Context: an optimization exercise on an open-source flow, tuned for small area. The choices shown serve that exercise and are no tape-out recipe.
RTL that was checked went through simulation tests only; none was proved equivalent to the original.
Not every run is shown, and edits may drop behaviour that the tests do not exercise.
No functional check of the RTL was part of runs 2, 3 and 7.
Power figures rest on the tool's default switching activity, not on a simulated workload.

File: design.v
module usb3_crc_cw(
input 	wire	[10:0] 	di,
output 	wire	[4:0] 	crc_out
);
wire	[10:0]	d = { 	di[0], di[1], di[2], di[3], di[4], 
						di[5], di[6], di[7], di[8], di[9], 
						di[10] };
wire	[4:0]	c = 5'h1F;						
wire	[4:0]	q = {	^d[10:9] ^ ^d[6:5] ^ d[3] ^ d[0] ^ c[0] ^ ^c[4:3],
						d[10] ^ ^d[7:6] ^ d[4] ^ d[1] ^ ^c[1:0] ^ c[4],
						^d[10:7] ^ d[6] ^ ^d[3:2] ^ d[0] ^ ^c[4:0],
						^d[10:7] ^^ d[4:3] ^ d[1] ^ ^c[4:1],
						^d[10:8] ^ ^d[5:4] ^ d[2] ^ ^c[4:2]	};
assign	crc_out = ~q;
endmodule
module usb3_crc_hp(
input	wire	[31:0] 	di,
input	wire			crc_en,
output	wire	[15:0] 	crc_out,
input	wire			rst,
input	wire			clk
);
reg [15:0]	q;
wire [15:0]	c;
wire [31:0] d = {	di[0 ],di[1 ],di[2 ],di[3 ],di[4 ],di[5 ],di[6 ],di[7],
					di[8 ],di[9 ],di[10],di[11],di[12],di[13],di[14],di[15],
					di[16],di[17],di[18],di[19],di[20],di[21],di[22],di[23],
					di[24],di[25],di[26],di[27],di[28],di[29],di[30],di[31]};
assign crc_out = ~{	q[0], q[1], q[2], q[3], q[4], q[5], q[6], q[7], 
					q[8], q[9], q[10],q[11],q[12],q[13],q[14],q[15]};
assign	c[0] = q[4] ^ q[5] ^ q[7] ^ q[10] ^ q[12] ^ q[13] ^ q[15] ^ d[0] ^ d[4] ^ d[8] ^ d[12] ^ d[13] ^ d[15] ^ d[20] ^ d[21] ^ d[23] ^ d[26] ^ d[28] ^ d[29] ^ d[31];
assign	c[1] = q[0] ^ q[4] ^ q[6] ^ q[7] ^ q[8] ^ q[10] ^ q[11] ^ q[12] ^ q[14] ^ q[15] ^ d[0] ^ d[1] ^ d[4] ^ d[5] ^ d[8] ^ d[9] ^ d[12] ^ d[14] ^ d[15] ^ d[16] ^ d[20] ^ d[22] ^ d[23] ^ d[24] ^ d[26] ^ d[27] ^ d[28] ^ d[30] ^ d[31];
assign	c[2] = q[0] ^ q[1] ^ q[5] ^ q[7] ^ q[8] ^ q[9] ^ q[11] ^ q[12] ^ q[13] ^ q[15] ^ d[1] ^ d[2] ^ d[5] ^ d[6] ^ d[9] ^ d[10] ^ d[13] ^ d[15] ^ d[16] ^ d[17] ^ d[21] ^ d[23] ^ d[24] ^ d[25] ^ d[27] ^ d[28] ^ d[29] ^ d[31];
assign	c[3] = q[0] ^ q[1] ^ q[2] ^ q[4] ^ q[5] ^ q[6] ^ q[7] ^ q[8] ^ q[9] ^ q[14] ^ q[15] ^ d[0] ^ d[2] ^ d[3] ^ d[4] ^ d[6] ^ d[7] ^ d[8] ^ d[10] ^ d[11] ^ d[12] ^ d[13] ^ d[14] ^ d[15] ^ d[16] ^ d[17] ^ d[18] ^ d[20] ^ d[21] ^ d[22] ^ d[23] ^ d[24] ^ d[25] ^ d[30] ^ d[31];
assign	c[4] = q[0] ^ q[1] ^ q[2] ^ q[3] ^ q[5] ^ q[6] ^ q[7] ^ q[8] ^ q[9] ^ q[10] ^ q[15] ^ d[1] ^ d[3] ^ d[4] ^ d[5] ^ d[7] ^ d[8] ^ d[9] ^ d[11] ^ d[12] ^ d[13] ^ d[14] ^ d[15] ^ d[16] ^ d[17] ^ d[18] ^ d[19] ^ d[21] ^ d[22] ^ d[23] ^ d[24] ^ d[25] ^ d[26] ^ d[31];
assign	c[5] = q[0] ^ q[1] ^ q[2] ^ q[3] ^ q[4] ^ q[6] ^ q[7] ^ q[8] ^ q[9] ^ q[10] ^ q[11] ^ d[2] ^ d[4] ^ d[5] ^ d[6] ^ d[8] ^ d[9] ^ d[10] ^ d[12] ^ d[13] ^ d[14] ^ d[15] ^ d[16] ^ d[17] ^ d[18] ^ d[19] ^ d[20] ^ d[22] ^ d[23] ^ d[24] ^ d[25] ^ d[26] ^ d[27];
assign	c[6] = q[0] ^ q[1] ^ q[2] ^ q[3] ^ q[4] ^ q[5] ^ q[7] ^ q[8] ^ q[9] ^ q[10] ^ q[11] ^ q[12] ^ d[3] ^ d[5] ^ d[6] ^ d[7] ^ d[9] ^ d[10] ^ d[11] ^ d[13] ^ d[14] ^ d[15] ^ d[16] ^ d[17] ^ d[18] ^ d[19] ^ d[20] ^ d[21] ^ d[23] ^ d[24] ^ d[25] ^ d[26] ^ d[27] ^ d[28];
assign	c[7] = q[0] ^ q[1] ^ q[2] ^ q[3] ^ q[4] ^ q[5] ^ q[6] ^ q[8] ^ q[9] ^ q[10] ^ q[11] ^ q[12] ^ q[13] ^ d[4] ^ d[6] ^ d[7] ^ d[8] ^ d[10] ^ d[11] ^ d[12] ^ d[14] ^ d[15] ^ d[16] ^ d[17] ^ d[18] ^ d[19] ^ d[20] ^ d[21] ^ d[22] ^ d[24] ^ d[25] ^ d[26] ^ d[27] ^ d[28] ^ d[29];
assign	c[8] = q[0] ^ q[1] ^ q[2] ^ q[3] ^ q[4] ^ q[5] ^ q[6] ^ q[7] ^ q[9] ^ q[10] ^ q[11] ^ q[12] ^ q[13] ^ q[14] ^ d[5] ^ d[7] ^ d[8] ^ d[9] ^ d[11] ^ d[12] ^ d[13] ^ d[15] ^ d[16] ^ d[17] ^ d[18] ^ d[19] ^ d[20] ^ d[21] ^ d[22] ^ d[23] ^ d[25] ^ d[26] ^ d[27] ^ d[28] ^ d[29] ^ d[30];
assign	c[9] = q[0] ^ q[1] ^ q[2] ^ q[3] ^ q[4] ^ q[5] ^ q[6] ^ q[7] ^ q[8] ^ q[10] ^ q[11] ^ q[12] ^ q[13] ^ q[14] ^ q[15] ^ d[6] ^ d[8] ^ d[9] ^ d[10] ^ d[12] ^ d[13] ^ d[14] ^ d[16] ^ d[17] ^ d[18] ^ d[19] ^ d[20] ^ d[21] ^ d[22] ^ d[23] ^ d[24] ^ d[26] ^ d[27] ^ d[28] ^ d[29] ^ d[30] ^ d[31];
assign	c[10] = q[1] ^ q[2] ^ q[3] ^ q[4] ^ q[5] ^ q[6] ^ q[7] ^ q[8] ^ q[9] ^ q[11] ^ q[12] ^ q[13] ^ q[14] ^ q[15] ^ d[7] ^ d[9] ^ d[10] ^ d[11] ^ d[13] ^ d[14] ^ d[15] ^ d[17] ^ d[18] ^ d[19] ^ d[20] ^ d[21] ^ d[22] ^ d[23] ^ d[24] ^ d[25] ^ d[27] ^ d[28] ^ d[29] ^ d[30] ^ d[31]; 
assign  c[11] = q[0] ^ q[2] ^ q[3] ^ q[4] ^ q[5] ^ q[6] ^ q[7] ^ q[8] ^ q[9] ^ q[10] ^ q[12] ^ q[13] ^ q[14] ^ q[15] ^ d[8] ^ d[10] ^ d[11] ^ d[12] ^ d[14] ^ d[15] ^ d[16] ^ d[18] ^ d[19] ^ d[20] ^ d[21] ^ d[22] ^ d[23] ^ d[24] ^ d[25] ^ d[26] ^ d[28] ^ d[29] ^ d[30] ^ d[31];
assign	c[12] = q[0] ^ q[1] ^ q[3] ^ q[6] ^ q[8] ^ q[9] ^ q[11] ^ q[12] ^ q[14] ^ d[0] ^ d[4] ^ d[8] ^ d[9] ^ d[11] ^ d[16] ^ d[17] ^ d[19] ^ d[22] ^ d[24] ^ d[25] ^ d[27] ^ d[28] ^ d[30];
assign	c[13] = q[1] ^ q[2] ^ q[4] ^ q[7] ^ q[9] ^ q[10] ^ q[12] ^ q[13] ^ q[15] ^ d[1] ^ d[5] ^ d[9] ^ d[10] ^ d[12] ^ d[17] ^ d[18] ^ d[20] ^ d[23] ^ d[25] ^ d[26] ^ d[28] ^ d[29] ^ d[31];
assign	c[14] = q[2] ^ q[3] ^ q[5] ^ q[8] ^ q[10] ^ q[11] ^ q[13] ^ q[14] ^ d[2] ^ d[6] ^ d[10] ^ d[11] ^ d[13] ^ d[18] ^ d[19] ^ d[21] ^ d[24] ^ d[26] ^ d[27] ^ d[29] ^ d[30];
assign	c[15] = q[3] ^ q[4] ^ q[6] ^ q[9] ^ q[11] ^ q[12] ^ q[14] ^ q[15] ^ d[3] ^ d[7] ^ d[11] ^ d[12] ^ d[14] ^ d[19] ^ d[20] ^ d[22] ^ d[25] ^ d[27] ^ d[28] ^ d[30] ^ d[31];
always @(posedge clk, posedge rst) begin
	if(rst) begin
		q <= {16{1'b1}};
	end
	else begin
		q <= crc_en ? c : q;
	end
end
endmodule
module usb3_crc_dpp32(
input 	wire	[31:0]	di,
output	wire	[31:0]	lfsr_q,
input 	wire			crc_en,
output	wire	[31:0]	crc_out,
input	wire			rst,
input	wire			clk
);
reg [31:0] q;
wire [31:0]	c;
wire [31:0] d = {	di[0 ],di[1 ],di[2 ],di[3 ],di[4 ],di[5 ],di[6 ],di[7],
					di[8 ],di[9 ],di[10],di[11],di[12],di[13],di[14],di[15],
					di[16],di[17],di[18],di[19],di[20],di[21],di[22],di[23],
					di[24],di[25],di[26],di[27],di[28],di[29],di[30],di[31]};
assign lfsr_q = q;
assign crc_out = ~{	q[0],  q[1],  q[2],  q[3],  q[4],  q[5],  q[6],  q[7], 
					q[8],  q[9],  q[10], q[11], q[12], q[13], q[14], q[15],
					q[16], q[17], q[18], q[19], q[20], q[21], q[22], q[23], 
					q[24], q[25], q[26], q[27], q[28], q[29], q[30], q[31]};
assign	c[0] = q[0] ^ q[6] ^ q[9] ^ q[10] ^ q[12] ^ q[16] ^ q[24] ^ q[25] ^ q[26] ^ q[28] ^ q[29] ^ q[30] ^ q[31] ^ d[0] ^ d[6] ^ d[9] ^ d[10] ^ d[12] ^ d[16] ^ d[24] ^ d[25] ^ d[26] ^ d[28] ^ d[29] ^ d[30] ^ d[31];
assign	c[1] = q[0] ^ q[1] ^ q[6] ^ q[7] ^ q[9] ^ q[11] ^ q[12] ^ q[13] ^ q[16] ^ q[17] ^ q[24] ^ q[27] ^ q[28] ^ d[0] ^ d[1] ^ d[6] ^ d[7] ^ d[9] ^ d[11] ^ d[12] ^ d[13] ^ d[16] ^ d[17] ^ d[24] ^ d[27] ^ d[28];
assign	c[2] = q[0] ^ q[1] ^ q[2] ^ q[6] ^ q[7] ^ q[8] ^ q[9] ^ q[13] ^ q[14] ^ q[16] ^ q[17] ^ q[18] ^ q[24] ^ q[26] ^ q[30] ^ q[31] ^ d[0] ^ d[1] ^ d[2] ^ d[6] ^ d[7] ^ d[8] ^ d[9] ^ d[13] ^ d[14] ^ d[16] ^ d[17] ^ d[18] ^ d[24] ^ d[26] ^ d[30] ^ d[31];
assign	c[3] = q[1] ^ q[2] ^ q[3] ^ q[7] ^ q[8] ^ q[9] ^ q[10] ^ q[14] ^ q[15] ^ q[17] ^ q[18] ^ q[19] ^ q[25] ^ q[27] ^ q[31] ^ d[1] ^ d[2] ^ d[3] ^ d[7] ^ d[8] ^ d[9] ^ d[10] ^ d[14] ^ d[15] ^ d[17] ^ d[18] ^ d[19] ^ d[25] ^ d[27] ^ d[31];
assign	c[4] = q[0] ^ q[2] ^ q[3] ^ q[4] ^ q[6] ^ q[8] ^ q[11] ^ q[12] ^ q[15] ^ q[18] ^ q[19] ^ q[20] ^ q[24] ^ q[25] ^ q[29] ^ q[30] ^ q[31] ^ d[0] ^ d[2] ^ d[3] ^ d[4] ^ d[6] ^ d[8] ^ d[11] ^ d[12] ^ d[15] ^ d[18] ^ d[19] ^ d[20] ^ d[24] ^ d[25] ^ d[29] ^ d[30] ^ d[31];
assign	c[5] = q[0] ^ q[1] ^ q[3] ^ q[4] ^ q[5] ^ q[6] ^ q[7] ^ q[10] ^ q[13] ^ q[19] ^ q[20] ^ q[21] ^ q[24] ^ q[28] ^ q[29] ^ d[0] ^ d[1] ^ d[3] ^ d[4] ^ d[5] ^ d[6] ^ d[7] ^ d[10] ^ d[13] ^ d[19] ^ d[20] ^ d[21] ^ d[24] ^ d[28] ^ d[29];
assign	c[6] = q[1] ^ q[2] ^ q[4] ^ q[5] ^ q[6] ^ q[7] ^ q[8] ^ q[11] ^ q[14] ^ q[20] ^ q[21] ^ q[22] ^ q[25] ^ q[29] ^ q[30] ^ d[1] ^ d[2] ^ d[4] ^ d[5] ^ d[6] ^ d[7] ^ d[8] ^ d[11] ^ d[14] ^ d[20] ^ d[21] ^ d[22] ^ d[25] ^ d[29] ^ d[30];
assign	c[7] = q[0] ^ q[2] ^ q[3] ^ q[5] ^ q[7] ^ q[8] ^ q[10] ^ q[15] ^ q[16] ^ q[21] ^ q[22] ^ q[23] ^ q[24] ^ q[25] ^ q[28] ^ q[29] ^ d[0] ^ d[2] ^ d[3] ^ d[5] ^ d[7] ^ d[8] ^ d[10] ^ d[15] ^ d[16] ^ d[21] ^ d[22] ^ d[23] ^ d[24] ^ d[25] ^ d[28] ^ d[29];
assign	c[8] = q[0] ^ q[1] ^ q[3] ^ q[4] ^ q[8] ^ q[10] ^ q[11] ^ q[12] ^ q[17] ^ q[22] ^ q[23] ^ q[28] ^ q[31] ^ d[0] ^ d[1] ^ d[3] ^ d[4] ^ d[8] ^ d[10] ^ d[11] ^ d[12] ^ d[17] ^ d[22] ^ d[23] ^ d[28] ^ d[31];
assign	c[9] = q[1] ^ q[2] ^ q[4] ^ q[5] ^ q[9] ^ q[11] ^ q[12] ^ q[13] ^ q[18] ^ q[23] ^ q[24] ^ q[29] ^ d[1] ^ d[2] ^ d[4] ^ d[5] ^ d[9] ^ d[11] ^ d[12] ^ d[13] ^ d[18] ^ d[23] ^ d[24] ^ d[29];
assign	c[10] = q[0] ^ q[2] ^ q[3] ^ q[5] ^ q[9] ^ q[13] ^ q[14] ^ q[16] ^ q[19] ^ q[26] ^ q[28] ^ q[29] ^ q[31] ^ d[0] ^ d[2] ^ d[3] ^ d[5] ^ d[9] ^ d[13] ^ d[14] ^ d[16] ^ d[19] ^ d[26] ^ d[28] ^ d[29] ^ d[31];
assign	c[11] = q[0] ^ q[1] ^ q[3] ^ q[4] ^ q[9] ^ q[12] ^ q[14] ^ q[15] ^ q[16] ^ q[17] ^ q[20] ^ q[24] ^ q[25] ^ q[26] ^ q[27] ^ q[28] ^ q[31] ^ d[0] ^ d[1] ^ d[3] ^ d[4] ^ d[9] ^ d[12] ^ d[14] ^ d[15] ^ d[16] ^ d[17] ^ d[20] ^ d[24] ^ d[25] ^ d[26] ^ d[27] ^ d[28] ^ d[31];
assign	c[12] = q[0] ^ q[1] ^ q[2] ^ q[4] ^ q[5] ^ q[6] ^ q[9] ^ q[12] ^ q[13] ^ q[15] ^ q[17] ^ q[18] ^ q[21] ^ q[24] ^ q[27] ^ q[30] ^ q[31] ^ d[0] ^ d[1] ^ d[2] ^ d[4] ^ d[5] ^ d[6] ^ d[9] ^ d[12] ^ d[13] ^ d[15] ^ d[17] ^ d[18] ^ d[21] ^ d[24] ^ d[27] ^ d[30] ^ d[31];
assign	c[13] = q[1] ^ q[2] ^ q[3] ^ q[5] ^ q[6] ^ q[7] ^ q[10] ^ q[13] ^ q[14] ^ q[16] ^ q[18] ^ q[19] ^ q[22] ^ q[25] ^ q[28] ^ q[31] ^ d[1] ^ d[2] ^ d[3] ^ d[5] ^ d[6] ^ d[7] ^ d[10] ^ d[13] ^ d[14] ^ d[16] ^ d[18] ^ d[19] ^ d[22] ^ d[25] ^ d[28] ^ d[31];
assign	c[14] = q[2] ^ q[3] ^ q[4] ^ q[6] ^ q[7] ^ q[8] ^ q[11] ^ q[14] ^ q[15] ^ q[17] ^ q[19] ^ q[20] ^ q[23] ^ q[26] ^ q[29] ^ d[2] ^ d[3] ^ d[4] ^ d[6] ^ d[7] ^ d[8] ^ d[11] ^ d[14] ^ d[15] ^ d[17] ^ d[19] ^ d[20] ^ d[23] ^ d[26] ^ d[29];
assign	c[15] = q[3] ^ q[4] ^ q[5] ^ q[7] ^ q[8] ^ q[9] ^ q[12] ^ q[15] ^ q[16] ^ q[18] ^ q[20] ^ q[21] ^ q[24] ^ q[27] ^ q[30] ^ d[3] ^ d[4] ^ d[5] ^ d[7] ^ d[8] ^ d[9] ^ d[12] ^ d[15] ^ d[16] ^ d[18] ^ d[20] ^ d[21] ^ d[24] ^ d[27] ^ d[30];
assign	c[16] = q[0] ^ q[4] ^ q[5] ^ q[8] ^ q[12] ^ q[13] ^ q[17] ^ q[19] ^ q[21] ^ q[22] ^ q[24] ^ q[26] ^ q[29] ^ q[30] ^ d[0] ^ d[4] ^ d[5] ^ d[8] ^ d[12] ^ d[13] ^ d[17] ^ d[19] ^ d[21] ^ d[22] ^ d[24] ^ d[26] ^ d[29] ^ d[30];
assign	c[17] = q[1] ^ q[5] ^ q[6] ^ q[9] ^ q[13] ^ q[14] ^ q[18] ^ q[20] ^ q[22] ^ q[23] ^ q[25] ^ q[27] ^ q[30] ^ q[31] ^ d[1] ^ d[5] ^ d[6] ^ d[9] ^ d[13] ^ d[14] ^ d[18] ^ d[20] ^ d[22] ^ d[23] ^ d[25] ^ d[27] ^ d[30] ^ d[31];
assign	c[18] = q[2] ^ q[6] ^ q[7] ^ q[10] ^ q[14] ^ q[15] ^ q[19] ^ q[21] ^ q[23] ^ q[24] ^ q[26] ^ q[28] ^ q[31] ^ d[2] ^ d[6] ^ d[7] ^ d[10] ^ d[14] ^ d[15] ^ d[19] ^ d[21] ^ d[23] ^ d[24] ^ d[26] ^ d[28] ^ d[31];
assign	c[19] = q[3] ^ q[7] ^ q[8] ^ q[11] ^ q[15] ^ q[16] ^ q[20] ^ q[22] ^ q[24] ^ q[25] ^ q[27] ^ q[29] ^ d[3] ^ d[7] ^ d[8] ^ d[11] ^ d[15] ^ d[16] ^ d[20] ^ d[22] ^ d[24] ^ d[25] ^ d[27] ^ d[29];
assign	c[20] = q[4] ^ q[8] ^ q[9] ^ q[12] ^ q[16] ^ q[17] ^ q[21] ^ q[23] ^ q[25] ^ q[26] ^ q[28] ^ q[30] ^ d[4] ^ d[8] ^ d[9] ^ d[12] ^ d[16] ^ d[17] ^ d[21] ^ d[23] ^ d[25] ^ d[26] ^ d[28] ^ d[30];
assign	c[21] = q[5] ^ q[9] ^ q[10] ^ q[13] ^ q[17] ^ q[18] ^ q[22] ^ q[24] ^ q[26] ^ q[27] ^ q[29] ^ q[31] ^ d[5] ^ d[9] ^ d[10] ^ d[13] ^ d[17] ^ d[18] ^ d[22] ^ d[24] ^ d[26] ^ d[27] ^ d[29] ^ d[31];
assign	c[22] = q[0] ^ q[9] ^ q[11] ^ q[12] ^ q[14] ^ q[16] ^ q[18] ^ q[19] ^ q[23] ^ q[24] ^ q[26] ^ q[27] ^ q[29] ^ q[31] ^ d[0] ^ d[9] ^ d[11] ^ d[12] ^ d[14] ^ d[16] ^ d[18] ^ d[19] ^ d[23] ^ d[24] ^ d[26] ^ d[27] ^ d[29] ^ d[31];
assign	c[23] = q[0] ^ q[1] ^ q[6] ^ q[9] ^ q[13] ^ q[15] ^ q[16] ^ q[17] ^ q[19] ^ q[20] ^ q[26] ^ q[27] ^ q[29] ^ q[31] ^ d[0] ^ d[1] ^ d[6] ^ d[9] ^ d[13] ^ d[15] ^ d[16] ^ d[17] ^ d[19] ^ d[20] ^ d[26] ^ d[27] ^ d[29] ^ d[31];
assign	c[24] = q[1] ^ q[2] ^ q[7] ^ q[10] ^ q[14] ^ q[16] ^ q[17] ^ q[18] ^ q[20] ^ q[21] ^ q[27] ^ q[28] ^ q[30] ^ d[1] ^ d[2] ^ d[7] ^ d[10] ^ d[14] ^ d[16] ^ d[17] ^ d[18] ^ d[20] ^ d[21] ^ d[27] ^ d[28] ^ d[30];
assign	c[25] = q[2] ^ q[3] ^ q[8] ^ q[11] ^ q[15] ^ q[17] ^ q[18] ^ q[19] ^ q[21] ^ q[22] ^ q[28] ^ q[29] ^ q[31] ^ d[2] ^ d[3] ^ d[8] ^ d[11] ^ d[15] ^ d[17] ^ d[18] ^ d[19] ^ d[21] ^ d[22] ^ d[28] ^ d[29] ^ d[31];
assign	c[26] = q[0] ^ q[3] ^ q[4] ^ q[6] ^ q[10] ^ q[18] ^ q[19] ^ q[20] ^ q[22] ^ q[23] ^ q[24] ^ q[25] ^ q[26] ^ q[28] ^ q[31] ^ d[0] ^ d[3] ^ d[4] ^ d[6] ^ d[10] ^ d[18] ^ d[19] ^ d[20] ^ d[22] ^ d[23] ^ d[24] ^ d[25] ^ d[26] ^ d[28] ^ d[31];
assign	c[27] = q[1] ^ q[4] ^ q[5] ^ q[7] ^ q[11] ^ q[19] ^ q[20] ^ q[21] ^ q[23] ^ q[24] ^ q[25] ^ q[26] ^ q[27] ^ q[29] ^ d[1] ^ d[4] ^ d[5] ^ d[7] ^ d[11] ^ d[19] ^ d[20] ^ d[21] ^ d[23] ^ d[24] ^ d[25] ^ d[26] ^ d[27] ^ d[29];
assign	c[28] = q[2] ^ q[5] ^ q[6] ^ q[8] ^ q[12] ^ q[20] ^ q[21] ^ q[22] ^ q[24] ^ q[25] ^ q[26] ^ q[27] ^ q[28] ^ q[30] ^ d[2] ^ d[5] ^ d[6] ^ d[8] ^ d[12] ^ d[20] ^ d[21] ^ d[22] ^ d[24] ^ d[25] ^ d[26] ^ d[27] ^ d[28] ^ d[30];
assign	c[29] = q[3] ^ q[6] ^ q[7] ^ q[9] ^ q[13] ^ q[21] ^ q[22] ^ q[23] ^ q[25] ^ q[26] ^ q[27] ^ q[28] ^ q[29] ^ q[31] ^ d[3] ^ d[6] ^ d[7] ^ d[9] ^ d[13] ^ d[21] ^ d[22] ^ d[23] ^ d[25] ^ d[26] ^ d[27] ^ d[28] ^ d[29] ^ d[31];
assign	c[30] = q[4] ^ q[7] ^ q[8] ^ q[10] ^ q[14] ^ q[22] ^ q[23] ^ q[24] ^ q[26] ^ q[27] ^ q[28] ^ q[29] ^ q[30] ^ d[4] ^ d[7] ^ d[8] ^ d[10] ^ d[14] ^ d[22] ^ d[23] ^ d[24] ^ d[26] ^ d[27] ^ d[28] ^ d[29] ^ d[30];
assign	c[31] = q[5] ^ q[8] ^ q[9] ^ q[11] ^ q[15] ^ q[23] ^ q[24] ^ q[25] ^ q[27] ^ q[28] ^ q[29] ^ q[30] ^ q[31] ^ d[5] ^ d[8] ^ d[9] ^ d[11] ^ d[15] ^ d[23] ^ d[24] ^ d[25] ^ d[27] ^ d[28] ^ d[29] ^ d[30] ^ d[31];
always @(posedge clk, posedge rst) begin
	if(rst) begin
		q <= {32{1'b1}};
	end
	else begin
		q <= crc_en ? c : q;
	end
end
endmodule
module usb3_crc_dpp24 (
input 	wire	[23:0]	di,
input	wire	[31:0]	q,
output	wire	[31:0]	crc_out,
input	wire			rst,
input	wire			clk
);
wire [31:0]	c;
wire [23:0] d = {	di[0 ],di[1 ],di[2 ],di[3 ],di[4 ],di[5 ],di[6 ],di[7],
					di[8 ],di[9 ],di[10],di[11],di[12],di[13],di[14],di[15],
					di[16],di[17],di[18],di[19],di[20],di[21],di[22],di[23]};
assign crc_out = ~{	c[0],  c[1],  c[2],  c[3],  c[4],  c[5],  c[6],  c[7], 
					c[8],  c[9],  c[10], c[11], c[12], c[13], c[14], c[15],
					c[16], c[17], c[18], c[19], c[20], c[21], c[22], c[23], 
					c[24], c[25], c[26], c[27], c[28], c[29], c[30], c[31]};
assign	c[0] = q[8] ^ q[14] ^ q[17] ^ q[18] ^ q[20] ^ q[24] ^ d[0] ^ d[6] ^ d[9] ^ d[10] ^ d[12] ^ d[16];
assign	c[1] = q[8] ^ q[9] ^ q[14] ^ q[15] ^ q[17] ^ q[19] ^ q[20] ^ q[21] ^ q[24] ^ q[25] ^ d[0] ^ d[1] ^ d[6] ^ d[7] ^ d[9] ^ d[11] ^ d[12] ^ d[13] ^ d[16] ^ d[17];
assign	c[2] = q[8] ^ q[9] ^ q[10] ^ q[14] ^ q[15] ^ q[16] ^ q[17] ^ q[21] ^ q[22] ^ q[24] ^ q[25] ^ q[26] ^ d[0] ^ d[1] ^ d[2] ^ d[6] ^ d[7] ^ d[8] ^ d[9] ^ d[13] ^ d[14] ^ d[16] ^ d[17] ^ d[18];
assign	c[3] = q[9] ^ q[10] ^ q[11] ^ q[15] ^ q[16] ^ q[17] ^ q[18] ^ q[22] ^ q[23] ^ q[25] ^ q[26] ^ q[27] ^ d[1] ^ d[2] ^ d[3] ^ d[7] ^ d[8] ^ d[9] ^ d[10] ^ d[14] ^ d[15] ^ d[17] ^ d[18] ^ d[19];
assign	c[4] = q[8] ^ q[10] ^ q[11] ^ q[12] ^ q[14] ^ q[16] ^ q[19] ^ q[20] ^ q[23] ^ q[26] ^ q[27] ^ q[28] ^ d[0] ^ d[2] ^ d[3] ^ d[4] ^ d[6] ^ d[8] ^ d[11] ^ d[12] ^ d[15] ^ d[18] ^ d[19] ^ d[20];
assign	c[5] = q[8] ^ q[9] ^ q[11] ^ q[12] ^ q[13] ^ q[14] ^ q[15] ^ q[18] ^ q[21] ^ q[27] ^ q[28] ^ q[29] ^ d[0] ^ d[1] ^ d[3] ^ d[4] ^ d[5] ^ d[6] ^ d[7] ^ d[10] ^ d[13] ^ d[19] ^ d[20] ^ d[21];
assign	c[6] = q[9] ^ q[10] ^ q[12] ^ q[13] ^ q[14] ^ q[15] ^ q[16] ^ q[19] ^ q[22] ^ q[28] ^ q[29] ^ q[30] ^ d[1] ^ d[2] ^ d[4] ^ d[5] ^ d[6] ^ d[7] ^ d[8] ^ d[11] ^ d[14] ^ d[20] ^ d[21] ^ d[22];
assign	c[7] = q[8] ^ q[10] ^ q[11] ^ q[13] ^ q[15] ^ q[16] ^ q[18] ^ q[23] ^ q[24] ^ q[29] ^ q[30] ^ q[31] ^ d[0] ^ d[2] ^ d[3] ^ d[5] ^ d[7] ^ d[8] ^ d[10] ^ d[15] ^ d[16] ^ d[21] ^ d[22] ^ d[23];
assign	c[8] = q[8] ^ q[9] ^ q[11] ^ q[12] ^ q[16] ^ q[18] ^ q[19] ^ q[20] ^ q[25] ^ q[30] ^ q[31] ^ d[0] ^ d[1] ^ d[3] ^ d[4] ^ d[8] ^ d[10] ^ d[11] ^ d[12] ^ d[17] ^ d[22] ^ d[23];
assign	c[9] = q[9] ^ q[10] ^ q[12] ^ q[13] ^ q[17] ^ q[19] ^ q[20] ^ q[21] ^ q[26] ^ q[31] ^ d[1] ^ d[2] ^ d[4] ^ d[5] ^ d[9] ^ d[11] ^ d[12] ^ d[13] ^ d[18] ^ d[23];
assign	c[10] = q[8] ^ q[10] ^ q[11] ^ q[13] ^ q[17] ^ q[21] ^ q[22] ^ q[24] ^ q[27] ^ d[0] ^ d[2] ^ d[3] ^ d[5] ^ d[9] ^ d[13] ^ d[14] ^ d[16] ^ d[19];
assign	c[11] = q[8] ^ q[9] ^ q[11] ^ q[12] ^ q[17] ^ q[20] ^ q[22] ^ q[23] ^ q[24] ^ q[25] ^ q[28] ^ d[0] ^ d[1] ^ d[3] ^ d[4] ^ d[9] ^ d[12] ^ d[14] ^ d[15] ^ d[16] ^ d[17] ^ d[20];
assign	c[12] = q[8] ^ q[9] ^ q[10] ^ q[12] ^ q[13] ^ q[14] ^ q[17] ^ q[20] ^ q[21] ^ q[23] ^ q[25] ^ q[26] ^ q[29] ^ d[0] ^ d[1] ^ d[2] ^ d[4] ^ d[5] ^ d[6] ^ d[9] ^ d[12] ^ d[13] ^ d[15] ^ d[17] ^ d[18] ^ d[21];
assign	c[13] = q[9] ^ q[10] ^ q[11] ^ q[13] ^ q[14] ^ q[15] ^ q[18] ^ q[21] ^ q[22] ^ q[24] ^ q[26] ^ q[27] ^ q[30] ^ d[1] ^ d[2] ^ d[3] ^ d[5] ^ d[6] ^ d[7] ^ d[10] ^ d[13] ^ d[14] ^ d[16] ^ d[18] ^ d[19] ^ d[22];
assign	c[14] = q[10] ^ q[11] ^ q[12] ^ q[14] ^ q[15] ^ q[16] ^ q[19] ^ q[22] ^ q[23] ^ q[25] ^ q[27] ^ q[28] ^ q[31] ^ d[2] ^ d[3] ^ d[4] ^ d[6] ^ d[7] ^ d[8] ^ d[11] ^ d[14] ^ d[15] ^ d[17] ^ d[19] ^ d[20] ^ d[23];
assign	c[15] = q[11] ^ q[12] ^ q[13] ^ q[15] ^ q[16] ^ q[17] ^ q[20] ^ q[23] ^ q[24] ^ q[26] ^ q[28] ^ q[29] ^ d[3] ^ d[4] ^ d[5] ^ d[7] ^ d[8] ^ d[9] ^ d[12] ^ d[15] ^ d[16] ^ d[18] ^ d[20] ^ d[21];
assign	c[16] = q[8] ^ q[12] ^ q[13] ^ q[16] ^ q[20] ^ q[21] ^ q[25] ^ q[27] ^ q[29] ^ q[30] ^ d[0] ^ d[4] ^ d[5] ^ d[8] ^ d[12] ^ d[13] ^ d[17] ^ d[19] ^ d[21] ^ d[22];
assign	c[17] = q[9] ^ q[13] ^ q[14] ^ q[17] ^ q[21] ^ q[22] ^ q[26] ^ q[28] ^ q[30] ^ q[31] ^ d[1] ^ d[5] ^ d[6] ^ d[9] ^ d[13] ^ d[14] ^ d[18] ^ d[20] ^ d[22] ^ d[23];
assign	c[18] = q[10] ^ q[14] ^ q[15] ^ q[18] ^ q[22] ^ q[23] ^ q[27] ^ q[29] ^ q[31] ^ d[2] ^ d[6] ^ d[7] ^ d[10] ^ d[14] ^ d[15] ^ d[19] ^ d[21] ^ d[23];
assign	c[19] = q[11] ^ q[15] ^ q[16] ^ q[19] ^ q[23] ^ q[24] ^ q[28] ^ q[30] ^ d[3] ^ d[7] ^ d[8] ^ d[11] ^ d[15] ^ d[16] ^ d[20] ^ d[22];
assign	c[20] = q[12] ^ q[16] ^ q[17] ^ q[20] ^ q[24] ^ q[25] ^ q[29] ^ q[31] ^ d[4] ^ d[8] ^ d[9] ^ d[12] ^ d[16] ^ d[17] ^ d[21] ^ d[23];
assign	c[21] = q[13] ^ q[17] ^ q[18] ^ q[21] ^ q[25] ^ q[26] ^ q[30] ^ d[5] ^ d[9] ^ d[10] ^ d[13] ^ d[17] ^ d[18] ^ d[22];
assign	c[22] = q[8] ^ q[17] ^ q[19] ^ q[20] ^ q[22] ^ q[24] ^ q[26] ^ q[27] ^ q[31] ^ d[0] ^ d[9] ^ d[11] ^ d[12] ^ d[14] ^ d[16] ^ d[18] ^ d[19] ^ d[23];
assign	c[23] = q[8] ^ q[9] ^ q[14] ^ q[17] ^ q[21] ^ q[23] ^ q[24] ^ q[25] ^ q[27] ^ q[28] ^ d[0] ^ d[1] ^ d[6] ^ d[9] ^ d[13] ^ d[15] ^ d[16] ^ d[17] ^ d[19] ^ d[20];
assign	c[24] = q[0] ^ q[9] ^ q[10] ^ q[15] ^ q[18] ^ q[22] ^ q[24] ^ q[25] ^ q[26] ^ q[28] ^ q[29] ^ d[1] ^ d[2] ^ d[7] ^ d[10] ^ d[14] ^ d[16] ^ d[17] ^ d[18] ^ d[20] ^ d[21];
assign	c[25] = q[1] ^ q[10] ^ q[11] ^ q[16] ^ q[19] ^ q[23] ^ q[25] ^ q[26] ^ q[27] ^ q[29] ^ q[30] ^ d[2] ^ d[3] ^ d[8] ^ d[11] ^ d[15] ^ d[17] ^ d[18] ^ d[19] ^ d[21] ^ d[22];
assign	c[26] = q[2] ^ q[8] ^ q[11] ^ q[12] ^ q[14] ^ q[18] ^ q[26] ^ q[27] ^ q[28] ^ q[30] ^ q[31] ^ d[0] ^ d[3] ^ d[4] ^ d[6] ^ d[10] ^ d[18] ^ d[19] ^ d[20] ^ d[22] ^ d[23];
assign	c[27] = q[3] ^ q[9] ^ q[12] ^ q[13] ^ q[15] ^ q[19] ^ q[27] ^ q[28] ^ q[29] ^ q[31] ^ d[1] ^ d[4] ^ d[5] ^ d[7] ^ d[11] ^ d[19] ^ d[20] ^ d[21] ^ d[23];
assign	c[28] = q[4] ^ q[10] ^ q[13] ^ q[14] ^ q[16] ^ q[20] ^ q[28] ^ q[29] ^ q[30] ^ d[2] ^ d[5] ^ d[6] ^ d[8] ^ d[12] ^ d[20] ^ d[21] ^ d[22];
assign	c[29] = q[5] ^ q[11] ^ q[14] ^ q[15] ^ q[17] ^ q[21] ^ q[29] ^ q[30] ^ q[31] ^ d[3] ^ d[6] ^ d[7] ^ d[9] ^ d[13] ^ d[21] ^ d[22] ^ d[23];
assign	c[30] = q[6] ^ q[12] ^ q[15] ^ q[16] ^ q[18] ^ q[22] ^ q[30] ^ q[31] ^ d[4] ^ d[7] ^ d[8] ^ d[10] ^ d[14] ^ d[22] ^ d[23];
assign	c[31] = q[7] ^ q[13] ^ q[16] ^ q[17] ^ q[19] ^ q[23] ^ q[31] ^ d[5] ^ d[8] ^ d[9] ^ d[11] ^ d[15] ^ d[23];
endmodule
module usb3_crc_dpp16 (
input 	wire	[15:0]	di,
input	wire	[31:0]	q,
output	wire	[31:0]	crc_out,
input	wire			rst,
input	wire			clk
);
wire [31:0]	c;
wire [15:0] d = {	di[0 ],di[1 ],di[2 ],di[3 ],di[4 ],di[5 ],di[6 ],di[7],
					di[8 ],di[9 ],di[10],di[11],di[12],di[13],di[14],di[15]};
assign crc_out = ~{	c[0],  c[1],  c[2],  c[3],  c[4],  c[5],  c[6],  c[7], 
					c[8],  c[9],  c[10], c[11], c[12], c[13], c[14], c[15],
					c[16], c[17], c[18], c[19], c[20], c[21], c[22], c[23], 
					c[24], c[25], c[26], c[27], c[28], c[29], c[30], c[31]};
assign	c[0] = q[16] ^ q[22] ^ q[25] ^ q[26] ^ q[28] ^ d[0] ^ d[6] ^ d[9] ^ d[10] ^ d[12];
assign	c[1] = q[16] ^ q[17] ^ q[22] ^ q[23] ^ q[25] ^ q[27] ^ q[28] ^ q[29] ^ d[0] ^ d[1] ^ d[6] ^ d[7] ^ d[9] ^ d[11] ^ d[12] ^ d[13];
assign	c[2] = q[16] ^ q[17] ^ q[18] ^ q[22] ^ q[23] ^ q[24] ^ q[25] ^ q[29] ^ q[30] ^ d[0] ^ d[1] ^ d[2] ^ d[6] ^ d[7] ^ d[8] ^ d[9] ^ d[13] ^ d[14];
assign	c[3] = q[17] ^ q[18] ^ q[19] ^ q[23] ^ q[24] ^ q[25] ^ q[26] ^ q[30] ^ q[31] ^ d[1] ^ d[2] ^ d[3] ^ d[7] ^ d[8] ^ d[9] ^ d[10] ^ d[14] ^ d[15];
assign	c[4] = q[16] ^ q[18] ^ q[19] ^ q[20] ^ q[22] ^ q[24] ^ q[27] ^ q[28] ^ q[31] ^ d[0] ^ d[2] ^ d[3] ^ d[4] ^ d[6] ^ d[8] ^ d[11] ^ d[12] ^ d[15];
assign	c[5] = q[16] ^ q[17] ^ q[19] ^ q[20] ^ q[21] ^ q[22] ^ q[23] ^ q[26] ^ q[29] ^ d[0] ^ d[1] ^ d[3] ^ d[4] ^ d[5] ^ d[6] ^ d[7] ^ d[10] ^ d[13];
assign	c[6] = q[17] ^ q[18] ^ q[20] ^ q[21] ^ q[22] ^ q[23] ^ q[24] ^ q[27] ^ q[30] ^ d[1] ^ d[2] ^ d[4] ^ d[5] ^ d[6] ^ d[7] ^ d[8] ^ d[11] ^ d[14];
assign	c[7] = q[16] ^ q[18] ^ q[19] ^ q[21] ^ q[23] ^ q[24] ^ q[26] ^ q[31] ^ d[0] ^ d[2] ^ d[3] ^ d[5] ^ d[7] ^ d[8] ^ d[10] ^ d[15];
assign	c[8] = q[16] ^ q[17] ^ q[19] ^ q[20] ^ q[24] ^ q[26] ^ q[27] ^ q[28] ^ d[0] ^ d[1] ^ d[3] ^ d[4] ^ d[8] ^ d[10] ^ d[11] ^ d[12];
assign	c[9] = q[17] ^ q[18] ^ q[20] ^ q[21] ^ q[25] ^ q[27] ^ q[28] ^ q[29] ^ d[1] ^ d[2] ^ d[4] ^ d[5] ^ d[9] ^ d[11] ^ d[12] ^ d[13];
assign	c[10] = q[16] ^ q[18] ^ q[19] ^ q[21] ^ q[25] ^ q[29] ^ q[30] ^ d[0] ^ d[2] ^ d[3] ^ d[5] ^ d[9] ^ d[13] ^ d[14];
assign	c[11] = q[16] ^ q[17] ^ q[19] ^ q[20] ^ q[25] ^ q[28] ^ q[30] ^ q[31] ^ d[0] ^ d[1] ^ d[3] ^ d[4] ^ d[9] ^ d[12] ^ d[14] ^ d[15];
assign	c[12] = q[16] ^ q[17] ^ q[18] ^ q[20] ^ q[21] ^ q[22] ^ q[25] ^ q[28] ^ q[29] ^ q[31] ^ d[0] ^ d[1] ^ d[2] ^ d[4] ^ d[5] ^ d[6] ^ d[9] ^ d[12] ^ d[13] ^ d[15];
assign	c[13] = q[17] ^ q[18] ^ q[19] ^ q[21] ^ q[22] ^ q[23] ^ q[26] ^ q[29] ^ q[30] ^ d[1] ^ d[2] ^ d[3] ^ d[5] ^ d[6] ^ d[7] ^ d[10] ^ d[13] ^ d[14];
assign	c[14] = q[18] ^ q[19] ^ q[20] ^ q[22] ^ q[23] ^ q[24] ^ q[27] ^ q[30] ^ q[31] ^ d[2] ^ d[3] ^ d[4] ^ d[6] ^ d[7] ^ d[8] ^ d[11] ^ d[14] ^ d[15];
assign	c[15] = q[19] ^ q[20] ^ q[21] ^ q[23] ^ q[24] ^ q[25] ^ q[28] ^ q[31] ^ d[3] ^ d[4] ^ d[5] ^ d[7] ^ d[8] ^ d[9] ^ d[12] ^ d[15];
assign	c[16] = q[0] ^ q[16] ^ q[20] ^ q[21] ^ q[24] ^ q[28] ^ q[29] ^ d[0] ^ d[4] ^ d[5] ^ d[8] ^ d[12] ^ d[13];
assign	c[17] = q[1] ^ q[17] ^ q[21] ^ q[22] ^ q[25] ^ q[29] ^ q[30] ^ d[1] ^ d[5] ^ d[6] ^ d[9] ^ d[13] ^ d[14];
assign	c[18] = q[2] ^ q[18] ^ q[22] ^ q[23] ^ q[26] ^ q[30] ^ q[31] ^ d[2] ^ d[6] ^ d[7] ^ d[10] ^ d[14] ^ d[15];
assign	c[19] = q[3] ^ q[19] ^ q[23] ^ q[24] ^ q[27] ^ q[31] ^ d[3] ^ d[7] ^ d[8] ^ d[11] ^ d[15];
assign	c[20] = q[4] ^ q[20] ^ q[24] ^ q[25] ^ q[28] ^ d[4] ^ d[8] ^ d[9] ^ d[12];
assign	c[21] = q[5] ^ q[21] ^ q[25] ^ q[26] ^ q[29] ^ d[5] ^ d[9] ^ d[10] ^ d[13];
assign	c[22] = q[6] ^ q[16] ^ q[25] ^ q[27] ^ q[28] ^ q[30] ^ d[0] ^ d[9] ^ d[11] ^ d[12] ^ d[14];
assign	c[23] = q[7] ^ q[16] ^ q[17] ^ q[22] ^ q[25] ^ q[29] ^ q[31] ^ d[0] ^ d[1] ^ d[6] ^ d[9] ^ d[13] ^ d[15];
assign	c[24] = q[8] ^ q[17] ^ q[18] ^ q[23] ^ q[26] ^ q[30] ^ d[1] ^ d[2] ^ d[7] ^ d[10] ^ d[14];
assign	c[25] = q[9] ^ q[18] ^ q[19] ^ q[24] ^ q[27] ^ q[31] ^ d[2] ^ d[3] ^ d[8] ^ d[11] ^ d[15];
assign	c[26] = q[10] ^ q[16] ^ q[19] ^ q[20] ^ q[22] ^ q[26] ^ d[0] ^ d[3] ^ d[4] ^ d[6] ^ d[10];
assign	c[27] = q[11] ^ q[17] ^ q[20] ^ q[21] ^ q[23] ^ q[27] ^ d[1] ^ d[4] ^ d[5] ^ d[7] ^ d[11];
assign	c[28] = q[12] ^ q[18] ^ q[21] ^ q[22] ^ q[24] ^ q[28] ^ d[2] ^ d[5] ^ d[6] ^ d[8] ^ d[12];
assign	c[29] = q[13] ^ q[19] ^ q[22] ^ q[23] ^ q[25] ^ q[29] ^ d[3] ^ d[6] ^ d[7] ^ d[9] ^ d[13];
assign	c[30] = q[14] ^ q[20] ^ q[23] ^ q[24] ^ q[26] ^ q[30] ^ d[4] ^ d[7] ^ d[8] ^ d[10] ^ d[14];
assign	c[31] = q[15] ^ q[21] ^ q[24] ^ q[25] ^ q[27] ^ q[31] ^ d[5] ^ d[8] ^ d[9] ^ d[11] ^ d[15];
endmodule
module usb3_crc_dpp8 (
input 	wire	[7:0]	di,
input	wire	[31:0]	q,
output	wire	[31:0]	crc_out,
input	wire			rst,
input	wire			clk
);
wire [31:0]	c;
wire [7:0] d = {	di[0 ],di[1 ],di[2 ],di[3 ],di[4 ],di[5 ],di[6 ],di[7]};
assign crc_out = ~{	c[0],  c[1],  c[2],  c[3],  c[4],  c[5],  c[6],  c[7], 
					c[8],  c[9],  c[10], c[11], c[12], c[13], c[14], c[15],
					c[16], c[17], c[18], c[19], c[20], c[21], c[22], c[23], 
					c[24], c[25], c[26], c[27], c[28], c[29], c[30], c[31]};
assign	c[0] = q[24] ^ q[30] ^ d[0] ^ d[6];
assign	c[1] = q[24] ^ q[25] ^ q[30] ^ q[31] ^ d[0] ^ d[1] ^ d[6] ^ d[7];
assign	c[2] = q[24] ^ q[25] ^ q[26] ^ q[30] ^ q[31] ^ d[0] ^ d[1] ^ d[2] ^ d[6] ^ d[7];
assign	c[3] = q[25] ^ q[26] ^ q[27] ^ q[31] ^ d[1] ^ d[2] ^ d[3] ^ d[7];
assign	c[4] = q[24] ^ q[26] ^ q[27] ^ q[28] ^ q[30] ^ d[0] ^ d[2] ^ d[3] ^ d[4] ^ d[6];
assign	c[5] = q[24] ^ q[25] ^ q[27] ^ q[28] ^ q[29] ^ q[30] ^ q[31] ^ d[0] ^ d[1] ^ d[3] ^ d[4] ^ d[5] ^ d[6] ^ d[7];
assign	c[6] = q[25] ^ q[26] ^ q[28] ^ q[29] ^ q[30] ^ q[31] ^ d[1] ^ d[2] ^ d[4] ^ d[5] ^ d[6] ^ d[7];
assign	c[7] = q[24] ^ q[26] ^ q[27] ^ q[29] ^ q[31] ^ d[0] ^ d[2] ^ d[3] ^ d[5] ^ d[7];
assign	c[8] = q[0] ^ q[24] ^ q[25] ^ q[27] ^ q[28] ^ d[0] ^ d[1] ^ d[3] ^ d[4];
assign	c[9] = q[1] ^ q[25] ^ q[26] ^ q[28] ^ q[29] ^ d[1] ^ d[2] ^ d[4] ^ d[5];
assign	c[10] = q[2] ^ q[24] ^ q[26] ^ q[27] ^ q[29] ^ d[0] ^ d[2] ^ d[3] ^ d[5];
assign	c[11] = q[3] ^ q[24] ^ q[25] ^ q[27] ^ q[28] ^ d[0] ^ d[1] ^ d[3] ^ d[4];
assign	c[12] = q[4] ^ q[24] ^ q[25] ^ q[26] ^ q[28] ^ q[29] ^ q[30] ^ d[0] ^ d[1] ^ d[2] ^ d[4] ^ d[5] ^ d[6];
assign	c[13] = q[5] ^ q[25] ^ q[26] ^ q[27] ^ q[29] ^ q[30] ^ q[31] ^ d[1] ^ d[2] ^ d[3] ^ d[5] ^ d[6] ^ d[7];
assign	c[14] = q[6] ^ q[26] ^ q[27] ^ q[28] ^ q[30] ^ q[31] ^ d[2] ^ d[3] ^ d[4] ^ d[6] ^ d[7];
assign	c[15] = q[7] ^ q[27] ^ q[28] ^ q[29] ^ q[31] ^ d[3] ^ d[4] ^ d[5] ^ d[7];
assign	c[16] = q[8] ^ q[24] ^ q[28] ^ q[29] ^ d[0] ^ d[4] ^ d[5];
assign	c[17] = q[9] ^ q[25] ^ q[29] ^ q[30] ^ d[1] ^ d[5] ^ d[6];
assign	c[18] = q[10] ^ q[26] ^ q[30] ^ q[31] ^ d[2] ^ d[6] ^ d[7];
assign	c[19] = q[11] ^ q[27] ^ q[31] ^ d[3] ^ d[7];
assign	c[20] = q[12] ^ q[28] ^ d[4];
assign	c[21] = q[13] ^ q[29] ^ d[5];
assign	c[22] = q[14] ^ q[24] ^ d[0];
assign	c[23] = q[15] ^ q[24] ^ q[25] ^ q[30] ^ d[0] ^ d[1] ^ d[6];
assign	c[24] = q[16] ^ q[25] ^ q[26] ^ q[31] ^ d[1] ^ d[2] ^ d[7];
assign	c[25] = q[17] ^ q[26] ^ q[27] ^ d[2] ^ d[3];
assign	c[26] = q[18] ^ q[24] ^ q[27] ^ q[28] ^ q[30] ^ d[0] ^ d[3] ^ d[4] ^ d[6];
assign	c[27] = q[19] ^ q[25] ^ q[28] ^ q[29] ^ q[31] ^ d[1] ^ d[4] ^ d[5] ^ d[7];
assign	c[28] = q[20] ^ q[26] ^ q[29] ^ q[30] ^ d[2] ^ d[5] ^ d[6];
assign	c[29] = q[21] ^ q[27] ^ q[30] ^ q[31] ^ d[3] ^ d[6] ^ d[7];
assign	c[30] = q[22] ^ q[28] ^ q[31] ^ d[4] ^ d[7];
assign	c[31] = q[23] ^ q[29] ^ d[5];
endmodule
module usb3_link (
input	wire			local_clk,
input	wire			reset_n,
input	wire	[4:0]	ltssm_state,
input	wire			ltssm_hot_reset,
output	reg				ltssm_go_disabled,
output	reg		[2:0]	ltssm_go_u,
output	reg				ltssm_go_recovery,
input	wire	[31:0]	in_data,
input	wire	[3:0]	in_datak,
input	wire			in_active,
output	reg		[31:0]	outp_data,
output	reg		[3:0]	outp_datak,
output	reg				outp_active,
input	wire			out_stall,
input	wire	[1:0]	endp_mode_rx,
input	wire	[1:0]	endp_mode_tx,
input	wire	[6:0]	dev_addr,
output	reg				prot_rx_tp,
output	reg				prot_rx_tp_hosterr,
output	reg				prot_rx_tp_retry,
output	reg				prot_rx_tp_pktpend,
output	reg		[3:0]	prot_rx_tp_subtype,
output	reg		[3:0]	prot_rx_tp_endp,
output	reg		[4:0]	prot_rx_tp_nump,
output	reg		[4:0]	prot_rx_tp_seq,
output	reg		[15:0]	prot_rx_tp_stream,
output	reg				prot_rx_dph,
output	reg				prot_rx_dph_eob,
output	reg				prot_rx_dph_setup,
output	reg				prot_rx_dph_pktpend,
output	reg		[3:0]	prot_rx_dph_endp,
output	reg		[4:0]	prot_rx_dph_seq,
output	reg		[15:0]	prot_rx_dph_len,
output	reg				prot_rx_dpp_start,
output	reg				prot_rx_dpp_done,
output	reg				prot_rx_dpp_crcgood,
input	wire			prot_tx_tp_a,
input	wire			prot_tx_tp_a_retry,
input	wire			prot_tx_tp_a_dir,
input	wire	[3:0]	prot_tx_tp_a_subtype,
input	wire	[3:0]	prot_tx_tp_a_endp,
input	wire	[4:0]	prot_tx_tp_a_nump,
input	wire	[4:0]	prot_tx_tp_a_seq,
input	wire	[15:0]	prot_tx_tp_a_stream,
output	reg				prot_tx_tp_a_ack,
input	wire			prot_tx_tp_b,
input	wire			prot_tx_tp_b_retry,
input	wire			prot_tx_tp_b_dir,
input	wire	[3:0]	prot_tx_tp_b_subtype,
input	wire	[3:0]	prot_tx_tp_b_endp,
input	wire	[4:0]	prot_tx_tp_b_nump,
input	wire	[4:0]	prot_tx_tp_b_seq,
input	wire	[15:0]	prot_tx_tp_b_stream,
output	reg				prot_tx_tp_b_ack,
input	wire			prot_tx_tp_c,
input	wire			prot_tx_tp_c_retry,
input	wire			prot_tx_tp_c_dir,
input	wire	[3:0]	prot_tx_tp_c_subtype,
input	wire	[3:0]	prot_tx_tp_c_endp,
input	wire	[4:0]	prot_tx_tp_c_nump,
input	wire	[4:0]	prot_tx_tp_c_seq,
input	wire	[15:0]	prot_tx_tp_c_stream,
output	reg				prot_tx_tp_c_ack,
input	wire			prot_tx_dph,
input	wire			prot_tx_dph_eob,
input	wire			prot_tx_dph_dir,
input	wire	[3:0]	prot_tx_dph_endp,
input	wire	[4:0]	prot_tx_dph_seq,
input	wire	[15:0]	prot_tx_dph_len,
output	reg				prot_tx_dpp_ack,
output	reg				prot_tx_dpp_done,
output	reg		[8:0]	buf_in_addr,
output	reg		[31:0]	buf_in_data,
output	reg				buf_in_wren,
input	wire			buf_in_ready,
output	reg				buf_in_commit,
output	reg		[10:0]	buf_in_commit_len,
input	wire			buf_in_commit_ack,
output	reg		[9:0]	buf_out_addr,
input	wire	[31:0]	buf_out_q,
input	wire	[10:0]	buf_out_len,
input	wire			buf_out_hasdata,
output	reg				buf_out_arm,
input	wire			buf_out_arm_ack,
output	reg				err_lbad,
output	reg				err_lbad_recv,
output	reg				err_stuck_hpseq,
output	reg				err_lcmd_undefined,
output	reg				err_lcrd_mismatch,
output	reg				err_lgood_order,
output	reg				err_lgood_missed,
output	reg				err_pending_hp,
output	reg				err_credit_hp,
output	reg				err_hp_crc,
output	reg				err_hp_seq,
output	reg				err_hp_type,
output	reg				err_dpp_len_mismatch
);
parameter	[4:0]	LT_SS_DISABLED			= 'd01,
					LT_SS_INACTIVE			= 'd02,
					LT_SS_INACTIVE_QUIET 	= 'd03,
					LT_SS_INACTIVE_DETECT_0	= 'd04,
					LT_SS_INACTIVE_DETECT_1	= 'd05,
					LT_RX_DETECT_RESET		= 'd06,
					LT_RX_DETECT_ACTIVE_0	= 'd07,
					LT_RX_DETECT_ACTIVE_1	= 'd08,
					LT_RX_DETECT_QUIET		= 'd09,
					LT_POLLING_LFPS			= 'd10,
					LT_POLLING_RXEQ_0		= 'd11,
					LT_POLLING_RXEQ_1		= 'd12,
					LT_POLLING_ACTIVE		= 'd13,
					LT_POLLING_CONFIG		= 'd14,
					LT_POLLING_IDLE			= 'd15,
					LT_U0					= 'd16,
					LT_U1					= 'd17,
					LT_U2					= 'd18,
					LT_U3					= 'd19,
					LT_COMPLIANCE			= 'd20,
					LT_LOOPBACK				= 'd21,
					LT_HOTRESET				= 'd22,
					LT_HOTRESET_ACTIVE		= 'd23,
					LT_HOTRESET_EXIT		= 'd24,
					LT_RECOVERY				= 'd25,
					LT_RECOVERY_WAIT		= 'd26,
					LT_RECOVERY_ACTIVE		= 'd27,
					LT_RECOVERY_CONFIG		= 'd28,
					LT_RECOVERY_IDLE		= 'd29,
					LT_RESET				= 'd30,
					LT_LAST					= 'b11111;
parameter	[4:0]	LFPS_RESET			= 'h00,
					LFPS_IDLE			= 'h01,
					LFPS_RECV_1			= 'h02,
					LFPS_RECV_2			= 'h03,
					LFPS_RECV_3			= 'h04,
					LFPS_SEND_1			= 'h05,
					LFPS_SEND_2			= 'h06,
					LFPS_SEND_3			= 'h07,
					LFPS_0				= 'h08,
					LFPS_LAST			= 'b11111;
parameter	[23:0]	LFPS_POLLING_MIN	= 'd37;			 
parameter	[23:0]	LFPS_POLLING_NOM	= 'd62;			 
parameter	[23:0]	LFPS_POLLING_MAX	= 'd87;			 
parameter	[23:0]	LFPS_PING_MIN		= 'd2;			 
parameter	[23:0]	LFPS_PING_NOM		= 'd6;			 
parameter	[23:0]	LFPS_PING_MAX		= 'd12;			 
parameter	[23:0]	LFPS_RESET_MIN		= 'd5000000;	 
parameter	[23:0]	LFPS_RESET_DELAY	= 'd1875000;	 
parameter	[23:0]	LFPS_RESET_MAX		= 'd7500000;	 
parameter	[23:0]	LFPS_U1EXIT_MIN		= 'd36;			 
parameter	[23:0]	LFPS_U1EXIT_NOM		= 'd42;			 
parameter	[23:0]	LFPS_U1EXIT_MAX		= 'd125000;		 
parameter	[23:0]	LFPS_U2LBEXIT_MIN	= 'd5100;		 
parameter	[23:0]	LFPS_U2LBEXIT_NOM	= 'd6250;		 
parameter	[23:0]	LFPS_U2LBEXIT_MAX	= 'd125000+62500;		 
parameter	[23:0]	LFPS_U3WAKEUP_MIN	= 'd5000;		 
parameter	[23:0]	LFPS_U3WAKEUP_NOM	= 'd62500;		 
parameter	[23:0]	LFPS_U3WAKEUP_MAX	= 'd625000;		 
parameter	[23:0]	LFPS_BURST_POLL_MIN	= 'd375;		 
parameter	[23:0]	LFPS_BURST_POLL_NOM	= 'd625;		 
parameter	[23:0]	LFPS_BURST_POLL_MAX	= 'd875;		 
parameter	[23:0]	LFPS_BURST_PING_MIN	= 'd10000000;	 
parameter	[23:0]	LFPS_BURST_PING_NOM	= 'd12500000;	 
parameter	[23:0]	LFPS_BURST_PING_MAX	= 'd15000000;	 
parameter	[24:0]	T_SS_INACTIVE_QUIET	= 'd750000;		 
parameter	[24:0]	T_RX_DETECT_QUIET	= 'd7500000;	 
parameter	[24:0]	T_POLLING_LFPS		= 'd22500000;	 
parameter	[24:0]	T_POLLING_ACTIVE	= 'd750000;		 
parameter	[24:0]	T_POLLING_CONFIG	= 'd750000;		 
parameter	[24:0]	T_POLLING_IDLE		= 'd125000;		 
parameter	[24:0]	T_U0_RECOVERY		= 'd125000;		 
parameter	[24:0]	T_U0L_TIMEOUT		= 'd1250;		 
parameter	[24:0]	T_PENDING_HP		= 'd376;		 
parameter	[24:0]	T_CREDIT_HP			= 'd625000;		 
parameter	[24:0]	T_NOLFPS_U1			= 'd125000;		 
parameter	[24:0]	T_U1_PING			= 'd18750000;	 
parameter	[24:0]	T_NOLFPS_U2			= 'd125000;		 
parameter	[24:0]	T_NOLFPS_U3			= 'd625000;		 
parameter	[24:0]	T_RECOV_ACTIVE		= 'd750000;		 
parameter	[24:0]	T_RECOV_CONFIG		= 'd375000;		 
parameter	[24:0]	T_RECOV_IDLE		= 'd125000;		 
parameter	[24:0]	T_LOOPBACK_EXIT		= 'd125000;		 
parameter	[24:0]	T_PM_LC				= 'd376;		 
parameter	[24:0]	T_PM_ENTRY			= 'd752;		 
parameter	[24:0]	T_UX_EXIT			= 'd750000;		 
parameter	[24:0]	T_PORT_CONFIG		= 'd2550;		 
parameter	[1:0]	POWERDOWN_0			= 2'd0,		 
					POWERDOWN_1			= 2'd1,		 
					POWERDOWN_2			= 2'd2,		 
					POWERDOWN_3			= 2'd3;		 
parameter			SWING_FULL			= 1'b0,		 
					SWING_HALF			= 1'b1;
parameter			ELASBUF_HALF		= 1'b0,		 
					ELASBUF_EMPTY		= 1'b1;
parameter	[2:0]	MARGIN_A			= 3'b000,	 
					MARGIN_B			= 3'b001,	 
					MARGIN_C			= 3'b010,	 
					MARGIN_D			= 3'b011,
					MARGIN_E			= 3'b100;			
parameter	[1:0]	DEEMPH_6_0_DB		= 2'b00,	 
					DEEMPH_3_5_DB		= 2'b01,	 
					DEEMPH_NONE			= 2'b10,	 
					DEEMPH_RESVD		= 2'b11;	
parameter	[10:0]	LCMD_LGOOD			= 'b00_00_000_0_xxx,
					LCMD_LGOOD_0		= 'b00_00_000_0_000,
					LCMD_LGOOD_1		= 'b00_00_000_0_001,
					LCMD_LGOOD_2		= 'b00_00_000_0_010,
					LCMD_LGOOD_3		= 'b00_00_000_0_011,
					LCMD_LGOOD_4		= 'b00_00_000_0_100,
					LCMD_LGOOD_5		= 'b00_00_000_0_101,
					LCMD_LGOOD_6		= 'b00_00_000_0_110,
					LCMD_LGOOD_7		= 'b00_00_000_0_111;
parameter	[10:0]	LCMD_LCRD			= 'b00_01_000_00_xx,
					LCMD_LCRD_A			= 'b00_01_000_00_00,
					LCMD_LCRD_B			= 'b00_01_000_00_01,
					LCMD_LCRD_C			= 'b00_01_000_00_10,
					LCMD_LCRD_D			= 'b00_01_000_00_11;
parameter	[10:0]	LCMD_LRTY			= 'b00_10_000_0000,
					LCMD_LBAD			= 'b00_11_000_0000;
parameter	[10:0]	LCMD_LGO			= 'b01_00_000_00xx,
					LCMD_LGO_U1			= 'b01_00_000_0001,
					LCMD_LGO_U2			= 'b01_00_000_0010,
					LCMD_LGO_U3			= 'b01_00_000_0011;
parameter	[10:0]	LCMD_LAU			= 'b01_01_000_0000,
					LCMD_LXU			= 'b01_10_000_0000,
					LCMD_LPMA			= 'b01_11_000_0000;
parameter	[10:0]	LCMD_LDN			= 'b10_11_000_0000,
					LCMD_LUP			= 'b10_00_000_0000;
parameter	[4:0]	LP_TYPE_LMP			= 'b00000,				
					LP_TYPE_TP			= 'b00100,
					LP_TYPE_DP			= 'b01000,
					LP_TYPE_ITP			= 'b01100;
parameter	[3:0]	LP_LMP_SUB_RSVD			= 'b0000,
					LP_LMP_SUB_SETLINK		= 'b0001,
					LP_LMP_SUB_U2INACT		= 'b0010,
					LP_LMP_SUB_VENDTEST		= 'b0011,
					LP_LMP_SUB_PORTCAP		= 'b0100,
					LP_LMP_SUB_PORTCFG		= 'b0101,
					LP_LMP_SUB_PORTCFGRSP	= 'b0110;
parameter	[6:0]	LP_LMP_SPEED_5GBPS		= 'b000000_1;
parameter	[6:0]	LP_LMP_SPEED_DECLINE	= 'b000000_0;
parameter	[6:0]	LP_LMP_SPEED_ACCEPT		= 'b000000_1;
parameter	[7:0]	LP_LMP_NUM_HP_4			= 'd4;
parameter	[1:0]	LP_LMP_DIR_DOWN			= 'b01;
parameter	[1:0]	LP_LMP_DIR_UP			= 'b10;
parameter	[0:0]	LP_LMP_OTG_INCAPABLE	= 'b0;
parameter	[0:0]	LP_LMP_OTG_CAPABLE		= 'b1;
parameter	[3:0]	LP_LMP_TIEBREAK			= 'b0000;
parameter	[3:0]	LP_TP_SUB_RSVD			= 'b0000,
					LP_TP_SUB_ACK			= 'b0001,
					LP_TP_SUB_NRDY			= 'b0010,
					LP_TP_SUB_ERDY			= 'b0011,
					LP_TP_SUB_STATUS		= 'b0100,
					LP_TP_SUB_STALL			= 'b0101,
					LP_TP_SUB_DEVNOTIFY		= 'b0110,
					LP_TP_SUB_PING			= 'b0111,
					LP_TP_SUB_PINGRSP		= 'b1000;
parameter	[19:0]	LP_TP_ROUTE0			= 'b0;
parameter	[0:0]	LP_TP_NORETRY			= 'b0,
					LP_TP_RETRY				= 'b1;
parameter	[0:0]	LP_TP_HOSTTODEVICE		= 'b0,
					LP_TP_DEVICETOHOST		= 'b1;
parameter	[15:0]	LP_TP_STREAMID			= 'h0;
parameter	[0:0]	LP_TP_SSI_NO			= 'b0,	 
					LP_TP_SSI_YES			= 'b1;
parameter	[0:0]	LP_TP_WPA_NO			= 'b0,	 
					LP_TP_WPA_YES			= 'b1;
parameter	[0:0]	LP_TP_DBI_NO			= 'b0,	 
					LP_TP_DBI_YES			= 'b1;
parameter	[0:0]	LP_TP_PPEND_NO			= 'b0,	 
					LP_TP_PPEND_YES			= 'b1;
parameter	[3:0]	LP_TP_NBI_0				= 'b0;	 
parameter	[3:0]	LP_TP_DN_FUNC_AWAKE		= 'b0001,
					LP_TP_DN_LAT_TOL_MSG	= 'b0010,
					LP_TP_DN_BUS_INTER_ADJ	= 'b0011,
					LP_TP_DN_HOST_ROLE_REQ	= 'b0100;
parameter	[0:0]	LP_DP_EOB_LPF_NO		= 1'b0,
					LP_DP_EOB_LPF_YES		= 1'b1;
function	[15:0]	swap16;
	input	[15:0]	i;
	swap16 = {i[7:0], i[15:8]};
endfunction
function	[31:0]	swap32;
	input	[31:0]	i;
	swap32 = {i[7:0], i[15:8], i[23:16], i[31:24]};
endfunction
	reg		[5:0]	send_state;
parameter	[5:0]	LINK_SEND_RESET		= 'd0,
					LINK_SEND_IDLE		= 'd2,
					LINK_SEND_0			= 'd4,
					LINK_SEND_1			= 'd6,
					LINK_SEND_2			= 'd8,
					LINK_SEND_3			= 'd10,
					LINK_SEND_4			= 'd12,
					LINK_SEND_CMDW_0	= 'd14,
					LINK_SEND_CMDW_1	= 'd16,
					LINK_SEND_HP_RTY	= 'd17,
					LINK_SEND_HP_0		= 'd18,
					LINK_SEND_HP_1		= 'd20,
					LINK_SEND_HP_2		= 'd22;
	reg		[5:0]	recv_state;
parameter	[5:0]	LINK_RECV_RESET		= 'd0,
					LINK_RECV_IDLE		= 'd2,
					LINK_RECV_HP_0		= 'd4,
					LINK_RECV_HP_1		= 'd5,
					LINK_RECV_DP_0		= 'd7,
					LINK_RECV_DP_1		= 'd8,
					LINK_RECV_DP_2		= 'd9,
					LINK_RECV_DP_3		= 'd10,
					LINK_RECV_CMDW_0		= 'd15,
					LINK_RECV_CMDW_1		= 'd16,
					LINK_RECV_CMDW_2		= 'd17,
					LINK_RECV_CMDW_3		= 'd18,
					LINK_RECV_CMDW_4		= 'd19;
	reg		[5:0]	read_dpp_state;
parameter	[5:0]	READ_DPP_RESET		= 'd0,
					READ_DPP_IDLE		= 'd1,
					READ_DPP_0			= 'd2,
					READ_DPP_1			= 'd3,
					READ_DPP_2			= 'd4,
					READ_DPP_3			= 'd5,
					READ_DPP_4			= 'd6,
					READ_DPP_5			= 'd7,
					READ_DPP_6			= 'd8;
	reg		[5:0]	write_dpp_state;
parameter	[5:0]	WRITE_DPP_RESET		= 'd0,
					WRITE_DPP_IDLE		= 'd1,
					WRITE_DPP_0			= 'd2,
					WRITE_DPP_1			= 'd3,
					WRITE_DPP_2			= 'd4,
					WRITE_DPP_3			= 'd5,
					WRITE_DPP_4			= 'd6,
					WRITE_DPP_5			= 'd7,
					WRITE_DPP_6			= 'd8,
					WRITE_DPP_7			= 'd9,
					WRITE_DPP_8			= 'd10,
					WRITE_DPP_9			= 'd11,
					WRITE_DPP_10		= 'd12,
					WRITE_DPP_11		= 'd13,
					WRITE_DPP_12		= 'd14,
					WRITE_DPP_13		= 'd15;
	reg		[5:0]	check_hp_state;
parameter	[5:0]	CHECK_HP_RESET		= 'd0,
					CHECK_HP_IDLE		= 'd1,
					CHECK_HP_0			= 'd2,
					CHECK_HP_1			= 'd3,
					CHECK_HP_2			= 'd4,
					CHECK_HP_3			= 'd5;
	reg		[5:0]	expect_state;
parameter	[5:0]	LINK_EXPECT_RESET		= 'd0,
					LINK_EXPECT_IDLE		= 'd2,
					LINK_EXPECT_HDR_SEQ_AD	= 'd4,
					LINK_EXPECT_HP_1		= 'd6,
					LINK_EXPECT_HP_2		= 'd8,
					LINK_EXPECT_HP_3		= 'd10;
	reg		[5:0]	queue_state;
parameter	[5:0]	LINK_QUEUE_RESET		= 'd0,
					LINK_QUEUE_IDLE			= 'd2,
					LINK_QUEUE_HDR_SEQ_AD	= 'd4,
					LINK_QUEUE_PORTCAP		= 'd6,
					LINK_QUEUE_PORTCFGRSP	= 'd8,
					LINK_QUEUE_RTY_HP		= 'd9,
					LINK_QUEUE_TP_A			= 'd10,
					LINK_QUEUE_TP_B			= 'd11,
					LINK_QUEUE_TP_C			= 'd13,
					LINK_QUEUE_DP			= 'd12;
	reg		[4:0]	rd_hp_state;
parameter	[4:0]	RD_HP_RESET			= 'd0,
					RD_HP_IDLE			= 'd1,
					RD_HP_LMP_0			= 'd4,
					RD_HP_LMP_1			= 'd5,
					RD_HP_TP_0			= 'd10,
					RD_HP_TP_1			= 'd11,
					RD_HP_TP_2			= 'd12,
					RD_HP_DP_0			= 'd16,
					RD_HP_DP_1			= 'd17,
					RD_HP_DP_2			= 'd18,
					RD_HP_0				= 'd20,
					RD_HP_1				= 'd21,
					RD_HP_2				= 'd22,
					RD_HP_3				= 'd22;
	reg		[3:0]	rd_lcmd_state;
parameter	[3:0]	RD_LCMD_RESET		= 'd0,
					RD_LCMD_IDLE		= 'd1,
					RD_LCMD_0			= 'd2;
	reg		[3:0]	wr_lcmd_state;
parameter	[3:0]	WR_LCMD_RESET		= 'd0,
					WR_LCMD_IDLE		= 'd1,
					WR_LCMD_0			= 'd2,
					WR_LCMD_1			= 'd3;
	reg		[3:0]	wr_hp_state;
parameter	[3:0]	WR_HP_RESET		= 'd0,
					WR_HP_IDLE		= 'd1,
					WR_HP_0			= 'd2,
					WR_HP_1			= 'd3,
					WR_HP_2			= 'd4,
					WR_HP_3			= 'd5,
					WR_HP_4			= 'd6,
					WR_HP_5			= 'd7,
					WR_HP_6			= 'd8,
					WR_HP_7			= 'd9;
	reg		[4:0]	ltssm_last;
	reg		[4:0]	ltssm_stored  ;
	reg				ltssm_changed  ;
	reg				ltssm_go_recovery_1;
	reg		[2:0]	ltssm_go_u_1;
	reg		[24:0]	dc;
	reg		[24:0]	u0l_timeout;
	reg		[24:0]	u0_recovery_timeout;
	reg		[24:0]	u2_timeout;
	reg		[24:0]	pending_hp_timer;
	reg		[24:0]	credit_hp_timer;
	reg		[7:0]	link_error_count;
	reg				force_linkpm_accept;
	reg		[24:0]	pm_lc_timer;									 
	reg		[24:0]	pm_entry_timer;		 
	reg		[24:0]	ux_exit_timer;		 
	reg				pm_waiting_for_ack;
	reg		[24:0]	port_config_timeout;
	reg		[24:0]	T_PORT_U2_TIMEOUT;
	reg		[2:0]	tx_hdr_seq_num  ;			 
	reg		[2:0]	last_hdr_seq_num  ;
	reg		[2:0]	ack_tx_hdr_seq_num  ;		 
	reg		[2:0]	rty_tx_hdr_seq_num  ;		 
	reg		[2:0]	rx_hdr_seq_num  ;			 
	wire	[2:0]	rx_hdr_seq_num_dec = rx_hdr_seq_num - 3'h1;
	reg				rx_hdr_seq_ignore;								 
	reg		[2:0]	local_rx_cred_count  ;	 
	reg		[2:0]	remote_rx_cred_count  ;	 
	reg				remote_rx_cred_count_inc;
	reg				remote_rx_cred_count_dec;
	reg		[1:0]	tx_cred_idx  ;	
	reg		[1:0]	rx_cred_idx  ;
	reg		[1:0]	rx_cred_idx_cache;
	reg		[26:0]	itp_value;
	wire	[13:0]	bus_interval_count = itp_value[13:0];
	reg		[3:0]	in_header_pkt_queued;
	reg		[1:0]	in_header_pkt_pick;
	wire	[95:0]	in_header_pkt_mux = (	in_header_pkt_pick == 3 ? in_header_pkt_a :
											in_header_pkt_pick == 2 ? in_header_pkt_b :
											in_header_pkt_pick == 1 ? in_header_pkt_c : 
											in_header_pkt_d );
	reg		[95:0]	in_header_pkt_a;
	reg		[95:0]	in_header_pkt_b;
	reg		[95:0]	in_header_pkt_c;
	reg		[95:0]	in_header_pkt_d;
	reg		[1:0]	out_header_pkt_pick;
	wire	[95:0]	out_header_pkt_mux = (	out_header_pkt_pick == 0 ? out_header_pkt_a :
											out_header_pkt_pick == 1 ? out_header_pkt_b :
											out_header_pkt_pick == 2 ? out_header_pkt_c : 
											out_header_pkt_d );
	reg		[95:0]	out_header_pkt_a;
	reg		[95:0]	out_header_pkt_b;
	reg		[95:0]	out_header_pkt_c;
	reg		[95:0]	out_header_pkt_d;
	reg		[31:0]	out_data;
	reg		[3:0]	out_datak;
	reg				out_active;
	reg		[31:0]	out_data_1, out_data_2;
	reg		[3:0]	out_datak_1, out_datak_2;
	reg				out_active_1, out_active_2;
	reg		[10:0]	out_header_cw;
	reg		[15:0]	in_header_cw_a;
	reg		[15:0]	in_header_cw_b;
	reg		[15:0]	in_header_cw_c;
	reg		[15:0]	in_header_cw_d;
	reg		[15:0]	in_header_cw;
	wire	[2:0]	in_header_seq = in_header_cw[2:0];
	reg		[15:0]	in_header_crc;
	reg		[1:0]	in_header_err_count;
	reg				out_header_first_since_entry;
	reg		[31:0]	in_link_command  ;
	reg		[31:0]	in_link_command_1  ;
	reg				in_link_command_act  ;
	wire	[31:0]	in_data_swap16 = {in_data[23:16], in_data[31:24], in_data[7:0], in_data[15:8]};
	wire	[31:0]	in_data_swap32 = {in_data[7:0], in_data[15:8], in_data[23:16], in_data[31:24]};
	reg		[31:0]	in_data_1, in_data_2, in_data_3;
	reg		[31:0]	in_data_4, in_data_5, in_data_6;
	reg		[3:0]	in_datak_1, in_datak_2, in_datak_3;
	reg		[3:0]	in_datak_4, in_datak_5, in_datak_6;
	reg				in_active_1, in_active_2, in_active_3;
	reg				in_active_4, in_active_5, in_active_6;
	reg		[15:0]	in_dpp_length  ;
	reg		[15:0]	in_dpp_length_expect  ;
	reg				in_dpp_wasready;
	reg		[31:0]	in_dpp_crc32  ;
	reg		[15:0]	out_dpp_length  ;
	reg		[15:0]	out_dpp_length_remain  ;
	reg		[15:0]	out_dpp_length_remain_1  ;
	reg		[95:0]	out_dpp_end;
	reg		[11:0]	out_dpp_endk;
	reg				buf_in_ready_1;
	reg		[10:0]	rx_lcmd   ;
	reg				rx_lcmd_act   ;
	reg		[10:0]	tx_lcmd   ;
	reg				tx_lcmd_act   ;
	reg				tx_lcmd_act_1;
	reg				tx_lcmd_queue;
	wire			tx_lcmd_do = (tx_lcmd_act & ~tx_lcmd_act_1) | tx_lcmd_queue;
	reg		[10:0]	tx_lcmd_latch;
	reg		[10:0]	tx_lcmd_out;
	reg				tx_lcmd_done   ;
	reg		[6:0]	local_dev_addr;
	reg		[31:0]	tx_hp_word_0;
	reg		[31:0]	tx_hp_word_1;
	reg		[31:0]	tx_hp_word_2;	
	reg				tx_hp_act   ;
	reg				tx_hp_act_1;
	reg				tx_hp_queue;
	wire			tx_hp_do = (tx_hp_act & ~tx_hp_act_1) | tx_hp_queue;
	reg		[10:0]	tx_hp_latch;
	reg				tx_hp_done   ;
	reg				tx_hp_dph;
	reg				tx_hp_retry;
	reg				queue_hp_retry;
	reg				tx_queue_open;
	reg				tx_queue_lup;
	reg		[2:0]	tx_queue_lcred;	 
	reg		[3:0]	tx_queue_lgood;	 
	reg				send_port_cfg_resp;
	reg		[1:0]	recv_port_cmdcfg;
	reg		[9:0]	qc;		 
	reg				queue_send_u0_adv;
	reg				sent_u0_adv;
	reg				queue_send_u0_portcap;
	reg				sent_u0_portcap;
	reg				recv_u0_adv;
	reg		[9:0]	rc;		 
	reg		[9:0]	sc;		 
always @(posedge local_clk) begin
	ltssm_last <= ltssm_state;
	ltssm_changed <= 0;
	ltssm_go_recovery_1 <= ltssm_go_recovery;
	ltssm_go_u_1 <= ltssm_go_u_1;
	outp_data <= out_data;
	outp_datak <= out_datak;
	outp_active <= out_active;
	out_data <= 32'h0;
	out_data_1 <= 32'h0;
	out_data_2 <= 32'h0;
	out_datak <= 4'b0000;
	out_datak_1 <= 4'b0000;
	out_datak_2 <= 4'b0000;
	out_active <= 1'b0;
	out_active_1 <= 1'b0;
	out_active_2 <= 1'b0;
	{in_data_6, in_data_5,  in_data_4,  in_data_3,  in_data_2,  in_data_1}  <= 
		{in_data_5, in_data_4,  in_data_3,  in_data_2,  in_data_1,  in_data};
	{in_datak_6, in_datak_5, in_datak_4, in_datak_3, in_datak_2, in_datak_1} <= 
		{in_datak_5, in_datak_4, in_datak_3, in_datak_2, in_datak_1, in_datak};
	{in_active_6, in_active_5,  in_active_4,  in_active_3,  in_active_2,  in_active_1}  <= 
		{in_active_5, in_active_4,  in_active_3,  in_active_2,  in_active_1,  in_active};
	tx_lcmd_act <= 0;
	tx_lcmd_act_1 <= tx_lcmd_act;
	tx_lcmd_done <= 0;
	if(tx_lcmd_do) tx_lcmd_queue <= 1;
	tx_hp_act <= 0;
	tx_hp_act_1 <= tx_hp_act;
	tx_hp_done <= 0;
	if(tx_hp_do) tx_hp_queue <= 1;
	rx_lcmd_act <= 0;
	crc_hprx_rst <= 0;
	crc_hptx_rst <= 0;
	crc_dpprx_rst <= 0;
	crc_dpptx_rst <= 0;
	buf_in_wren <= 0;
	buf_in_commit <= 0;
	buf_out_arm <= 0;
	buf_in_ready_1 <= buf_in_ready;
	prot_rx_tp <= 0;
	prot_rx_dph <= 0;
	prot_tx_tp_a_ack <= 0;
	prot_tx_tp_b_ack <= 0;
	prot_tx_tp_c_ack <= 0;
	prot_tx_dpp_ack <= 0;
	if(in_data == 32'h0) dc<=dc+1'b1;
	rc<=rc+1'b1;
	sc<=sc+1'b1;
	remote_rx_cred_count_inc <= 0;
	remote_rx_cred_count_dec <= 0;
	remote_rx_cred_count <= remote_rx_cred_count + 
							(remote_rx_cred_count_inc ? 1 : 0) - 
							(remote_rx_cred_count_dec ? 1 : 0);
	if(ltssm_last != ltssm_state) begin
		ltssm_changed <= 1;
		ltssm_stored <= ltssm_last;
	end	
	if(ltssm_go_recovery & ~ltssm_go_recovery_1) begin
		link_error_count<=link_error_count+1'b1;
	end
	case(ltssm_state)
	LT_U0: begin
		pending_hp_timer<=pending_hp_timer+1'b1;
		credit_hp_timer<=credit_hp_timer+1'b1;
		pm_entry_timer<=pm_entry_timer+1'b1;
		ux_exit_timer<=ux_exit_timer+1'b1;
		port_config_timeout<=port_config_timeout+1'b1;
		if(u0l_timeout < T_U0L_TIMEOUT) 
			u0l_timeout<=u0l_timeout+1'b1;
		if(u0_recovery_timeout < T_U0_RECOVERY)
			u0_recovery_timeout<=u0_recovery_timeout+1'b1;
		if(u0l_timeout == T_U0L_TIMEOUT) begin
			tx_queue_lup <= 1;
			u0l_timeout <= 0;
		end
		if(u0_recovery_timeout == T_U0_RECOVERY) begin
			ltssm_go_recovery <= 1;
		end
		u2_timeout <= 0;
		if(remote_rx_cred_count == 4) credit_hp_timer <= 0;
		if(credit_hp_timer == T_CREDIT_HP) begin
			credit_hp_timer <= T_CREDIT_HP;
			if(wr_hp_state == WR_HP_IDLE) begin
				err_credit_hp <= 1;
				ltssm_go_recovery <= 1;
			end
		end
		if(remote_rx_cred_count == 4 && recv_u0_adv) pending_hp_timer <= 0;
		if(pending_hp_timer == T_PENDING_HP) begin
			pending_hp_timer <= T_PENDING_HP;
			if(wr_hp_state == WR_HP_IDLE) begin
				err_pending_hp <= 1;
				ltssm_go_recovery <= 1;
			end
		end
		if(!pm_waiting_for_ack) pm_entry_timer <= 0;
		if(pm_entry_timer == T_PM_ENTRY) begin
			pm_entry_timer <= T_PM_ENTRY;
			if(pm_waiting_for_ack) begin
				ltssm_go_u[2] <= 1'b1;
				pm_waiting_for_ack <= 0;
			end
		end
		if(recv_port_cmdcfg == 2'b11) port_config_timeout <= 0;
		if(port_config_timeout == T_PORT_CONFIG) begin
			port_config_timeout <= T_PORT_CONFIG;
			if(recv_port_cmdcfg != 2'b11) begin
				ltssm_go_disabled <= 1;
			end
		end
	end
	LT_U1: begin
		if(u2_timeout < T_PORT_U2_TIMEOUT)
			u2_timeout<=u2_timeout+1'b1;
		if(u2_timeout == T_PORT_U2_TIMEOUT)
			ltssm_go_u[2:0] <= {1'b1, 2'd2};
	end
	default: begin  
		u0l_timeout <= 0;
		u0_recovery_timeout <= 0;
		pending_hp_timer <= 0;
		credit_hp_timer <= 0;
		pm_lc_timer <= 0;
		pm_entry_timer <= 0;
		ux_exit_timer <= 0;
		port_config_timeout <= 0;
		ltssm_go_disabled <= 0;
	end
	endcase
	if(ltssm_state != LT_U0) begin
		recv_u0_adv <= 0;
		sent_u0_adv <= 0;
		sent_u0_portcap <= 0;
	end
	if(ltssm_changed) begin
		ltssm_go_u <= 0;
		case(ltssm_state) 
		LT_U0: begin
			if(ltssm_stored == LT_POLLING_IDLE || ltssm_stored == LT_HOTRESET_EXIT) begin
				tx_hdr_seq_num <= 0;
				rx_hdr_seq_num <= 0;
				rx_hdr_seq_ignore <= 0;
				queue_hp_retry <= 0;
				rty_tx_hdr_seq_num <= 0;
				last_hdr_seq_num <= 7;
				local_rx_cred_count <= 4;
				in_header_pkt_queued <= 4'b0000;
				in_header_pkt_a <= 'h0;
				in_header_pkt_b <= 'h0;
				in_header_pkt_c <= 'h0;
				in_header_pkt_d <= 'h0;
				link_error_count <= 0;
			end
			if(ltssm_stored == LT_POLLING_IDLE || ltssm_stored == LT_HOTRESET_EXIT) begin
				queue_send_u0_portcap <= 1;
				recv_port_cmdcfg <= 2'h0;
			end else begin
			end
			queue_send_u0_adv <= 1;
			tx_cred_idx <= 0;  
			rx_cred_idx <= 0;  
			remote_rx_cred_count <= 0;
			dc <= 0;
			force_linkpm_accept <= 0;
			pm_waiting_for_ack <= 0;
			tx_queue_lup <= 0;
			tx_queue_lcred <= 0;
			tx_queue_lgood <= 0;
			tx_queue_open <= 1;
			tx_lcmd_act <= 0;
			tx_lcmd_queue <= 0;  
			send_port_cfg_resp <= 0;
			out_header_first_since_entry <= 1;
			in_header_err_count <= 0;
			queue_state <= LINK_QUEUE_RESET;
			read_dpp_state <= READ_DPP_RESET;
			rd_hp_state <= RD_HP_RESET;
			check_hp_state <= CHECK_HP_RESET;
		end
		LT_RECOVERY_IDLE: begin
			ltssm_go_recovery <= 0;
			rx_hdr_seq_ignore <= 0;
		end
		default: begin
			ltssm_go_recovery <= 0;
		end
		endcase	
	end
	in_link_command_act <= 0;
	in_link_command_1 <= in_link_command;
	case(recv_state)
	LINK_RECV_RESET: begin
		recv_state <= LINK_RECV_IDLE;
	end
	LINK_RECV_IDLE: begin
		if(ltssm_state == LT_U0 && in_active) begin
			if({in_data, in_datak} == {32'hFEFEFEF7, 4'b1111}) begin
				u0_recovery_timeout <= 0;
				recv_state <= LINK_RECV_CMDW_0;
			end
			if({in_data, in_datak} == {32'hFBFBFBF7, 4'b1111}) begin
				rc <= 0;
				crc_hprx_rst <= 1;
				recv_state <= LINK_RECV_HP_0;
			end
		end
	end
	LINK_RECV_HP_0: begin
		if(in_active) begin
			case(rx_cred_idx)
			0: in_header_pkt_a <= {swap32(in_data), in_header_pkt_a[95:32]};
			1: in_header_pkt_b <= {swap32(in_data), in_header_pkt_b[95:32]};
			2: in_header_pkt_c <= {swap32(in_data), in_header_pkt_c[95:32]};
			3: in_header_pkt_d <= {swap32(in_data), in_header_pkt_d[95:32]};
			endcase
			crc_hprx_in <= swap32(in_data);
			if(rc == 2) recv_state <= LINK_RECV_HP_1;
		end else rc <= rc;
		if(~in_active && rc == 0) crc_hprx_rst <= 1;
	end
	LINK_RECV_HP_1: begin
		if(in_active) begin
			in_header_crc <= in_data_swap16[31:16];
			in_header_cw <= in_data_swap16[15:0];
			recv_state <= LINK_RECV_IDLE;
			if(!rx_hdr_seq_ignore) begin
				check_hp_state <= CHECK_HP_0;
			end
		end
	end
	LINK_RECV_CMDW_0: begin
		if(in_active) begin
			in_link_command <= in_data_swap16;
			in_link_command_act <= 1;
			recv_state <= LINK_RECV_IDLE;
		end
	end
	endcase
	case(expect_state)
	LINK_EXPECT_RESET: expect_state <= LINK_EXPECT_IDLE;
	LINK_EXPECT_IDLE: begin
		if(ltssm_state == LT_POLLING_IDLE || ltssm_state == LT_RECOVERY_IDLE) begin
			expect_state <= LINK_EXPECT_HDR_SEQ_AD;
		end
	end
	LINK_EXPECT_HDR_SEQ_AD: begin
		if(ltssm_state == LT_U0) begin
			case({rx_lcmd, rx_lcmd_act})
			{LCMD_LGOOD_0, 1'b1}: ack_tx_hdr_seq_num <= 1;
			{LCMD_LGOOD_1, 1'b1}: ack_tx_hdr_seq_num <= 2;
			{LCMD_LGOOD_2, 1'b1}: ack_tx_hdr_seq_num <= 3;
			{LCMD_LGOOD_3, 1'b1}: ack_tx_hdr_seq_num <= 4;
			{LCMD_LGOOD_4, 1'b1}: ack_tx_hdr_seq_num <= 5;
			{LCMD_LGOOD_5, 1'b1}: ack_tx_hdr_seq_num <= 6;
			{LCMD_LGOOD_6, 1'b1}: ack_tx_hdr_seq_num <= 7;
			{LCMD_LGOOD_7, 1'b1}: ack_tx_hdr_seq_num <= 0;
			{LCMD_LCRD_A, 1'b1}: begin 
				remote_rx_cred_count_inc <= 1;
				rx_cred_idx<=rx_cred_idx+1'b1;
			end
			{LCMD_LCRD_B, 1'b1}: begin 
				remote_rx_cred_count_inc <= 1;
				rx_cred_idx<=rx_cred_idx+1'b1;
			end
			{LCMD_LCRD_C, 1'b1}: begin 
				remote_rx_cred_count_inc <= 1;
				rx_cred_idx<=rx_cred_idx+1'b1;
			end
			{LCMD_LCRD_D, 1'b1}: begin 
				remote_rx_cred_count_inc <= 1;
				rx_cred_idx<=rx_cred_idx+1'b1;
				pending_hp_timer <= 0;
				credit_hp_timer <= 0;
				recv_u0_adv <= 1;
				expect_state <= LINK_EXPECT_IDLE;
			end
			endcase 
		end
	end
	endcase
	case(read_dpp_state)
	READ_DPP_RESET: read_dpp_state <= READ_DPP_IDLE;
	READ_DPP_IDLE: begin
		if(ltssm_state == LT_U0 && in_active_6) begin
			read_dpp_state <= READ_DPP_0;
			buf_in_wren <= 0;
		end
	end
	READ_DPP_0: begin
		buf_in_addr <= -1;
		buf_in_wren <= 0;
		in_dpp_length <= 0;
		in_dpp_wasready <= 0;
		buf_in_commit_len <= in_dpp_length_expect;
		crc_dpprx_rst <= 1;
		if({in_data_6, in_datak_6, in_active_6} == {32'h5C5C5CF7, 4'b1111, 1'b1}) begin
			read_dpp_state <= READ_DPP_1;
			prot_rx_dpp_start <= 1;
			in_dpp_wasready <= buf_in_ready;
		end
		if(ltssm_state != LT_U0) read_dpp_state <= READ_DPP_RESET;
	end
	READ_DPP_1: begin
		if(in_active_6) begin
			if(	{in_data_6, in_datak_6} == {32'hFDFDFDF7, 4'b1111}) begin
				read_dpp_state <= READ_DPP_IDLE;
				err_dpp_len_mismatch <= 1;
			end else begin
				in_dpp_length <= in_dpp_length + 3'h4;
				buf_in_addr<=buf_in_addr+1'b1;
				buf_in_data <= in_data_6;
				crc_dpprx_in <= swap32(in_data_6);
				buf_in_wren <= in_dpp_wasready;
				if((in_dpp_length + 3'h4) >= in_dpp_length_expect) begin
					read_dpp_state <= READ_DPP_2;
				end
			end
		end else begin
			if(in_dpp_length == 0) crc_dpprx_rst <= 1;
		end
	end
	READ_DPP_2: begin
		if(in_active_6) begin
			in_dpp_crc32 <= swap32(in_data_6);
			read_dpp_state <= READ_DPP_3;
		end
	end
	READ_DPP_3: begin
		prot_rx_dpp_done <= 1;
		if(in_dpp_crc32 == crc_dpprx32_out) begin
			prot_rx_dpp_crcgood <= 1;
			buf_in_commit <= 1;  
		end else begin
			prot_rx_dpp_crcgood <= 1;
			buf_in_commit <= 1;
		end
		read_dpp_state <= READ_DPP_IDLE;
	end
	endcase
	case(check_hp_state)
	CHECK_HP_RESET: check_hp_state <= CHECK_HP_IDLE;
	CHECK_HP_IDLE: begin
	end
	CHECK_HP_0: begin
		if(crc_hprx_out == in_header_crc && crc_cw3_out == in_header_cw[15:11]) begin
			if(in_header_seq == rx_hdr_seq_num && local_rx_cred_count > 0) begin
				check_hp_state <= CHECK_HP_1;
			end else begin
				err_hp_seq <= 1;
				check_hp_state <= CHECK_HP_IDLE;
				ltssm_go_recovery <= 1;
			end
		end else begin
			err_lbad <= 1;
			tx_lcmd <= LCMD_LBAD;
			tx_lcmd_act <= 1;
			err_hp_crc <= 1;
			in_header_err_count<=in_header_err_count+1'b1;
			rx_hdr_seq_ignore <= 1;
			check_hp_state <= CHECK_HP_IDLE;
			if(in_header_err_count >= 2) begin
				tx_lcmd_act <= 0;
				ltssm_go_recovery <= 1;
			end
		end
	end
	CHECK_HP_1: begin
		in_header_err_count <= 0;
		local_rx_cred_count<=local_rx_cred_count-1'b1;
		rx_hdr_seq_num<=rx_hdr_seq_num+1'b1;
		in_header_pkt_queued[3-rx_cred_idx] <= 1;
		rx_cred_idx_cache <= rx_cred_idx;
		rx_cred_idx<=rx_cred_idx+1'b1;  
		tx_queue_lgood <= {1'b1, rx_hdr_seq_num[2:0]};
		check_hp_state <= CHECK_HP_IDLE;
	end
	endcase
	case(rd_hp_state)
	RD_HP_RESET: rd_hp_state <= RD_HP_IDLE;
	RD_HP_IDLE: begin
		case(rx_cred_idx_cache)
		0: begin
			if(in_header_pkt_queued[3]) in_header_pkt_pick <= 3; else
			if(in_header_pkt_queued[2]) in_header_pkt_pick <= 2; else
			if(in_header_pkt_queued[1]) in_header_pkt_pick <= 1; else
			if(in_header_pkt_queued[0]) in_header_pkt_pick <= 0; end
		1: begin
			if(in_header_pkt_queued[2]) in_header_pkt_pick <= 2; else
			if(in_header_pkt_queued[1]) in_header_pkt_pick <= 1; else
			if(in_header_pkt_queued[0]) in_header_pkt_pick <= 0; else
			if(in_header_pkt_queued[3]) in_header_pkt_pick <= 3; end
		2: begin
			if(in_header_pkt_queued[1]) in_header_pkt_pick <= 1; else
			if(in_header_pkt_queued[0]) in_header_pkt_pick <= 0; else
			if(in_header_pkt_queued[3]) in_header_pkt_pick <= 3; else
			if(in_header_pkt_queued[2]) in_header_pkt_pick <= 2; end
		3: begin
			if(in_header_pkt_queued[0]) in_header_pkt_pick <= 0; else
			if(in_header_pkt_queued[3]) in_header_pkt_pick <= 3; else
			if(in_header_pkt_queued[2]) in_header_pkt_pick <= 2; else
			if(in_header_pkt_queued[1]) in_header_pkt_pick <= 1; end
		endcase
		if(|in_header_pkt_queued) rd_hp_state <= RD_HP_0;
	end
	RD_HP_0: begin
		case(in_header_pkt_mux[4:0])
		LP_TYPE_LMP: begin
			case(in_header_pkt_mux[8:5])
			LP_LMP_SUB_SETLINK: force_linkpm_accept <= in_header_pkt_mux[10];
			LP_LMP_SUB_U2INACT: T_PORT_U2_TIMEOUT <= in_header_pkt_mux[16:9] * 32000;  
			LP_LMP_SUB_VENDTEST: begin end
			LP_LMP_SUB_PORTCAP: begin 
				recv_port_cmdcfg[1] <= 1'b1;
			end
			LP_LMP_SUB_PORTCFG: begin
				send_port_cfg_resp <= 1;
				recv_port_cmdcfg[0] <= 1'b1;
			end
			LP_LMP_SUB_PORTCFGRSP: begin 
			end
			endcase		
		end
		LP_TYPE_TP: begin
			prot_rx_tp <= 1;
			prot_rx_tp_hosterr	<= in_header_pkt_mux[(15+32)];
			prot_rx_tp_retry	<= in_header_pkt_mux[( 6+32)];
			prot_rx_tp_pktpend	<= in_header_pkt_mux[(27+64)];
			prot_rx_tp_subtype	<= in_header_pkt_mux[( 3+32):( 0+32)];
			prot_rx_tp_endp		<= in_header_pkt_mux[(11+32):( 8+32)];
			prot_rx_tp_nump		<= in_header_pkt_mux[(20+32):(16+32)];
			prot_rx_tp_seq		<= in_header_pkt_mux[(25+32):(21+32)];
			prot_rx_tp_stream	<= in_header_pkt_mux[79:64];
		end		
		LP_TYPE_DP: begin
			in_dpp_length_expect	<= in_header_pkt_mux[(31+32):(16+32)];
			prot_rx_dph <= 1;
			prot_rx_dph_eob		<= in_header_pkt_mux[( 6+32)];
			prot_rx_dph_setup	<= in_header_pkt_mux[(15+32)];
			prot_rx_dph_pktpend	<= in_header_pkt_mux[(27+64)];
			prot_rx_dph_endp	<= in_header_pkt_mux[(11+32):( 8+32)];
			prot_rx_dph_seq		<= in_header_pkt_mux[( 4+32):( 0+32)];
			prot_rx_dph_len		<= in_header_pkt_mux[(31+32):(16+32)];
			prot_rx_dpp_start	<= 0;
			prot_rx_dpp_done	<= 0;
		end
		LP_TYPE_ITP: begin
			itp_value <= in_header_pkt_mux[31:5];
		end
		default: err_hp_type <= 1;
		endcase
		in_header_pkt_queued[in_header_pkt_pick] <= 0;
		tx_queue_lcred[2:0] <= {1'b1, rx_cred_idx_cache[1:0]};
		local_rx_cred_count<=local_rx_cred_count+1'b1;
		rd_hp_state <= RD_HP_IDLE;
	end
	endcase
	case(rd_lcmd_state) 
	RD_LCMD_RESET: rd_lcmd_state <= RD_LCMD_IDLE;
	RD_LCMD_IDLE: begin
		if(in_link_command_act) begin
			if(	in_link_command[10:0] == in_link_command[26:16] &&
				crc_cw1_out == in_link_command[31:27] &&
				crc_cw2_out == in_link_command[15:11] ) begin
				rd_lcmd_state <= RD_LCMD_0;
			end
		end
	end 
	RD_LCMD_0: begin
		rd_lcmd_state <= RD_LCMD_IDLE;
		rx_lcmd <= in_link_command_1[10:0];
		rx_lcmd_act <= 1;
	end
	endcase
	if(rx_lcmd_act) begin
		if(rx_lcmd[10:3] == LCMD_LGOOD_0[10:3] && sent_u0_adv && recv_u0_adv) begin
			if(ack_tx_hdr_seq_num != rx_lcmd[2:0]) begin
				err_lgood_order <= 1;
				ltssm_go_recovery <= 1;
			end else begin
				ack_tx_hdr_seq_num<=ack_tx_hdr_seq_num+1'b1;
				pending_hp_timer <= 0;
			end
		end else
		if(rx_lcmd[10:2] == LCMD_LCRD_A[10:2] && sent_u0_adv && recv_u0_adv) begin
			if(remote_rx_cred_count > 3) begin
				err_lcrd_mismatch <= 1;
				ltssm_go_recovery <= 1;
			end else if(tx_cred_idx != rx_lcmd[1:0]) begin
				err_lcrd_mismatch <= 1;
				ltssm_go_recovery <= 1;
			end else if (0) begin  
				err_lgood_missed <= 1;
				ltssm_go_recovery <= 1;
			end else begin
				tx_cred_idx<=tx_cred_idx+1'b1;
				remote_rx_cred_count_inc <= 1;
				credit_hp_timer <= 0;
			end
		end else
		if(rx_lcmd[10:2] == LCMD_LGO_U1[10:2]) begin
			ltssm_go_u[1:0] <= rx_lcmd[1:0];
			if(local_rx_cred_count < 4 && !force_linkpm_accept) begin  
				tx_lcmd <= LCMD_LXU;
			end else begin
				tx_lcmd <= LCMD_LAU;	 
				pm_waiting_for_ack <= 1;
			end
			tx_lcmd_act <= 1;
		end else
		if(rx_lcmd == LCMD_LPMA) begin
			ltssm_go_u[2] <= 1'b1;
			pm_waiting_for_ack <= 0;
		end else
		if(rx_lcmd == LCMD_LRTY) begin
			rx_hdr_seq_ignore <= 0;
		end else
		if(rx_lcmd == LCMD_LBAD) begin
			queue_hp_retry <= 1;
			rty_tx_hdr_seq_num <= ack_tx_hdr_seq_num;
			err_lbad_recv <= 1;
		end
	end
	case(queue_state)
	LINK_QUEUE_RESET: queue_state <= LINK_QUEUE_IDLE;
	LINK_QUEUE_IDLE: begin
		qc <= 0;
		if(queue_send_u0_adv && (recv_u0_adv||1) && dc > 1) begin
			queue_state <= LINK_QUEUE_HDR_SEQ_AD;
			queue_send_u0_adv <= 0;
		end else if( send_state == LINK_SEND_IDLE && !tx_hp_do) begin 
			if(queue_send_u0_portcap && sent_u0_adv) begin
				queue_state <= LINK_QUEUE_PORTCAP;
				queue_send_u0_portcap <= 0;
			end else
			if(!sent_u0_adv || !recv_u0_adv) begin
			end else
			if(send_port_cfg_resp) begin
				queue_state <= LINK_QUEUE_PORTCFGRSP;
				send_port_cfg_resp <= 0;
			end else
			if(queue_hp_retry) begin
				queue_state <= LINK_QUEUE_RTY_HP;
			end else
			if(prot_tx_tp_c) begin
				queue_state <= LINK_QUEUE_TP_C;
			end else
			if(prot_tx_tp_b) begin
				queue_state <= LINK_QUEUE_TP_B;
			end else
			if(prot_tx_tp_a) begin
				queue_state <= LINK_QUEUE_TP_A;
			end else
			if(prot_tx_dph) begin
				queue_state <= LINK_QUEUE_DP;
			end
		end
	end
	LINK_QUEUE_HDR_SEQ_AD: begin
		if(tx_lcmd_done) qc<=qc+1'b1;
		else
		case(qc)
		0: begin
			tx_lcmd <= {LCMD_LGOOD_0[10:3], rx_hdr_seq_num_dec[2:0]};
			tx_lcmd_act <= 1;
		end
		1: begin
			{tx_lcmd, tx_lcmd_act} <= {LCMD_LCRD_A, 1'b1};
			if(local_rx_cred_count == 1) qc <= 5; 	 
		end
		2: begin
			{tx_lcmd, tx_lcmd_act} <= {LCMD_LCRD_B, 1'b1};
			if(local_rx_cred_count == 2) qc <= 5;	 
		end
		3: begin
			{tx_lcmd, tx_lcmd_act} <= {LCMD_LCRD_C, 1'b1};
			if(local_rx_cred_count == 3) qc <= 5;	 
		end
		4: begin
			{tx_lcmd, tx_lcmd_act} <= {LCMD_LCRD_D, 1'b1};
		end
		5: begin 
			sent_u0_adv <= 1; 
			queue_state <= LINK_QUEUE_IDLE; 
		end
		default: queue_state <= LINK_QUEUE_IDLE;
		endcase
	end
	LINK_QUEUE_PORTCAP: begin
		case(qc)
		0: begin
			tx_hp_word_0 <= {16'h0, LP_LMP_SPEED_5GBPS, LP_LMP_SUB_PORTCAP, LP_TYPE_LMP};
			tx_hp_word_1 <= {8'h0, LP_LMP_TIEBREAK, 1'b0, LP_LMP_OTG_INCAPABLE, LP_LMP_DIR_UP, 8'b0, LP_LMP_NUM_HP_4};
			tx_hp_word_2 <= {32'h0};
			tx_hp_act <= 1;
			qc <= 1;
		end
		1: begin
			sent_u0_portcap <= 1;
			queue_state <= LINK_QUEUE_IDLE;
		end		
		endcase
	end
	LINK_QUEUE_PORTCFGRSP: begin
		case(qc)
		0: begin
			tx_hp_word_0 <= {16'h0, LP_LMP_SPEED_ACCEPT, LP_LMP_SUB_PORTCFGRSP, LP_TYPE_LMP};
			tx_hp_word_1 <= {32'h0};
			tx_hp_word_2 <= {32'h0};
			tx_hp_act <= 1;
			qc <= 1;
		end
		1: queue_state <= LINK_QUEUE_IDLE;
		endcase
	end
	LINK_QUEUE_RTY_HP: begin
		tx_hp_retry <= 1;
		if(tx_lcmd_done) qc<=qc+1'b1;
		else
		case(qc)
		0: begin
			tx_lcmd <= LCMD_LRTY;
			tx_lcmd_act <= 1;
		end
		1: begin
			if(tx_hp_done) begin
				queue_state <= LINK_QUEUE_IDLE;
				queue_hp_retry <= 0;
			end
		end		
		default: queue_state <= LINK_QUEUE_IDLE;
		endcase
	end
	LINK_QUEUE_TP_A: begin
		tx_hp_word_0 <= {	local_dev_addr, LP_TP_ROUTE0, LP_TYPE_TP};
		tx_hp_word_1 <= {	6'h0, prot_tx_tp_a_seq, prot_tx_tp_a_nump, 
							1'b0, 3'h0, prot_tx_tp_a_endp, prot_tx_tp_a_dir, prot_tx_tp_a_retry, 2'h0, prot_tx_tp_a_subtype};
		tx_hp_word_2 <= {	LP_TP_NBI_0, LP_TP_PPEND_NO, LP_TP_DBI_NO, LP_TP_WPA_NO, LP_TP_SSI_NO, 8'h0, prot_tx_tp_a_stream};
		tx_hp_act <= 1;
		prot_tx_tp_a_ack <= 1;
		queue_state <= LINK_QUEUE_IDLE;
	end
	LINK_QUEUE_TP_B: begin
		tx_hp_word_0 <= {	local_dev_addr, LP_TP_ROUTE0, LP_TYPE_TP};
		tx_hp_word_1 <= {	6'h0, prot_tx_tp_b_seq, prot_tx_tp_b_nump, 
							1'b0, 3'h0, prot_tx_tp_b_endp, prot_tx_tp_b_dir, prot_tx_tp_b_retry, 2'h0, prot_tx_tp_b_subtype};
		tx_hp_word_2 <= {	LP_TP_NBI_0, LP_TP_PPEND_NO, LP_TP_DBI_NO, LP_TP_WPA_NO, LP_TP_SSI_NO, 8'h0, prot_tx_tp_b_stream};
		tx_hp_act <= 1;
		local_dev_addr <= dev_addr;
		prot_tx_tp_b_ack <= 1;
		queue_state <= LINK_QUEUE_IDLE;
	end
	LINK_QUEUE_TP_C: begin
		tx_hp_word_0 <= {	local_dev_addr, LP_TP_ROUTE0, LP_TYPE_TP};
		tx_hp_word_1 <= {	6'h0, prot_tx_tp_c_seq, prot_tx_tp_c_nump, 
							1'b0, 3'h0, prot_tx_tp_c_endp, prot_tx_tp_c_dir, prot_tx_tp_c_retry, 2'h0, prot_tx_tp_c_subtype};
		tx_hp_word_2 <= {	LP_TP_NBI_0, LP_TP_PPEND_NO, LP_TP_DBI_NO, LP_TP_WPA_NO, LP_TP_SSI_NO, 8'h0, prot_tx_tp_c_stream};
		tx_hp_act <= 1;
		local_dev_addr <= dev_addr;
		prot_tx_tp_c_ack <= 1;
		queue_state <= LINK_QUEUE_IDLE;
	end
	LINK_QUEUE_DP: begin
		case(qc)
		0: begin
			if(send_state == LINK_SEND_IDLE) begin
			tx_hp_word_0 <= {	local_dev_addr, LP_TP_ROUTE0, LP_TYPE_DP};
			tx_hp_word_1 <= {	prot_tx_dph_len, 1'b0, 3'b0, prot_tx_dph_endp, prot_tx_dph_dir, prot_tx_dph_eob, 1'b0, prot_tx_dph_seq};
			tx_hp_word_2 <= {	32'h0};
			tx_hp_act <= 1;
			tx_hp_dph <= 1;
			out_dpp_length <= prot_tx_dph_len;
			prot_tx_dpp_ack <= 1;
			prot_tx_dpp_done <= 0;
			qc <= 1;
			end
		end
		1: begin
			queue_state <= LINK_QUEUE_IDLE;
		end
		endcase
	end
	endcase
	case(send_state)
	LINK_SEND_RESET: begin
		send_state <= LINK_SEND_IDLE;
	end
	LINK_SEND_IDLE: begin
		tx_queue_open <= 1;
		if(sent_u0_adv == 0) begin
			tx_queue_open <= 0;
		end
		if(ltssm_state != LT_U0 || (pm_waiting_for_ack && tx_lcmd != LCMD_LAU)) begin
			tx_queue_open <= 0;
		end else
		if(tx_lcmd_do) begin
			tx_lcmd_queue <= 0;
			tx_queue_open <= 0;
			send_state <= LINK_SEND_CMDW_0;
		end else 
		if(|tx_queue_lgood) begin
			tx_queue_lgood <= 0;
			tx_queue_open <= 0;
			tx_lcmd <= {LCMD_LGOOD_0[10:3], tx_queue_lgood[2:0]};
			send_state <= LINK_SEND_CMDW_0;
		end else
		if(|tx_queue_lcred) begin
			tx_queue_lcred <= 0;
			tx_queue_open <= 0;
			tx_lcmd <= {LCMD_LCRD_A[10:2], tx_queue_lcred[1:0]};
			send_state <= LINK_SEND_CMDW_0;
		end else 
		if(tx_hp_do && remote_rx_cred_count > 0) begin
			tx_queue_open <= 0;
			tx_hp_queue <= 0;
			send_state <= LINK_SEND_HP_0;
		end else
		if(tx_hp_retry && remote_rx_cred_count > 0 && qc > 0) begin
			tx_queue_open <= 0;
			send_state <= LINK_SEND_HP_RTY;
		end else
		if(tx_queue_lup) begin
			tx_queue_lup <= 0;
			tx_queue_open <= 0;
			tx_lcmd <= LCMD_LUP;
			send_state <= LINK_SEND_CMDW_0;
		end
	end
	LINK_SEND_CMDW_0: begin
		if(wr_lcmd_state != WR_LCMD_0) begin
			tx_lcmd_latch <= tx_lcmd;
			wr_lcmd_state <= WR_LCMD_0;
			u0l_timeout <= 0;
			send_state <= LINK_SEND_IDLE;
		end
	end
	LINK_SEND_HP_RTY: begin
		out_header_pkt_pick <= tx_cred_idx;
		send_state <= LINK_SEND_HP_1;
	end
	LINK_SEND_HP_0: begin
		case(tx_cred_idx)
		0: out_header_pkt_a <= {tx_hp_word_0, tx_hp_word_1, tx_hp_word_2};
		1: out_header_pkt_b <= {tx_hp_word_0, tx_hp_word_1, tx_hp_word_2};
		2: out_header_pkt_c <= {tx_hp_word_0, tx_hp_word_1, tx_hp_word_2};
		3: out_header_pkt_d <= {tx_hp_word_0, tx_hp_word_1, tx_hp_word_2};
		endcase	
		out_header_pkt_pick <= tx_cred_idx;
		send_state <= LINK_SEND_HP_1;
	end
	LINK_SEND_HP_1: begin
		if(wr_hp_state == WR_HP_IDLE) begin
			wr_hp_state <= WR_HP_0;
			send_state <= LINK_SEND_HP_2;
		end
	end
	LINK_SEND_HP_2: begin
		if(wr_hp_state == WR_HP_IDLE) begin
			tx_hp_retry <= 0;
			send_state <= LINK_SEND_IDLE;
		end
	end
	endcase	
	if(ltssm_state != LT_U0) send_state <= LINK_SEND_RESET;
	case(wr_lcmd_state) 
	WR_LCMD_RESET: wr_lcmd_state <= WR_LCMD_IDLE;
	WR_LCMD_IDLE: begin
	end
	WR_LCMD_0: begin
		{out_data, out_datak} <= {32'hFEFEFEF7, 4'b1111};
		out_active <= 1;
		crc_lcmd_in <= tx_lcmd_latch;
		tx_lcmd_out <= tx_lcmd_latch;	 
		wr_lcmd_state <= WR_LCMD_1;
	end
	WR_LCMD_1: begin
		{out_data, out_datak} <= {{2{tx_lcmd_out[7:0], crc_lcmd_out[4:0], tx_lcmd_out[10:8]}}, 4'b00};
		out_active <= 1;
		if(send_state == LINK_SEND_CMDW_0) 	 
			wr_lcmd_state <= WR_LCMD_0;		 
		else	
			wr_lcmd_state <= WR_LCMD_IDLE;	 
		tx_lcmd_done <= 1;
	end
	endcase
	if(wr_hp_state != WR_HP_IDLE) begin
		{out_data, out_data_1} <= {out_data_1, out_data_2} ; 
		{out_datak, out_datak_1} <= {out_datak_1, out_datak_2} ; 
		{out_active, out_active_1} <= {out_active_1, out_active_2} ; 
	end	
	case(wr_hp_state) 
	WR_HP_RESET: wr_hp_state <= WR_HP_IDLE;
	WR_HP_IDLE: begin
	end
	WR_HP_0: begin
		crc_hptx_rst <= 1;
		if(!tx_hp_retry) remote_rx_cred_count_dec <= 1;
		{out_data_2, out_datak_2} <= {32'hFBFBFBF7, 4'b1111};	 
		out_active_2 <= 1;
		sc <= 0;
		wr_hp_state <= WR_HP_1;
	end
	WR_HP_1: begin
		case(sc)
		0: out_data_2 <= swap32(out_header_pkt_mux[95:64]);
		1: out_data_2 <= swap32(out_header_pkt_mux[63:32]);
		2: out_data_2 <= swap32(out_header_pkt_mux[31:0]);
		endcase		
		if(sc == 0) begin
			last_hdr_seq_num <= tx_hdr_seq_num;
			if(tx_hdr_seq_num == last_hdr_seq_num && !tx_hp_retry) err_stuck_hpseq <= 1;
		end
		out_header_cw <= {1'b0, tx_hp_retry, 6'b0, tx_hdr_seq_num};
		out_active_2 <= 1;
		if(sc == 2) wr_hp_state <= WR_HP_2;
	end
	WR_HP_2: begin
		wr_hp_state <= WR_HP_3;
		if(tx_hp_dph) begin
			write_dpp_state <= WRITE_DPP_0;
		end
	end
	WR_HP_3: begin
		out_data_1 <= swap32({crc_cw4_out, out_header_cw, crc_hptx_out});
		out_active_1 <= 1;
		wr_hp_state <= WR_HP_4;
	end
	WR_HP_4: begin
		if(!tx_hp_retry) tx_hdr_seq_num<=tx_hdr_seq_num+1'b1;
		if(out_header_first_since_entry) begin
			out_header_first_since_entry <= 0;
		end
		if(tx_hp_dph) begin
			wr_hp_state <= WR_HP_5;
		end else begin
			tx_hp_done <= 1;
			wr_hp_state <= WR_HP_IDLE;
		end
	end
	WR_HP_5: begin
		if(write_dpp_state == WRITE_DPP_IDLE) begin
			buf_out_arm <= 1;
			tx_hp_done <= 1;
			prot_tx_dpp_done <= 1;
			wr_hp_state <= WR_HP_IDLE;
		end
	end
	endcase
	case(write_dpp_state)
	WRITE_DPP_RESET: write_dpp_state <= WRITE_DPP_IDLE;
	WRITE_DPP_IDLE: begin
		buf_out_addr <= 0;
	end
	WRITE_DPP_0: begin
		buf_out_addr<=buf_out_addr+1'b1;
		write_dpp_state <= WRITE_DPP_1;
	end
	WRITE_DPP_1: begin
		buf_out_addr<=buf_out_addr+1'b1;
		{out_data_1, out_datak_1} <= {32'h5C5C5CF7, 4'b1111};	 
		out_active_1 <= 1;
		out_dpp_length_remain <= out_dpp_length;
		out_dpp_length_remain_1 <= out_dpp_length;
		crc_dpptx_rst <= 1;
		write_dpp_state <= WRITE_DPP_2;
	end
	WRITE_DPP_2: begin
		case(out_dpp_length_remain_1)
		3: begin
			{out_data, out_datak} <= {out_data_1[31:8], crc_dpptx_out[31:24], 4'b0000};
			write_dpp_state <= WRITE_DPP_6;
		end
		2: begin
			{out_data, out_datak} <= {out_data_1[31:16], crc_dpptx_out[31:16], 4'b0000};
			write_dpp_state <= WRITE_DPP_7;
		end
		1: begin
			{out_data, out_datak} <= {out_data_1[31:24], crc_dpptx_out[31:8], 4'b0000};
			write_dpp_state <= WRITE_DPP_8;
		end
		0: begin
			{out_data, out_datak} <= {out_data_1, 4'b0000};
			write_dpp_state <= WRITE_DPP_5;
		end
		default: begin
			{out_data_1, out_datak_1} <= {buf_out_q, 4'b0000};
		end
		endcase
		if(out_dpp_length_remain_1 == 4 )
		if(out_dpp_length == 4) write_dpp_state <= WRITE_DPP_4; else begin
			{out_data_1, out_datak_1} <= {buf_out_q, 4'b0000};
			write_dpp_state <= WRITE_DPP_9;
		end
		if(out_dpp_length_remain > 4)
			out_dpp_length_remain <= out_dpp_length_remain - 16'h4;
		else
			out_dpp_length_remain <= 0;
		out_dpp_length_remain_1 <= out_dpp_length_remain;
		buf_out_addr<=buf_out_addr+1'b1;
		crc_dpptx_out_1 <= crc_dpptx_out;
		crc_dpptx_in <= swap32(buf_out_q);
		out_active_1 <= 1;
	end
	WRITE_DPP_3: begin
		tx_hp_dph <= 0;
		write_dpp_state <= WRITE_DPP_IDLE;
	end
	WRITE_DPP_4: begin
		 write_dpp_state <= WRITE_DPP_9;
	end
	WRITE_DPP_5: begin
		{out_data, out_datak, out_active} <= {crc_dpptx_out_1, 4'b0000, 1'b1}; write_dpp_state <= WRITE_DPP_10;
	end
	WRITE_DPP_6: begin
		{out_data, out_datak, out_active} <= {crc_dpptx_out_1[23:0], 8'hFD, 4'b0001, 1'b1}; write_dpp_state <= WRITE_DPP_11;
	end
	WRITE_DPP_7: begin 
		{out_data, out_datak, out_active} <= {crc_dpptx_out_1[15:0], 16'hFDFD, 4'b0011, 1'b1}; write_dpp_state <= WRITE_DPP_12;
	end
	WRITE_DPP_8: begin
		{out_data, out_datak, out_active} <= {crc_dpptx_out_1[7:0], 24'hFDFDFD, 4'b0111, 1'b1}; write_dpp_state <= WRITE_DPP_13;
	end
	WRITE_DPP_9: begin
		{out_data, out_datak, out_active} <= {crc_dpptx_out, 4'b0000, 1'b1};
		{out_data_1, out_datak_1, out_active_1} <= {32'hFDFDFDF7, 4'b1111, 1'b1}; write_dpp_state <= WRITE_DPP_3;
	end
	WRITE_DPP_10: begin
		{out_data, out_datak, out_active} <= {32'hFDFDFDF7, 4'b1111, 1'b1}; write_dpp_state <= WRITE_DPP_3;
	end
	WRITE_DPP_11: begin
		{out_data, out_datak, out_active} <= {32'hFDFDF700, 4'b1110, 1'b1}; write_dpp_state <= WRITE_DPP_3;
	end
	WRITE_DPP_12: begin 
		{out_data, out_datak, out_active} <= {32'hFDF70000, 4'b1100, 1'b1}; write_dpp_state <= WRITE_DPP_3;
	end
	WRITE_DPP_13: begin
		{out_data, out_datak, out_active} <= {32'hF7000000, 4'b1000, 1'b1}; write_dpp_state <= WRITE_DPP_3;
	end
	endcase
	if(~reset_n) begin
		ltssm_go_disabled <= 0;
		ltssm_go_u <= 0;
		ltssm_go_recovery <= 0;
		outp_data <= 0;
		outp_datak <= 0;
		outp_active <= 0;
		prot_rx_tp <= 0;
		prot_rx_tp_hosterr <= 0;
		prot_rx_tp_retry <= 0;
		prot_rx_tp_pktpend <= 0;
		prot_rx_tp_subtype <= 0;
		prot_rx_tp_endp <= 0;
		prot_rx_tp_nump <= 0;
		prot_rx_tp_seq <= 0;
		prot_rx_tp_stream <= 0;
		prot_rx_dph <= 0;
		prot_rx_dph_eob <= 0;
		prot_rx_dph_setup <= 0;
		prot_rx_dph_pktpend <= 0;
		prot_rx_dph_endp <= 0;
		prot_rx_dph_seq <= 0;
		prot_rx_dph_len <= 0;
		prot_rx_dpp_start <= 0;
		prot_rx_dpp_done <= 0;
		prot_rx_dpp_crcgood <= 0;
		prot_tx_tp_a_ack <= 0;
		prot_tx_tp_b_ack <= 0;
		prot_tx_tp_c_ack <= 0;
		prot_tx_dpp_ack <= 0;
		prot_tx_dpp_done <= 0;
		buf_in_addr <= 0;
		buf_in_data <= 0;
		buf_in_wren <= 0;
		buf_in_commit <= 0;
		buf_in_commit_len <= 0;
		buf_out_addr <= 0;
		buf_out_arm <= 0;
		err_lbad <= 0;
		err_lbad_recv <= 0;
		err_stuck_hpseq <= 0;
		err_lcmd_undefined <= 0;
		err_lcrd_mismatch <= 0;
		err_lgood_order <= 0;
		err_lgood_missed <= 0;
		err_pending_hp <= 0;
		err_credit_hp <= 0;
		err_hp_crc <= 0;
		err_hp_seq <= 0;
		err_hp_type <= 0;
		send_state <= 0;
		recv_state <= 0;
		read_dpp_state <= 0;
		write_dpp_state <= 0;
		check_hp_state <= 0;
		expect_state <= 0;
		queue_state <= 0;
		rd_hp_state <= 0;
		rd_lcmd_state <= 0;
		wr_lcmd_state <= 0;
		wr_hp_state <= 0;
		ltssm_last <= 0;
		ltssm_stored <= 0;
		ltssm_changed <= 0;
		ltssm_go_recovery_1 <= 0;
		ltssm_go_u_1 <= 0;
		dc <= 0;
		u0l_timeout <= 0;
		u0_recovery_timeout <= 0;
		u2_timeout <= 0;
		pending_hp_timer <= 0;
		credit_hp_timer <= 0;
		link_error_count <= 0;
		force_linkpm_accept <= 0;
		pm_lc_timer <= 0;
		pm_entry_timer <= 0;
		ux_exit_timer <= 0;
		pm_waiting_for_ack <= 0;
		port_config_timeout <= 0;
		T_PORT_U2_TIMEOUT <= 0;
		tx_hdr_seq_num <= 0;
		last_hdr_seq_num <= 0;
		ack_tx_hdr_seq_num <= 0;
		rty_tx_hdr_seq_num <= 0;
		rx_hdr_seq_num <= 0;
		rx_hdr_seq_ignore <= 0;
		local_rx_cred_count <= 0;
		remote_rx_cred_count <= 0;
		remote_rx_cred_count_inc <= 0;
		remote_rx_cred_count_dec <= 0;
		tx_cred_idx <= 0;
		rx_cred_idx <= 0;
		rx_cred_idx_cache <= 0;
		itp_value <= 0;
		in_header_pkt_queued <= 0;
		in_header_pkt_pick <= 0;
		in_header_pkt_a <= 0;
		in_header_pkt_b <= 0;
		in_header_pkt_c <= 0;
		in_header_pkt_d <= 0;
		out_header_pkt_pick <= 0;
		out_header_pkt_a <= 0;
		out_header_pkt_b <= 0;
		out_header_pkt_c <= 0;
		out_header_pkt_d <= 0;
		out_data <= 0;
		out_datak <= 0;
		out_active <= 0;
		out_data_1 <= 0;
		out_data_2 <= 0;
		out_datak_1 <= 0;
		out_datak_2 <= 0;
		out_active_1 <= 0;
		out_active_2 <= 0;
		out_header_cw <= 0;
		in_header_cw_a <= 0;
		in_header_cw_b <= 0;
		in_header_cw_c <= 0;
		in_header_cw_d <= 0;
		in_header_cw <= 0;
		in_header_crc <= 0;
		in_header_err_count <= 0;
		out_header_first_since_entry <= 0;
		in_link_command <= 0;
		in_link_command_1 <= 0;
		in_link_command_act <= 0;
		in_data_1 <= 0;
		in_data_2 <= 0;
		in_data_3 <= 0;
		in_data_4 <= 0;
		in_data_5 <= 0;
		in_data_6 <= 0;
		in_datak_1 <= 0;
		in_datak_2 <= 0;
		in_datak_3 <= 0;
		in_datak_4 <= 0;
		in_datak_5 <= 0;
		in_datak_6 <= 0;
		in_active_1 <= 0;
		in_active_2 <= 0;
		in_active_3 <= 0;
		in_active_4 <= 0;
		in_active_5 <= 0;
		in_active_6 <= 0;
		in_dpp_length <= 0;
		in_dpp_length_expect <= 0;
		in_dpp_wasready <= 0;
		in_dpp_crc32 <= 0;
		out_dpp_length <= 0;
		out_dpp_length_remain <= 0;
		out_dpp_length_remain_1 <= 0;
		out_dpp_end <= 0;
		out_dpp_endk <= 0;
		buf_in_ready_1 <= 0;
		rx_lcmd <= 0;
		rx_lcmd_act <= 0;
		tx_lcmd <= 0;
		tx_lcmd_act <= 0;
		tx_lcmd_act_1 <= 0;
		tx_lcmd_queue <= 0;
		tx_lcmd_latch <= 0;
		tx_lcmd_out <= 0;
		tx_lcmd_done <= 0;
		local_dev_addr <= 0;
		tx_hp_word_0 <= 0;
		tx_hp_word_1 <= 0;
		tx_hp_word_2 <= 0;
		tx_hp_act <= 0;
		tx_hp_act_1 <= 0;
		tx_hp_queue <= 0;
		tx_hp_latch <= 0;
		tx_hp_done <= 0;
		tx_hp_dph <= 0;
		tx_hp_retry <= 0;
		queue_hp_retry <= 0;
		tx_queue_open <= 0;
		tx_queue_lup <= 0;
		tx_queue_lcred <= 0;
		tx_queue_lgood <= 0;
		send_port_cfg_resp <= 0;
		recv_port_cmdcfg <= 0;
		qc <= 0;
		queue_send_u0_adv <= 0;
		sent_u0_adv <= 0;
		queue_send_u0_portcap <= 0;
		sent_u0_portcap <= 0;
		recv_u0_adv <= 0;
		rc <= 0;
		sc <= 0;
		crc_dpprx_rst <= 0;
		crc_dpprx_in <= 0;
		crc_dpptx_out_1 <= 0;
		crc_dpptx_rst <= 0;
		crc_dpptx_in <= 0;
		crc_hprx_rst <= 0;
		crc_hprx_in <= 0;
		crc_hptx_rst <= 0;
		crc_lcmd_in <= 0;
		send_state <= LINK_SEND_RESET;
		recv_state <= LINK_RECV_RESET;
		expect_state <= LINK_EXPECT_RESET;
		queue_state <= LINK_QUEUE_RESET;
		rd_lcmd_state <= RD_LCMD_RESET;
		rd_hp_state <= RD_HP_RESET;
		wr_lcmd_state <= WR_LCMD_RESET;
		wr_hp_state <= WR_HP_RESET;
		check_hp_state <= CHECK_HP_RESET;
		err_lcmd_undefined <= 0;
		err_lcrd_mismatch <= 0;
		err_lgood_order <= 0;
		err_lgood_missed <= 0;
		err_pending_hp <= 0;
		err_credit_hp <= 0;
		err_hp_crc <= 0;
		err_hp_seq <= 0;
		err_hp_type <= 0;
		err_dpp_len_mismatch <= 0;
		err_lbad <= 0;
		err_lbad_recv <= 0;
		err_stuck_hpseq <= 0;
		link_error_count <= 0;
		ltssm_go_recovery <= 0;
		ltssm_go_u <= 0;
		queue_send_u0_adv <= 0;
		local_dev_addr <= 0;
		tx_hp_dph <= 0;
		tx_hp_retry <= 0;
		prot_rx_dpp_done <= 0;
		prot_tx_dpp_done <= 0;
	end
end
	wire	[31:0]	crc_dpprx_q;
	reg				crc_dpprx_rst;
	reg		[31:0]	crc_dpprx_in;
	wire	[31:0]	crc_dpprx32_out;
	wire	[31:0]	crc_dpprx24_out;
	wire	[31:0]	crc_dpprx16_out;
	wire	[31:0]	crc_dpprx8_out;
usb3_crc_dpp32 iu3cdprx32 (
	.clk		( local_clk ),
	.rst		( crc_dpprx_rst ),
	.crc_en		( in_active_6 ),
	.di			( crc_dpprx_in ),
	.lfsr_q		( crc_dpprx_q ),
	.crc_out	( crc_dpprx32_out )
);
usb3_crc_dpp24 iu3cdprx24 (
	.di			( crc_dpprx_in[31:8] ),
	.q			( crc_dpprx_q ),
	.crc_out	( crc_dpprx24_out )
);
usb3_crc_dpp16 iu3cdprx16 (
	.di			( crc_dpprx_in[31:16] ),
	.q			( crc_dpprx_q ),
	.crc_out	( crc_dpprx16_out )
);
usb3_crc_dpp8 iu3cdprx8 (
	.di			( crc_dpprx_in[31:24] ),
	.q			( crc_dpprx_q ),
	.crc_out	( crc_dpprx8_out )
);
	wire	[31:0]	crc_dpptx_out = (out_dpp_length_remain_1 == 4) ? (swap32(crc_dpptx32_out)) :
									(out_dpp_length_remain_1 == 3) ? (swap32(crc_dpptx24_out)) :
									(out_dpp_length_remain_1 == 2) ? (swap32(crc_dpptx16_out)) :
									(out_dpp_length_remain_1 == 1) ? (swap32(crc_dpptx8_out)) : (swap32(crc_dpptx32_out));
	reg		[31:0]	crc_dpptx_out_1;
	wire	[31:0]	crc_dpptx_q;
	reg				crc_dpptx_rst;
	reg		[31:0]	crc_dpptx_in;
	wire	[31:0]	crc_dpptx32_out;
	wire	[31:0]	crc_dpptx24_out;
	wire	[31:0]	crc_dpptx16_out;
	wire	[31:0]	crc_dpptx8_out;
usb3_crc_dpp32 iu3cdptx32 (
	.clk		( local_clk ),
	.rst		( crc_dpptx_rst ),
	.crc_en		( 1'b1 ),
	.di			( crc_dpptx_in ),
	.lfsr_q		( crc_dpptx_q ),
	.crc_out	( crc_dpptx32_out )
);
usb3_crc_dpp24 iu3cdptx24 (
	.di			( crc_dpptx_in[23:0] ),
	.q			( crc_dpptx_q ),
	.crc_out	( crc_dpptx24_out )
);
usb3_crc_dpp16 iu3cdptx16 (
	.di			( crc_dpptx_in[15:0] ),
	.q			( crc_dpptx_q ),
	.crc_out	( crc_dpptx16_out )
);
usb3_crc_dpp8 iu3cdptx8 (
	.di			( crc_dpptx_in[7:0] ),
	.q			( crc_dpptx_q ),
	.crc_out	( crc_dpptx8_out )
);
	reg				crc_hprx_rst;
	reg		[31:0]	crc_hprx_in;
	wire	[15:0]	crc_hprx_out;
usb3_crc_hp iu3chprx (
	.clk		( local_clk ),
	.rst		( crc_hprx_rst ),
	.crc_en		( in_active ),
	.di			( crc_hprx_in ),
	.crc_out	( crc_hprx_out )
);
	reg				crc_hptx_rst;
	wire	[31:0]	crc_hptx_in = swap32(out_data_2);
	wire	[15:0]	crc_hptx_out;
usb3_crc_hp iu3chptx (
	.clk		( local_clk ),
	.rst		( crc_hptx_rst ),
	.crc_en		( 1'b1 ),
	.di			( crc_hptx_in ),
	.crc_out	( crc_hptx_out )
);
	wire	[10:0]	crc_cw1_in = in_link_command[26:16];
	wire	[4:0]	crc_cw1_out;
usb3_crc_cw iu3ccw1 (
	.di			( crc_cw1_in ),
	.crc_out	( crc_cw1_out )
);
	wire	[10:0]	crc_cw2_in = in_link_command[10:0];
	wire	[4:0]	crc_cw2_out;
usb3_crc_cw iu3ccw2 (
	.di			( crc_cw2_in ),
	.crc_out	( crc_cw2_out )
);
	wire	[10:0]	crc_cw3_in = in_header_cw[10:0];
	wire	[4:0]	crc_cw3_out;
usb3_crc_cw iu3ccw3 (
	.di			( crc_cw3_in ),
	.crc_out	( crc_cw3_out )
);
	wire	[10:0]	crc_cw4_in = out_header_cw[10:0];
	wire	[4:0]	crc_cw4_out;
usb3_crc_cw iu3ccw5 (
	.di			( crc_cw4_in ),
	.crc_out	( crc_cw4_out )
);
	reg		[10:0]	crc_lcmd_in;
	wire	[4:0]	crc_lcmd_out;
usb3_crc_cw iu3ccw4 (
	.di			( crc_lcmd_in ),
	.crc_out	( crc_lcmd_out )
);
endmodule
File: run.sh
#!/bin/bash
# synth_recipe.tcl (not shown) runs the flow's synth.tcl, then flattens the netlist and writes it again
# the make line also repeats each setting of config.mk as NAME=value (left out here)
make -C /OpenROAD-flow-scripts/flow DESIGN_CONFIG=/design/flow/config.mk WORK_HOME=/design/flow/orfs CLKGATE_MAP_FILE= SYNTH_SCRIPT=/design/flow/synth_recipe.tcl finish
File: config.mk
export PLATFORM = sky130hd
export DESIGN_NAME = usb3_link
export DESIGN_NICKNAME = usb3_link
export VERILOG_FILES = /design/flow/design.v
export SDC_FILE = /design/flow/constraint.sdc
export NUM_CORES = 4
export LEC_CHECK = 0
export CAP_MARGIN = 20
export CORE_MARGIN = 2
export CORE_UTILIZATION = 40
export SLEW_MARGIN = 20
File: constraint.sdc
create_clock -name core_clock -period 8.0 [get_ports {local_clk}]
set_input_delay 1.6000 -clock core_clock [delete_from_list [all_inputs] [get_ports {local_clk}]]
set_output_delay 1.6000 -clock core_clock [all_outputs]
set_load 0.01 [all_outputs]
run_1/wires.png
(1 px per µm) Only two layers are drawn.
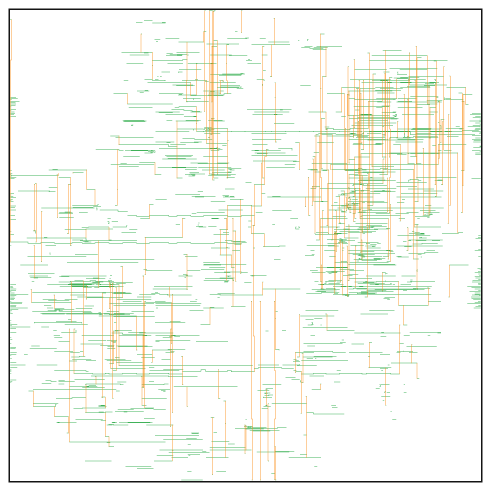
- green: metal 3 (wire length 19400 µm)
- orange: metal 4 (wire length 12500 µm)

run_1/chip.png
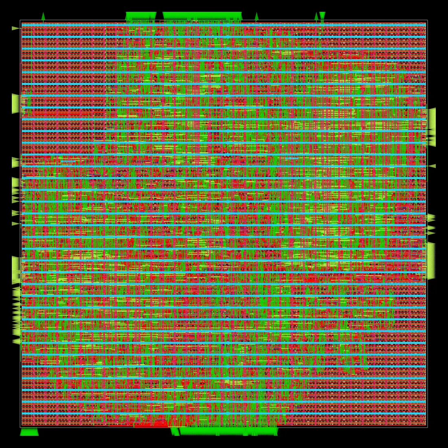
number of core rows: 171
Ports: 438

run_1/congestion.png
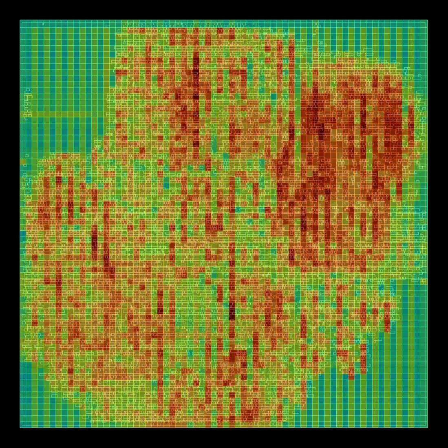
GR Util All Layers: 0.261
met3 layer usage reported by global route: 0.0386

==> flow_summary.rst, run 1 <==
.. list-table::
   :header-rows: 1

   * - Metric
     - Value
   * - Xor/xnor cell area share of the yosys netlist
     - 0.142
   * - Inverters
     - 175
   * - Fraction of area in multi-input gates
     - 0.466
   * - Maximum single-stage delay on the critical path
     - 0.80 ns
   * - Leading cell type by number of instances after synthesis
     - sky130_fd_sc_hd__dfxtp_1
   * - Main combinational cell family by area after synthesis
     - simple AND/OR/NAND/NOR gates
   * - Max Buffers Root-to-Sink
     - 3
   * - Leading post-synthesis cells by cell area
     - sky130_fd_sc_hd__dfxtp_1, sky130_fd_sc_hd__xnor2_1, sky130_fd_sc_hd__nand2_1
   * - Total half-perimeter wirelength after legalization and detailed placement
     - 214 mm
   * - Clock buffer count from CTS
     - 195
   * - Placeable Area
     - 0.217 mm²
   * - Met1 layer usage reported by global route
     - 0.352
   * - Number of buffer cells added on primary ports
     - 415
   * - Share of synthesized flip-flops with an asynchronous set or reset
     - 0.0348
   * - Register clock-pin slew on the reported worst setup and hold paths
     - 0.06 ns
   * - Detailed-routed wire length on met2
     - 138 mm
   * - Proportion of synthesized area in mux cells
     - 0.0404
   * - Aggregate negative setup slack
     - 0 ns
   * - Outcome
     - finished clean
   * - Routability congestion estimate from global placement
     - 0.983
   * - Highest clock frequency the design can meet
     - 0.175 GHz
   * - Number of antenna-violating nets in the routed design
     - 0
   * - Clock tree from TritonCTS
     - done
   * - Hold Vio Cnt, Final
     - 0
   * - Initial core utilization
     - 0.402
   * - Average cell area after synthesis
     - 8.87 µm²
   * - Most Used Layer, Global Route
     - met2
   * - Post-synthesis sequential area ratio
     - 0.427
   * - Overall die width
     - 471 µm
   * - Via count of the routed design
     - 72.7k
   * - Post-CTS setup repair buffer count
     - 0
   * - ANT cells
     - 13
   * - CTS Root Cell
     - sky130_fd_sc_hd__clkbuf_16
   * - Buffers excl. clock
     - 568
   * - Tightest Hold Check Type
     - reg2reg
   * - Final wirelength
     - 301 mm
   * - Met1 WL
     - 131 mm
   * - Pwr/cell area
     - 441 mW/mm²
   * - Die Area
     - 0.222 mm²
   * - Biggest cell category by area in the final layout
     - multi-input gates
   * - Top cell types by occurrence after synthesis
     - sky130_fd_sc_hd__dfxtp_1, sky130_fd_sc_hd__nand2_1, sky130_fd_sc_hd__a21oi_1, sky130_fd_sc_hd__xnor2_1, sky130_fd_sc_hd__nor2_1
   * - Number of nets at the end of the flow
     - 10.3k
   * - Number of combinational gates with multiple inputs
     - 7149
   * - Cell variety after synth
     - 91
==> run 1: final timing paths <==
path	start	to	slack (ns)	cells past startpoint
setup / recovery	in_header_pkt_pick[0]	T_PORT_U2_TIMEOUT[22]	2.28	15
setup reg to reg	in_header_pkt_pick[0]	T_PORT_U2_TIMEOUT[22]	2.28	15
min in group asynchronous	crc_hprx_rst	iu3chprx.q[15]	0.63	1
max in group asynchronous	crc_dpptx_rst	iu3cdptx32.q[16]	7.07	1
hold / removal	out_data[11]	outp_data[11]	0.41	1
hold reg to reg	out_data[11]	outp_data[11]	0.41	1
==> run 1: metrics by stage <==
step	total power, W	utilization	hold slack, ns	setup slack, ns
global route	0.0462	0.466	0.422	1.98
CTS	0.0445	0.465	0.409	2.25
global placement	0.0346	0.433	0.414	2.27
floorplan	0.0277	-	0.408	2.26
finish	0.0446	0.466	0.412	2.28
detailed placement	0.0345	0.433	0.417	2.16
==> run 1: where the power goes <==
group	switching [W]	internal (W)
logic	0.0134	0.0103
clock network	0.00404	0.00573
registers	0.000899	0.0102
--- run 2: outline of the changes from run 1 ---
design.v: 2071 -> 2169 lines; modules unchanged: 1
  usb3_crc_hp: edited, 40 -> 159 lines
  usb3_crc_dpptx: new, 278 lines
  usb3_link: edited, 1815 -> 1717 lines
  removed: usb3_crc_dpp32, usb3_crc_dpp24, usb3_crc_dpp16, usb3_crc_dpp8
==> module usb3_crc_hp as of run 2 <==
module usb3_crc_hp(
input	wire	[31:0] 	di,
input	wire			crc_en,
output	wire	[15:0] 	crc_out,
input	wire			rst,
input	wire			clk
);
reg [15:0]	q;
wire [15:0]	c;
wire [31:0] d = {	di[0 ],di[1 ],di[2 ],di[3 ],di[4 ],di[5 ],di[6 ],di[7],
					di[8 ],di[9 ],di[10],di[11],di[12],di[13],di[14],di[15],
					di[16],di[17],di[18],di[19],di[20],di[21],di[22],di[23],
					di[24],di[25],di[26],di[27],di[28],di[29],di[30],di[31]};
wire [31:0] x = d ^ {q, 16'h0};
assign crc_out = ~{	q[0], q[1], q[2], q[3], q[4], q[5], q[6], q[7], 
					q[8], q[9], q[10],q[11],q[12],q[13],q[14],q[15]};
wire hx_0 = x[12] ^ x[20];
wire hx_1 = x[15] ^ x[23];
wire hx_2 = x[17] ^ x[25];
wire hx_3 = x[16] ^ x[24];
wire hx_4 = x[18] ^ x[19];
wire hx_5 = x[27] ^ x[28];
wire hx_6 = x[8] ^ x[22];
wire hx_7 = x[13] ^ x[21];
wire hx_8 = x[9] ^ hx_2;
wire hx_9 = x[26] ^ hx_4;
wire hx_10 = x[14] ^ hx_3;
wire hx_11 = hx_0 ^ hx_6;
wire hx_12 = x[6] ^ x[10];
wire hx_13 = x[11] ^ x[30];
wire hx_14 = x[31] ^ hx_1;
wire hx_15 = hx_10 ^ hx_11;
wire hx_16 = x[5] ^ hx_8;
wire hx_17 = x[29] ^ hx_7;
wire hx_18 = x[7] ^ hx_5;
wire hx_19 = hx_9 ^ hx_12;
wire hx_20 = x[4] ^ hx_15;
wire hx_21 = hx_14 ^ hx_17;
wire hx_22 = hx_13 ^ hx_18;
wire hx_23 = hx_1 ^ hx_16;
wire hx_24 = x[1] ^ hx_16;
wire hx_25 = x[3] ^ hx_7;
wire hx_26 = x[9] ^ x[30];
wire hx_27 = hx_5 ^ hx_26;
wire hx_28 = x[0] ^ x[26];
wire hx_29 = hx_3 ^ hx_5;
wire hx_30 = x[27] ^ hx_19;
wire hx_31 = x[31] ^ hx_0;
wire hx_32 = hx_9 ^ hx_14;
wire hx_33 = x[14] ^ x[22];
wire hx_34 = x[2] ^ hx_12;
wire hx_35 = x[11] ^ hx_25;
wire hx_36 = x[4] ^ hx_6;
wire hx_37 = x[10] ^ x[29];
wire hx_38 = x[0] ^ hx_13;
wire hx_39 = hx_2 ^ hx_20;
wire hx_40 = x[2] ^ hx_30;
wire hx_41 = x[28] ^ hx_37;
wire hx_42 = hx_18 ^ hx_19;
wire hx_43 = hx_22 ^ hx_33;
wire hx_44 = hx_10 ^ hx_35;
wire hx_45 = x[4] ^ x[8];
wire hx_46 = x[28] ^ hx_0;
wire hx_47 = hx_21 ^ hx_28;
wire hx_48 = hx_45 ^ hx_46;
wire hx_49 = hx_47 ^ hx_48;
wire hx_50 = x[1] ^ x[5];
wire hx_51 = hx_14 ^ hx_20;
wire hx_52 = hx_27 ^ hx_28;
wire hx_53 = hx_50 ^ hx_51;
wire hx_54 = hx_52 ^ hx_53;
wire hx_55 = hx_21 ^ hx_24;
wire hx_56 = hx_29 ^ hx_34;
wire hx_57 = hx_55 ^ hx_56;
wire hx_58 = x[7] ^ x[18];
wire hx_59 = hx_14 ^ hx_25;
wire hx_60 = hx_34 ^ hx_38;
wire hx_61 = hx_39 ^ hx_58;
wire hx_62 = hx_59 ^ hx_60;
wire hx_63 = hx_61 ^ hx_62;
wire hx_64 = x[7] ^ x[12];
wire hx_65 = hx_24 ^ hx_32;
wire hx_66 = hx_36 ^ hx_44;
wire hx_67 = hx_64 ^ hx_65;
wire hx_68 = hx_66 ^ hx_67;
wire hx_69 = x[13] ^ hx_20;
wire hx_70 = hx_23 ^ hx_40;
wire hx_71 = hx_69 ^ hx_70;
wire hx_72 = x[20] ^ hx_23;
wire hx_73 = hx_42 ^ hx_44;
wire hx_74 = hx_72 ^ hx_73;
wire hx_75 = x[11] ^ x[15];
wire hx_76 = x[21] ^ x[29];
wire hx_77 = hx_39 ^ hx_42;
wire hx_78 = hx_75 ^ hx_76;
wire hx_79 = hx_77 ^ hx_78;
wire hx_80 = x[16] ^ hx_9;
wire hx_81 = hx_11 ^ hx_17;
wire hx_82 = hx_22 ^ hx_23;
wire hx_83 = hx_80 ^ hx_81;
wire hx_84 = hx_82 ^ hx_83;
wire hx_85 = x[17] ^ x[23];
wire hx_86 = x[31] ^ hx_15;
wire hx_87 = hx_17 ^ hx_19;
wire hx_88 = hx_27 ^ hx_85;
wire hx_89 = hx_86 ^ hx_87;
wire hx_90 = hx_88 ^ hx_89;
wire hx_91 = x[10] ^ x[20];
wire hx_92 = x[24] ^ hx_4;
wire hx_93 = hx_8 ^ hx_21;
wire hx_94 = hx_43 ^ hx_91;
wire hx_95 = hx_92 ^ hx_93;
wire hx_96 = hx_94 ^ hx_95;
wire hx_97 = x[21] ^ x[25];
wire hx_98 = hx_13 ^ hx_15;
wire hx_99 = hx_32 ^ hx_41;
wire hx_100 = hx_97 ^ hx_98;
wire hx_101 = hx_99 ^ hx_100;
wire hx_102 = x[19] ^ hx_8;
wire hx_103 = hx_29 ^ hx_36;
wire hx_104 = hx_38 ^ hx_102;
wire hx_105 = hx_103 ^ hx_104;
wire hx_106 = x[18] ^ x[23];
wire hx_107 = x[26] ^ hx_24;
wire hx_108 = hx_31 ^ hx_41;
wire hx_109 = hx_106 ^ hx_107;
wire hx_110 = hx_108 ^ hx_109;
wire hx_111 = x[24] ^ hx_13;
wire hx_112 = hx_17 ^ hx_40;
wire hx_113 = hx_111 ^ hx_112;
wire hx_114 = x[3] ^ x[19];
wire hx_115 = x[25] ^ hx_31;
wire hx_116 = hx_43 ^ hx_114;
wire hx_117 = hx_115 ^ hx_116;
assign c[0] = hx_49;
assign c[1] = hx_54;
assign c[2] = hx_57;
assign c[3] = hx_63;
assign c[4] = hx_68;
assign c[5] = hx_71;
assign c[6] = hx_74;
assign c[7] = hx_79;
assign c[8] = hx_84;
assign c[9] = hx_90;
assign c[10] = hx_96;
assign c[11] = hx_101;
assign c[12] = hx_105;
assign c[13] = hx_110;
assign c[14] = hx_113;
assign c[15] = hx_117;
always @(posedge clk, posedge rst) begin
	if(rst) begin
		q <= {16{1'b1}};
	end
	else begin
		q <= crc_en ? c : q;
	end
end
endmodule
==> module usb3_crc_dpptx as of run 2 <==
module usb3_crc_dpptx(
input	wire	[31:0]	di,
input	wire	[1:0]	part,
input	wire			hold,
output	wire	[31:0]	crc_out,
output	wire	[31:0]	crc_q,
input	wire			set,
input	wire			set_next,
input	wire			clk
);
reg [31:0] q;
wire [31:0] p;
wire [31:0] d = {	di[0 ],di[1 ],di[2 ],di[3 ],di[4 ],di[5 ],di[6 ],di[7],
					di[8 ],di[9 ],di[10],di[11],di[12],di[13],di[14],di[15],
					di[16],di[17],di[18],di[19],di[20],di[21],di[22],di[23],
					di[24],di[25],di[26],di[27],di[28],di[29],di[30],di[31]};
wire [31:0] xs = q ^ d;
wire [31:0] y = xs >> {part, 3'b000};
wire [31:0] qs = (part == 2'd1) ? {q[7:0], 24'h0} :
				 (part == 2'd2) ? {q[15:0], 16'h0} :
				 (part == 2'd3) ? {q[23:0], 8'h0} : 32'h0;
wire [31:0] r = (part == 2'd0) ? q : (p ^ qs);
assign crc_out = ~{	r[0],  r[1],  r[2],  r[3],  r[4],  r[5],  r[6],  r[7], 
					r[8],  r[9],  r[10], r[11], r[12], r[13], r[14], r[15],
					r[16], r[17], r[18], r[19], r[20], r[21], r[22], r[23], 
					r[24], r[25], r[26], r[27], r[28], r[29], r[30], r[31]};
assign crc_q = ~{	q[0],  q[1],  q[2],  q[3],  q[4],  q[5],  q[6],  q[7], 
					q[8],  q[9],  q[10], q[11], q[12], q[13], q[14], q[15],
					q[16], q[17], q[18], q[19], q[20], q[21], q[22], q[23], 
					q[24], q[25], q[26], q[27], q[28], q[29], q[30], q[31]};
wire mx_0 = y[24] ^ y[29];
wire mx_1 = y[9] ^ y[31];
wire mx_2 = y[25] ^ y[28];
wire mx_3 = y[27] ^ mx_1;
wire mx_4 = y[8] ^ y[30];
wire mx_5 = y[6] ^ y[7];
wire mx_6 = y[4] ^ y[20];
wire mx_7 = y[0] ^ y[16];
wire mx_8 = y[2] ^ y[18];
wire mx_9 = y[1] ^ y[17];
wire mx_10 = y[5] ^ y[21];
wire mx_11 = y[19] ^ y[26];
wire mx_12 = y[3] ^ y[15];
wire mx_13 = y[11] ^ mx_0;
wire mx_14 = y[22] ^ y[23];
wire mx_15 = y[10] ^ mx_0;
wire mx_16 = y[13] ^ mx_5;
wire mx_17 = y[8] ^ mx_12;
wire mx_18 = y[12] ^ y[24];
wire mx_19 = y[26] ^ mx_2;
wire mx_20 = y[7] ^ y[27];
wire mx_21 = mx_3 ^ mx_9;
wire mx_22 = y[14] ^ mx_11;
wire mx_23 = y[4] ^ y[12];
wire mx_24 = y[14] ^ mx_8;
wire mx_25 = y[10] ^ y[31];
wire mx_26 = mx_4 ^ mx_10;
wire mx_27 = y[5] ^ y[13];
wire mx_28 = y[23] ^ mx_13;
wire mx_29 = y[18] ^ mx_3;
wire mx_30 = y[1] ^ mx_6;
wire mx_31 = y[28] ^ mx_9;
wire mx_32 = y[2] ^ mx_22;
wire mx_33 = y[3] ^ mx_14;
wire mx_34 = mx_1 ^ mx_7;
wire mx_35 = y[6] ^ y[30];
wire mx_36 = y[16] ^ mx_20;
wire mx_37 = y[17] ^ y[22];
wire mx_38 = y[11] ^ y[29];
wire mx_39 = mx_6 ^ mx_12;
wire mx_40 = y[19] ^ y[25];
wire mx_41 = y[27] ^ mx_18;
wire mx_42 = y[25] ^ mx_30;
wire mx_43 = y[11] ^ mx_31;
wire mx_44 = y[2] ^ mx_26;
wire mx_45 = y[10] ^ mx_24;
wire mx_46 = y[21] ^ mx_19;
wire mx_47 = y[13] ^ mx_21;
wire mx_48 = y[0] ^ mx_23;
wire mx_49 = y[28] ^ mx_15;
wire mx_50 = y[7] ^ mx_17;
wire mx_51 = y[26] ^ mx_4;
wire mx_52 = mx_17 ^ mx_38;
wire mx_53 = mx_27 ^ mx_29;
wire mx_54 = y[3] ^ y[19];
wire mx_55 = y[6] ^ y[20];
wire mx_56 = mx_18 ^ mx_39;
wire mx_57 = y[21] ^ y[28];
wire mx_58 = y[0] ^ mx_10;
wire mx_59 = y[17] ^ y[23];
wire mx_60 = y[22] ^ mx_44;
wire mx_61 = y[31] ^ mx_8;
wire mx_62 = y[0] ^ y[6];
wire mx_63 = y[5] ^ mx_2;
wire mx_64 = y[20] ^ y[25];
wire mx_65 = mx_16 ^ mx_24;
wire mx_66 = mx_25 ^ mx_33;
wire mx_67 = y[15] ^ mx_47;
wire mx_68 = mx_5 ^ mx_32;
wire mx_69 = y[14] ^ mx_14;
wire mx_70 = y[9] ^ mx_23;
wire mx_71 = y[12] ^ mx_15;
wire mx_72 = mx_19 ^ mx_34;
wire mx_73 = mx_35 ^ mx_71;
wire mx_74 = mx_72 ^ mx_73;
wire mx_75 = y[9] ^ mx_7;
wire mx_76 = mx_16 ^ mx_41;
wire mx_77 = mx_43 ^ mx_75;
wire mx_78 = mx_76 ^ mx_77;
wire mx_79 = y[24] ^ mx_9;
wire mx_80 = mx_34 ^ mx_51;
wire mx_81 = mx_65 ^ mx_79;
wire mx_82 = mx_80 ^ mx_81;
wire mx_83 = mx_21 ^ mx_40;
wire mx_84 = mx_45 ^ mx_50;
wire mx_85 = mx_83 ^ mx_84;
wire mx_86 = y[12] ^ mx_4;
wire mx_87 = mx_13 ^ mx_39;
wire mx_88 = mx_40 ^ mx_61;
wire mx_89 = mx_62 ^ mx_86;
wire mx_90 = mx_87 ^ mx_88;
wire mx_91 = mx_89 ^ mx_90;
wire mx_92 = mx_16 ^ mx_30;
wire mx_93 = mx_49 ^ mx_54;
wire mx_94 = mx_58 ^ mx_92;
wire mx_95 = mx_93 ^ mx_94;
wire mx_96 = y[14] ^ mx_5;
wire mx_97 = mx_38 ^ mx_42;
wire mx_98 = mx_60 ^ mx_96;
wire mx_99 = mx_97 ^ mx_98;
wire mx_100 = y[2] ^ mx_2;
wire mx_101 = mx_7 ^ mx_10;
wire mx_102 = mx_14 ^ mx_15;
wire mx_103 = mx_50 ^ mx_100;
wire mx_104 = mx_101 ^ mx_102;
wire mx_105 = mx_103 ^ mx_104;
wire mx_106 = y[8] ^ mx_43;
wire mx_107 = mx_48 ^ mx_66;
wire mx_108 = mx_106 ^ mx_107;
wire mx_109 = y[1] ^ mx_8;
wire mx_110 = mx_27 ^ mx_28;
wire mx_111 = mx_70 ^ mx_109;
wire mx_112 = mx_110 ^ mx_111;
wire mx_113 = y[3] ^ y[28];
wire mx_114 = y[29] ^ mx_27;
wire mx_115 = mx_32 ^ mx_34;
wire mx_116 = mx_113 ^ mx_114;
wire mx_117 = mx_115 ^ mx_116;
wire mx_118 = y[14] ^ mx_7;
wire mx_119 = mx_19 ^ mx_21;
wire mx_120 = mx_56 ^ mx_118;
wire mx_121 = mx_119 ^ mx_120;
wire mx_122 = y[4] ^ mx_8;
wire mx_123 = mx_18 ^ mx_35;
wire mx_124 = mx_58 ^ mx_67;
wire mx_125 = mx_122 ^ mx_123;
wire mx_126 = mx_124 ^ mx_125;
wire mx_127 = y[1] ^ y[16];
wire mx_128 = y[22] ^ mx_25;
wire mx_129 = mx_54 ^ mx_63;
wire mx_130 = mx_65 ^ mx_127;
wire mx_131 = mx_128 ^ mx_129;
wire mx_132 = mx_130 ^ mx_131;
wire mx_133 = mx_6 ^ mx_52;
wire mx_134 = mx_59 ^ mx_68;
wire mx_135 = mx_133 ^ mx_134;
wire mx_136 = y[9] ^ y[18];
wire mx_137 = mx_26 ^ mx_36;
wire mx_138 = mx_56 ^ mx_136;
wire mx_139 = mx_137 ^ mx_138;
wire mx_140 = y[13] ^ mx_0;
wire mx_141 = mx_11 ^ mx_26;
wire mx_142 = mx_37 ^ mx_48;
wire mx_143 = mx_140 ^ mx_141;
wire mx_144 = mx_142 ^ mx_143;
wire mx_145 = y[1] ^ mx_35;
wire mx_146 = mx_53 ^ mx_64;
wire mx_147 = mx_69 ^ mx_145;
wire mx_148 = mx_146 ^ mx_147;
wire mx_149 = y[15] ^ y[23];
wire mx_150 = y[24] ^ mx_25;
wire mx_151 = mx_57 ^ mx_68;
wire mx_152 = mx_149 ^ mx_150;
wire mx_153 = mx_151 ^ mx_152;
wire mx_154 = y[22] ^ mx_13;
wire mx_155 = mx_17 ^ mx_36;
wire mx_156 = mx_64 ^ mx_154;
wire mx_157 = mx_155 ^ mx_156;
wire mx_158 = y[16] ^ mx_4;
wire mx_159 = mx_46 ^ mx_59;
wire mx_160 = mx_70 ^ mx_158;
wire mx_161 = mx_159 ^ mx_160;
wire mx_162 = y[26] ^ mx_15;
wire mx_163 = mx_37 ^ mx_53;
wire mx_164 = mx_162 ^ mx_163;
wire mx_165 = y[12] ^ mx_7;
wire mx_166 = mx_22 ^ mx_28;
wire mx_167 = mx_29 ^ mx_165;
wire mx_168 = mx_166 ^ mx_167;
wire mx_169 = y[29] ^ mx_7;
wire mx_170 = mx_11 ^ mx_55;
wire mx_171 = mx_67 ^ mx_169;
wire mx_172 = mx_170 ^ mx_171;
wire mx_173 = y[20] ^ y[21];
wire mx_174 = y[30] ^ mx_31;
wire mx_175 = mx_36 ^ mx_45;
wire mx_176 = mx_173 ^ mx_174;
wire mx_177 = mx_175 ^ mx_176;
wire mx_178 = y[19] ^ mx_37;
wire mx_179 = mx_52 ^ mx_57;
wire mx_180 = mx_61 ^ mx_178;
wire mx_181 = mx_179 ^ mx_180;
wire mx_182 = y[18] ^ y[24];
wire mx_183 = mx_2 ^ mx_6;
wire mx_184 = mx_11 ^ mx_62;
wire mx_185 = mx_66 ^ mx_182;
wire mx_186 = mx_183 ^ mx_184;
wire mx_187 = mx_185 ^ mx_186;
wire mx_188 = mx_10 ^ mx_11;
wire mx_189 = mx_20 ^ mx_28;
wire mx_190 = mx_42 ^ mx_188;
wire mx_191 = mx_189 ^ mx_190;
wire mx_192 = mx_19 ^ mx_41;
wire mx_193 = mx_55 ^ mx_60;
wire mx_194 = mx_192 ^ mx_193;
wire mx_195 = y[29] ^ mx_3;
wire mx_196 = mx_16 ^ mx_33;
wire mx_197 = mx_46 ^ mx_195;
wire mx_198 = mx_196 ^ mx_197;
wire mx_199 = y[4] ^ mx_20;
wire mx_200 = mx_49 ^ mx_51;
wire mx_201 = mx_69 ^ mx_199;
wire mx_202 = mx_200 ^ mx_201;
wire mx_203 = y[15] ^ mx_3;
wire mx_204 = mx_4 ^ mx_28;
wire mx_205 = mx_63 ^ mx_203;
wire mx_206 = mx_204 ^ mx_205;
assign p[0] = mx_74;
assign p[1] = mx_78;
assign p[2] = mx_82;
assign p[3] = mx_85;
assign p[4] = mx_91;
assign p[5] = mx_95;
assign p[6] = mx_99;
assign p[7] = mx_105;
assign p[8] = mx_108;
assign p[9] = mx_112;
assign p[10] = mx_117;
assign p[11] = mx_121;
assign p[12] = mx_126;
assign p[13] = mx_132;
assign p[14] = mx_135;
assign p[15] = mx_139;
assign p[16] = mx_144;
assign p[17] = mx_148;
assign p[18] = mx_153;
assign p[19] = mx_157;
assign p[20] = mx_161;
assign p[21] = mx_164;
assign p[22] = mx_168;
assign p[23] = mx_172;
assign p[24] = mx_177;
assign p[25] = mx_181;
assign p[26] = mx_187;
assign p[27] = mx_191;
assign p[28] = mx_194;
assign p[29] = mx_198;
assign p[30] = mx_202;
assign p[31] = mx_206;
always @(posedge clk) begin
	if(set_next || (set && !hold)) begin
		q <= {32{1'b1}};
	end
	else begin
		q <= hold ? r : p;
	end
end
endmodule
--- a/config.mk
+++ b/config.mk
@@ -9,3 +9,6 @@
 export CORE_MARGIN = 2
 export CORE_UTILIZATION = 40
+export CTS_BUF_LIST = sky130_fd_sc_hd__clkbuf_8
+export CTS_CLUSTER_DIAMETER = 60
+export CTS_CLUSTER_SIZE = 16
 export SLEW_MARGIN = 20
run_2/chip.png
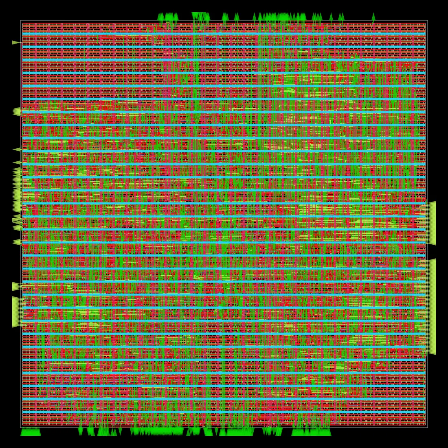
final cell count without fillers: 10.4k
chip height: 425 µm
number of core rows: 154
overall die width: 425 µm
area of all placed cells without fillers: 0.0798 mm²

==> run 2 against run 1 <==
Net effect:
- count of clock-buffer cells in the layout down 116
- first-iteration DRC count shrank 20%
- sequential cell count shrank 273
- sequential power down 15%
- critical path type unchanged
- largest cell class unchanged
==> flow_summary.rst, run 2 <==
.. list-table::
   :header-rows: 1

   * - Metric
     - Value
   * - Wire length per cell
     - 22.6 µm (was 23.2 µm)
   * - Total power of the final layout
     - 0.0328 W (was 0.0446 W)
   * - Routability congestion estimate from global placement
     - 0.946 (was 0.983)
   * - Register-to-register setup slack
     - 2.81 ns (was 2.28 ns)
   * - Outcome
     - finished clean (unchanged)
   * - Min-Delay Path Depth
     - 0 (was 1)
   * - Maximum single-stage delay on the critical path
     - 0.79 ns (was 0.80 ns)
   * - Hold_sp
     - in_data_4[3] (was out_data[11])
   * - Highest clock frequency the design can meet
     - 0.193 GHz (was 0.175 GHz)
   * - Initial core utilization
     - 0.402 (about the same)
   * - Number of buffer cells added on primary ports
     - 415 (unchanged)
   * - Clock buffer count from CTS
     - 141 (was 195)
   * - Clock power frac
     - 0.157 (was 0.219)
   * - Post-route worst hold slack
     - 0.323 ns (was 0.412 ns)
   * - Sw frac
     - 0.430 (was 0.411)
   * - Share of power burned in combinational logic
     - 0.555 (was 0.532)
   * - Tightest Hold Check Type
     - reg2reg (unchanged)
   * - Setup slack at placement
     - 2.80 ns (was 2.16 ns)
   * - Max Buffers Root-to-Sink
     - 3 (unchanged)
   * - ANT cells
     - 2 (was 13)
   * - Post-route worst setup slack
     - 2.81 ns (was 2.28 ns)
   * - Buffers excl. clock
     - 526 (was 568)
   * - Register clock-pin slew on the reported worst setup and hold paths
     - 0.10 ns (was 0.06 ns)
   * - Internal
     - 0.0187 W (was 0.0262 W)
   * - Total half-perimeter wirelength after legalization and detailed placement
     - 162 mm (was 214 mm)
   * - Portion of total power attributed to sequential cells
     - 0.289 (was 0.248)
   * - Inverters
     - 129 (was 175)
   * - Dominant cell type by area after synthesis
     - sky130_fd_sc_hd__dfxtp_1 (unchanged)
   * - Share of synthesized flip-flops with an asynchronous set or reset
     - 0.0204 (was 0.0348)
   * - Leading post-synthesis cells by cell area
     - sky130_fd_sc_hd__dfxtp_1, sky130_fd_sc_hd__edfxtp_1, sky130_fd_sc_hd__nand2_1 (was sky130_fd_sc_hd__dfxtp_1, sky130_fd_sc_hd__xnor2_1, sky130_fd_sc_hd__nand2_1)
   * - Pwr/cell area
     - 411 mW/mm² (was 441 mW/mm²)
   * - CTS Hold Bufs
     - 0 (unchanged)
   * - Combinational Power
     - 0.0182 W (was 0.0237 W)
   * - Stages on worst setup path
     - 14 (was 15)
   * - Overall overflow remaining after global route
     - 0 (unchanged)
   * - End of the worst register-to-register path
     - out_data[3] (was T_PORT_U2_TIMEOUT[22])
   * - Launch point of the critical path
     - out_dpp_length_remain_1[1] (was in_header_pkt_pick[0])
   * - Post-CTS setup repair buffer count
     - 0 (unchanged)
   * - Number of antenna-violating nets in the routed design
     - 0 (unchanged)
   * - Final Util
     - 0.453 (was 0.466)
   * - GR Util All Layers
     - 0.253 (was 0.261)
   * - Switching power of the nets
     - 0.0141 W (was 0.0183 W)
   * - Via count of the routed design
     - 57.7k (was 72.7k)
   * - Biggest cell category by area in the final layout
     - multi-input gates (unchanged)
   * - Hold Vio Cnt, Final
     - 0 (unchanged)
   * - CTS Root Cell
     - sky130_fd_sc_hd__clkbuf_8 (was sky130_fd_sc_hd__clkbuf_16)
   * - Cell variety after synth
     - 116 (was 91)
   * - Critical path capture point
     - out_data[3] (was T_PORT_U2_TIMEOUT[22])
   * - Average cell area after synthesis
     - 9.03 µm² (was 8.87 µm²)
   * - Number of combinational gates with multiple inputs
     - 5590 (was 7149)
   * - Aggregate negative setup slack
     - 0 ns (unchanged)
   * - Top cell types by occurrence after synthesis
     - sky130_fd_sc_hd__nand2_1, sky130_fd_sc_hd__dfxtp_1, sky130_fd_sc_hd__a21oi_1, sky130_fd_sc_hd__nor2_1, sky130_fd_sc_hd__clkbuf_1 (was sky130_fd_sc_hd__dfxtp_1, sky130_fd_sc_hd__nand2_1, sky130_fd_sc_hd__a21oi_1, sky130_fd_sc_hd__xnor2_1, sky130_fd_sc_hd__nor2_1)
   * - Placeable Area
     - 0.176 mm² (was 0.217 mm²)
   * - Number of nets at the end of the flow
     - 8291 (was 10.3k)
   * - Endpoint of the worst hold path
     - in_data_5[3] (was outp_data[11])
   * - Fraction of area in multi-input gates
     - 0.436 (was 0.466)
   * - Worst flop-to-flop path startpoint
     - out_dpp_length_remain_1[1] (was in_header_pkt_pick[0])
   * - Setup repair after global routing missed its margin
     - no (unchanged)
   * - Dominant power group
     - combinational cells (unchanged)
   * - Worst setup path class
     - reg2reg (unchanged)
   * - Reported clock group power
     - 0.00514 W (was 0.00978 W)
   * - Clock tree from TritonCTS
     - done (unchanged)
   * - Sequential power
     - 0.00946 W (was 0.0111 W)
   * - Final wirelength
     - 235 mm (was 301 mm)
run_2/congestion.png
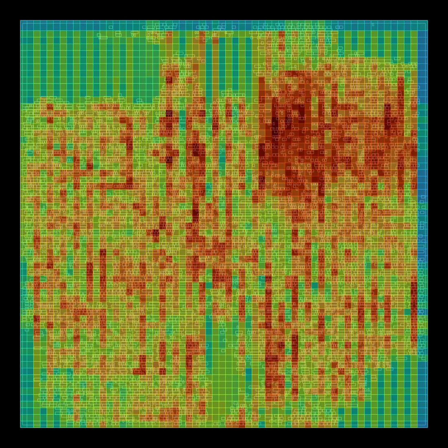
met3 layer usage reported by global route: 0.0376
met2 Track Usage GR: 0.428

[run 2: cell count changes after synthesis, sizes merged, moves of 194 or more]
cell    change
edfxtp    +194
dfxtp     -435
nand3     +195
xnor2     -500
a22o      -249
and2      -227
[run 2: logic make-up after synthesis]
| kind of cell | count (synthesis) | synth area share |
|---|---|---|
| buf+inv | 686 | 0.0378 |
| compound gates | 1675 | 0.140 |
| xor+xnor | 675 | 0.0930 |
| simple gates | 2882 | 0.181 |
| flops | 1566 | 0.473 |
| mux | 262 | 0.0576 |
| fa+ha+maj | 94 | 0.0167 |
| other cells | 1 | 0.0000530 |
[run 2: worst reg2reg max path, delay by kind of cell, from the launching register on]
kind | cells | cell delay, ns
and+or+nand+nor | 1 | 0.21
xor gates and xnor gates | 3 | 1.24
DFF | 1 | 0.53
muxes | 1 | 0.13
AOI/OAI and AO/OA | 6 | 1.66
buffers and inverters | 2 | 0.46
adders and majority gates | 1 | 0.79
[run 2: per-layer routing]
layer  vias up  part of all wire  global-route usage
li1      27400                 -                   -
met4         0             0.054               0.129
met1     28000              0.41               0.313
met3       440             0.058              0.0376
met5         -                 0                   0
met2      1960              0.48               0.428
==> run 3, diff against run 2 <==
--- a/config.mk
+++ b/config.mk
@@ -10,5 +10,5 @@
 export CORE_UTILIZATION = 40
-export CTS_BUF_LIST = sky130_fd_sc_hd__clkbuf_8
-export CTS_CLUSTER_DIAMETER = 60
-export CTS_CLUSTER_SIZE = 16
+export CTS_BUF_LIST = sky130_fd_sc_hd__clkbuf_16
+export CTS_CLUSTER_DIAMETER = 100
+export CTS_CLUSTER_SIZE = 25
 export SLEW_MARGIN = 20
run_3/layer_met4.png
(1 px per µm)
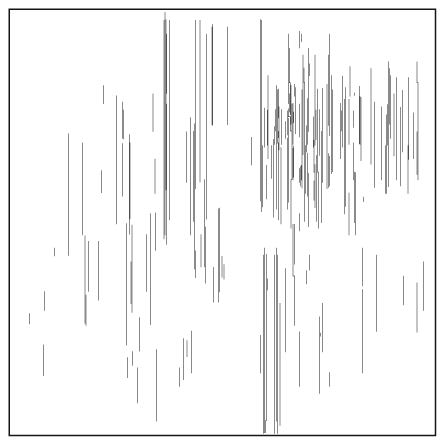
- longest straight run: 223 µm
- main direction: vertical
- share of all routed wire: 5.4%
- wire length on this layer: 12600 µm

==> run 3 against run 2 <==
Net effect:
- via count is 0.45% lower
- count of clock-buffer cells in the layout down 71
- synthesized cell count unchanged
- routed wire length is 0.67% lower
- power fell by 1.8%
- global-route usage decreased by 0.22 points
- worst setup slack got worse by 0.059 ns
- sequential share of layout area up 0.34 points
- clock power fell by 11%
- synthesized area stayed put
- fmax shrank 1.1%
- critical path type unchanged
==> flow_summary.rst, run 3 <==
.. list-table::
   :header-rows: 1

   * - Metric
     - Value
   * - Stages on worst setup path
     - 14 (unchanged)
   * - Hold Vio Cnt, Final
     - 0 (unchanged)
   * - Post-CTS setup repair buffer count
     - 0 (unchanged)
   * - Routability congestion estimate from global placement
     - 0.946 (unchanged)
   * - Overall die width
     - 425 µm (unchanged)
   * - Cells on worst reg2reg path
     - 14 (unchanged)
   * - Share of synthesized flip-flops with an asynchronous set or reset
     - 0.0204 (unchanged)
   * - Top cell types by occurrence after synthesis
     - sky130_fd_sc_hd__nand2_1, sky130_fd_sc_hd__dfxtp_1, sky130_fd_sc_hd__a21oi_1, sky130_fd_sc_hd__nor2_1, sky130_fd_sc_hd__clkbuf_1 (unchanged)
   * - Overall overflow remaining after global route
     - 0 (unchanged)
   * - Detailed-routed wire length on met2
     - 113 mm (about the same)
   * - Worst flop-to-flop path startpoint
     - out_dpp_length_remain_1[1] (unchanged)
   * - Number of antenna-violating nets in the routed design
     - 0 (unchanged)
   * - Maximum single-stage delay on the critical path
     - 0.78 ns (was 0.79 ns)
   * - Ports
     - 438 (unchanged)
   * - Average cell area after synthesis
     - 9.03 µm² (unchanged)
   * - Met2 Track Usage GR
     - 0.428 (about the same)
   * - Share of power burned in combinational logic
     - 0.564 (was 0.555)
   * - Clock power frac
     - 0.143 (was 0.157)
   * - Setup repair after global routing missed its margin
     - no (unchanged)
   * - First-pass GRT wire length
     - 349 mm (was 350 mm)
   * - Clock tree from TritonCTS
     - done (unchanged)
   * - Max Buffers Root-to-Sink
     - 3 (unchanged)
   * - Combinational Power
     - 0.0181 W (was 0.0182 W)
   * - Layout area overhead
     - 11.8% (was 12.7%)
   * - Hold_sp
     - in_data_4[3] (unchanged)
   * - Register-to-register setup slack
     - 2.75 ns (was 2.81 ns)
   * - Switching power of the nets
     - 0.0138 W (was 0.0141 W)
   * - Cell count after synthesis
     - 7841 (unchanged)
   * - Clock buffer count from CTS
     - 77 (was 141)
   * - Dominant power group
     - combinational cells (unchanged)
   * - Worst path cell trace
     - inv_1 -> ha_1 -> buf_4 -> or3b_4 -> o22a_1 -> a21boi_4 -> xor2_1 -> xor2_1 -> xnor2_2 -> mux2i_1 -> a21o_1 -> a221o_1 -> a221oi_1 -> o21ai_1 (unchanged)
   * - Register clock-pin slew on the reported worst setup and hold paths
     - 0.10 ns (about the same)
   * - Wire length per cell
     - 22.7 µm (was 22.6 µm)
   * - Total half-perimeter wirelength after legalization and detailed placement
     - 162 mm (unchanged)
   * - Number of register bits inferred by synthesis
     - 1566 (unchanged)
   * - Reported clock group power
     - 0.00459 W (was 0.00514 W)
   * - Internal
     - 0.0184 W (was 0.0187 W)
   * - Met1 WL
     - 95.1 mm (was 95.4 mm)
   * - Number of buffer cells added on primary ports
     - 415 (unchanged)
   * - Max stage delay cell, worst path
     - sky130_fd_sc_hd__ha_1 (unchanged)
   * - Placeable Area
     - 0.176 mm² (unchanged)
   * - Dominant cell type by area after synthesis
     - sky130_fd_sc_hd__dfxtp_1 (unchanged)
   * - Routed met3 length
     - 12.7 mm (was 13.7 mm)
   * - Cell variety after synth
     - 116 (unchanged)
   * - Pwr/cell area
     - 407 mW/mm² (was 411 mW/mm²)
   * - Leading post-synthesis cells by cell area
     - sky130_fd_sc_hd__dfxtp_1, sky130_fd_sc_hd__edfxtp_1, sky130_fd_sc_hd__nand2_1 (unchanged)
   * - Post-synthesis sequential area ratio
     - 0.473 (unchanged)
   * - Aggregate negative setup slack
     - 0 ns (unchanged)
   * - Met1 layer usage reported by global route
     - 0.314 (was 0.313)
   * - First-pass detailed-route iteration total
     - 6 (unchanged)
   * - Endpoint of the worst hold path
     - in_data_5[3] (unchanged)
   * - Chip height
     - 425 µm (unchanged)
   * - Setup slack at placement
     - 2.80 ns (unchanged)
   * - ANT cells
     - 0 (was 2)
   * - Min-Delay Path Depth
     - 0 (unchanged)
   * - Highest-count cells in the layout ignoring fill and taps
     - sky130_fd_sc_hd__nand2_1, sky130_fd_sc_hd__dfxtp_1, sky130_fd_sc_hd__a21oi_1 (unchanged)
   * - Post-route worst setup slack
     - 2.75 ns (was 2.81 ns)
   * - Leading cell type by number of instances after synthesis
     - sky130_fd_sc_hd__nand2_1 (unchanged)
   * - Met3 layer usage reported by global route
     - 0.0305 (was 0.0376)
   * - Number of nets at the end of the flow
     - 8227 (was 8291)
   * - Highest clock frequency the design can meet
     - 0.190 GHz (was 0.193 GHz)
   * - Final wirelength
     - 233 mm (was 235 mm)
   * - End of the worst register-to-register path
     - out_data[3] (unchanged)
   * - Launch point of the critical path
     - out_dpp_length_remain_1[1] (unchanged)
   * - Portion of total power attributed to sequential cells
     - 0.294 (was 0.289)
   * - CTS Hold Bufs
     - 0 (unchanged)
   * - Topmost layer with routed signal wires
     - met4 (unchanged)
   * - Total clock sinks
     - 1566 (unchanged)
   * - GR Util All Layers
     - 0.251 (was 0.253)
   * - Worst setup path class
     - reg2reg (unchanged)
   * - Sw frac
     - 0.428 (was 0.430)
   * - Most Used Layer, Global Route
     - met2 (unchanged)
   * - Critical path capture point
     - out_data[3] (unchanged)
   * - Via count of the routed design
     - 57.5k (was 57.7k)
   * - Outcome
     - finished clean (unchanged)
   * - Sequential power
     - 0.00946 W (about the same)
   * - Vias per Instance
     - 5.59 (was 5.55)
   * - Tightest Hold Check Type
     - reg2reg (unchanged)
   * - CTS Root Cell
     - sky130_fd_sc_hd__clkbuf_16 (was sky130_fd_sc_hd__clkbuf_8)
   * - Initial core utilization
     - 0.402 (unchanged)
   * - Number of core rows
     - 154 (unchanged)
run_3/chip.png
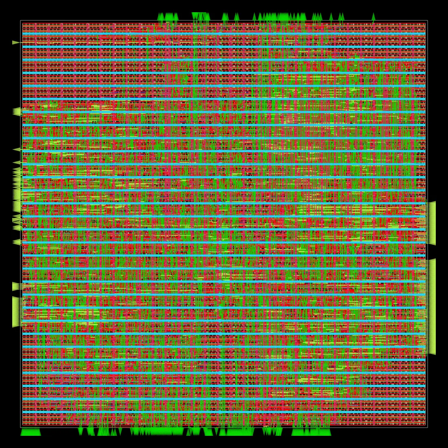
area of all placed cells without fillers: 0.0791 mm²
Die Area: 0.180 mm²
Final Util: 0.450

run 3: cell counts after synthesis:
No cell type changed its count.
run 3: logic make-up (layout without fill, tap and decap cells):
kind of cell             count (synthesis)  in the layout  synth area share
other                                    1              2         0.0000530
AO/OA/AOI/OAI                         1675           1675             0.140
adder cells (fa/ha/maj)                 94             94            0.0167
multiplexers                           262            262            0.0576
flip-flops                            1566           1566             0.473
buffers and inverters                  686            782            0.0378
AND/OR/NAND/NOR                       2882           2882             0.181
XOR/XNOR                               675            675            0.0930
run 3: layout make-up:
class | count | share of cell area
clock buffer | 77 | 0.0244
clock inverter | 50 | 0.00617
inverter | 129 | 0.00621
multi-input combinational | 5590 | 0.439
sequential | 1566 | 0.423
tap | 2340 | 0.0370
timing repair buffer | 526 | 0.0638
run 3: stage by stage:
| step | total power (W) | hold slack, ns | util | std cells |
|---|---|---|---|---|
| floorplan | 0.0224 | 0.310 | - | 7842 |
| global placement | 0.0273 | 0.310 | 0.436 | 10200 |
| detailed placement | 0.0273 | 0.312 | 0.436 | 10200 |
| CTS | 0.0320 | 0.324 | 0.450 | 10300 |
| global route | 0.0338 | 0.327 | 0.450 | 10300 |
| finish | 0.0322 | 0.327 | 0.450 | 10300 |
==> run 4, diff against run 3 <==
--- a/design.v
+++ b/design.v
@@ -177,7 +177,4 @@
 input	wire	[1:0]	part,
-input	wire			hold,
 output	wire	[31:0]	crc_out,
-output	wire	[31:0]	crc_q,
-input	wire			set,
-input	wire			set_next,
+input	wire			rst,
 input	wire			clk
@@ -200,6 +197,2 @@
 					r[24], r[25], r[26], r[27], r[28], r[29], r[30], r[31]};
-assign crc_q = ~{	q[0],  q[1],  q[2],  q[3],  q[4],  q[5],  q[6],  q[7], 
-					q[8],  q[9],  q[10], q[11], q[12], q[13], q[14], q[15],
-					q[16], q[17], q[18], q[19], q[20], q[21], q[22], q[23], 
-					q[24], q[25], q[26], q[27], q[28], q[29], q[30], q[31]};
 wire mx_0 = y[24] ^ y[29];
@@ -443,4 +436,4 @@
 assign p[31] = mx_206;
-always @(posedge clk) begin
-	if(set_next || (set && !hold)) begin
+always @(posedge clk, posedge rst) begin
+	if(rst) begin
 		q <= {32{1'b1}};
@@ -448,3 +441,3 @@
 	else begin
-		q <= hold ? r : p;
+		q <= p;
 	end
@@ -865,4 +858,3 @@
 	reg		[16:0]	u0_recovery_timeout;	 
-	reg		[7:0]	u2_timeout_hi;			 
-	reg		[14:0]	u2_timeout_lo;			 
+	reg		[22:0]	u2_timeout;				 
 	reg		[8:0]	pending_hp_timer;		 
@@ -876,3 +868,3 @@
 	reg		[11:0]	port_config_timeout;	 
-	reg		[7:0]	T_PORT_U2_TIMEOUT;		 
+	reg		[24:0]	T_PORT_U2_TIMEOUT;
 	reg		[2:0]	tx_hdr_seq_num  ;			 
@@ -906,8 +898,2 @@
 											out_header_pkt_d );
-	wire			out_hp_isdp = out_header_pkt_mux[64+3];
-	wire	[31:0]	out_hp_w1 = {out_hp_isdp ? out_header_pkt_mux[5:0] : out_header_pkt_mux[63:58],
-								out_header_pkt_mux[57:37],
-								out_hp_isdp ? out_header_pkt_mux[6] : out_header_pkt_mux[36],
-								out_header_pkt_mux[35:32]};
-	wire	[31:0]	out_hp_w2 = out_hp_isdp ? 32'h0 : out_header_pkt_mux[31:0];
 	reg		[95:0]	out_header_pkt_a;
@@ -955,6 +941,4 @@
 	wire			tx_lcmd_do = (tx_lcmd_act & ~tx_lcmd_act_1) | tx_lcmd_queue;
-	reg		[6:0]	tx_lcmd_latch_v;
-	wire	[10:0]	tx_lcmd_latch = {tx_lcmd_latch_v[6:3], 4'b0000, tx_lcmd_latch_v[2:0]};
-	reg		[6:0]	tx_lcmd_out_v;
-	wire	[10:0]	tx_lcmd_out = {tx_lcmd_out_v[6:3], 4'b0000, tx_lcmd_out_v[2:0]};
+	reg		[10:0]	tx_lcmd_latch;
+	reg		[10:0]	tx_lcmd_out;
 	reg				tx_lcmd_done   ;
@@ -1067,4 +1051,3 @@
 		end
-		u2_timeout_hi <= 0;
-		u2_timeout_lo <= 0;
+		u2_timeout <= 0;
 		if(remote_rx_cred_count == 4) credit_hp_timer <= 0;
@@ -1102,10 +1085,5 @@
 	LT_U1: begin
-		if(u2_timeout_hi < T_PORT_U2_TIMEOUT) begin
-			if(u2_timeout_lo == 15'd31999) begin
-				u2_timeout_lo <= 0;
-				u2_timeout_hi<=u2_timeout_hi+1'b1;
-			end else
-				u2_timeout_lo<=u2_timeout_lo+1'b1;
-		end
-		if(u2_timeout_hi == T_PORT_U2_TIMEOUT && u2_timeout_lo == 0)
+		if(u2_timeout < T_PORT_U2_TIMEOUT)
+			u2_timeout<=u2_timeout+1'b1;
+		if(u2_timeout == T_PORT_U2_TIMEOUT)
 			ltssm_go_u[2:0] <= {1'b1, 2'd2};
@@ -1397,3 +1375,3 @@
 			LP_LMP_SUB_SETLINK: force_linkpm_accept <= in_header_pkt_mux[10];
-			LP_LMP_SUB_U2INACT: T_PORT_U2_TIMEOUT <= in_header_pkt_mux[16:9];  
+			LP_LMP_SUB_U2INACT: T_PORT_U2_TIMEOUT <= in_header_pkt_mux[16:9] * 32000;  
 			LP_LMP_SUB_VENDTEST: begin end
@@ -1651,4 +1629,4 @@
 			tx_hp_word_0 <= {	local_dev_addr, LP_TP_ROUTE0, LP_TYPE_DP};
-			tx_hp_word_1 <= {	6'h0, prot_tx_dph_len[9:0], 1'b0, 3'b0, prot_tx_dph_endp, prot_tx_dph_dir, prot_tx_dph_eob, 1'b0, 1'b0, prot_tx_dph_seq[3:0]};
-			tx_hp_word_2 <= {	25'h0, prot_tx_dph_seq[4], prot_tx_dph_len[15:10]};
+			tx_hp_word_1 <= {	prot_tx_dph_len, 1'b0, 3'b0, prot_tx_dph_endp, prot_tx_dph_dir, prot_tx_dph_eob, 1'b0, prot_tx_dph_seq};
+			tx_hp_word_2 <= {	32'h0};
 			tx_hp_act <= 1;
@@ -1714,3 +1692,3 @@
 		if(wr_lcmd_state != WR_LCMD_0) begin
-			tx_lcmd_latch_v <= {tx_lcmd[10:7], tx_lcmd[2:0]};
+			tx_lcmd_latch <= tx_lcmd;
 			wr_lcmd_state <= WR_LCMD_0;
@@ -1755,3 +1733,4 @@
 		out_active <= 1;
-		tx_lcmd_out_v <= tx_lcmd_latch_v;	 
+		crc_lcmd_in <= tx_lcmd_latch;
+		tx_lcmd_out <= tx_lcmd_latch;	 
 		wr_lcmd_state <= WR_LCMD_1;
@@ -1788,4 +1767,4 @@
 		0: out_data_2 <= swap32(out_header_pkt_mux[95:64]);
-		1: out_data_2 <= swap32(out_hp_w1);
-		2: out_data_2 <= swap32(out_hp_w2);
+		1: out_data_2 <= swap32(out_header_pkt_mux[63:32]);
+		2: out_data_2 <= swap32(out_header_pkt_mux[31:0]);
 		endcase		
@@ -1882,2 +1861,3 @@
 		buf_out_addr<=buf_out_addr+1'b1;
+		crc_dpptx_out_1 <= crc_dpptx_out;
 		crc_dpptx_in <= swap32(buf_out_q);
@@ -1990,4 +1970,3 @@
 		u0_recovery_timeout <= 0;
-		u2_timeout_hi <= 0;
-		u2_timeout_lo <= 0;
+		u2_timeout <= 0;
 		pending_hp_timer <= 0;
@@ -2049,3 +2028,2 @@
 		rx_lcmd_act <= 0;
-		tx_lcmd <= 0;
 		tx_lcmd_act <= 0;
@@ -2117,4 +2095,3 @@
 	wire	[31:0]	crc_dpptx_out = swap32(crc_dpptx_out_r);
-	wire	[31:0]	crc_dpptx_q;
-	wire	[31:0]	crc_dpptx_out_1 = swap32(crc_dpptx_q);
+	reg		[31:0]	crc_dpptx_out_1;
 	reg				crc_dpptx_rst;
@@ -2123,9 +2100,6 @@
 	.clk		( local_clk ),
-	.set		( crc_dpptx_rst ),
-	.set_next	( write_dpp_state == WRITE_DPP_1 && reset_n ),
+	.rst		( crc_dpptx_rst ),
 	.di			( crc_dpptx_in ),
 	.part		( crc_dpptx_part ),
-	.hold		( write_dpp_state == WRITE_DPP_2 && ~out_dpp_length_remain_1[2] ),
-	.crc_out	( crc_dpptx_out_r ),
-	.crc_q		( crc_dpptx_q )
+	.crc_out	( crc_dpptx_out_r )
 );
@@ -2162,3 +2136,3 @@
 );
-	wire	[10:0]	crc_lcmd_in = tx_lcmd_out;
+	reg		[10:0]	crc_lcmd_in;
 	wire	[4:0]	crc_lcmd_out;
--- a/config.mk
+++ b/config.mk
@@ -10,5 +10,2 @@
 export CORE_UTILIZATION = 40
-export CTS_BUF_LIST = sky130_fd_sc_hd__clkbuf_16
-export CTS_CLUSTER_DIAMETER = 100
-export CTS_CLUSTER_SIZE = 25
 export SLEW_MARGIN = 20
run_4/layer_met3.png
(1 px per µm) Cells faint in the background.
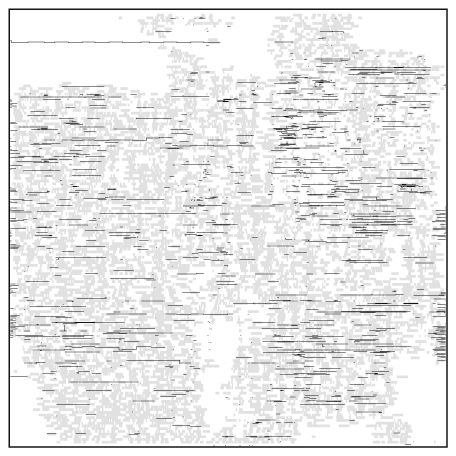
- main direction: horizontal
- share of all routed wire: 5.1%
- longest straight run: 96.4 µm
- nets with wire on the layer: 635

==> run 4 against run 3 <==
Net effect:
- die area grew 5.5%
- routed wire length is 3.6% higher
- sequential cell count grew 82
- fmax shrank 6.4%
- non-clock buffer count rose by 16
- first-iteration DRC count decreased by 4.8%
- core utilization rose by 1.9 points
- final cell count rose by 6.8%
- power grew 5.5%
- worst setup slack got worse by 0.36 ns
- highest routed layer unchanged
- critical path depth increased by 5
- largest cell class unchanged
- still clean on timing, DRC and antenna
- sequential power grew 4.2%
==> flow_summary.rst, run 4 <==
.. list-table::
   :header-rows: 1

   * - Metric
     - Value
   * - Final cell count without fillers
     - 11.0k (was 10.3k)
   * - Average cell area after synthesis
     - 9.15 µm² (was 9.03 µm²)
   * - Register-to-register setup slack
     - 2.39 ns (was 2.75 ns)
   * - Met1 layer usage reported by global route
     - 0.305 (was 0.314)
   * - Pwr/cell area
     - 390 mW/mm² (was 407 mW/mm²)
   * - Cells on worst reg2reg path
     - 19 (was 14)
   * - Top cell types by occurrence after synthesis
     - sky130_fd_sc_hd__nand2_1, sky130_fd_sc_hd__dfxtp_1, sky130_fd_sc_hd__a21oi_1, sky130_fd_sc_hd__clkbuf_1, sky130_fd_sc_hd__xnor2_1 (was sky130_fd_sc_hd__nand2_1, sky130_fd_sc_hd__dfxtp_1, sky130_fd_sc_hd__a21oi_1, sky130_fd_sc_hd__nor2_1, sky130_fd_sc_hd__clkbuf_1)
   * - Critical path capture point
     - T_PORT_U2_TIMEOUT[21] (was out_data[3])
   * - Hold Vio Cnt, Final
     - 0 (unchanged)
   * - Dominant power group
     - combinational cells (unchanged)
   * - Switching power of the nets
     - 0.0130 W (was 0.0138 W)
   * - Post-synthesis share of cell area spent on full adders, half adders and majority gates
     - 0.0289 (was 0.0167)
   * - Overall overflow remaining after global route
     - 0 (unchanged)
   * - Cell count after synthesis
     - 8170 (was 7841)
   * - Worst path cell trace
     - buf_4 -> mux4_2 -> fa_1 -> fa_1 -> inv_1 -> fa_1 -> fa_1 -> inv_1 -> ha_1 -> a21oi_1 -> o21bai_1 -> a21oi_1 -> o21bai_1 -> a21oi_1 -> o21bai_1 -> a21oi_1 -> xnor2_1 -> mux2i_1 -> nor2_1 (was inv_1 -> ha_1 -> buf_4 -> or3b_4 -> o22a_1 -> a21boi_4 -> xor2_1 -> xor2_1 -> xnor2_2 -> mux2i_1 -> a21o_1 -> a221o_1 -> a221oi_1 -> o21ai_1)
   * - First-pass detailed-route iteration total
     - 13 (was 6)
   * - Sequential power
     - 0.00986 W (was 0.00946 W)
   * - Maximum single-stage delay on the critical path
     - 0.68 ns (was 0.78 ns)
   * - Outcome
     - finished clean (unchanged)
   * - Synthesized-area fraction occupied by and/or/nand/nor cells
     - 0.170 (was 0.181)
   * - Post-CTS setup repair buffer count
     - 0 (unchanged)
   * - Share of power burned in combinational logic
     - 0.464 (was 0.564)
   * - GR Util All Layers
     - 0.246 (was 0.251)
   * - Clock power frac
     - 0.246 (was 0.143)
   * - Total half-perimeter wirelength after legalization and detailed placement
     - 166 mm (was 162 mm)
   * - Combinational Power
     - 0.0157 W (was 0.0181 W)
   * - Number of register bits inferred by synthesis
     - 1648 (was 1566)
   * - Worst flop-to-flop path startpoint
     - in_header_pkt_pick[0] (was out_dpp_length_remain_1[1])
   * - Data arrival time at the worst-slack endpoint
     - 6.30 ns (was 5.83 ns)
   * - Vias per Instance
     - 5.52 (was 5.59)
   * - Cell variety after synth
     - 107 (was 116)
   * - Reported clock group power
     - 0.00835 W (was 0.00459 W)
   * - Share of synthesized flip-flops with an asynchronous set or reset
     - 0.0388 (was 0.0204)
   * - CTS Hold Bufs
     - 0 (unchanged)
   * - Number of antenna-violating nets in the routed design
     - 0 (unchanged)
   * - Tightest Hold Check Type
     - reg2reg (unchanged)
   * - Leading cell type by number of instances after synthesis
     - sky130_fd_sc_hd__nand2_1 (unchanged)
   * - CTS Root Cell
     - sky130_fd_sc_hd__clkbuf_16 (unchanged)
   * - Aggregate negative setup slack
     - 0 ns (unchanged)
   * - Number of buffer cells added on primary ports
     - 415 (unchanged)
   * - Hold_sp
     - in_data_3[7] (was in_data_4[3])
   * - Via count of the routed design
     - 60.6k (was 57.5k)
   * - Compound-gate portion of the synthesized area
     - 0.144 (was 0.140)
   * - Highest clock frequency the design can meet
     - 0.178 GHz (was 0.190 GHz)
   * - Dominant cell type by area after synthesis
     - sky130_fd_sc_hd__dfxtp_1 (unchanged)
   * - Sw frac
     - 0.384 (was 0.428)
   * - Overall die width
     - 436 µm (was 425 µm)
   * - First-pass GRT wire length
     - 365 mm (was 349 mm)
   * - Proportion of synthesized area in mux cells
     - 0.0475 (was 0.0576)
   * - Min-Delay Path Depth
     - 0 (unchanged)
   * - Worst setup path class
     - reg2reg (unchanged)
   * - Final wirelength
     - 242 mm (was 233 mm)
   * - Post-synthesis sequential area ratio
     - 0.479 (was 0.473)
   * - Wire length per cell
     - 22.0 µm (was 22.7 µm)
   * - Internal
     - 0.0209 W (was 0.0184 W)
   * - Portion of total power attributed to sequential cells
     - 0.290 (was 0.294)
   * - Number of nets at the end of the flow
     - 8743 (was 8227)
   * - Highest-count cells in the layout ignoring fill and taps
     - sky130_fd_sc_hd__nand2_1, sky130_fd_sc_hd__dfxtp_1, sky130_fd_sc_hd__a21oi_1 (unchanged)
   * - Clock tree from TritonCTS
     - done (unchanged)
   * - Met2 Track Usage GR
     - 0.419 (was 0.428)
   * - Clock buffer count from CTS
     - 179 (was 77)
   * - Setup slack at placement
     - 2.36 ns (was 2.80 ns)
   * - Main combinational cell family by area after synthesis
     - simple AND/OR/NAND/NOR gates (unchanged)
   * - Met3 layer usage reported by global route
     - 0.0333 (was 0.0305)
   * - Die Area
     - 0.190 mm² (was 0.180 mm²)
   * - Leading post-synthesis cells by cell area
     - sky130_fd_sc_hd__dfxtp_1, sky130_fd_sc_hd__edfxtp_1, sky130_fd_sc_hd__nand2_1 (unchanged)
   * - Endpoint of the worst hold path
     - in_data_4[7] (was in_data_5[3])
   * - Register clock-pin slew on the reported worst setup and hold paths
     - 0.06 ns (was 0.10 ns)
   * - Most Used Layer, Global Route
     - met2 (unchanged)
   * - End of the worst register-to-register path
     - T_PORT_U2_TIMEOUT[21] (was out_data[3])
   * - Setup repair after global routing missed its margin
     - no (unchanged)
   * - Post-route worst setup slack
     - 2.39 ns (was 2.75 ns)
   * - Number of cells in the design after placement
     - 10.6k (was 10.2k)
   * - Number of core rows
     - 158 (was 154)
run_4/layer_met4.png
(1 px per µm)
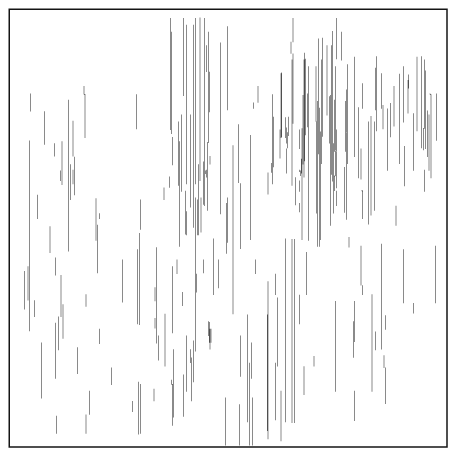
- share of all routed wire: 5.4%
- main direction: vertical
- longest straight run: 203 µm

run 4: stage by stage:
| stage | util | hold WS, ns | instance area [µm²] | total power, W |
|---|---|---|---|---|
| 6_report | 0.469 | 0.317 | 87100 | 0.0339 |
| 5_1_grt | 0.469 | 0.321 | 87100 | 0.0355 |
| 4_1_cts | 0.469 | 0.321 | 87000 | 0.0340 |
| 3_5_place_dp | 0.436 | 0.312 | 81000 | 0.0254 |
| 3_3_place_gp | 0.436 | 0.310 | 81000 | 0.0255 |
| 2_1_floorplan | - | 0.310 | 74700 | 0.0212 |
run 4: layout make-up:
class                           instances  area share
Tap cell                             2480      0.0356
Multi-Input combinational cell       5758       0.415
Antenna cell                            2   0.0000575
Inverter                              212     0.00923
Timing Repair Buffer                  542      0.0591
Clock buffer                          247      0.0589
Sequential cell                      1648       0.411
Clock inverter                         86      0.0104
run 4: metal layers:
| metal | vias up | routed length (µm) |
|---|---|---|
| met5 | - | 0 |
| met4 | 0 | 12900 |
| met3 | 509 | 12400 |
| met2 | 1937 | 117000 |
| met1 | 29500 | 99100 |
| li1 | 28700 | - |
==> run 5: too many edits to list; what changed since run 4 <==
design.v: 2143 -> 2191 lines; modules unchanged: 1
  usb3_crc_hp: edited, 159 -> 162 lines
  usb3_crc_dpptx: edited, 271 -> 278 lines
  usb3_link: edited, 1698 -> 1736 lines
==> module usb3_crc_dpptx as of run 5 <==
module usb3_crc_dpptx(
input	wire	[31:0]	di,
input	wire	[1:0]	part,
input	wire			hold,
output	wire	[31:0]	crc_out,
output	wire	[31:0]	crc_q,
input	wire			set,
input	wire			set_next,
input	wire			clk
);
reg [31:0] q;
wire [31:0] p;
wire [31:0] d = {	di[0 ],di[1 ],di[2 ],di[3 ],di[4 ],di[5 ],di[6 ],di[7],
					di[8 ],di[9 ],di[10],di[11],di[12],di[13],di[14],di[15],
					di[16],di[17],di[18],di[19],di[20],di[21],di[22],di[23],
					di[24],di[25],di[26],di[27],di[28],di[29],di[30],di[31]};
wire [31:0] xs = q ^ d;
wire [31:0] y = xs >> {part, 3'b000};
wire [31:0] qs = (part == 2'd1) ? {q[7:0], 24'h0} :
				 (part == 2'd2) ? {q[15:0], 16'h0} :
				 (part == 2'd3) ? {q[23:0], 8'h0} : 32'h0;
wire [31:0] r = (part == 2'd0) ? q : (p ^ qs);
assign crc_out = ~{	r[0],  r[1],  r[2],  r[3],  r[4],  r[5],  r[6],  r[7], 
					r[8],  r[9],  r[10], r[11], r[12], r[13], r[14], r[15],
					r[16], r[17], r[18], r[19], r[20], r[21], r[22], r[23], 
					r[24], r[25], r[26], r[27], r[28], r[29], r[30], r[31]};
assign crc_q = ~{	q[0],  q[1],  q[2],  q[3],  q[4],  q[5],  q[6],  q[7], 
					q[8],  q[9],  q[10], q[11], q[12], q[13], q[14], q[15],
					q[16], q[17], q[18], q[19], q[20], q[21], q[22], q[23], 
					q[24], q[25], q[26], q[27], q[28], q[29], q[30], q[31]};
wire mx_0 = y[24] ^ y[29];
wire mx_1 = y[9] ^ y[31];
wire mx_2 = y[25] ^ y[28];
wire mx_3 = y[27] ^ mx_1;
wire mx_4 = y[8] ^ y[30];
wire mx_5 = y[6] ^ y[7];
wire mx_6 = y[4] ^ y[20];
wire mx_7 = y[0] ^ y[16];
wire mx_8 = y[2] ^ y[18];
wire mx_9 = y[1] ^ y[17];
wire mx_10 = y[5] ^ y[21];
wire mx_11 = y[19] ^ y[26];
wire mx_12 = y[3] ^ y[15];
wire mx_13 = y[11] ^ mx_0;
wire mx_14 = y[22] ^ y[23];
wire mx_15 = y[10] ^ mx_0;
wire mx_16 = y[13] ^ mx_5;
wire mx_17 = y[8] ^ mx_12;
wire mx_18 = y[12] ^ y[24];
wire mx_19 = y[26] ^ mx_2;
wire mx_20 = y[7] ^ y[27];
wire mx_21 = mx_3 ^ mx_9;
wire mx_22 = y[14] ^ mx_11;
wire mx_23 = y[4] ^ y[12];
wire mx_24 = y[14] ^ mx_8;
wire mx_25 = y[10] ^ y[31];
wire mx_26 = mx_4 ^ mx_10;
wire mx_27 = y[5] ^ y[13];
wire mx_28 = y[23] ^ mx_13;
wire mx_29 = y[18] ^ mx_3;
wire mx_30 = y[1] ^ mx_6;
wire mx_31 = y[28] ^ mx_9;
wire mx_32 = y[2] ^ mx_22;
wire mx_33 = y[3] ^ mx_14;
wire mx_34 = mx_1 ^ mx_7;
wire mx_35 = y[6] ^ y[30];
wire mx_36 = y[16] ^ mx_20;
wire mx_37 = y[17] ^ y[22];
wire mx_38 = y[11] ^ y[29];
wire mx_39 = mx_6 ^ mx_12;
wire mx_40 = y[19] ^ y[25];
wire mx_41 = y[27] ^ mx_18;
wire mx_42 = y[25] ^ mx_30;
wire mx_43 = y[11] ^ mx_31;
wire mx_44 = y[2] ^ mx_26;
wire mx_45 = y[10] ^ mx_24;
wire mx_46 = y[21] ^ mx_19;
wire mx_47 = y[13] ^ mx_21;
wire mx_48 = y[0] ^ mx_23;
wire mx_49 = y[28] ^ mx_15;
wire mx_50 = y[7] ^ mx_17;
wire mx_51 = y[26] ^ mx_4;
wire mx_52 = mx_17 ^ mx_38;
wire mx_53 = mx_27 ^ mx_29;
wire mx_54 = y[3] ^ y[19];
wire mx_55 = y[6] ^ y[20];
wire mx_56 = mx_18 ^ mx_39;
wire mx_57 = y[21] ^ y[28];
wire mx_58 = y[0] ^ mx_10;
wire mx_59 = y[17] ^ y[23];
wire mx_60 = y[22] ^ mx_44;
wire mx_61 = y[31] ^ mx_8;
wire mx_62 = y[0] ^ y[6];
wire mx_63 = y[5] ^ mx_2;
wire mx_64 = y[20] ^ y[25];
wire mx_65 = mx_16 ^ mx_24;
wire mx_66 = mx_25 ^ mx_33;
wire mx_67 = y[15] ^ mx_47;
wire mx_68 = mx_5 ^ mx_32;
wire mx_69 = y[14] ^ mx_14;
wire mx_70 = y[9] ^ mx_23;
wire mx_71 = y[12] ^ mx_15;
wire mx_72 = mx_19 ^ mx_34;
wire mx_73 = mx_35 ^ mx_71;
wire mx_74 = mx_72 ^ mx_73;
wire mx_75 = y[9] ^ mx_7;
wire mx_76 = mx_16 ^ mx_41;
wire mx_77 = mx_43 ^ mx_75;
wire mx_78 = mx_76 ^ mx_77;
wire mx_79 = y[24] ^ mx_9;
wire mx_80 = mx_34 ^ mx_51;
wire mx_81 = mx_65 ^ mx_79;
wire mx_82 = mx_80 ^ mx_81;
wire mx_83 = mx_21 ^ mx_40;
wire mx_84 = mx_45 ^ mx_50;
wire mx_85 = mx_83 ^ mx_84;
wire mx_86 = y[12] ^ mx_4;
wire mx_87 = mx_13 ^ mx_39;
wire mx_88 = mx_40 ^ mx_61;
wire mx_89 = mx_62 ^ mx_86;
wire mx_90 = mx_87 ^ mx_88;
wire mx_91 = mx_89 ^ mx_90;
wire mx_92 = mx_16 ^ mx_30;
wire mx_93 = mx_49 ^ mx_54;
wire mx_94 = mx_58 ^ mx_92;
wire mx_95 = mx_93 ^ mx_94;
wire mx_96 = y[14] ^ mx_5;
wire mx_97 = mx_38 ^ mx_42;
wire mx_98 = mx_60 ^ mx_96;
wire mx_99 = mx_97 ^ mx_98;
wire mx_100 = y[2] ^ mx_2;
wire mx_101 = mx_7 ^ mx_10;
wire mx_102 = mx_14 ^ mx_15;
wire mx_103 = mx_50 ^ mx_100;
wire mx_104 = mx_101 ^ mx_102;
wire mx_105 = mx_103 ^ mx_104;
wire mx_106 = y[8] ^ mx_43;
wire mx_107 = mx_48 ^ mx_66;
wire mx_108 = mx_106 ^ mx_107;
wire mx_109 = y[1] ^ mx_8;
wire mx_110 = mx_27 ^ mx_28;
wire mx_111 = mx_70 ^ mx_109;
wire mx_112 = mx_110 ^ mx_111;
wire mx_113 = y[3] ^ y[28];
wire mx_114 = y[29] ^ mx_27;
wire mx_115 = mx_32 ^ mx_34;
wire mx_116 = mx_113 ^ mx_114;
wire mx_117 = mx_115 ^ mx_116;
wire mx_118 = y[14] ^ mx_7;
wire mx_119 = mx_19 ^ mx_21;
wire mx_120 = mx_56 ^ mx_118;
wire mx_121 = mx_119 ^ mx_120;
wire mx_122 = y[4] ^ mx_8;
wire mx_123 = mx_18 ^ mx_35;
wire mx_124 = mx_58 ^ mx_67;
wire mx_125 = mx_122 ^ mx_123;
wire mx_126 = mx_124 ^ mx_125;
wire mx_127 = y[1] ^ y[16];
wire mx_128 = y[22] ^ mx_25;
wire mx_129 = mx_54 ^ mx_63;
wire mx_130 = mx_65 ^ mx_127;
wire mx_131 = mx_128 ^ mx_129;
wire mx_132 = mx_130 ^ mx_131;
wire mx_133 = mx_6 ^ mx_52;
wire mx_134 = mx_59 ^ mx_68;
wire mx_135 = mx_133 ^ mx_134;
wire mx_136 = y[9] ^ y[18];
wire mx_137 = mx_26 ^ mx_36;
wire mx_138 = mx_56 ^ mx_136;
wire mx_139 = mx_137 ^ mx_138;
wire mx_140 = y[13] ^ mx_0;
wire mx_141 = mx_11 ^ mx_26;
wire mx_142 = mx_37 ^ mx_48;
wire mx_143 = mx_140 ^ mx_141;
wire mx_144 = mx_142 ^ mx_143;
wire mx_145 = y[1] ^ mx_35;
wire mx_146 = mx_53 ^ mx_64;
wire mx_147 = mx_69 ^ mx_145;
wire mx_148 = mx_146 ^ mx_147;
wire mx_149 = y[15] ^ y[23];
wire mx_150 = y[24] ^ mx_25;
wire mx_151 = mx_57 ^ mx_68;
wire mx_152 = mx_149 ^ mx_150;
wire mx_153 = mx_151 ^ mx_152;
wire mx_154 = y[22] ^ mx_13;
wire mx_155 = mx_17 ^ mx_36;
wire mx_156 = mx_64 ^ mx_154;
wire mx_157 = mx_155 ^ mx_156;
wire mx_158 = y[16] ^ mx_4;
wire mx_159 = mx_46 ^ mx_59;
wire mx_160 = mx_70 ^ mx_158;
wire mx_161 = mx_159 ^ mx_160;
wire mx_162 = y[26] ^ mx_15;
wire mx_163 = mx_37 ^ mx_53;
wire mx_164 = mx_162 ^ mx_163;
wire mx_165 = y[12] ^ mx_7;
wire mx_166 = mx_22 ^ mx_28;
wire mx_167 = mx_29 ^ mx_165;
wire mx_168 = mx_166 ^ mx_167;
wire mx_169 = y[29] ^ mx_7;
wire mx_170 = mx_11 ^ mx_55;
wire mx_171 = mx_67 ^ mx_169;
wire mx_172 = mx_170 ^ mx_171;
wire mx_173 = y[20] ^ y[21];
wire mx_174 = y[30] ^ mx_31;
wire mx_175 = mx_36 ^ mx_45;
wire mx_176 = mx_173 ^ mx_174;
wire mx_177 = mx_175 ^ mx_176;
wire mx_178 = y[19] ^ mx_37;
wire mx_179 = mx_52 ^ mx_57;
wire mx_180 = mx_61 ^ mx_178;
wire mx_181 = mx_179 ^ mx_180;
wire mx_182 = y[18] ^ y[24];
wire mx_183 = mx_2 ^ mx_6;
wire mx_184 = mx_11 ^ mx_62;
wire mx_185 = mx_66 ^ mx_182;
wire mx_186 = mx_183 ^ mx_184;
wire mx_187 = mx_185 ^ mx_186;
wire mx_188 = mx_10 ^ mx_11;
wire mx_189 = mx_20 ^ mx_28;
wire mx_190 = mx_42 ^ mx_188;
wire mx_191 = mx_189 ^ mx_190;
wire mx_192 = mx_19 ^ mx_41;
wire mx_193 = mx_55 ^ mx_60;
wire mx_194 = mx_192 ^ mx_193;
wire mx_195 = y[29] ^ mx_3;
wire mx_196 = mx_16 ^ mx_33;
wire mx_197 = mx_46 ^ mx_195;
wire mx_198 = mx_196 ^ mx_197;
wire mx_199 = y[4] ^ mx_20;
wire mx_200 = mx_49 ^ mx_51;
wire mx_201 = mx_69 ^ mx_199;
wire mx_202 = mx_200 ^ mx_201;
wire mx_203 = y[15] ^ mx_3;
wire mx_204 = mx_4 ^ mx_28;
wire mx_205 = mx_63 ^ mx_203;
wire mx_206 = mx_204 ^ mx_205;
assign p[0] = mx_74;
assign p[1] = mx_78;
assign p[2] = mx_82;
assign p[3] = mx_85;
assign p[4] = mx_91;
assign p[5] = mx_95;
assign p[6] = mx_99;
assign p[7] = mx_105;
assign p[8] = mx_108;
assign p[9] = mx_112;
assign p[10] = mx_117;
assign p[11] = mx_121;
assign p[12] = mx_126;
assign p[13] = mx_132;
assign p[14] = mx_135;
assign p[15] = mx_139;
assign p[16] = mx_144;
assign p[17] = mx_148;
assign p[18] = mx_153;
assign p[19] = mx_157;
assign p[20] = mx_161;
assign p[21] = mx_164;
assign p[22] = mx_168;
assign p[23] = mx_172;
assign p[24] = mx_177;
assign p[25] = mx_181;
assign p[26] = mx_187;
assign p[27] = mx_191;
assign p[28] = mx_194;
assign p[29] = mx_198;
assign p[30] = mx_202;
assign p[31] = mx_206;
always @(posedge clk) begin
	if(set_next || (set && !hold)) begin
		q <= {32{1'b1}};
	end
	else begin
		q <= hold ? r : p;
	end
end
endmodule
--- a/config.mk
+++ b/config.mk
@@ -8,4 +8,7 @@
 export CAP_MARGIN = 20
 export CORE_MARGIN = 2
-export CORE_UTILIZATION = 40
+export CORE_UTILIZATION = 55
+export CTS_BUF_LIST = sky130_fd_sc_hd__clkbuf_16
+export CTS_CLUSTER_DIAMETER = 100
+export CTS_CLUSTER_SIZE = 25
 export SLEW_MARGIN = 20
run_5/congestion.png
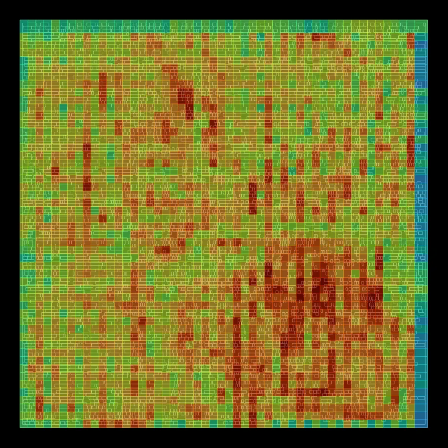
met3 layer usage reported by global route: 0.0436
Final Util: 0.617
GR Util All Layers: 0.300

==> run 5 against run 4 <==
Net effect:
- still clean
- non-clock buffer count down 34
- die area fell by 33%
- combinational power grew 14%
- critical endpoint is now out_data[3]
- largest power group unchanged
==> flow_summary.rst, run 5 <==
.. list-table::
   :header-rows: 1

   * - Metric
     - Value
   * - Data required time at the worst endpoint
     - 8.52 ns (was 8.69 ns)
   * - Dominant register cell in the synthesized netlist
     - sky130_fd_sc_hd__dfxtp_1 (unchanged)
   * - Pwr/cell area
     - 420 mW/mm² (was 390 mW/mm²)
   * - Worst setup path class
     - reg2reg (unchanged)
   * - Number of cells in the design after placement
     - 7911 (was 10.6k)
   * - Worst path cell trace
     - inv_1 -> ha_1 -> buf_4 -> and2b_1 -> a221oi_2 -> xnor2_2 -> xnor3_2 -> xor2_2 -> xnor2_2 -> xnor2_1 -> o211ai_1 -> a41o_1 -> a221oi_1 (was buf_4 -> mux4_2 -> fa_1 -> fa_1 -> inv_1 -> fa_1 -> fa_1 -> inv_1 -> ha_1 -> a21oi_1 -> o21bai_1 -> a21oi_1 -> o21bai_1 -> a21oi_1 -> o21bai_1 -> a21oi_1 -> xnor2_1 -> mux2i_1 -> nor2_1)
   * - Type of element capturing the critical path
     - flop (unchanged)
   * - Number of register bits inferred by synthesis
     - 1553 (was 1648)
   * - Setup slack at placement
     - 2.54 ns (was 2.36 ns)
   * - Via count of the routed design
     - 48.1k (was 60.6k)
   * - Number of buffer cells added on primary ports
     - 415 (unchanged)
   * - Number of synthesized flops with an enable pin
     - 681 (was 241)
   * - First-pass detailed-route iteration total
     - 6 (was 13)
   * - Number of nets at the end of the flow
     - 6692 (was 8743)
   * - Max stage delay cell, worst path
     - sky130_fd_sc_hd__and2b_1 (was sky130_fd_sc_hd__mux4_2)
   * - Wire length per cell
     - 24.0 µm (was 22.0 µm)
   * - Initial core utilization
     - 0.553 (was 0.403)
   * - Internal
     - 0.0189 W (was 0.0209 W)
   * - Post-route worst hold slack
     - 0.317 ns (about the same)
   * - Share of synthesized flip-flops with an asynchronous set or reset
     - 0.0206 (was 0.0388)
   * - Xor/xnor cell area share of the yosys netlist
     - 0.0986 (was 0.0914)
   * - Die Area
     - 0.127 mm² (was 0.190 mm²)
   * - Data arrival time at the worst-slack endpoint
     - 6.13 ns (was 6.30 ns)
   * - Hold Vio Cnt, Final
     - 0 (unchanged)
   * - Cell count after synthesis
     - 6104 (was 8170)
   * - Overall die width
     - 356 µm (was 436 µm)
   * - Chip height
     - 356 µm (was 436 µm)
   * - Sw frac
     - 0.409 (was 0.384)
   * - Total half-perimeter wirelength after legalization and detailed placement
     - 137 mm (was 166 mm)
   * - Highest-count cells in the layout ignoring fill and taps
     - sky130_fd_sc_hd__dfxtp_1, sky130_fd_sc_hd__edfxtp_1, sky130_fd_sc_hd__nand2_1 (was sky130_fd_sc_hd__nand2_1, sky130_fd_sc_hd__dfxtp_1, sky130_fd_sc_hd__a21oi_1)
   * - Hold_sp
     - in_data_4[7] (was in_data_3[7])
   * - Compound-gate portion of the synthesized area
     - 0.114 (was 0.144)
   * - Aggregate negative setup slack
     - 0 ns (unchanged)
   * - Share of power burned in combinational logic
     - 0.561 (was 0.464)
   * - Average cell area after synthesis
     - 11.2 µm² (was 9.15 µm²)
   * - Portion of total power attributed to sequential cells
     - 0.305 (was 0.290)
   * - Cell variety after synth
     - 109 (was 107)
   * - Dominant cell type by area after synthesis
     - sky130_fd_sc_hd__edfxtp_1 (was sky130_fd_sc_hd__dfxtp_1)
   * - Crit start category
     - flop (unchanged)
   * - Maximum single-stage delay on the critical path
     - 0.72 ns (was 0.68 ns)
   * - Main combinational cell family by area after synthesis
     - simple AND/OR/NAND/NOR gates (unchanged)
   * - Slew at the pin closest to its max-slew limit
     - 1.10 ns (was 1.18 ns)
   * - CTS Root Cell
     - sky130_fd_sc_hd__clkbuf_16 (unchanged)
   * - Tightest Hold Check Type
     - reg2reg (unchanged)
   * - Multi-input combinational cell area
     - 0.0284 mm² (was 0.0362 mm²)
   * - Register area
     - 0.0381 mm² (was 0.0358 mm²)
   * - Final cell count without fillers
     - 8044 (was 11.0k)
   * - First-pass GRT wire length
     - 289 mm (was 365 mm)
   * - Switching power of the nets
     - 0.0131 W (was 0.0130 W)
   * - Number of antenna-violating nets in the routed design
     - 0 (unchanged)
   * - Total placed instance area
     - 0.0739 mm² (was 0.0810 mm²)
   * - Max Buffers Root-to-Sink
     - 3 (unchanged)
   * - Outcome
     - finished clean (unchanged)
   * - Clock latency reported for the late side of the worst-skew pair
     - 0.69 ns (was 0.84 ns)
   * - Clock buffer count from CTS
     - 74 (was 179)
   * - Post-synthesis share of cell area spent on full adders, half adders and majority gates
     - 0.0183 (was 0.0289)
   * - Layout area overhead
     - 11.6% (was 16.5%)
   * - Total clock sinks
     - 1553 (was 1648)
   * - Setup repair after global routing missed its margin
     - no (unchanged)
   * - Largest voltage drop on the vdd net
     - 0.911 mV (was 0.485 mV)
   * - Yosys warning count
     - 3 (unchanged)
   * - Placeable Area
     - 0.123 mm² (was 0.186 mm²)
   * - Drt initial violations
     - 5359 (was 5125)
   * - Post-synthesis sequential area ratio
     - 0.558 (was 0.479)
   * - Final wirelength
     - 193 mm (was 242 mm)
   * - Leading post-synthesis cells by cell area
     - sky130_fd_sc_hd__edfxtp_1, sky130_fd_sc_hd__dfxtp_1, sky130_fd_sc_hd__xnor2_1 (was sky130_fd_sc_hd__dfxtp_1, sky130_fd_sc_hd__edfxtp_1, sky130_fd_sc_hd__nand2_1)
   * - Critical path buffer and inverter count
     - 2 (was 3)
   * - Number of max-cap violations
     - 0 (unchanged)
   * - Launch point of the critical path
     - out_dpp_length_remain_1[0] (was in_header_pkt_pick[0])
   * - Post-route worst setup slack
     - 2.39 ns (about the same)
   * - Proportion of synthesized area in mux cells
     - 0.0582 (was 0.0475)
   * - Post-route minimum period
     - 5.61 ns (about the same)
   * - Netlist area before placement
     - 0.0682 mm² (was 0.0747 mm²)
   * - Overall overflow remaining after global route
     - 0 (unchanged)
   * - Total power of the final layout
     - 0.0320 W (was 0.0339 W)
   * - Synthesized-area fraction occupied by and/or/nand/nor cells
     - 0.125 (was 0.170)
   * - Most common library cell in the layout ignoring fill and taps
     - sky130_fd_sc_hd__dfxtp_1 (was sky130_fd_sc_hd__nand2_1)
   * - Routability congestion estimate from global placement
     - 1.02 (was 0.974)
   * - Register clock-pin slew on the reported worst setup and hold paths
     - 0.10 ns (was 0.06 ns)
   * - Worst flop-to-flop path startpoint
     - out_dpp_length_remain_1[0] (was in_header_pkt_pick[0])
   * - Final setup violating endpoints
     - 0 (unchanged)
   * - Number of global-route vias before repair
     - 45.5k (was 58.5k)
   * - Number of core rows
     - 129 (was 158)
   * - Post-CTS setup repair buffer count
     - 0 (unchanged)
   * - Highest clock frequency the design can meet
     - 0.178 GHz (about the same)
   * - Max-slew violation total from the final report
     - 0 (unchanged)
   * - Clock tree from TritonCTS
     - done (unchanged)
   * - Number of antenna violations at the first check in global routing
     - 10 (was 8)
   * - Top cell types by occurrence after synthesis
     - sky130_fd_sc_hd__dfxtp_1, sky130_fd_sc_hd__edfxtp_1, sky130_fd_sc_hd__nand2_1, sky130_fd_sc_hd__nor2_1, sky130_fd_sc_hd__a21oi_1 (was sky130_fd_sc_hd__nand2_1, sky130_fd_sc_hd__dfxtp_1, sky130_fd_sc_hd__a21oi_1, sky130_fd_sc_hd__clkbuf_1, sky130_fd_sc_hd__xnor2_1)
   * - Kind of cell with the highest combined delay on the critical path
     - XOR/XNOR gates (was adder cells)
   * - Area of all placed cells without fillers
     - 0.0761 mm² (was 0.0871 mm²)
   * - Leading cell type by number of instances after synthesis
     - sky130_fd_sc_hd__dfxtp_1 (was sky130_fd_sc_hd__nand2_1)
   * - CTS Hold Bufs
     - 0 (unchanged)
   * - Clock power frac
     - 0.134 (was 0.246)
   * - Vias per Instance
     - 5.98 (was 5.52)
   * - Ports
     - 438 (unchanged)
run_5/io_fan.png
(1.5 px per µm)
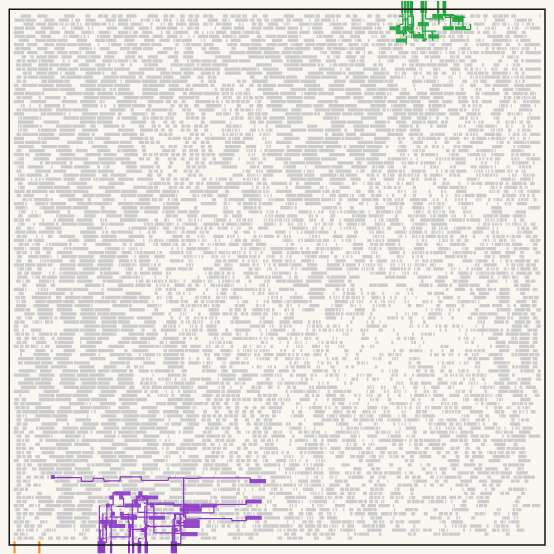
- green: `buf_in_commit_len` (bits 11; direction output; end cells 11; buffers 11; wire 297 µm)
- orange: `endp_mode_tx` (bits 2; direction input; end cells 0; buffers 0)
- purple: `prot_tx_dph_len` (bits 16; direction input; end cells 32; buffers 16; wire 979 µm)

[run 5: power by group through the flow]
stage | Clock (W) | Sequential [W] | Combinational, W
floorplan | 0 | 0.00948 | 0.0134
global placement | 0 | 0.00989 | 0.0175
detailed placement | 0 | 0.00989 | 0.0176
CTS | 0.00438 | 0.00971 | 0.0177
global route | 0.00464 | 0.00977 | 0.0191
finish | 0.00428 | 0.00974 | 0.0179
[run 5: final timing paths]
kind	to	depth (start not counted)	slack, ns
worst max-delay path	out_data[3]	13	2.39
worst min-delay path	in_data_5[7]	0	0.32
worst max register to register	out_data[3]	13	2.39
worst min register to register	in_data_5[7]	0	0.32
max in group asynchronous	iu3chprx.q[7]	1	7.27
min in group asynchronous	iu3chptx.q[15]	1	0.67
[run 5: final cells by class]
cell class              instances  share of cell area
flip-flops and latches       1553               0.501
multi-input cells            4076               0.373
repair buffers                508              0.0638
well taps                    1637              0.0269
clock buffers                  74              0.0243
inverters                     137             0.00690
clock inverters                58             0.00478
diodes                          1           0.0000329
[run 5: metal layers]
metal  part of all wire  GRT usage  vias up
met5            0.00010          0        -
li1                   -          -    22400
met1               0.46      0.461    23600
met2               0.43      0.443     1892
met4              0.027     0.0801        2
met3              0.077     0.0436      286
==> run 6, diff against run 5 <==
==> flow/run.sh (new file) <==
#!/bin/bash
# Own layout flow: the standard layout (standard.sh) with one change to
# synthesis. The synthesis is ORFS's synth.tcl run through synth_recipe.tcl as
# the standard flow runs it, except that the ABC technology-mapping step uses
# flow/area.abc (area-recovering mapping, no speed-driven buffering) instead of
# ORFS's abc_speed.script. Flip-flops are mapped by dfflibmap before ABC runs,
# so the registers, their names and their cell types are the standard ones.
# Each tool's output goes to its own log in this folder.
set -euo pipefail
W=$(pwd)

# synth.tcl with the ABC call replaced
sed 's|^  log_cmd abc {\*}\$abc_args$|  log_cmd abc -script '"$W"'/flow/area.abc {*}$lib_args {*}$lib_dont_use_args|' \
  "$FLOW_HOME/scripts/synth.tcl" > "$W/area_synth.tcl"
grep -q 'flow/area.abc' "$W/area_synth.tcl"
# The standard flow's synthesis wrapper, sourcing that synth.tcl
sed 's|source \$::env(SCRIPTS_DIR)/synth.tcl|source '"$W"'/area_synth.tcl|' \
  "$W/synth_recipe.tcl" > "$W/area_synth_recipe.tcl"
grep -q 'area_synth.tcl' "$W/area_synth_recipe.tcl"

# synthesis into the folder standard.sh uses, then the standard flow from there
make -C "$FLOW_HOME" DESIGN_CONFIG="$W/config.mk" WORK_HOME="$W/orfs" CLKGATE_MAP_FILE= \
  SYNTH_SCRIPT="$W/area_synth_recipe.tcl" synth > "$W/synth.log" 2>&1
# clock tree: sink clusters of up to 25 flip-flops under one clkbuf_16, and no
# dummy loads (they only balance an already small skew)
export CTS_ARGS="-sink_clustering_enable -repair_clock_nets -dont_use_dummy_load -sink_clustering_size 25 -sink_clustering_max_diameter 100 -buf_list sky130_fd_sc_hd__clkbuf_16"
bash "$W/standard.sh" > "$W/layout.log" 2>&1
test -f "$W/out/final.def"
==> flow/area.abc (new file) <==
strash
&get -n
&st
&dch
&nf
&put
strash
&get -n
&st
&syn2
&dch
&nf -a
&put
strash
&get -n
&st
&syn2
&dch
&nf -a
&put
==> standard.sh (new file) <==
#!/bin/bash
# synth_recipe.tcl (not shown) runs the flow's synth.tcl, then flattens the netlist and writes it again
# the make line also repeats each setting of config.mk as NAME=value (left out here)
make -C /OpenROAD-flow-scripts/flow DESIGN_CONFIG=/design/flow/config.mk WORK_HOME=/design/flow/orfs CLKGATE_MAP_FILE= SYNTH_SCRIPT=/design/flow/synth_recipe.tcl "${@:-finish}"
--- a/config.mk
+++ b/config.mk
@@ -9,6 +9,3 @@
 export CORE_MARGIN = 2
-export CORE_UTILIZATION = 55
-export CTS_BUF_LIST = sky130_fd_sc_hd__clkbuf_16
-export CTS_CLUSTER_DIAMETER = 100
-export CTS_CLUSTER_SIZE = 25
+export CORE_UTILIZATION = 40
 export SLEW_MARGIN = 20
removed: run.sh
run_6/wires.png
(1 px per µm) Only two layers are drawn.
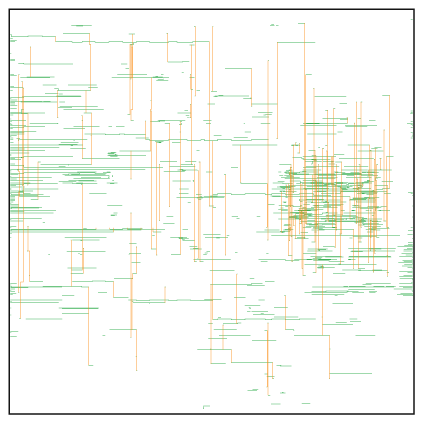
- orange: metal 4 (wire length 8020 µm)
- green: metal 3 (wire length 11800 µm)

==> run 6 against run 5 <==
Net effect:
- still clean
- clock power fell by 4%
- first-iteration DRC count fell by 26%
- routed wire length fell by 1.9%
- combinational power fell by 34%
- critical path type unchanged
- largest power group unchanged
==> flow_summary.rst, run 6 <==
.. list-table::
   :header-rows: 1

   * - Metric
     - Value
   * - Total power of the final layout
     - 0.0250 W (was 0.0320 W)
   * - CTS Hold Bufs
     - 0 (unchanged)
   * - Clock buf/inv share
     - 0.0256 (was 0.0291)
   * - Register clock-pin slew on the reported worst setup and hold paths
     - 0.10 ns (about the same)
   * - Most Used Layer, Global Route
     - met2 (was met1)
   * - Cell variety after synth
     - 76 (was 109)
   * - Inverters
     - 133 (was 137)
   * - Wire length per cell
     - 23.4 µm (was 24.0 µm)
   * - Share of synthesized flip-flops with an asynchronous set or reset
     - 0.0206 (unchanged)
   * - Initial core utilization
     - 0.402 (was 0.553)
   * - ANT cells
     - 5 (was 1)
   * - Maximum single-stage delay on the critical path
     - 0.85 ns (was 0.72 ns)
   * - Total clock sinks
     - 1553 (unchanged)
   * - Netlist area before placement
     - 0.0637 mm² (was 0.0682 mm²)
   * - Crit start category
     - flop (unchanged)
   * - Met1 WL
     - 79.8 mm (was 89.2 mm)
   * - Leading post-synthesis cells by cell area
     - sky130_fd_sc_hd__edfxtp_1, sky130_fd_sc_hd__dfxtp_1, sky130_fd_sc_hd__xnor2_1 (unchanged)
   * - Cells on worst reg2reg path
     - 13 (unchanged)
   * - Total half-perimeter wirelength after legalization and detailed placement
     - 133 mm (was 137 mm)
   * - Aggregate negative setup slack
     - 0 ns (unchanged)
   * - Flip-flop and latch count
     - 1553 (unchanged)
   * - Dominant cell type by area after synthesis
     - sky130_fd_sc_hd__edfxtp_1 (unchanged)
   * - Tightest Hold Check Type
     - reg2reg (unchanged)
   * - Dominant register cell in the synthesized netlist
     - sky130_fd_sc_hd__dfxtp_1 (unchanged)
   * - Slew at the pin closest to its max-slew limit
     - 1.14 ns (was 1.10 ns)
   * - Clock tree from TritonCTS
     - done (unchanged)
   * - First-pass GRT wire length
     - 280 mm (was 289 mm)
   * - Max stage delay cell, worst path
     - sky130_fd_sc_hd__edfxtp_1 (was sky130_fd_sc_hd__and2b_1)
   * - Met1 layer usage reported by global route
     - 0.297 (was 0.461)
   * - Cell count after synthesis
     - 5415 (was 6104)
   * - Number of combinational gates with multiple inputs
     - 3727 (was 4076)
   * - Yosys warning count
     - 3 (unchanged)
   * - Data required time at the worst endpoint
     - 8.56 ns (was 8.52 ns)
   * - Outcome
     - finished clean (unchanged)
   * - Area share of buffers outside the clock network
     - 0.0673 (was 0.0638)
   * - Buffers excl. clock
     - 516 (was 508)
   * - Critical path buffer and inverter count
     - 1 (was 2)
   * - Clock buffer count from CTS
     - 75 (was 74)
   * - Number of antenna violations at the first check in global routing
     - 6 (was 10)
   * - Multi-input combinational cell area
     - 0.0252 mm² (was 0.0284 mm²)
   * - Critical path capture point
     - out_data[10] (was out_data[3])
   * - Post-CTS setup repair buffer count
     - 0 (unchanged)
   * - Highest clock frequency the design can meet
     - 0.159 GHz (was 0.178 GHz)
   * - Min-Delay Path Depth
     - 0 (unchanged)
   * - Register fraction of the total cell area
     - 0.520 (was 0.501)
   * - Worst path cell trace
     - clkinv_1 -> ha_1 -> o21bai_1 -> nand2_1 -> xnor2_1 -> xnor2_1 -> xnor3_1 -> xor2_1 -> xor2_1 -> mux2i_1 -> a221oi_1 -> a221o_1 -> a221oi_1 (was inv_1 -> ha_1 -> buf_4 -> and2b_1 -> a221oi_2 -> xnor2_2 -> xnor3_2 -> xor2_2 -> xnor2_2 -> xnor2_1 -> o211ai_1 -> a41o_1 -> a221oi_1)
   * - Worst setup path class
     - reg2reg (unchanged)
run_6/chip.png
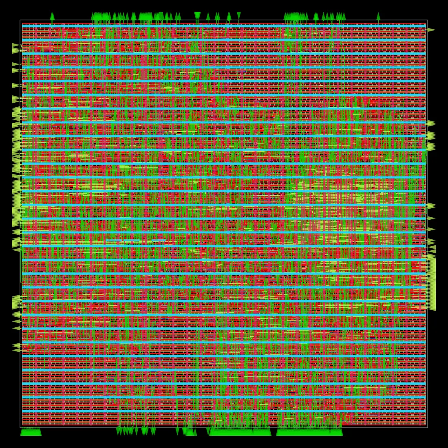
Die Area: 0.163 mm²
Final Util: 0.463
final cell count without fillers: 8081
chip height: 403 µm
final wirelength: 189 mm

-- run 6: cell count changes after synthesis, moves of 74 or more --
| cell | previous run | this run |
|---|---|---|
| sky130_fd_sc_hd__a21oi_1 | 418 | 317 |
| sky130_fd_sc_hd__and2_0 | 0 | 111 |
| sky130_fd_sc_hd__and2_1 | 107 | 0 |
| sky130_fd_sc_hd__clkbuf_1 | 278 | 0 |
| sky130_fd_sc_hd__clkinv_1 | 1 | 133 |
| sky130_fd_sc_hd__inv_1 | 136 | 0 |
| sky130_fd_sc_hd__mux2i_1 | 132 | 43 |
| sky130_fd_sc_hd__o21ai_0 | 261 | 335 |
-- run 6: cell families after synthesis --
kind of cell / count (synthesis) / synth area share
other: 1 / 0.0000588
XOR/XNOR: 650 / 0.0948
AO/OA/AOI/OAI: 1118 / 0.110
AND/OR/NAND/NOR: 1700 / 0.124
multiplexers: 158 / 0.0451
adder cells (fa/ha/maj): 99 / 0.0196
flip-flops: 1553 / 0.598
buffers and inverters: 136 / 0.00819
-- run 6: power breakdown --
group	total [W]	switching, W	internal [W]
clock	0.00412	0.00243	0.00168
combinational	0.0118	0.00654	0.00526
sequential	0.00908	0.000332	0.00875
total	0.0250	0.00931	0.0157
==> run 7, diff against run 6 <==
--- a/design.v
+++ b/design.v
@@ -177,2 +177,159 @@
 endmodule
+module usb3_crc_hprx(
+input	wire	[31:0] 	di,
+input	wire			en,
+input	wire			set,
+output	wire	[15:0] 	crc_out,
+input	wire			clk
+);
+reg [15:0]	q;
+wire [15:0]	c;
+wire [31:0] d = {	di[0 ],di[1 ],di[2 ],di[3 ],di[4 ],di[5 ],di[6 ],di[7],
+					di[8 ],di[9 ],di[10],di[11],di[12],di[13],di[14],di[15],
+					di[16],di[17],di[18],di[19],di[20],di[21],di[22],di[23],
+					di[24],di[25],di[26],di[27],di[28],di[29],di[30],di[31]};
+wire [31:0] x = d ^ {q, 16'h0};
+assign crc_out = ~{	q[0], q[1], q[2], q[3], q[4], q[5], q[6], q[7], 
+					q[8], q[9], q[10],q[11],q[12],q[13],q[14],q[15]};
+wire hx_0 = x[12] ^ x[20];
+wire hx_1 = x[15] ^ x[23];
+wire hx_2 = x[17] ^ x[25];
+wire hx_3 = x[16] ^ x[24];
+wire hx_4 = x[18] ^ x[19];
+wire hx_5 = x[27] ^ x[28];
+wire hx_6 = x[8] ^ x[22];
+wire hx_7 = x[13] ^ x[21];
+wire hx_8 = x[9] ^ hx_2;
+wire hx_9 = x[26] ^ hx_4;
+wire hx_10 = x[14] ^ hx_3;
+wire hx_11 = hx_0 ^ hx_6;
+wire hx_12 = x[6] ^ x[10];
+wire hx_13 = x[11] ^ x[30];
+wire hx_14 = x[31] ^ hx_1;
+wire hx_15 = hx_10 ^ hx_11;
+wire hx_16 = x[5] ^ hx_8;
+wire hx_17 = x[29] ^ hx_7;
+wire hx_18 = x[7] ^ hx_5;
+wire hx_19 = hx_9 ^ hx_12;
+wire hx_20 = x[4] ^ hx_15;
+wire hx_21 = hx_14 ^ hx_17;
+wire hx_22 = hx_13 ^ hx_18;
+wire hx_23 = hx_1 ^ hx_16;
+wire hx_24 = x[1] ^ hx_16;
+wire hx_25 = x[3] ^ hx_7;
+wire hx_26 = x[9] ^ x[30];
+wire hx_27 = hx_5 ^ hx_26;
+wire hx_28 = x[0] ^ x[26];
+wire hx_29 = hx_3 ^ hx_5;
+wire hx_30 = x[27] ^ hx_19;
+wire hx_31 = x[31] ^ hx_0;
+wire hx_32 = hx_9 ^ hx_14;
+wire hx_33 = x[14] ^ x[22];
+wire hx_34 = x[2] ^ hx_12;
+wire hx_35 = x[11] ^ hx_25;
+wire hx_36 = x[4] ^ hx_6;
+wire hx_37 = x[10] ^ x[29];
+wire hx_38 = x[0] ^ hx_13;
+wire hx_39 = hx_2 ^ hx_20;
+wire hx_40 = x[2] ^ hx_30;
+wire hx_41 = x[28] ^ hx_37;
+wire hx_42 = hx_18 ^ hx_19;
+wire hx_43 = hx_22 ^ hx_33;
+wire hx_44 = hx_10 ^ hx_35;
+wire hx_45 = x[4] ^ x[8];
+wire hx_46 = x[28] ^ hx_0;
+wire hx_47 = hx_21 ^ hx_28;
+wire hx_48 = hx_45 ^ hx_46;
+wire hx_49 = hx_47 ^ hx_48;
+wire hx_50 = x[1] ^ x[5];
+wire hx_51 = hx_14 ^ hx_20;
+wire hx_52 = hx_27 ^ hx_28;
+wire hx_53 = hx_50 ^ hx_51;
+wire hx_54 = hx_52 ^ hx_53;
+wire hx_55 = hx_21 ^ hx_24;
+wire hx_56 = hx_29 ^ hx_34;
+wire hx_57 = hx_55 ^ hx_56;
+wire hx_58 = x[7] ^ x[18];
+wire hx_59 = hx_14 ^ hx_25;
+wire hx_60 = hx_34 ^ hx_38;
+wire hx_61 = hx_39 ^ hx_58;
+wire hx_62 = hx_59 ^ hx_60;
+wire hx_63 = hx_61 ^ hx_62;
+wire hx_64 = x[7] ^ x[12];
+wire hx_65 = hx_24 ^ hx_32;
+wire hx_66 = hx_36 ^ hx_44;
+wire hx_67 = hx_64 ^ hx_65;
+wire hx_68 = hx_66 ^ hx_67;
+wire hx_69 = x[13] ^ hx_20;
+wire hx_70 = hx_23 ^ hx_40;
+wire hx_71 = hx_69 ^ hx_70;
+wire hx_72 = x[20] ^ hx_23;
+wire hx_73 = hx_42 ^ hx_44;
+wire hx_74 = hx_72 ^ hx_73;
+wire hx_75 = x[11] ^ x[15];
+wire hx_76 = x[21] ^ x[29];
+wire hx_77 = hx_39 ^ hx_42;
+wire hx_78 = hx_75 ^ hx_76;
+wire hx_79 = hx_77 ^ hx_78;
+wire hx_80 = x[16] ^ hx_9;
+wire hx_81 = hx_11 ^ hx_17;
+wire hx_82 = hx_22 ^ hx_23;
+wire hx_83 = hx_80 ^ hx_81;
+wire hx_84 = hx_82 ^ hx_83;
+wire hx_85 = x[17] ^ x[23];
+wire hx_86 = x[31] ^ hx_15;
+wire hx_87 = hx_17 ^ hx_19;
+wire hx_88 = hx_27 ^ hx_85;
+wire hx_89 = hx_86 ^ hx_87;
+wire hx_90 = hx_88 ^ hx_89;
+wire hx_91 = x[10] ^ x[20];
+wire hx_92 = x[24] ^ hx_4;
+wire hx_93 = hx_8 ^ hx_21;
+wire hx_94 = hx_43 ^ hx_91;
+wire hx_95 = hx_92 ^ hx_93;
+wire hx_96 = hx_94 ^ hx_95;
+wire hx_97 = x[21] ^ x[25];
+wire hx_98 = hx_13 ^ hx_15;
+wire hx_99 = hx_32 ^ hx_41;
+wire hx_100 = hx_97 ^ hx_98;
+wire hx_101 = hx_99 ^ hx_100;
+wire hx_102 = x[19] ^ hx_8;
+wire hx_103 = hx_29 ^ hx_36;
+wire hx_104 = hx_38 ^ hx_102;
+wire hx_105 = hx_103 ^ hx_104;
+wire hx_106 = x[18] ^ x[23];
+wire hx_107 = x[26] ^ hx_24;
+wire hx_108 = hx_31 ^ hx_41;
+wire hx_109 = hx_106 ^ hx_107;
+wire hx_110 = hx_108 ^ hx_109;
+wire hx_111 = x[24] ^ hx_13;
+wire hx_112 = hx_17 ^ hx_40;
+wire hx_113 = hx_111 ^ hx_112;
+wire hx_114 = x[3] ^ x[19];
+wire hx_115 = x[25] ^ hx_31;
+wire hx_116 = hx_43 ^ hx_114;
+wire hx_117 = hx_115 ^ hx_116;
+assign c[0] = hx_49;
+assign c[1] = hx_54;
+assign c[2] = hx_57;
+assign c[3] = hx_63;
+assign c[4] = hx_68;
+assign c[5] = hx_71;
+assign c[6] = hx_74;
+assign c[7] = hx_79;
+assign c[8] = hx_84;
+assign c[9] = hx_90;
+assign c[10] = hx_96;
+assign c[11] = hx_101;
+assign c[12] = hx_105;
+assign c[13] = hx_110;
+assign c[14] = hx_113;
+assign c[15] = hx_117;
+always @(posedge clk) begin
+	if(set)
+		q <= {16{1'b1}};
+	else if(en)
+		q <= c;
+end
+endmodule
 module usb3_crc_dpptx(
@@ -1050,3 +1207,2 @@
 	rx_lcmd_act <= 0;
-	crc_hprx_rst <= 0;
 	crc_hptx_rst <= 0;
@@ -1222,3 +1378,2 @@
 				rc <= 0;
-				crc_hprx_rst <= 1;
 				recv_state <= LINK_RECV_HP_0;
@@ -1235,6 +1390,4 @@
 			endcase
-			crc_hprx_in <= swap32(in_data);
 			if(rc == 2) recv_state <= LINK_RECV_HP_1;
 		end else rc <= rc;
-		if(~in_active && rc == 0) crc_hprx_rst <= 1;
 	end
@@ -1242,3 +1395,3 @@
 		if(in_active) begin
-			in_header_crc_ok <= (crc_hprx_next_out == in_data_swap16[31:16]);
+			in_header_crc_ok <= (crc_hprx_out == in_data_swap16[31:16]);
 			in_header_seq <= in_data_swap16[2:0];
@@ -2099,3 +2252,2 @@
 		crc_dpptx_in <= 0;
-		crc_hprx_rst <= 0;
 		crc_hptx_rst <= 0;
@@ -2151,13 +2303,10 @@
 );
-	reg				crc_hprx_rst;
-	reg		[31:0]	crc_hprx_in;
 	wire	[15:0]	crc_hprx_out;
-	wire	[15:0]	crc_hprx_next_out;
-usb3_crc_hp iu3chprx (
+usb3_crc_hprx iu3chprx (
 	.clk		( local_clk ),
-	.rst		( crc_hprx_rst ),
-	.crc_en		( in_active ),
-	.di			( crc_hprx_in ),
-	.crc_out	( crc_hprx_out ),
-	.crc_next_out	( crc_hprx_next_out )
+	.set		( recv_state == LINK_RECV_IDLE && ltssm_state == LT_U0 && in_active &&
+				  {in_data, in_datak} == {32'hFBFBFBF7, 4'b1111} ),
+	.en			( recv_state == LINK_RECV_HP_0 && in_active ),
+	.di			( swap32(in_data) ),
+	.crc_out	( crc_hprx_out )
 );
--- a/flow/run.sh
+++ b/flow/run.sh
@@ -26,2 +26,4 @@
 export CTS_ARGS="-sink_clustering_enable -repair_clock_nets -dont_use_dummy_load -sink_clustering_size 25 -sink_clustering_max_diameter 100 -buf_list sky130_fd_sc_hd__clkbuf_16"
+# every input and output port still gets its own buffer, the smallest one
+export BUFFER_PORTS_ARGS="-buffer_cell sky130_fd_sc_hd__buf_1"
 bash "$W/standard.sh" > "$W/layout.log" 2>&1
==> flow/area.abc (replaced) <==
strash
dc2
&get -n
&st
&dch
&nf
&put
strash
&get -n
&st
&dc2
&syn2
&dch -f
&nf -a
&put
strash
&get -n
&st
&dc2
&syn2
&dch -f
&nf -a
&put
--- a/config.mk
+++ b/config.mk
@@ -7,5 +7,5 @@
 export LEC_CHECK = 0
-export CAP_MARGIN = 20
+export CAP_MARGIN = 10
 export CORE_MARGIN = 2
-export CORE_UTILIZATION = 40
-export SLEW_MARGIN = 20
+export CORE_UTILIZATION = 55
+export SLEW_MARGIN = 10
run_7/congestion.png
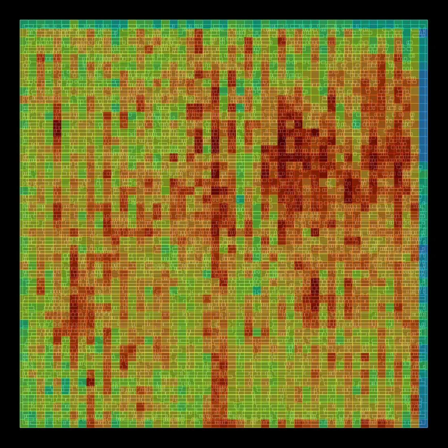
GR Util All Layers: 0.306
met1 layer usage reported by global route: 0.393
wire length per cell: 23.6 µm
met2 Track Usage GR: 0.519
Final Util: 0.610

==> run 7 against run 6 <==
Net effect:
- design area down 7.7%
- non-clock buffer count up 4
- worst setup slack better by 0.16 ns
- die area down 30%
- sequential power up 3.1%
- critical path depth up 6
- routed wire length down 4.8%
- highest routed layer unchanged
- global-route usage up 7.9 points
- first-iteration DRC count up 15%
- combinational power up 31%
- via count up 2.5%
- critical path type unchanged
==> flow_summary.rst, run 7 <==
.. list-table::
   :header-rows: 1

   * - Metric
     - Value
   * - Min-Delay Path Depth
     - 0 (unchanged)
   * - Aggregate negative setup slack
     - 0 ns (unchanged)
   * - Largest voltage drop on the vdd net
     - 0.752 mV (was 0.392 mV)
   * - Met1 WL
     - 73.0 mm (was 79.8 mm)
   * - Number of antenna-violating nets in the routed design
     - 0 (unchanged)
   * - Data required time at the worst endpoint
     - 8.48 ns (was 8.56 ns)
   * - Total clock sinks
     - 1520 (was 1553)
   * - Final cell count without fillers
     - 7660 (was 8081)
   * - Maximum single-stage delay on the critical path
     - 0.76 ns (was 0.85 ns)
   * - Register-to-register setup slack
     - 1.88 ns (was 1.73 ns)
   * - Met3 layer usage reported by global route
     - 0.0427 (was 0.0379)
   * - Topmost layer with routed signal wires
     - met5 (unchanged)
   * - Final setup violating endpoints
     - 0 (unchanged)
   * - Combinational Power
     - 0.0155 W (was 0.0118 W)
   * - Total half-perimeter wirelength after legalization and detailed placement
     - 127 mm (was 133 mm)
   * - Flip-flop and latch count
     - 1520 (was 1553)
   * - Die Area
     - 0.114 mm² (was 0.163 mm²)
   * - Switching power of the nets
     - 0.0120 W (was 0.00931 W)
   * - Post-route worst setup slack
     - 1.88 ns (was 1.73 ns)
   * - ANT cells
     - 2 (was 5)
   * - Worst flop-to-flop path startpoint
     - out_dpp_length_remain_1[0] (unchanged)
   * - Inverters
     - 142 (was 133)
   * - Dominant power group
     - combinational cells (unchanged)
   * - Chip height
     - 338 µm (was 403 µm)
   * - Pwr/cell area
     - 426 mW/mm² (was 341 mW/mm²)
   * - CTS Root Cell
     - sky130_fd_sc_hd__clkbuf_16 (unchanged)
   * - Number of nets at the end of the flow
     - 6513 (was 6348)
   * - Clock latency reported for the late side of the worst-skew pair
     - 0.68 ns (was 0.73 ns)
   * - Clock power frac
     - 0.137 (was 0.165)
   * - Hold_sp
     - in_data_4[1] (was in_data_1[19])
   * - Routed met3 length
     - 11.6 mm (was 11.8 mm)
   * - Register fraction of the total cell area
     - 0.548 (was 0.520)
   * - Share of synthesized flip-flops with an asynchronous set or reset
     - 0.0105 (was 0.0206)
   * - Clock buf/inv share
     - 0.0267 (was 0.0256)
   * - Tightest Hold Check Type
     - reg2reg (unchanged)
   * - Biggest cell category by area in the final layout
     - flip-flops and latches (unchanged)
   * - Layout area overhead
     - 9.95% (was 15.0%)
   * - Register clock-pin slew on the reported worst setup and hold paths
     - 0.10 ns (about the same)
   * - Max Buffers Root-to-Sink
     - 3 (unchanged)
   * - Outcome
     - finished clean (unchanged)
   * - Number of core rows
     - 122 (was 146)
   * - Number of register bits inferred by synthesis
     - 1520 (was 1553)
   * - Overall overflow remaining after global route
     - 0 (unchanged)
   * - Routability congestion estimate from global placement
     - 0.967 (was 0.979)
   * - Ports
     - 438 (unchanged)
   * - Max-slew violation total from the final report
     - 0 (unchanged)
   * - Share of power burned in combinational logic
     - 0.538 (was 0.472)
   * - Worst setup path class
     - reg2reg (unchanged)
   * - Reported clock group power
     - 0.00394 W (was 0.00412 W)
   * - First-pass detailed-route iteration total
     - 7 (was 8)
   * - Top cell types by occurrence after synthesis
     - sky130_fd_sc_hd__dfxtp_1, sky130_fd_sc_hd__edfxtp_1, sky130_fd_sc_hd__nor2_1, sky130_fd_sc_hd__nand2_1, sky130_fd_sc_hd__xnor2_1 (unchanged)
   * - Setup repair after global routing missed its margin
     - no (unchanged)
   * - Buffers excl. clock
     - 520 (was 516)
   * - Clock tree from TritonCTS
     - done (unchanged)
   * - Number of antenna violations at the first check in global routing
     - 6 (unchanged)
   * - Number of combinational gates with multiple inputs
     - 3916 (was 3727)
   * - Placeable Area
     - 0.111 mm² (was 0.158 mm²)
   * - Post-route minimum period
     - 6.12 ns (was 6.27 ns)
   * - Vias per Instance
     - 5.98 (was 5.54)
   * - Sequential power
     - 0.00936 W (was 0.00908 W)
   * - Area share of buffers outside the clock network
     - 0.0348 (was 0.0673)
   * - CTS Hold Bufs
     - 0 (unchanged)
   * - End of the worst register-to-register path
     - out_data[5] (was out_data[10])
   * - First-pass GRT wire length
     - 270 mm (was 280 mm)
   * - Sw frac
     - 0.416 (was 0.372)
   * - Number of max-cap violations
     - 0 (unchanged)
   * - Cell count after synthesis
     - 5580 (was 5415)
   * - Highest-count cells in the layout ignoring fill and taps
     - sky130_fd_sc_hd__dfxtp_1, sky130_fd_sc_hd__edfxtp_1, sky130_fd_sc_hd__nor2_1 (unchanged)
   * - Num tapcells
     - 1488 (was 2072)
   * - Data arrival time at the worst-slack endpoint
     - 6.59 ns (was 6.83 ns)
   * - Netlist area before placement
     - 0.0615 mm² (was 0.0637 mm²)
   * - Setup slack at placement
     - 2.10 ns (was 1.96 ns)
run_7/wires.png
(1.5 px per µm) Only two layers are drawn.
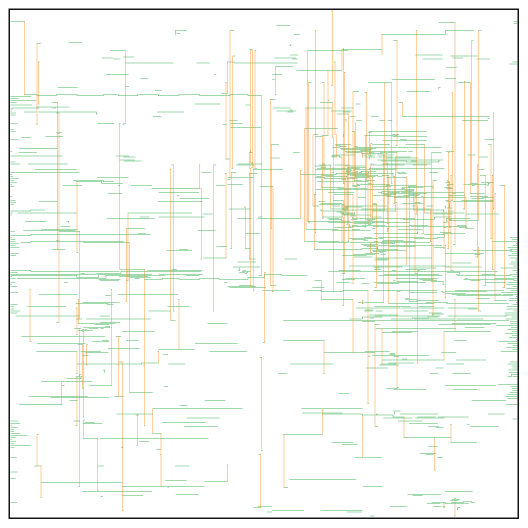
- orange: metal 4 (wire length 8570 µm)
- green: metal 3 (wire length 11600 µm)

run 7: how the worst max path moves through the flow:
stage / from / end / slack, ns / cells past startpoint
after floorplan: reset_n / prot_rx_tp_stream[9] / 1.87 / 4
after global placement: out_dpp_length_remain_1[0] / out_data[5] / 2.05 / 19
after detailed placement: out_dpp_length_remain_1[0] / out_data[5] / 2.10 / 19
after CTS: out_dpp_length_remain_1[0] / out_data[5] / 2.04 / 19
after global routing: out_dpp_length_remain_1[0] / out_data[7] / 1.48 / 19
final: out_dpp_length_remain_1[0] / out_data[5] / 1.88 / 19
run 7: through the flow:
step                      hold WS [ns]  instance area [µm²]
after floorplan                  0.310                61500
after global placement           0.310                65800
after detailed placement         0.312                65800
after CTS                        0.307                67600
after global routing             0.304                67600
final                            0.314                67600
run 7: kinds of logic (layout without fill, tap and decap cells):
group                      count (synthesis)  after routing  synth area share
AOI/OAI and AO/OA                       1425           1425             0.144
xor gates and xnor gates                 641            641            0.0915
adders and majority gates                 98             98            0.0201
buffers and inverters                    145            734           0.00904
DFF                                     1520           1520             0.602
muxes                                     22             22           0.00358
other                                      1              4         0.0000610
and+or+nand+nor                         1728           1728             0.129
==> run 8, diff against run 7 <==
--- a/design.v
+++ b/design.v
@@ -1205,3 +1205,3 @@
 	tx_hp_done <= 0;
-	if(tx_hp_do) tx_hp_queue <= 1;
+	tx_hp_queue <= tx_hp_do;	 
 	rx_lcmd_act <= 0;
@@ -1241,5 +1241,5 @@
 		port_config_timeout<=port_config_timeout+1'b1;
-		if(u0l_timeout < T_U0L_TIMEOUT) 
+		if(u0l_timeout != T_U0L_TIMEOUT) 	 
 			u0l_timeout<=u0l_timeout+1'b1;
-		if(u0_recovery_timeout < T_U0_RECOVERY)
+		if(u0_recovery_timeout != T_U0_RECOVERY)	 
 			u0_recovery_timeout<=u0_recovery_timeout+1'b1;
@@ -2201,7 +2201,4 @@
 		out_data_1 <= 0;
-		out_data_2 <= 0;
 		out_datak_1 <= 0;
-		out_datak_2 <= 0;
 		out_active_1 <= 0;
-		out_active_2 <= 0;
 		in_header_err_count <= 0;
--- a/config.mk
+++ b/config.mk
@@ -9,3 +9,3 @@
 export CORE_MARGIN = 2
-export CORE_UTILIZATION = 55
+export CORE_UTILIZATION = 65
 export SLEW_MARGIN = 10
run_8/chip.png
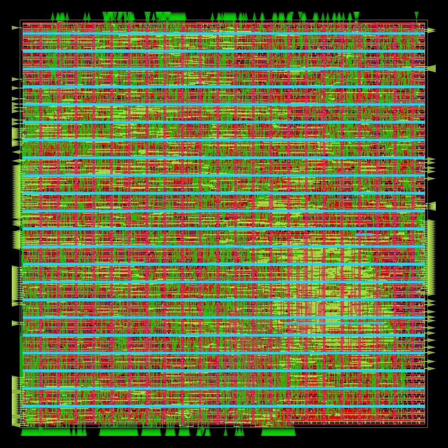
chip height: 312 µm
overall die width: 312 µm
Die Area: 0.0975 mm²
final cell count without fillers: 7346

==> run 8 against run 7 <==
Net effect:
- worst setup slack improved by 0.15 ns
- power fell by 6.4%
- sequential power about the same
- die area decreased by 15%
- global-route usage grew 4.6 points
- synthesized area grew 0.47%
- first-iteration DRC count up 35%
- clock power fell by 2%
- clock skew fell by 0.029 ns
- design area is 0.30% lower
- largest cell class unchanged
==> flow_summary.rst, run 8 <==
.. list-table::
   :header-rows: 1

   * - Metric
     - Value
   * - Outcome
     - finished clean (unchanged)
   * - Number of cells in the design after placement
     - 7272 (was 7586)
   * - Number of nets at the end of the flow
     - 6421 (was 6513)
   * - Register clock-pin slew on the reported worst setup and hold paths
     - 0.10 ns (about the same)
   * - Final Util
     - 0.713 (was 0.610)
   * - Number of antenna violations at the first check in global routing
     - 4 (was 6)
   * - Worst setup path class
     - reg2reg (unchanged)
   * - CTS Hold Bufs
     - 0 (unchanged)
   * - Number of max-cap violations
     - 0 (unchanged)
   * - Clock buf/inv share
     - 0.0264 (was 0.0267)
   * - Initial core utilization
     - 0.653 (was 0.555)
   * - Final wirelength
     - 176 mm (was 180 mm)
   * - Data arrival time at the worst-slack endpoint
     - 6.44 ns (was 6.59 ns)
   * - Max-slew violation total from the final report
     - 0 (unchanged)
   * - Flip-flop and latch count
     - 1521 (was 1520)
   * - Register area
     - 0.0370 mm² (about the same)
   * - Data required time at the worst endpoint
     - 8.48 ns (about the same)
   * - Total power of the final layout
     - 0.0270 W (was 0.0288 W)
   * - Slew at the pin closest to its max-slew limit
     - 1.32 ns (was 1.17 ns)
   * - Register-to-register setup slack
     - 2.04 ns (was 1.88 ns)
   * - Topmost layer with routed signal wires
     - met5 (unchanged)
   * - Most Used Layer, Global Route
     - met2 (unchanged)
   * - Vias per Instance
     - 6.36 (was 5.98)
   * - Filler Cell Count
     - 6878 (was 9323)
   * - Setup slack at placement
     - 2.22 ns (was 2.10 ns)
   * - Clock latency reported for the late side of the worst-skew pair
     - 0.67 ns (was 0.68 ns)
   * - Top cell type's share of synthesized area
     - 0.316 (was 0.317)
   * - GR Util All Layers
     - 0.352 (was 0.306)
   * - Number of synthesized flops with an enable pin
     - 649 (unchanged)
   * - Max stage delay cell, worst path
     - sky130_fd_sc_hd__a211oi_1 (was sky130_fd_sc_hd__ha_1)
   * - Top cell types by occurrence after synthesis
     - sky130_fd_sc_hd__dfxtp_1, sky130_fd_sc_hd__edfxtp_1, sky130_fd_sc_hd__nor2_1, sky130_fd_sc_hd__nand2_1, sky130_fd_sc_hd__xnor2_1 (unchanged)
   * - Number of combinational gates with multiple inputs
     - 3844 (was 3916)
   * - Placeable Area
     - 0.0946 mm² (was 0.111 mm²)
   * - Num tapcells
     - 1265 (was 1488)
   * - Worst path cell trace
     - clkinv_1 -> ha_1 -> nand2b_1 -> buf_4 -> o22ai_1 -> a211oi_1 -> xnor2_1 -> xnor2_1 -> xnor2_1 -> xnor2_1 -> xnor2_1 -> nand2_1 -> o21ai_0 -> buf_4 -> a221oi_1 -> a221oi_1 -> a2111oi_0 -> a211oi_1 (was clkinv_1 -> ha_1 -> nand2b_1 -> buf_4 -> nand2_2 -> buf_4 -> o22ai_1 -> a21oi_1 -> xor2_1 -> xnor2_1 -> xnor2_1 -> xnor2_1 -> xor2_1 -> a21oi_1 -> nor2b_1 -> a21oi_1 -> a221oi_1 -> a2111oi_0 -> a211oi_1)
   * - Area share of buffers outside the clock network
     - 0.0323 (was 0.0348)
   * - Type of element capturing the critical path
     - flop (unchanged)
   * - Worst flop-to-flop path startpoint
     - out_dpp_length_remain_1[0] (unchanged)
   * - Met1 WL
     - 73.7 mm (was 73.0 mm)
   * - Clock buffer count from CTS
     - 71 (was 72)
   * - Wire length per cell
     - 24.0 µm (was 23.6 µm)
   * - Detailed-routed wire length on met2
     - 78.1 mm (was 87.3 mm)
   * - Leading post-synthesis cells by cell area
     - sky130_fd_sc_hd__edfxtp_1, sky130_fd_sc_hd__dfxtp_1, sky130_fd_sc_hd__xnor2_1 (unchanged)
   * - Clock Buffer Count
     - 71 (was 72)
   * - Cell count after synthesis
     - 5514 (was 5580)
   * - Overall overflow remaining after global route
     - 0 (unchanged)
   * - Register fraction of the total cell area
     - 0.550 (was 0.548)
   * - Post-route worst hold slack
     - 0.302 ns (was 0.314 ns)
   * - Endpoint of the worst hold path
     - in_data_5[27] (was in_data_5[1])
   * - Pwr/cell area
     - 400 mW/mm² (was 426 mW/mm²)
   * - Dominant cell type by area after synthesis
     - sky130_fd_sc_hd__edfxtp_1 (unchanged)
   * - Total half-perimeter wirelength after legalization and detailed placement
     - 123 mm (was 127 mm)
   * - Hold_sp
     - in_data_4[27] (was in_data_4[1])
   * - Hold Vio Cnt, Final
     - 0 (unchanged)
   * - Total placed instance area
     - 0.0656 mm² (was 0.0658 mm²)
   * - Number of buffer cells added on primary ports
     - 415 (unchanged)
   * - Drt initial violations
     - 6184 (was 4588)
   * - Aggregate negative setup slack
     - 0 ns (unchanged)
   * - Post-synthesis sequential area ratio
     - 0.600 (was 0.602)
   * - End of the worst register-to-register path
     - out_data[11] (was out_data[5])
   * - Netlist area before placement
     - 0.0618 mm² (was 0.0615 mm²)
   * - First-pass GRT wire length
     - 264 mm (was 270 mm)
   * - Share of synthesized flip-flops with an asynchronous set or reset
     - 0.0105 (about the same)
   * - Maximum single-stage delay on the critical path
     - 0.83 ns (was 0.76 ns)
   * - Number of core rows
     - 113 (was 122)
   * - Highest clock frequency the design can meet
     - 0.168 GHz (was 0.164 GHz)
   * - Leading cell type by number of instances after synthesis
     - sky130_fd_sc_hd__dfxtp_1 (unchanged)
   * - Biggest cell category by area in the final layout
     - flip-flops and latches (unchanged)
   * - Inverters
     - 147 (was 142)
   * - Met1 layer usage reported by global route
     - 0.507 (was 0.393)
   * - Multi-input combinational cell area
     - 0.0242 mm² (was 0.0240 mm²)
   * - Post-CTS setup repair buffer count
     - 0 (unchanged)
   * - Critical path capture point
     - out_data[11] (was out_data[5])
   * - Largest voltage drop on the vdd net
     - 0.746 mV (was 0.752 mV)
   * - Most common library cell in the layout ignoring fill and taps
     - sky130_fd_sc_hd__dfxtp_1 (unchanged)
   * - CTS Root Cell
     - sky130_fd_sc_hd__clkbuf_16 (unchanged)
   * - Post-route minimum period
     - 5.96 ns (was 6.12 ns)
   * - Yosys warning count
     - 4 (unchanged)
   * - Clock tree from TritonCTS
     - done (unchanged)
   * - First-pass detailed-route iteration total
     - 10 (was 7)
   * - Number of global-route vias before repair
     - 43.6k (was 43.8k)
   * - Dominant register cell in the synthesized netlist
     - sky130_fd_sc_hd__dfxtp_1 (unchanged)
   * - Buffers excl. clock
     - 495 (was 520)
   * - Total clock sinks
     - 1521 (was 1520)
   * - Max Buffers Root-to-Sink
     - 3 (unchanged)
   * - Average cell area after synthesis
     - 11.2 µm² (was 11.0 µm²)
   * - Final setup violating endpoints
     - 0 (unchanged)
   * - Ports
     - 438 (unchanged)
   * - Number of register bits inferred by synthesis
     - 1521 (was 1520)
   * - ANT cells
     - 3 (was 2)
   * - Highest-count cells in the layout ignoring fill and taps
     - sky130_fd_sc_hd__dfxtp_1, sky130_fd_sc_hd__edfxtp_1, sky130_fd_sc_hd__nor2_1 (unchanged)
   * - Met2 Track Usage GR
     - 0.531 (was 0.519)
   * - Crit start category
     - flop (unchanged)
   * - Launch point of the critical path
     - out_dpp_length_remain_1[0] (unchanged)
   * - Post-route worst setup slack
     - 2.04 ns (was 1.88 ns)
   * - Area of all placed cells without fillers
     - 0.0674 mm² (was 0.0676 mm²)
   * - Number of antenna-violating nets in the routed design
     - 0 (unchanged)
   * - Cells on worst reg2reg path
     - 18 (was 19)
   * - Routability congestion estimate from global placement
     - 1.00 (was 0.967)
   * - Min-Delay Path Depth
     - 0 (unchanged)
   * - Tightest Hold Check Type
     - reg2reg (unchanged)
   * - Fraction of area in multi-input gates
     - 0.360 (was 0.355)
   * - Via count of the routed design
     - 46.7k (was 45.8k)
run_8/layer_met4.png
(1 px per µm)
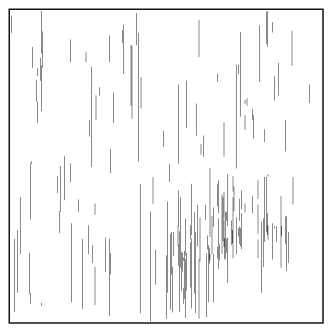
- main direction: vertical
- nets with wire on the layer: 124
- share of all routed wire: 3.4%
- wire length on this layer: 5930 µm
- longest straight run: 129 µm

==> run 8: worst max-delay path, delay by kind of cell (launching register included) <==
| kind | cells | cell delay (ns) |
|---|---|---|
| xor+xnor | 5 | 1.61 |
| flops | 1 | 0.61 |
| buf+inv | 3 | 0.76 |
| simple gates | 2 | 0.24 |
| fa+ha+maj | 1 | 0.61 |
| compound gates | 7 | 1.95 |
==> run 8: report_power, final <==
group | leakage [nW] | total (W) | switching [W] | internal, W
combinational | 9.13 | 0.0137 | 0.00804 | 0.00567
clock | 0.875 | 0.00388 | 0.00228 | 0.00160
sequential | 13.0 | 0.00938 | 0.000572 | 0.00880
total | 23.0 | 0.0270 | 0.0109 | 0.0161
==> run 8: kinds of logic (layout without fill, tap and decap cells) <==
logic type | count (synthesis) | count (layout) | synth area share
xor+xnor | 643 | 643 | 0.0912
flops | 1521 | 1521 | 0.600
fa+ha+maj | 98 | 98 | 0.0200
simple gates | 1721 | 1721 | 0.128
buf+inv | 150 | 713 | 0.00930
mux | 64 | 64 | 0.0186
other cells | 1 | 5 | 0.0000607
compound gates | 1316 | 1316 | 0.133
==> run 9, diff against run 8 <==
--- a/config.mk
+++ b/config.mk
@@ -9,3 +9,3 @@
 export CORE_MARGIN = 2
-export CORE_UTILIZATION = 65
+export CORE_UTILIZATION = 40
 export SLEW_MARGIN = 10
run_9/io_fan.png
(1.5 px per µm)
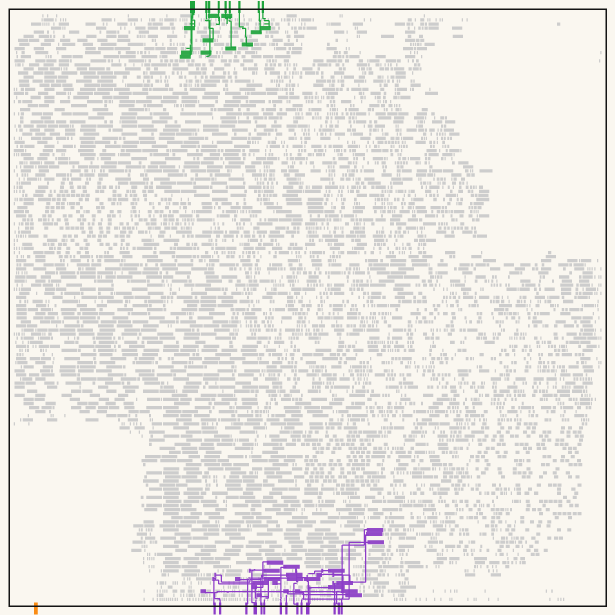
- purple: `prot_tx_dph_len` (bits 16; direction input; end cells 32; buffers 16; wire 849 µm)
- orange: `endp_mode_tx` (bits 2; direction input; end cells 0; buffers 0)
- green: `buf_in_commit_len` (bits 11; direction output; end cells 11; buffers 11; wire 262 µm)

==> run 9 against run 8 <==
Net effect:
- sequential power about the same
- design area grew 1.8%
- highest routed layer unchanged
- hold slack lost 0.050 ns
- combinational power about the same
- worst setup slack got worse by 0.076 ns
- non-clock buffer count increased by 18
- die area is 62% higher
- critical path depth rose by 1
- global-route usage down 12 points
- register-to-register slack got worse by 0.08 ns
- power shrank 0.24%
==> flow_summary.rst, run 9 <==
.. list-table::
   :header-rows: 1

   * - Metric
     - Value
   * - Outcome
     - finished clean (unchanged)
   * - Clock tree from TritonCTS
     - done (unchanged)
   * - Dominant register cell in the synthesized netlist
     - sky130_fd_sc_hd__dfxtp_1 (unchanged)
   * - Highest clock frequency the design can meet
     - 0.166 GHz (was 0.168 GHz)
   * - Number of global-route vias before repair
     - 43.0k (was 43.6k)
   * - Worst path cell trace
     - clkinv_1 -> ha_1 -> buf_4 -> o21bai_1 -> buf_4 -> nand2_1 -> xnor2_1 -> xor2_1 -> xnor2_1 -> xnor2_1 -> nand2_1 -> o211ai_1 -> o21ai_0 -> buf_4 -> a221o_1 -> a221oi_1 -> a211oi_1 -> o31ai_1 -> a21oi_1 (was clkinv_1 -> ha_1 -> nand2b_1 -> buf_4 -> o22ai_1 -> a211oi_1 -> xnor2_1 -> xnor2_1 -> xnor2_1 -> xnor2_1 -> xnor2_1 -> nand2_1 -> o21ai_0 -> buf_4 -> a221oi_1 -> a221oi_1 -> a2111oi_0 -> a211oi_1)
   * - Routability congestion estimate from global placement
     - 0.976 (was 1.00)
   * - Max stage delay cell, worst path
     - sky130_fd_sc_hd__edfxtp_1 (was sky130_fd_sc_hd__a211oi_1)
   * - Setup slack at placement
     - 2.13 ns (was 2.22 ns)
   * - Leading post-synthesis cells by cell area
     - sky130_fd_sc_hd__edfxtp_1, sky130_fd_sc_hd__dfxtp_1, sky130_fd_sc_hd__xnor2_1 (unchanged)
   * - Pwr/cell area
     - 392 mW/mm² (was 400 mW/mm²)
   * - Number of antenna-violating nets in the routed design
     - 0 (unchanged)
   * - Clock latency reported for the late side of the worst-skew pair
     - 0.72 ns (was 0.67 ns)
   * - Average cell area after synthesis
     - 11.2 µm² (unchanged)
   * - GR Util All Layers
     - 0.230 (was 0.352)
   * - Total half-perimeter wirelength after legalization and detailed placement
     - 132 mm (was 123 mm)
   * - Main combinational cell family by area after synthesis
     - compound AO/OA/AOI/OAI gates (unchanged)
   * - Cell count after synthesis
     - 5514 (unchanged)
   * - Proportion of synthesized area in mux cells
     - 0.0186 (unchanged)
   * - Critical path buffer and inverter count
     - 4 (was 3)
   * - Post-CTS setup repair buffer count
     - 0 (unchanged)
   * - Placeable Area
     - 0.154 mm² (was 0.0946 mm²)
   * - Compound-gate portion of the synthesized area
     - 0.133 (unchanged)
   * - Data arrival time at the worst-slack endpoint
     - 6.58 ns (was 6.44 ns)
   * - Reported clock group power
     - 0.00405 W (was 0.00388 W)
   * - Number of cells in the design after placement
     - 8068 (was 7272)
   * - Number of core rows
     - 144 (was 113)
   * - Final cell count without fillers
     - 8145 (was 7346)
   * - Highest-count cells in the layout ignoring fill and taps
     - sky130_fd_sc_hd__dfxtp_1, sky130_fd_sc_hd__edfxtp_1, sky130_fd_sc_hd__nor2_1 (unchanged)
   * - Sw frac
     - 0.399 (was 0.404)
   * - Synthesized-area fraction occupied by and/or/nand/nor cells
     - 0.128 (unchanged)
   * - Dominant power group
     - combinational cells (unchanged)
   * - Netlist area before placement
     - 0.0618 mm² (unchanged)
   * - Max Buffers Root-to-Sink
     - 3 (unchanged)
   * - Post-route worst setup slack
     - 1.96 ns (was 2.04 ns)
   * - Sequential power
     - 0.00939 W (was 0.00938 W)
   * - Setup repair after global routing missed its margin
     - no (unchanged)
   * - Tightest Hold Check Type
     - reg2reg (unchanged)
   * - Vias per Instance
     - 5.57 (was 6.36)
   * - Crit start category
     - flop (unchanged)
   * - Multi-input combinational cell area
     - 0.0242 mm² (about the same)
   * - Post-route minimum period
     - 6.04 ns (was 5.96 ns)
   * - Maximum single-stage delay on the critical path
     - 0.68 ns (was 0.83 ns)
   * - Via count of the routed design
     - 45.3k (was 46.7k)
   * - CTS Hold Bufs
     - 0 (unchanged)
   * - Fraction of layout instances using a drive strength above 1
     - 0.0423 (was 0.0393)
   * - Number of buffer cells added on primary ports
     - 415 (unchanged)
   * - Chip height
     - 397 µm (was 312 µm)
   * - Launch point of the critical path
     - out_dpp_length_remain_1[0] (unchanged)
   * - Register area
     - 0.0370 mm² (unchanged)
   * - Initial core utilization
     - 0.402 (was 0.653)
   * - First-pass GRT wire length
     - 276 mm (was 264 mm)
   * - Leading cell type by number of instances after synthesis
     - sky130_fd_sc_hd__dfxtp_1 (unchanged)
   * - Final setup violating endpoints
     - 0 (unchanged)
   * - Data required time at the worst endpoint
     - 8.55 ns (was 8.48 ns)
   * - Wire length per cell
     - 22.9 µm (was 24.0 µm)
   * - Dominant cell type by area after synthesis
     - sky130_fd_sc_hd__edfxtp_1 (unchanged)
   * - Total placed instance area
     - 0.0667 mm² (was 0.0656 mm²)
   * - Hold Vio Cnt, Final
     - 0 (unchanged)
   * - Register clock-pin slew on the reported worst setup and hold paths
     - 0.10 ns (about the same)
   * - Share of power burned in combinational logic
     - 0.500 (was 0.508)
   * - Xor/xnor cell area share of the yosys netlist
     - 0.0912 (unchanged)
   * - First-pass detailed-route iteration total
     - 9 (was 10)
   * - Switching power of the nets
     - 0.0107 W (was 0.0109 W)
   * - Cells on worst reg2reg path
     - 19 (was 18)
   * - Worst flop-to-flop path startpoint
     - out_dpp_length_remain_1[0] (unchanged)
   * - Clock power frac
     - 0.151 (was 0.144)
   * - Number of nets at the end of the flow
     - 6443 (was 6421)
   * - End of the worst register-to-register path
     - out_data[1] (was out_data[11])
   * - Worst setup path class
     - reg2reg (unchanged)
   * - Number of register bits inferred by synthesis
     - 1521 (unchanged)
   * - Slew at the pin closest to its max-slew limit
     - 1.29 ns (was 1.32 ns)
   * - Min-Delay Path Depth
     - 0 (unchanged)
   * - Hold_sp
     - in_data_3[23] (was in_data_4[27])
   * - Drt initial violations
     - 4099 (was 6184)
   * - Top cell type's share of synthesized area
     - 0.316 (unchanged)
   * - Layout area overhead
     - 11.0% (was 9.11%)
   * - Critical path capture point
     - out_data[1] (was out_data[11])
   * - Top cell types by occurrence after synthesis
     - sky130_fd_sc_hd__dfxtp_1, sky130_fd_sc_hd__edfxtp_1, sky130_fd_sc_hd__nor2_1, sky130_fd_sc_hd__nand2_1, sky130_fd_sc_hd__xnor2_1 (unchanged)
   * - Die Area
     - 0.158 mm² (was 0.0975 mm²)
   * - Internal
     - 0.0162 W (was 0.0161 W)
   * - Number of antenna violations at the first check in global routing
     - 6 (was 4)
   * - Type of element capturing the critical path
     - flop (unchanged)
   * - Aggregate negative setup slack
     - 0 ns (unchanged)
   * - Post-route worst hold slack
     - 0.252 ns (was 0.302 ns)
   * - Cell variety after synth
     - 72 (unchanged)
   * - Number of synthesized flops with an enable pin
     - 649 (unchanged)
   * - CTS Root Cell
     - sky130_fd_sc_hd__clkbuf_16 (unchanged)
   * - Most common library cell in the layout ignoring fill and taps
     - sky130_fd_sc_hd__dfxtp_1 (unchanged)
   * - Post-synthesis sequential area ratio
     - 0.600 (unchanged)
   * - Clock buffer count from CTS
     - 75 (was 71)
   * - Kind of cell with the highest combined delay on the critical path
     - compound AO/OA/AOI/OAI gates (unchanged)
   * - Portion of total power attributed to sequential cells
     - 0.349 (was 0.348)
   * - Filler Cell Count
     - 14.4k (was 6878)
   * - Endpoint of the worst hold path
     - in_data_4[23] (was in_data_5[27])
   * - Total clock sinks
     - 1521 (unchanged)
   * - Yosys warning count
     - 4 (unchanged)
   * - Ports
     - 438 (unchanged)
run_9/chip.png
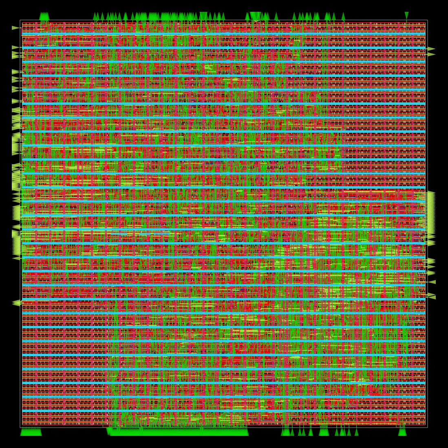
final wirelength: 186 mm
area of all placed cells without fillers: 0.0686 mm²

-- run 9: cell type report --
cell class | instances | share of cell area
Sequential cell | 1521 | 0.540
Inverter | 147 | 0.00817
Antenna cell | 1 | 0.0000365
Timing Repair Buffer | 513 | 0.0335
Tap cell | 2044 | 0.0373
Clock buffer | 75 | 0.0274
Multi-Input combinational cell | 3844 | 0.353
-- run 9: cell families (layout without fill, tap and decap cells) --
| family | count (synthesis) | count (layout) |
|---|---|---|
| buf+inv | 150 | 735 |
| compound gates | 1316 | 1316 |
| fa+ha+maj | 98 | 98 |
| xor+xnor | 643 | 643 |
| other cells | 1 | 3 |
| simple gates | 1721 | 1721 |
| flops | 1521 | 1521 |
| mux | 64 | 64 |
-- run 9: metrics by stage --
step | total power (W) | utilization
after CTS | 0.0270 | 0.446
final | 0.0269 | 0.446
after floorplan | 0.0194 | -
after global routing | 0.0284 | 0.446
after detailed placement | 0.0229 | 0.434
after global placement | 0.0229 | 0.434
-- run 9: routing by layer --
metal	GRT usage	vias to the layer above	routed length, µm
li1	-	21300	-
met1	0.307	22100	79500
met2	0.378	1544	87300
met3	0.0387	312	12100
met4	0.0833	6	7320
met5	0	-	36

## Gallery

Metal 4.
(1 px per µm)
picture 1
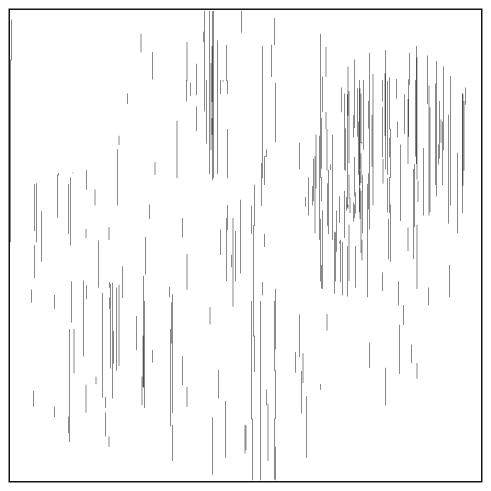
picture 2
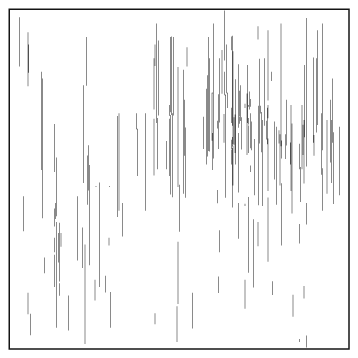
picture 3
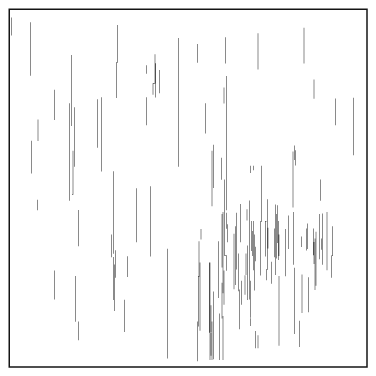
run 7 -> picture 2
run 5 -> picture 3
run 1 -> picture 1

Key to picture 1:
- wire length on this layer: 12500 µm
- longest straight run: 182 µm
- nets with wire on the layer: 159


==> notes/layouts.md <==
Pictures saved along the way, in no particular order.

Nets reached from selected ports.
panel A
(1.5 px per µm)
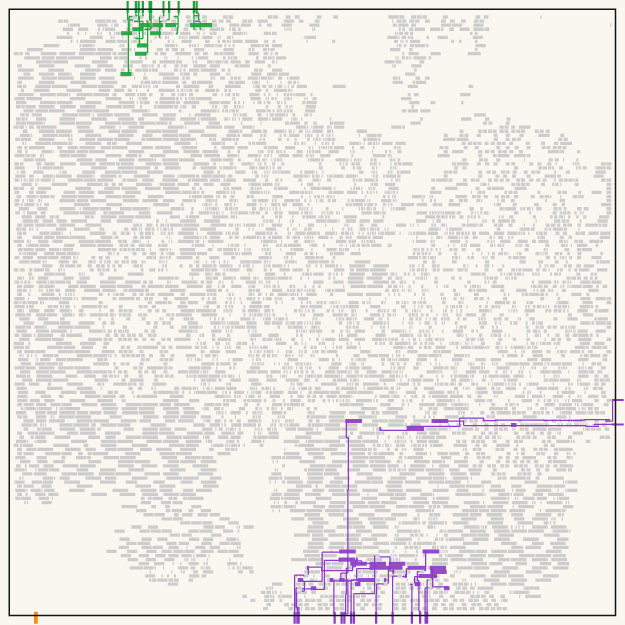
panel B
(1 px per µm)
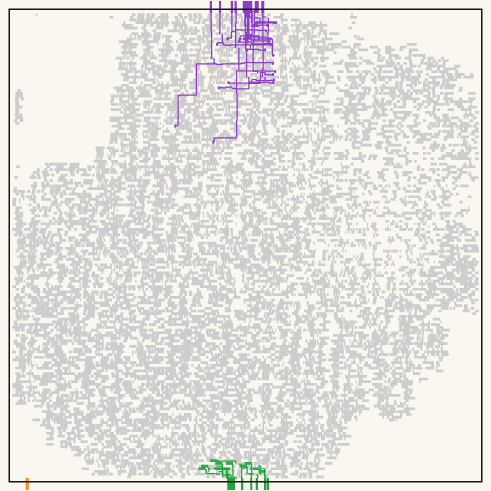
panel C
(1.5 px per µm)
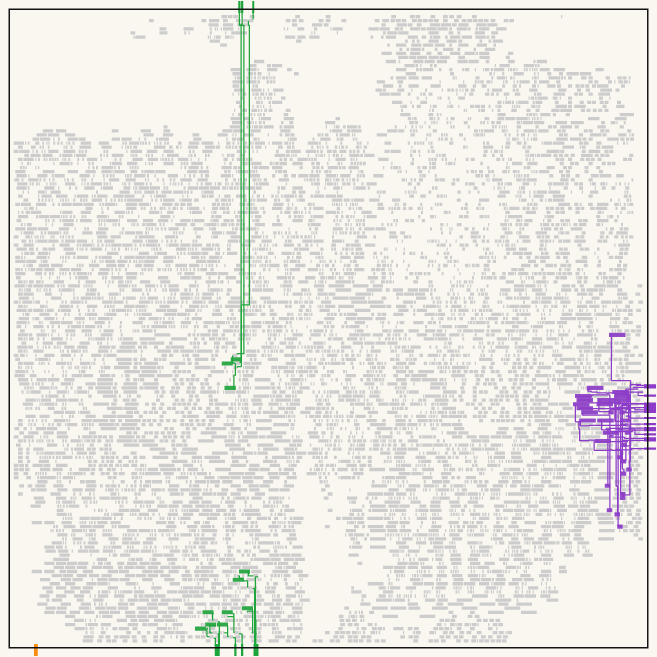
panel D
(2 px per µm)
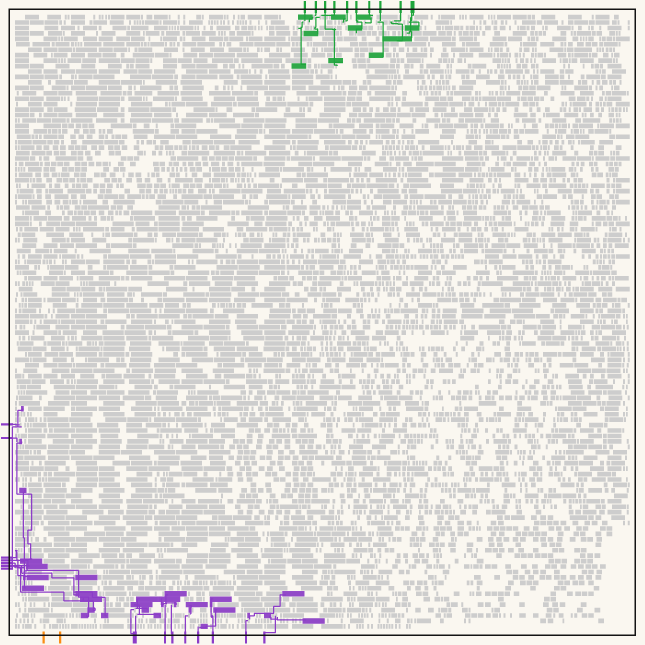
panel E
(1.5 px per µm)
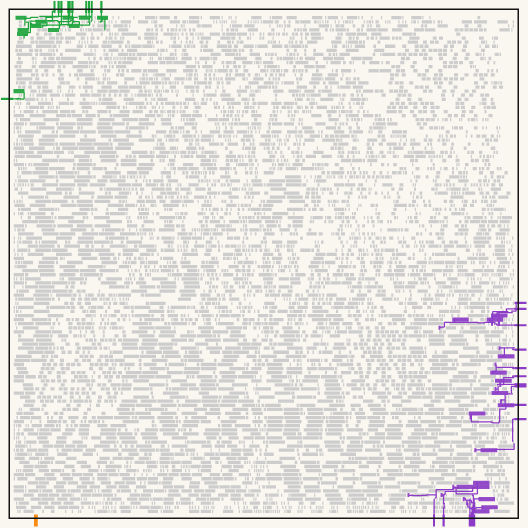
panel C: run 2
panel D: run 8
panel B: run 1
panel E: run 7
panel A: run 6
- most cells: panel B
- smallest die: panel D

Key to panel C:
- orange: `endp_mode_tx` (bits 2; direction input; end cells 0; buffers 0)
- purple: `prot_tx_dph_len` (bits 16; direction input; end cells 32; buffers 16; wire 1330 µm)
- green: `buf_in_commit_len` (bits 11; direction output; end cells 11; buffers 11; wire 987 µm)

-- port drivers added, routing unchanged --
How much do the figures lean on ideal ports? The routed layouts below were timed once more, with nothing changed but the port constraints.
Step 1: set_driving_cell puts a clkbuf_16 on local_clk and a buf_2 on each other input, an assumption about the parent block.
Step 2 times the ports against the registers' clock, not the clock port: input delays grow and output delays shrink by t, the midpoint of the rising clock arrivals with the driver on.
a / b / c = no drivers / after step 1 / after step 2; a / b = the first two.
run	shift t [ns]	slack for setup (ns)	cell pins on the clock port's net
run 1	0.948	2.285 / 2.285 / 2.173	1
run 2	1.014	2.808 / 2.808 / 2.808	1
run 3	0.810	2.749 / 2.749 / 2.749	1
run 4	0.893	2.388 / 2.388 / 2.388	1
run 5	0.755	2.393 / 2.393 / 2.393	1
run 6	0.774	1.728 / 1.728 / 1.728	1
run 7	0.735	1.885 / 1.885 / 1.885	1
run 8	0.720	2.038 / 2.038 / 2.038	1
run 9	0.769	1.961 / 1.961 / 1.961	1
After both steps setup and hold are still met in every run listed. For run 1, which loses most, drivers alone change the setup slack by 0.000 ns; drivers and shift together by -0.112 ns.
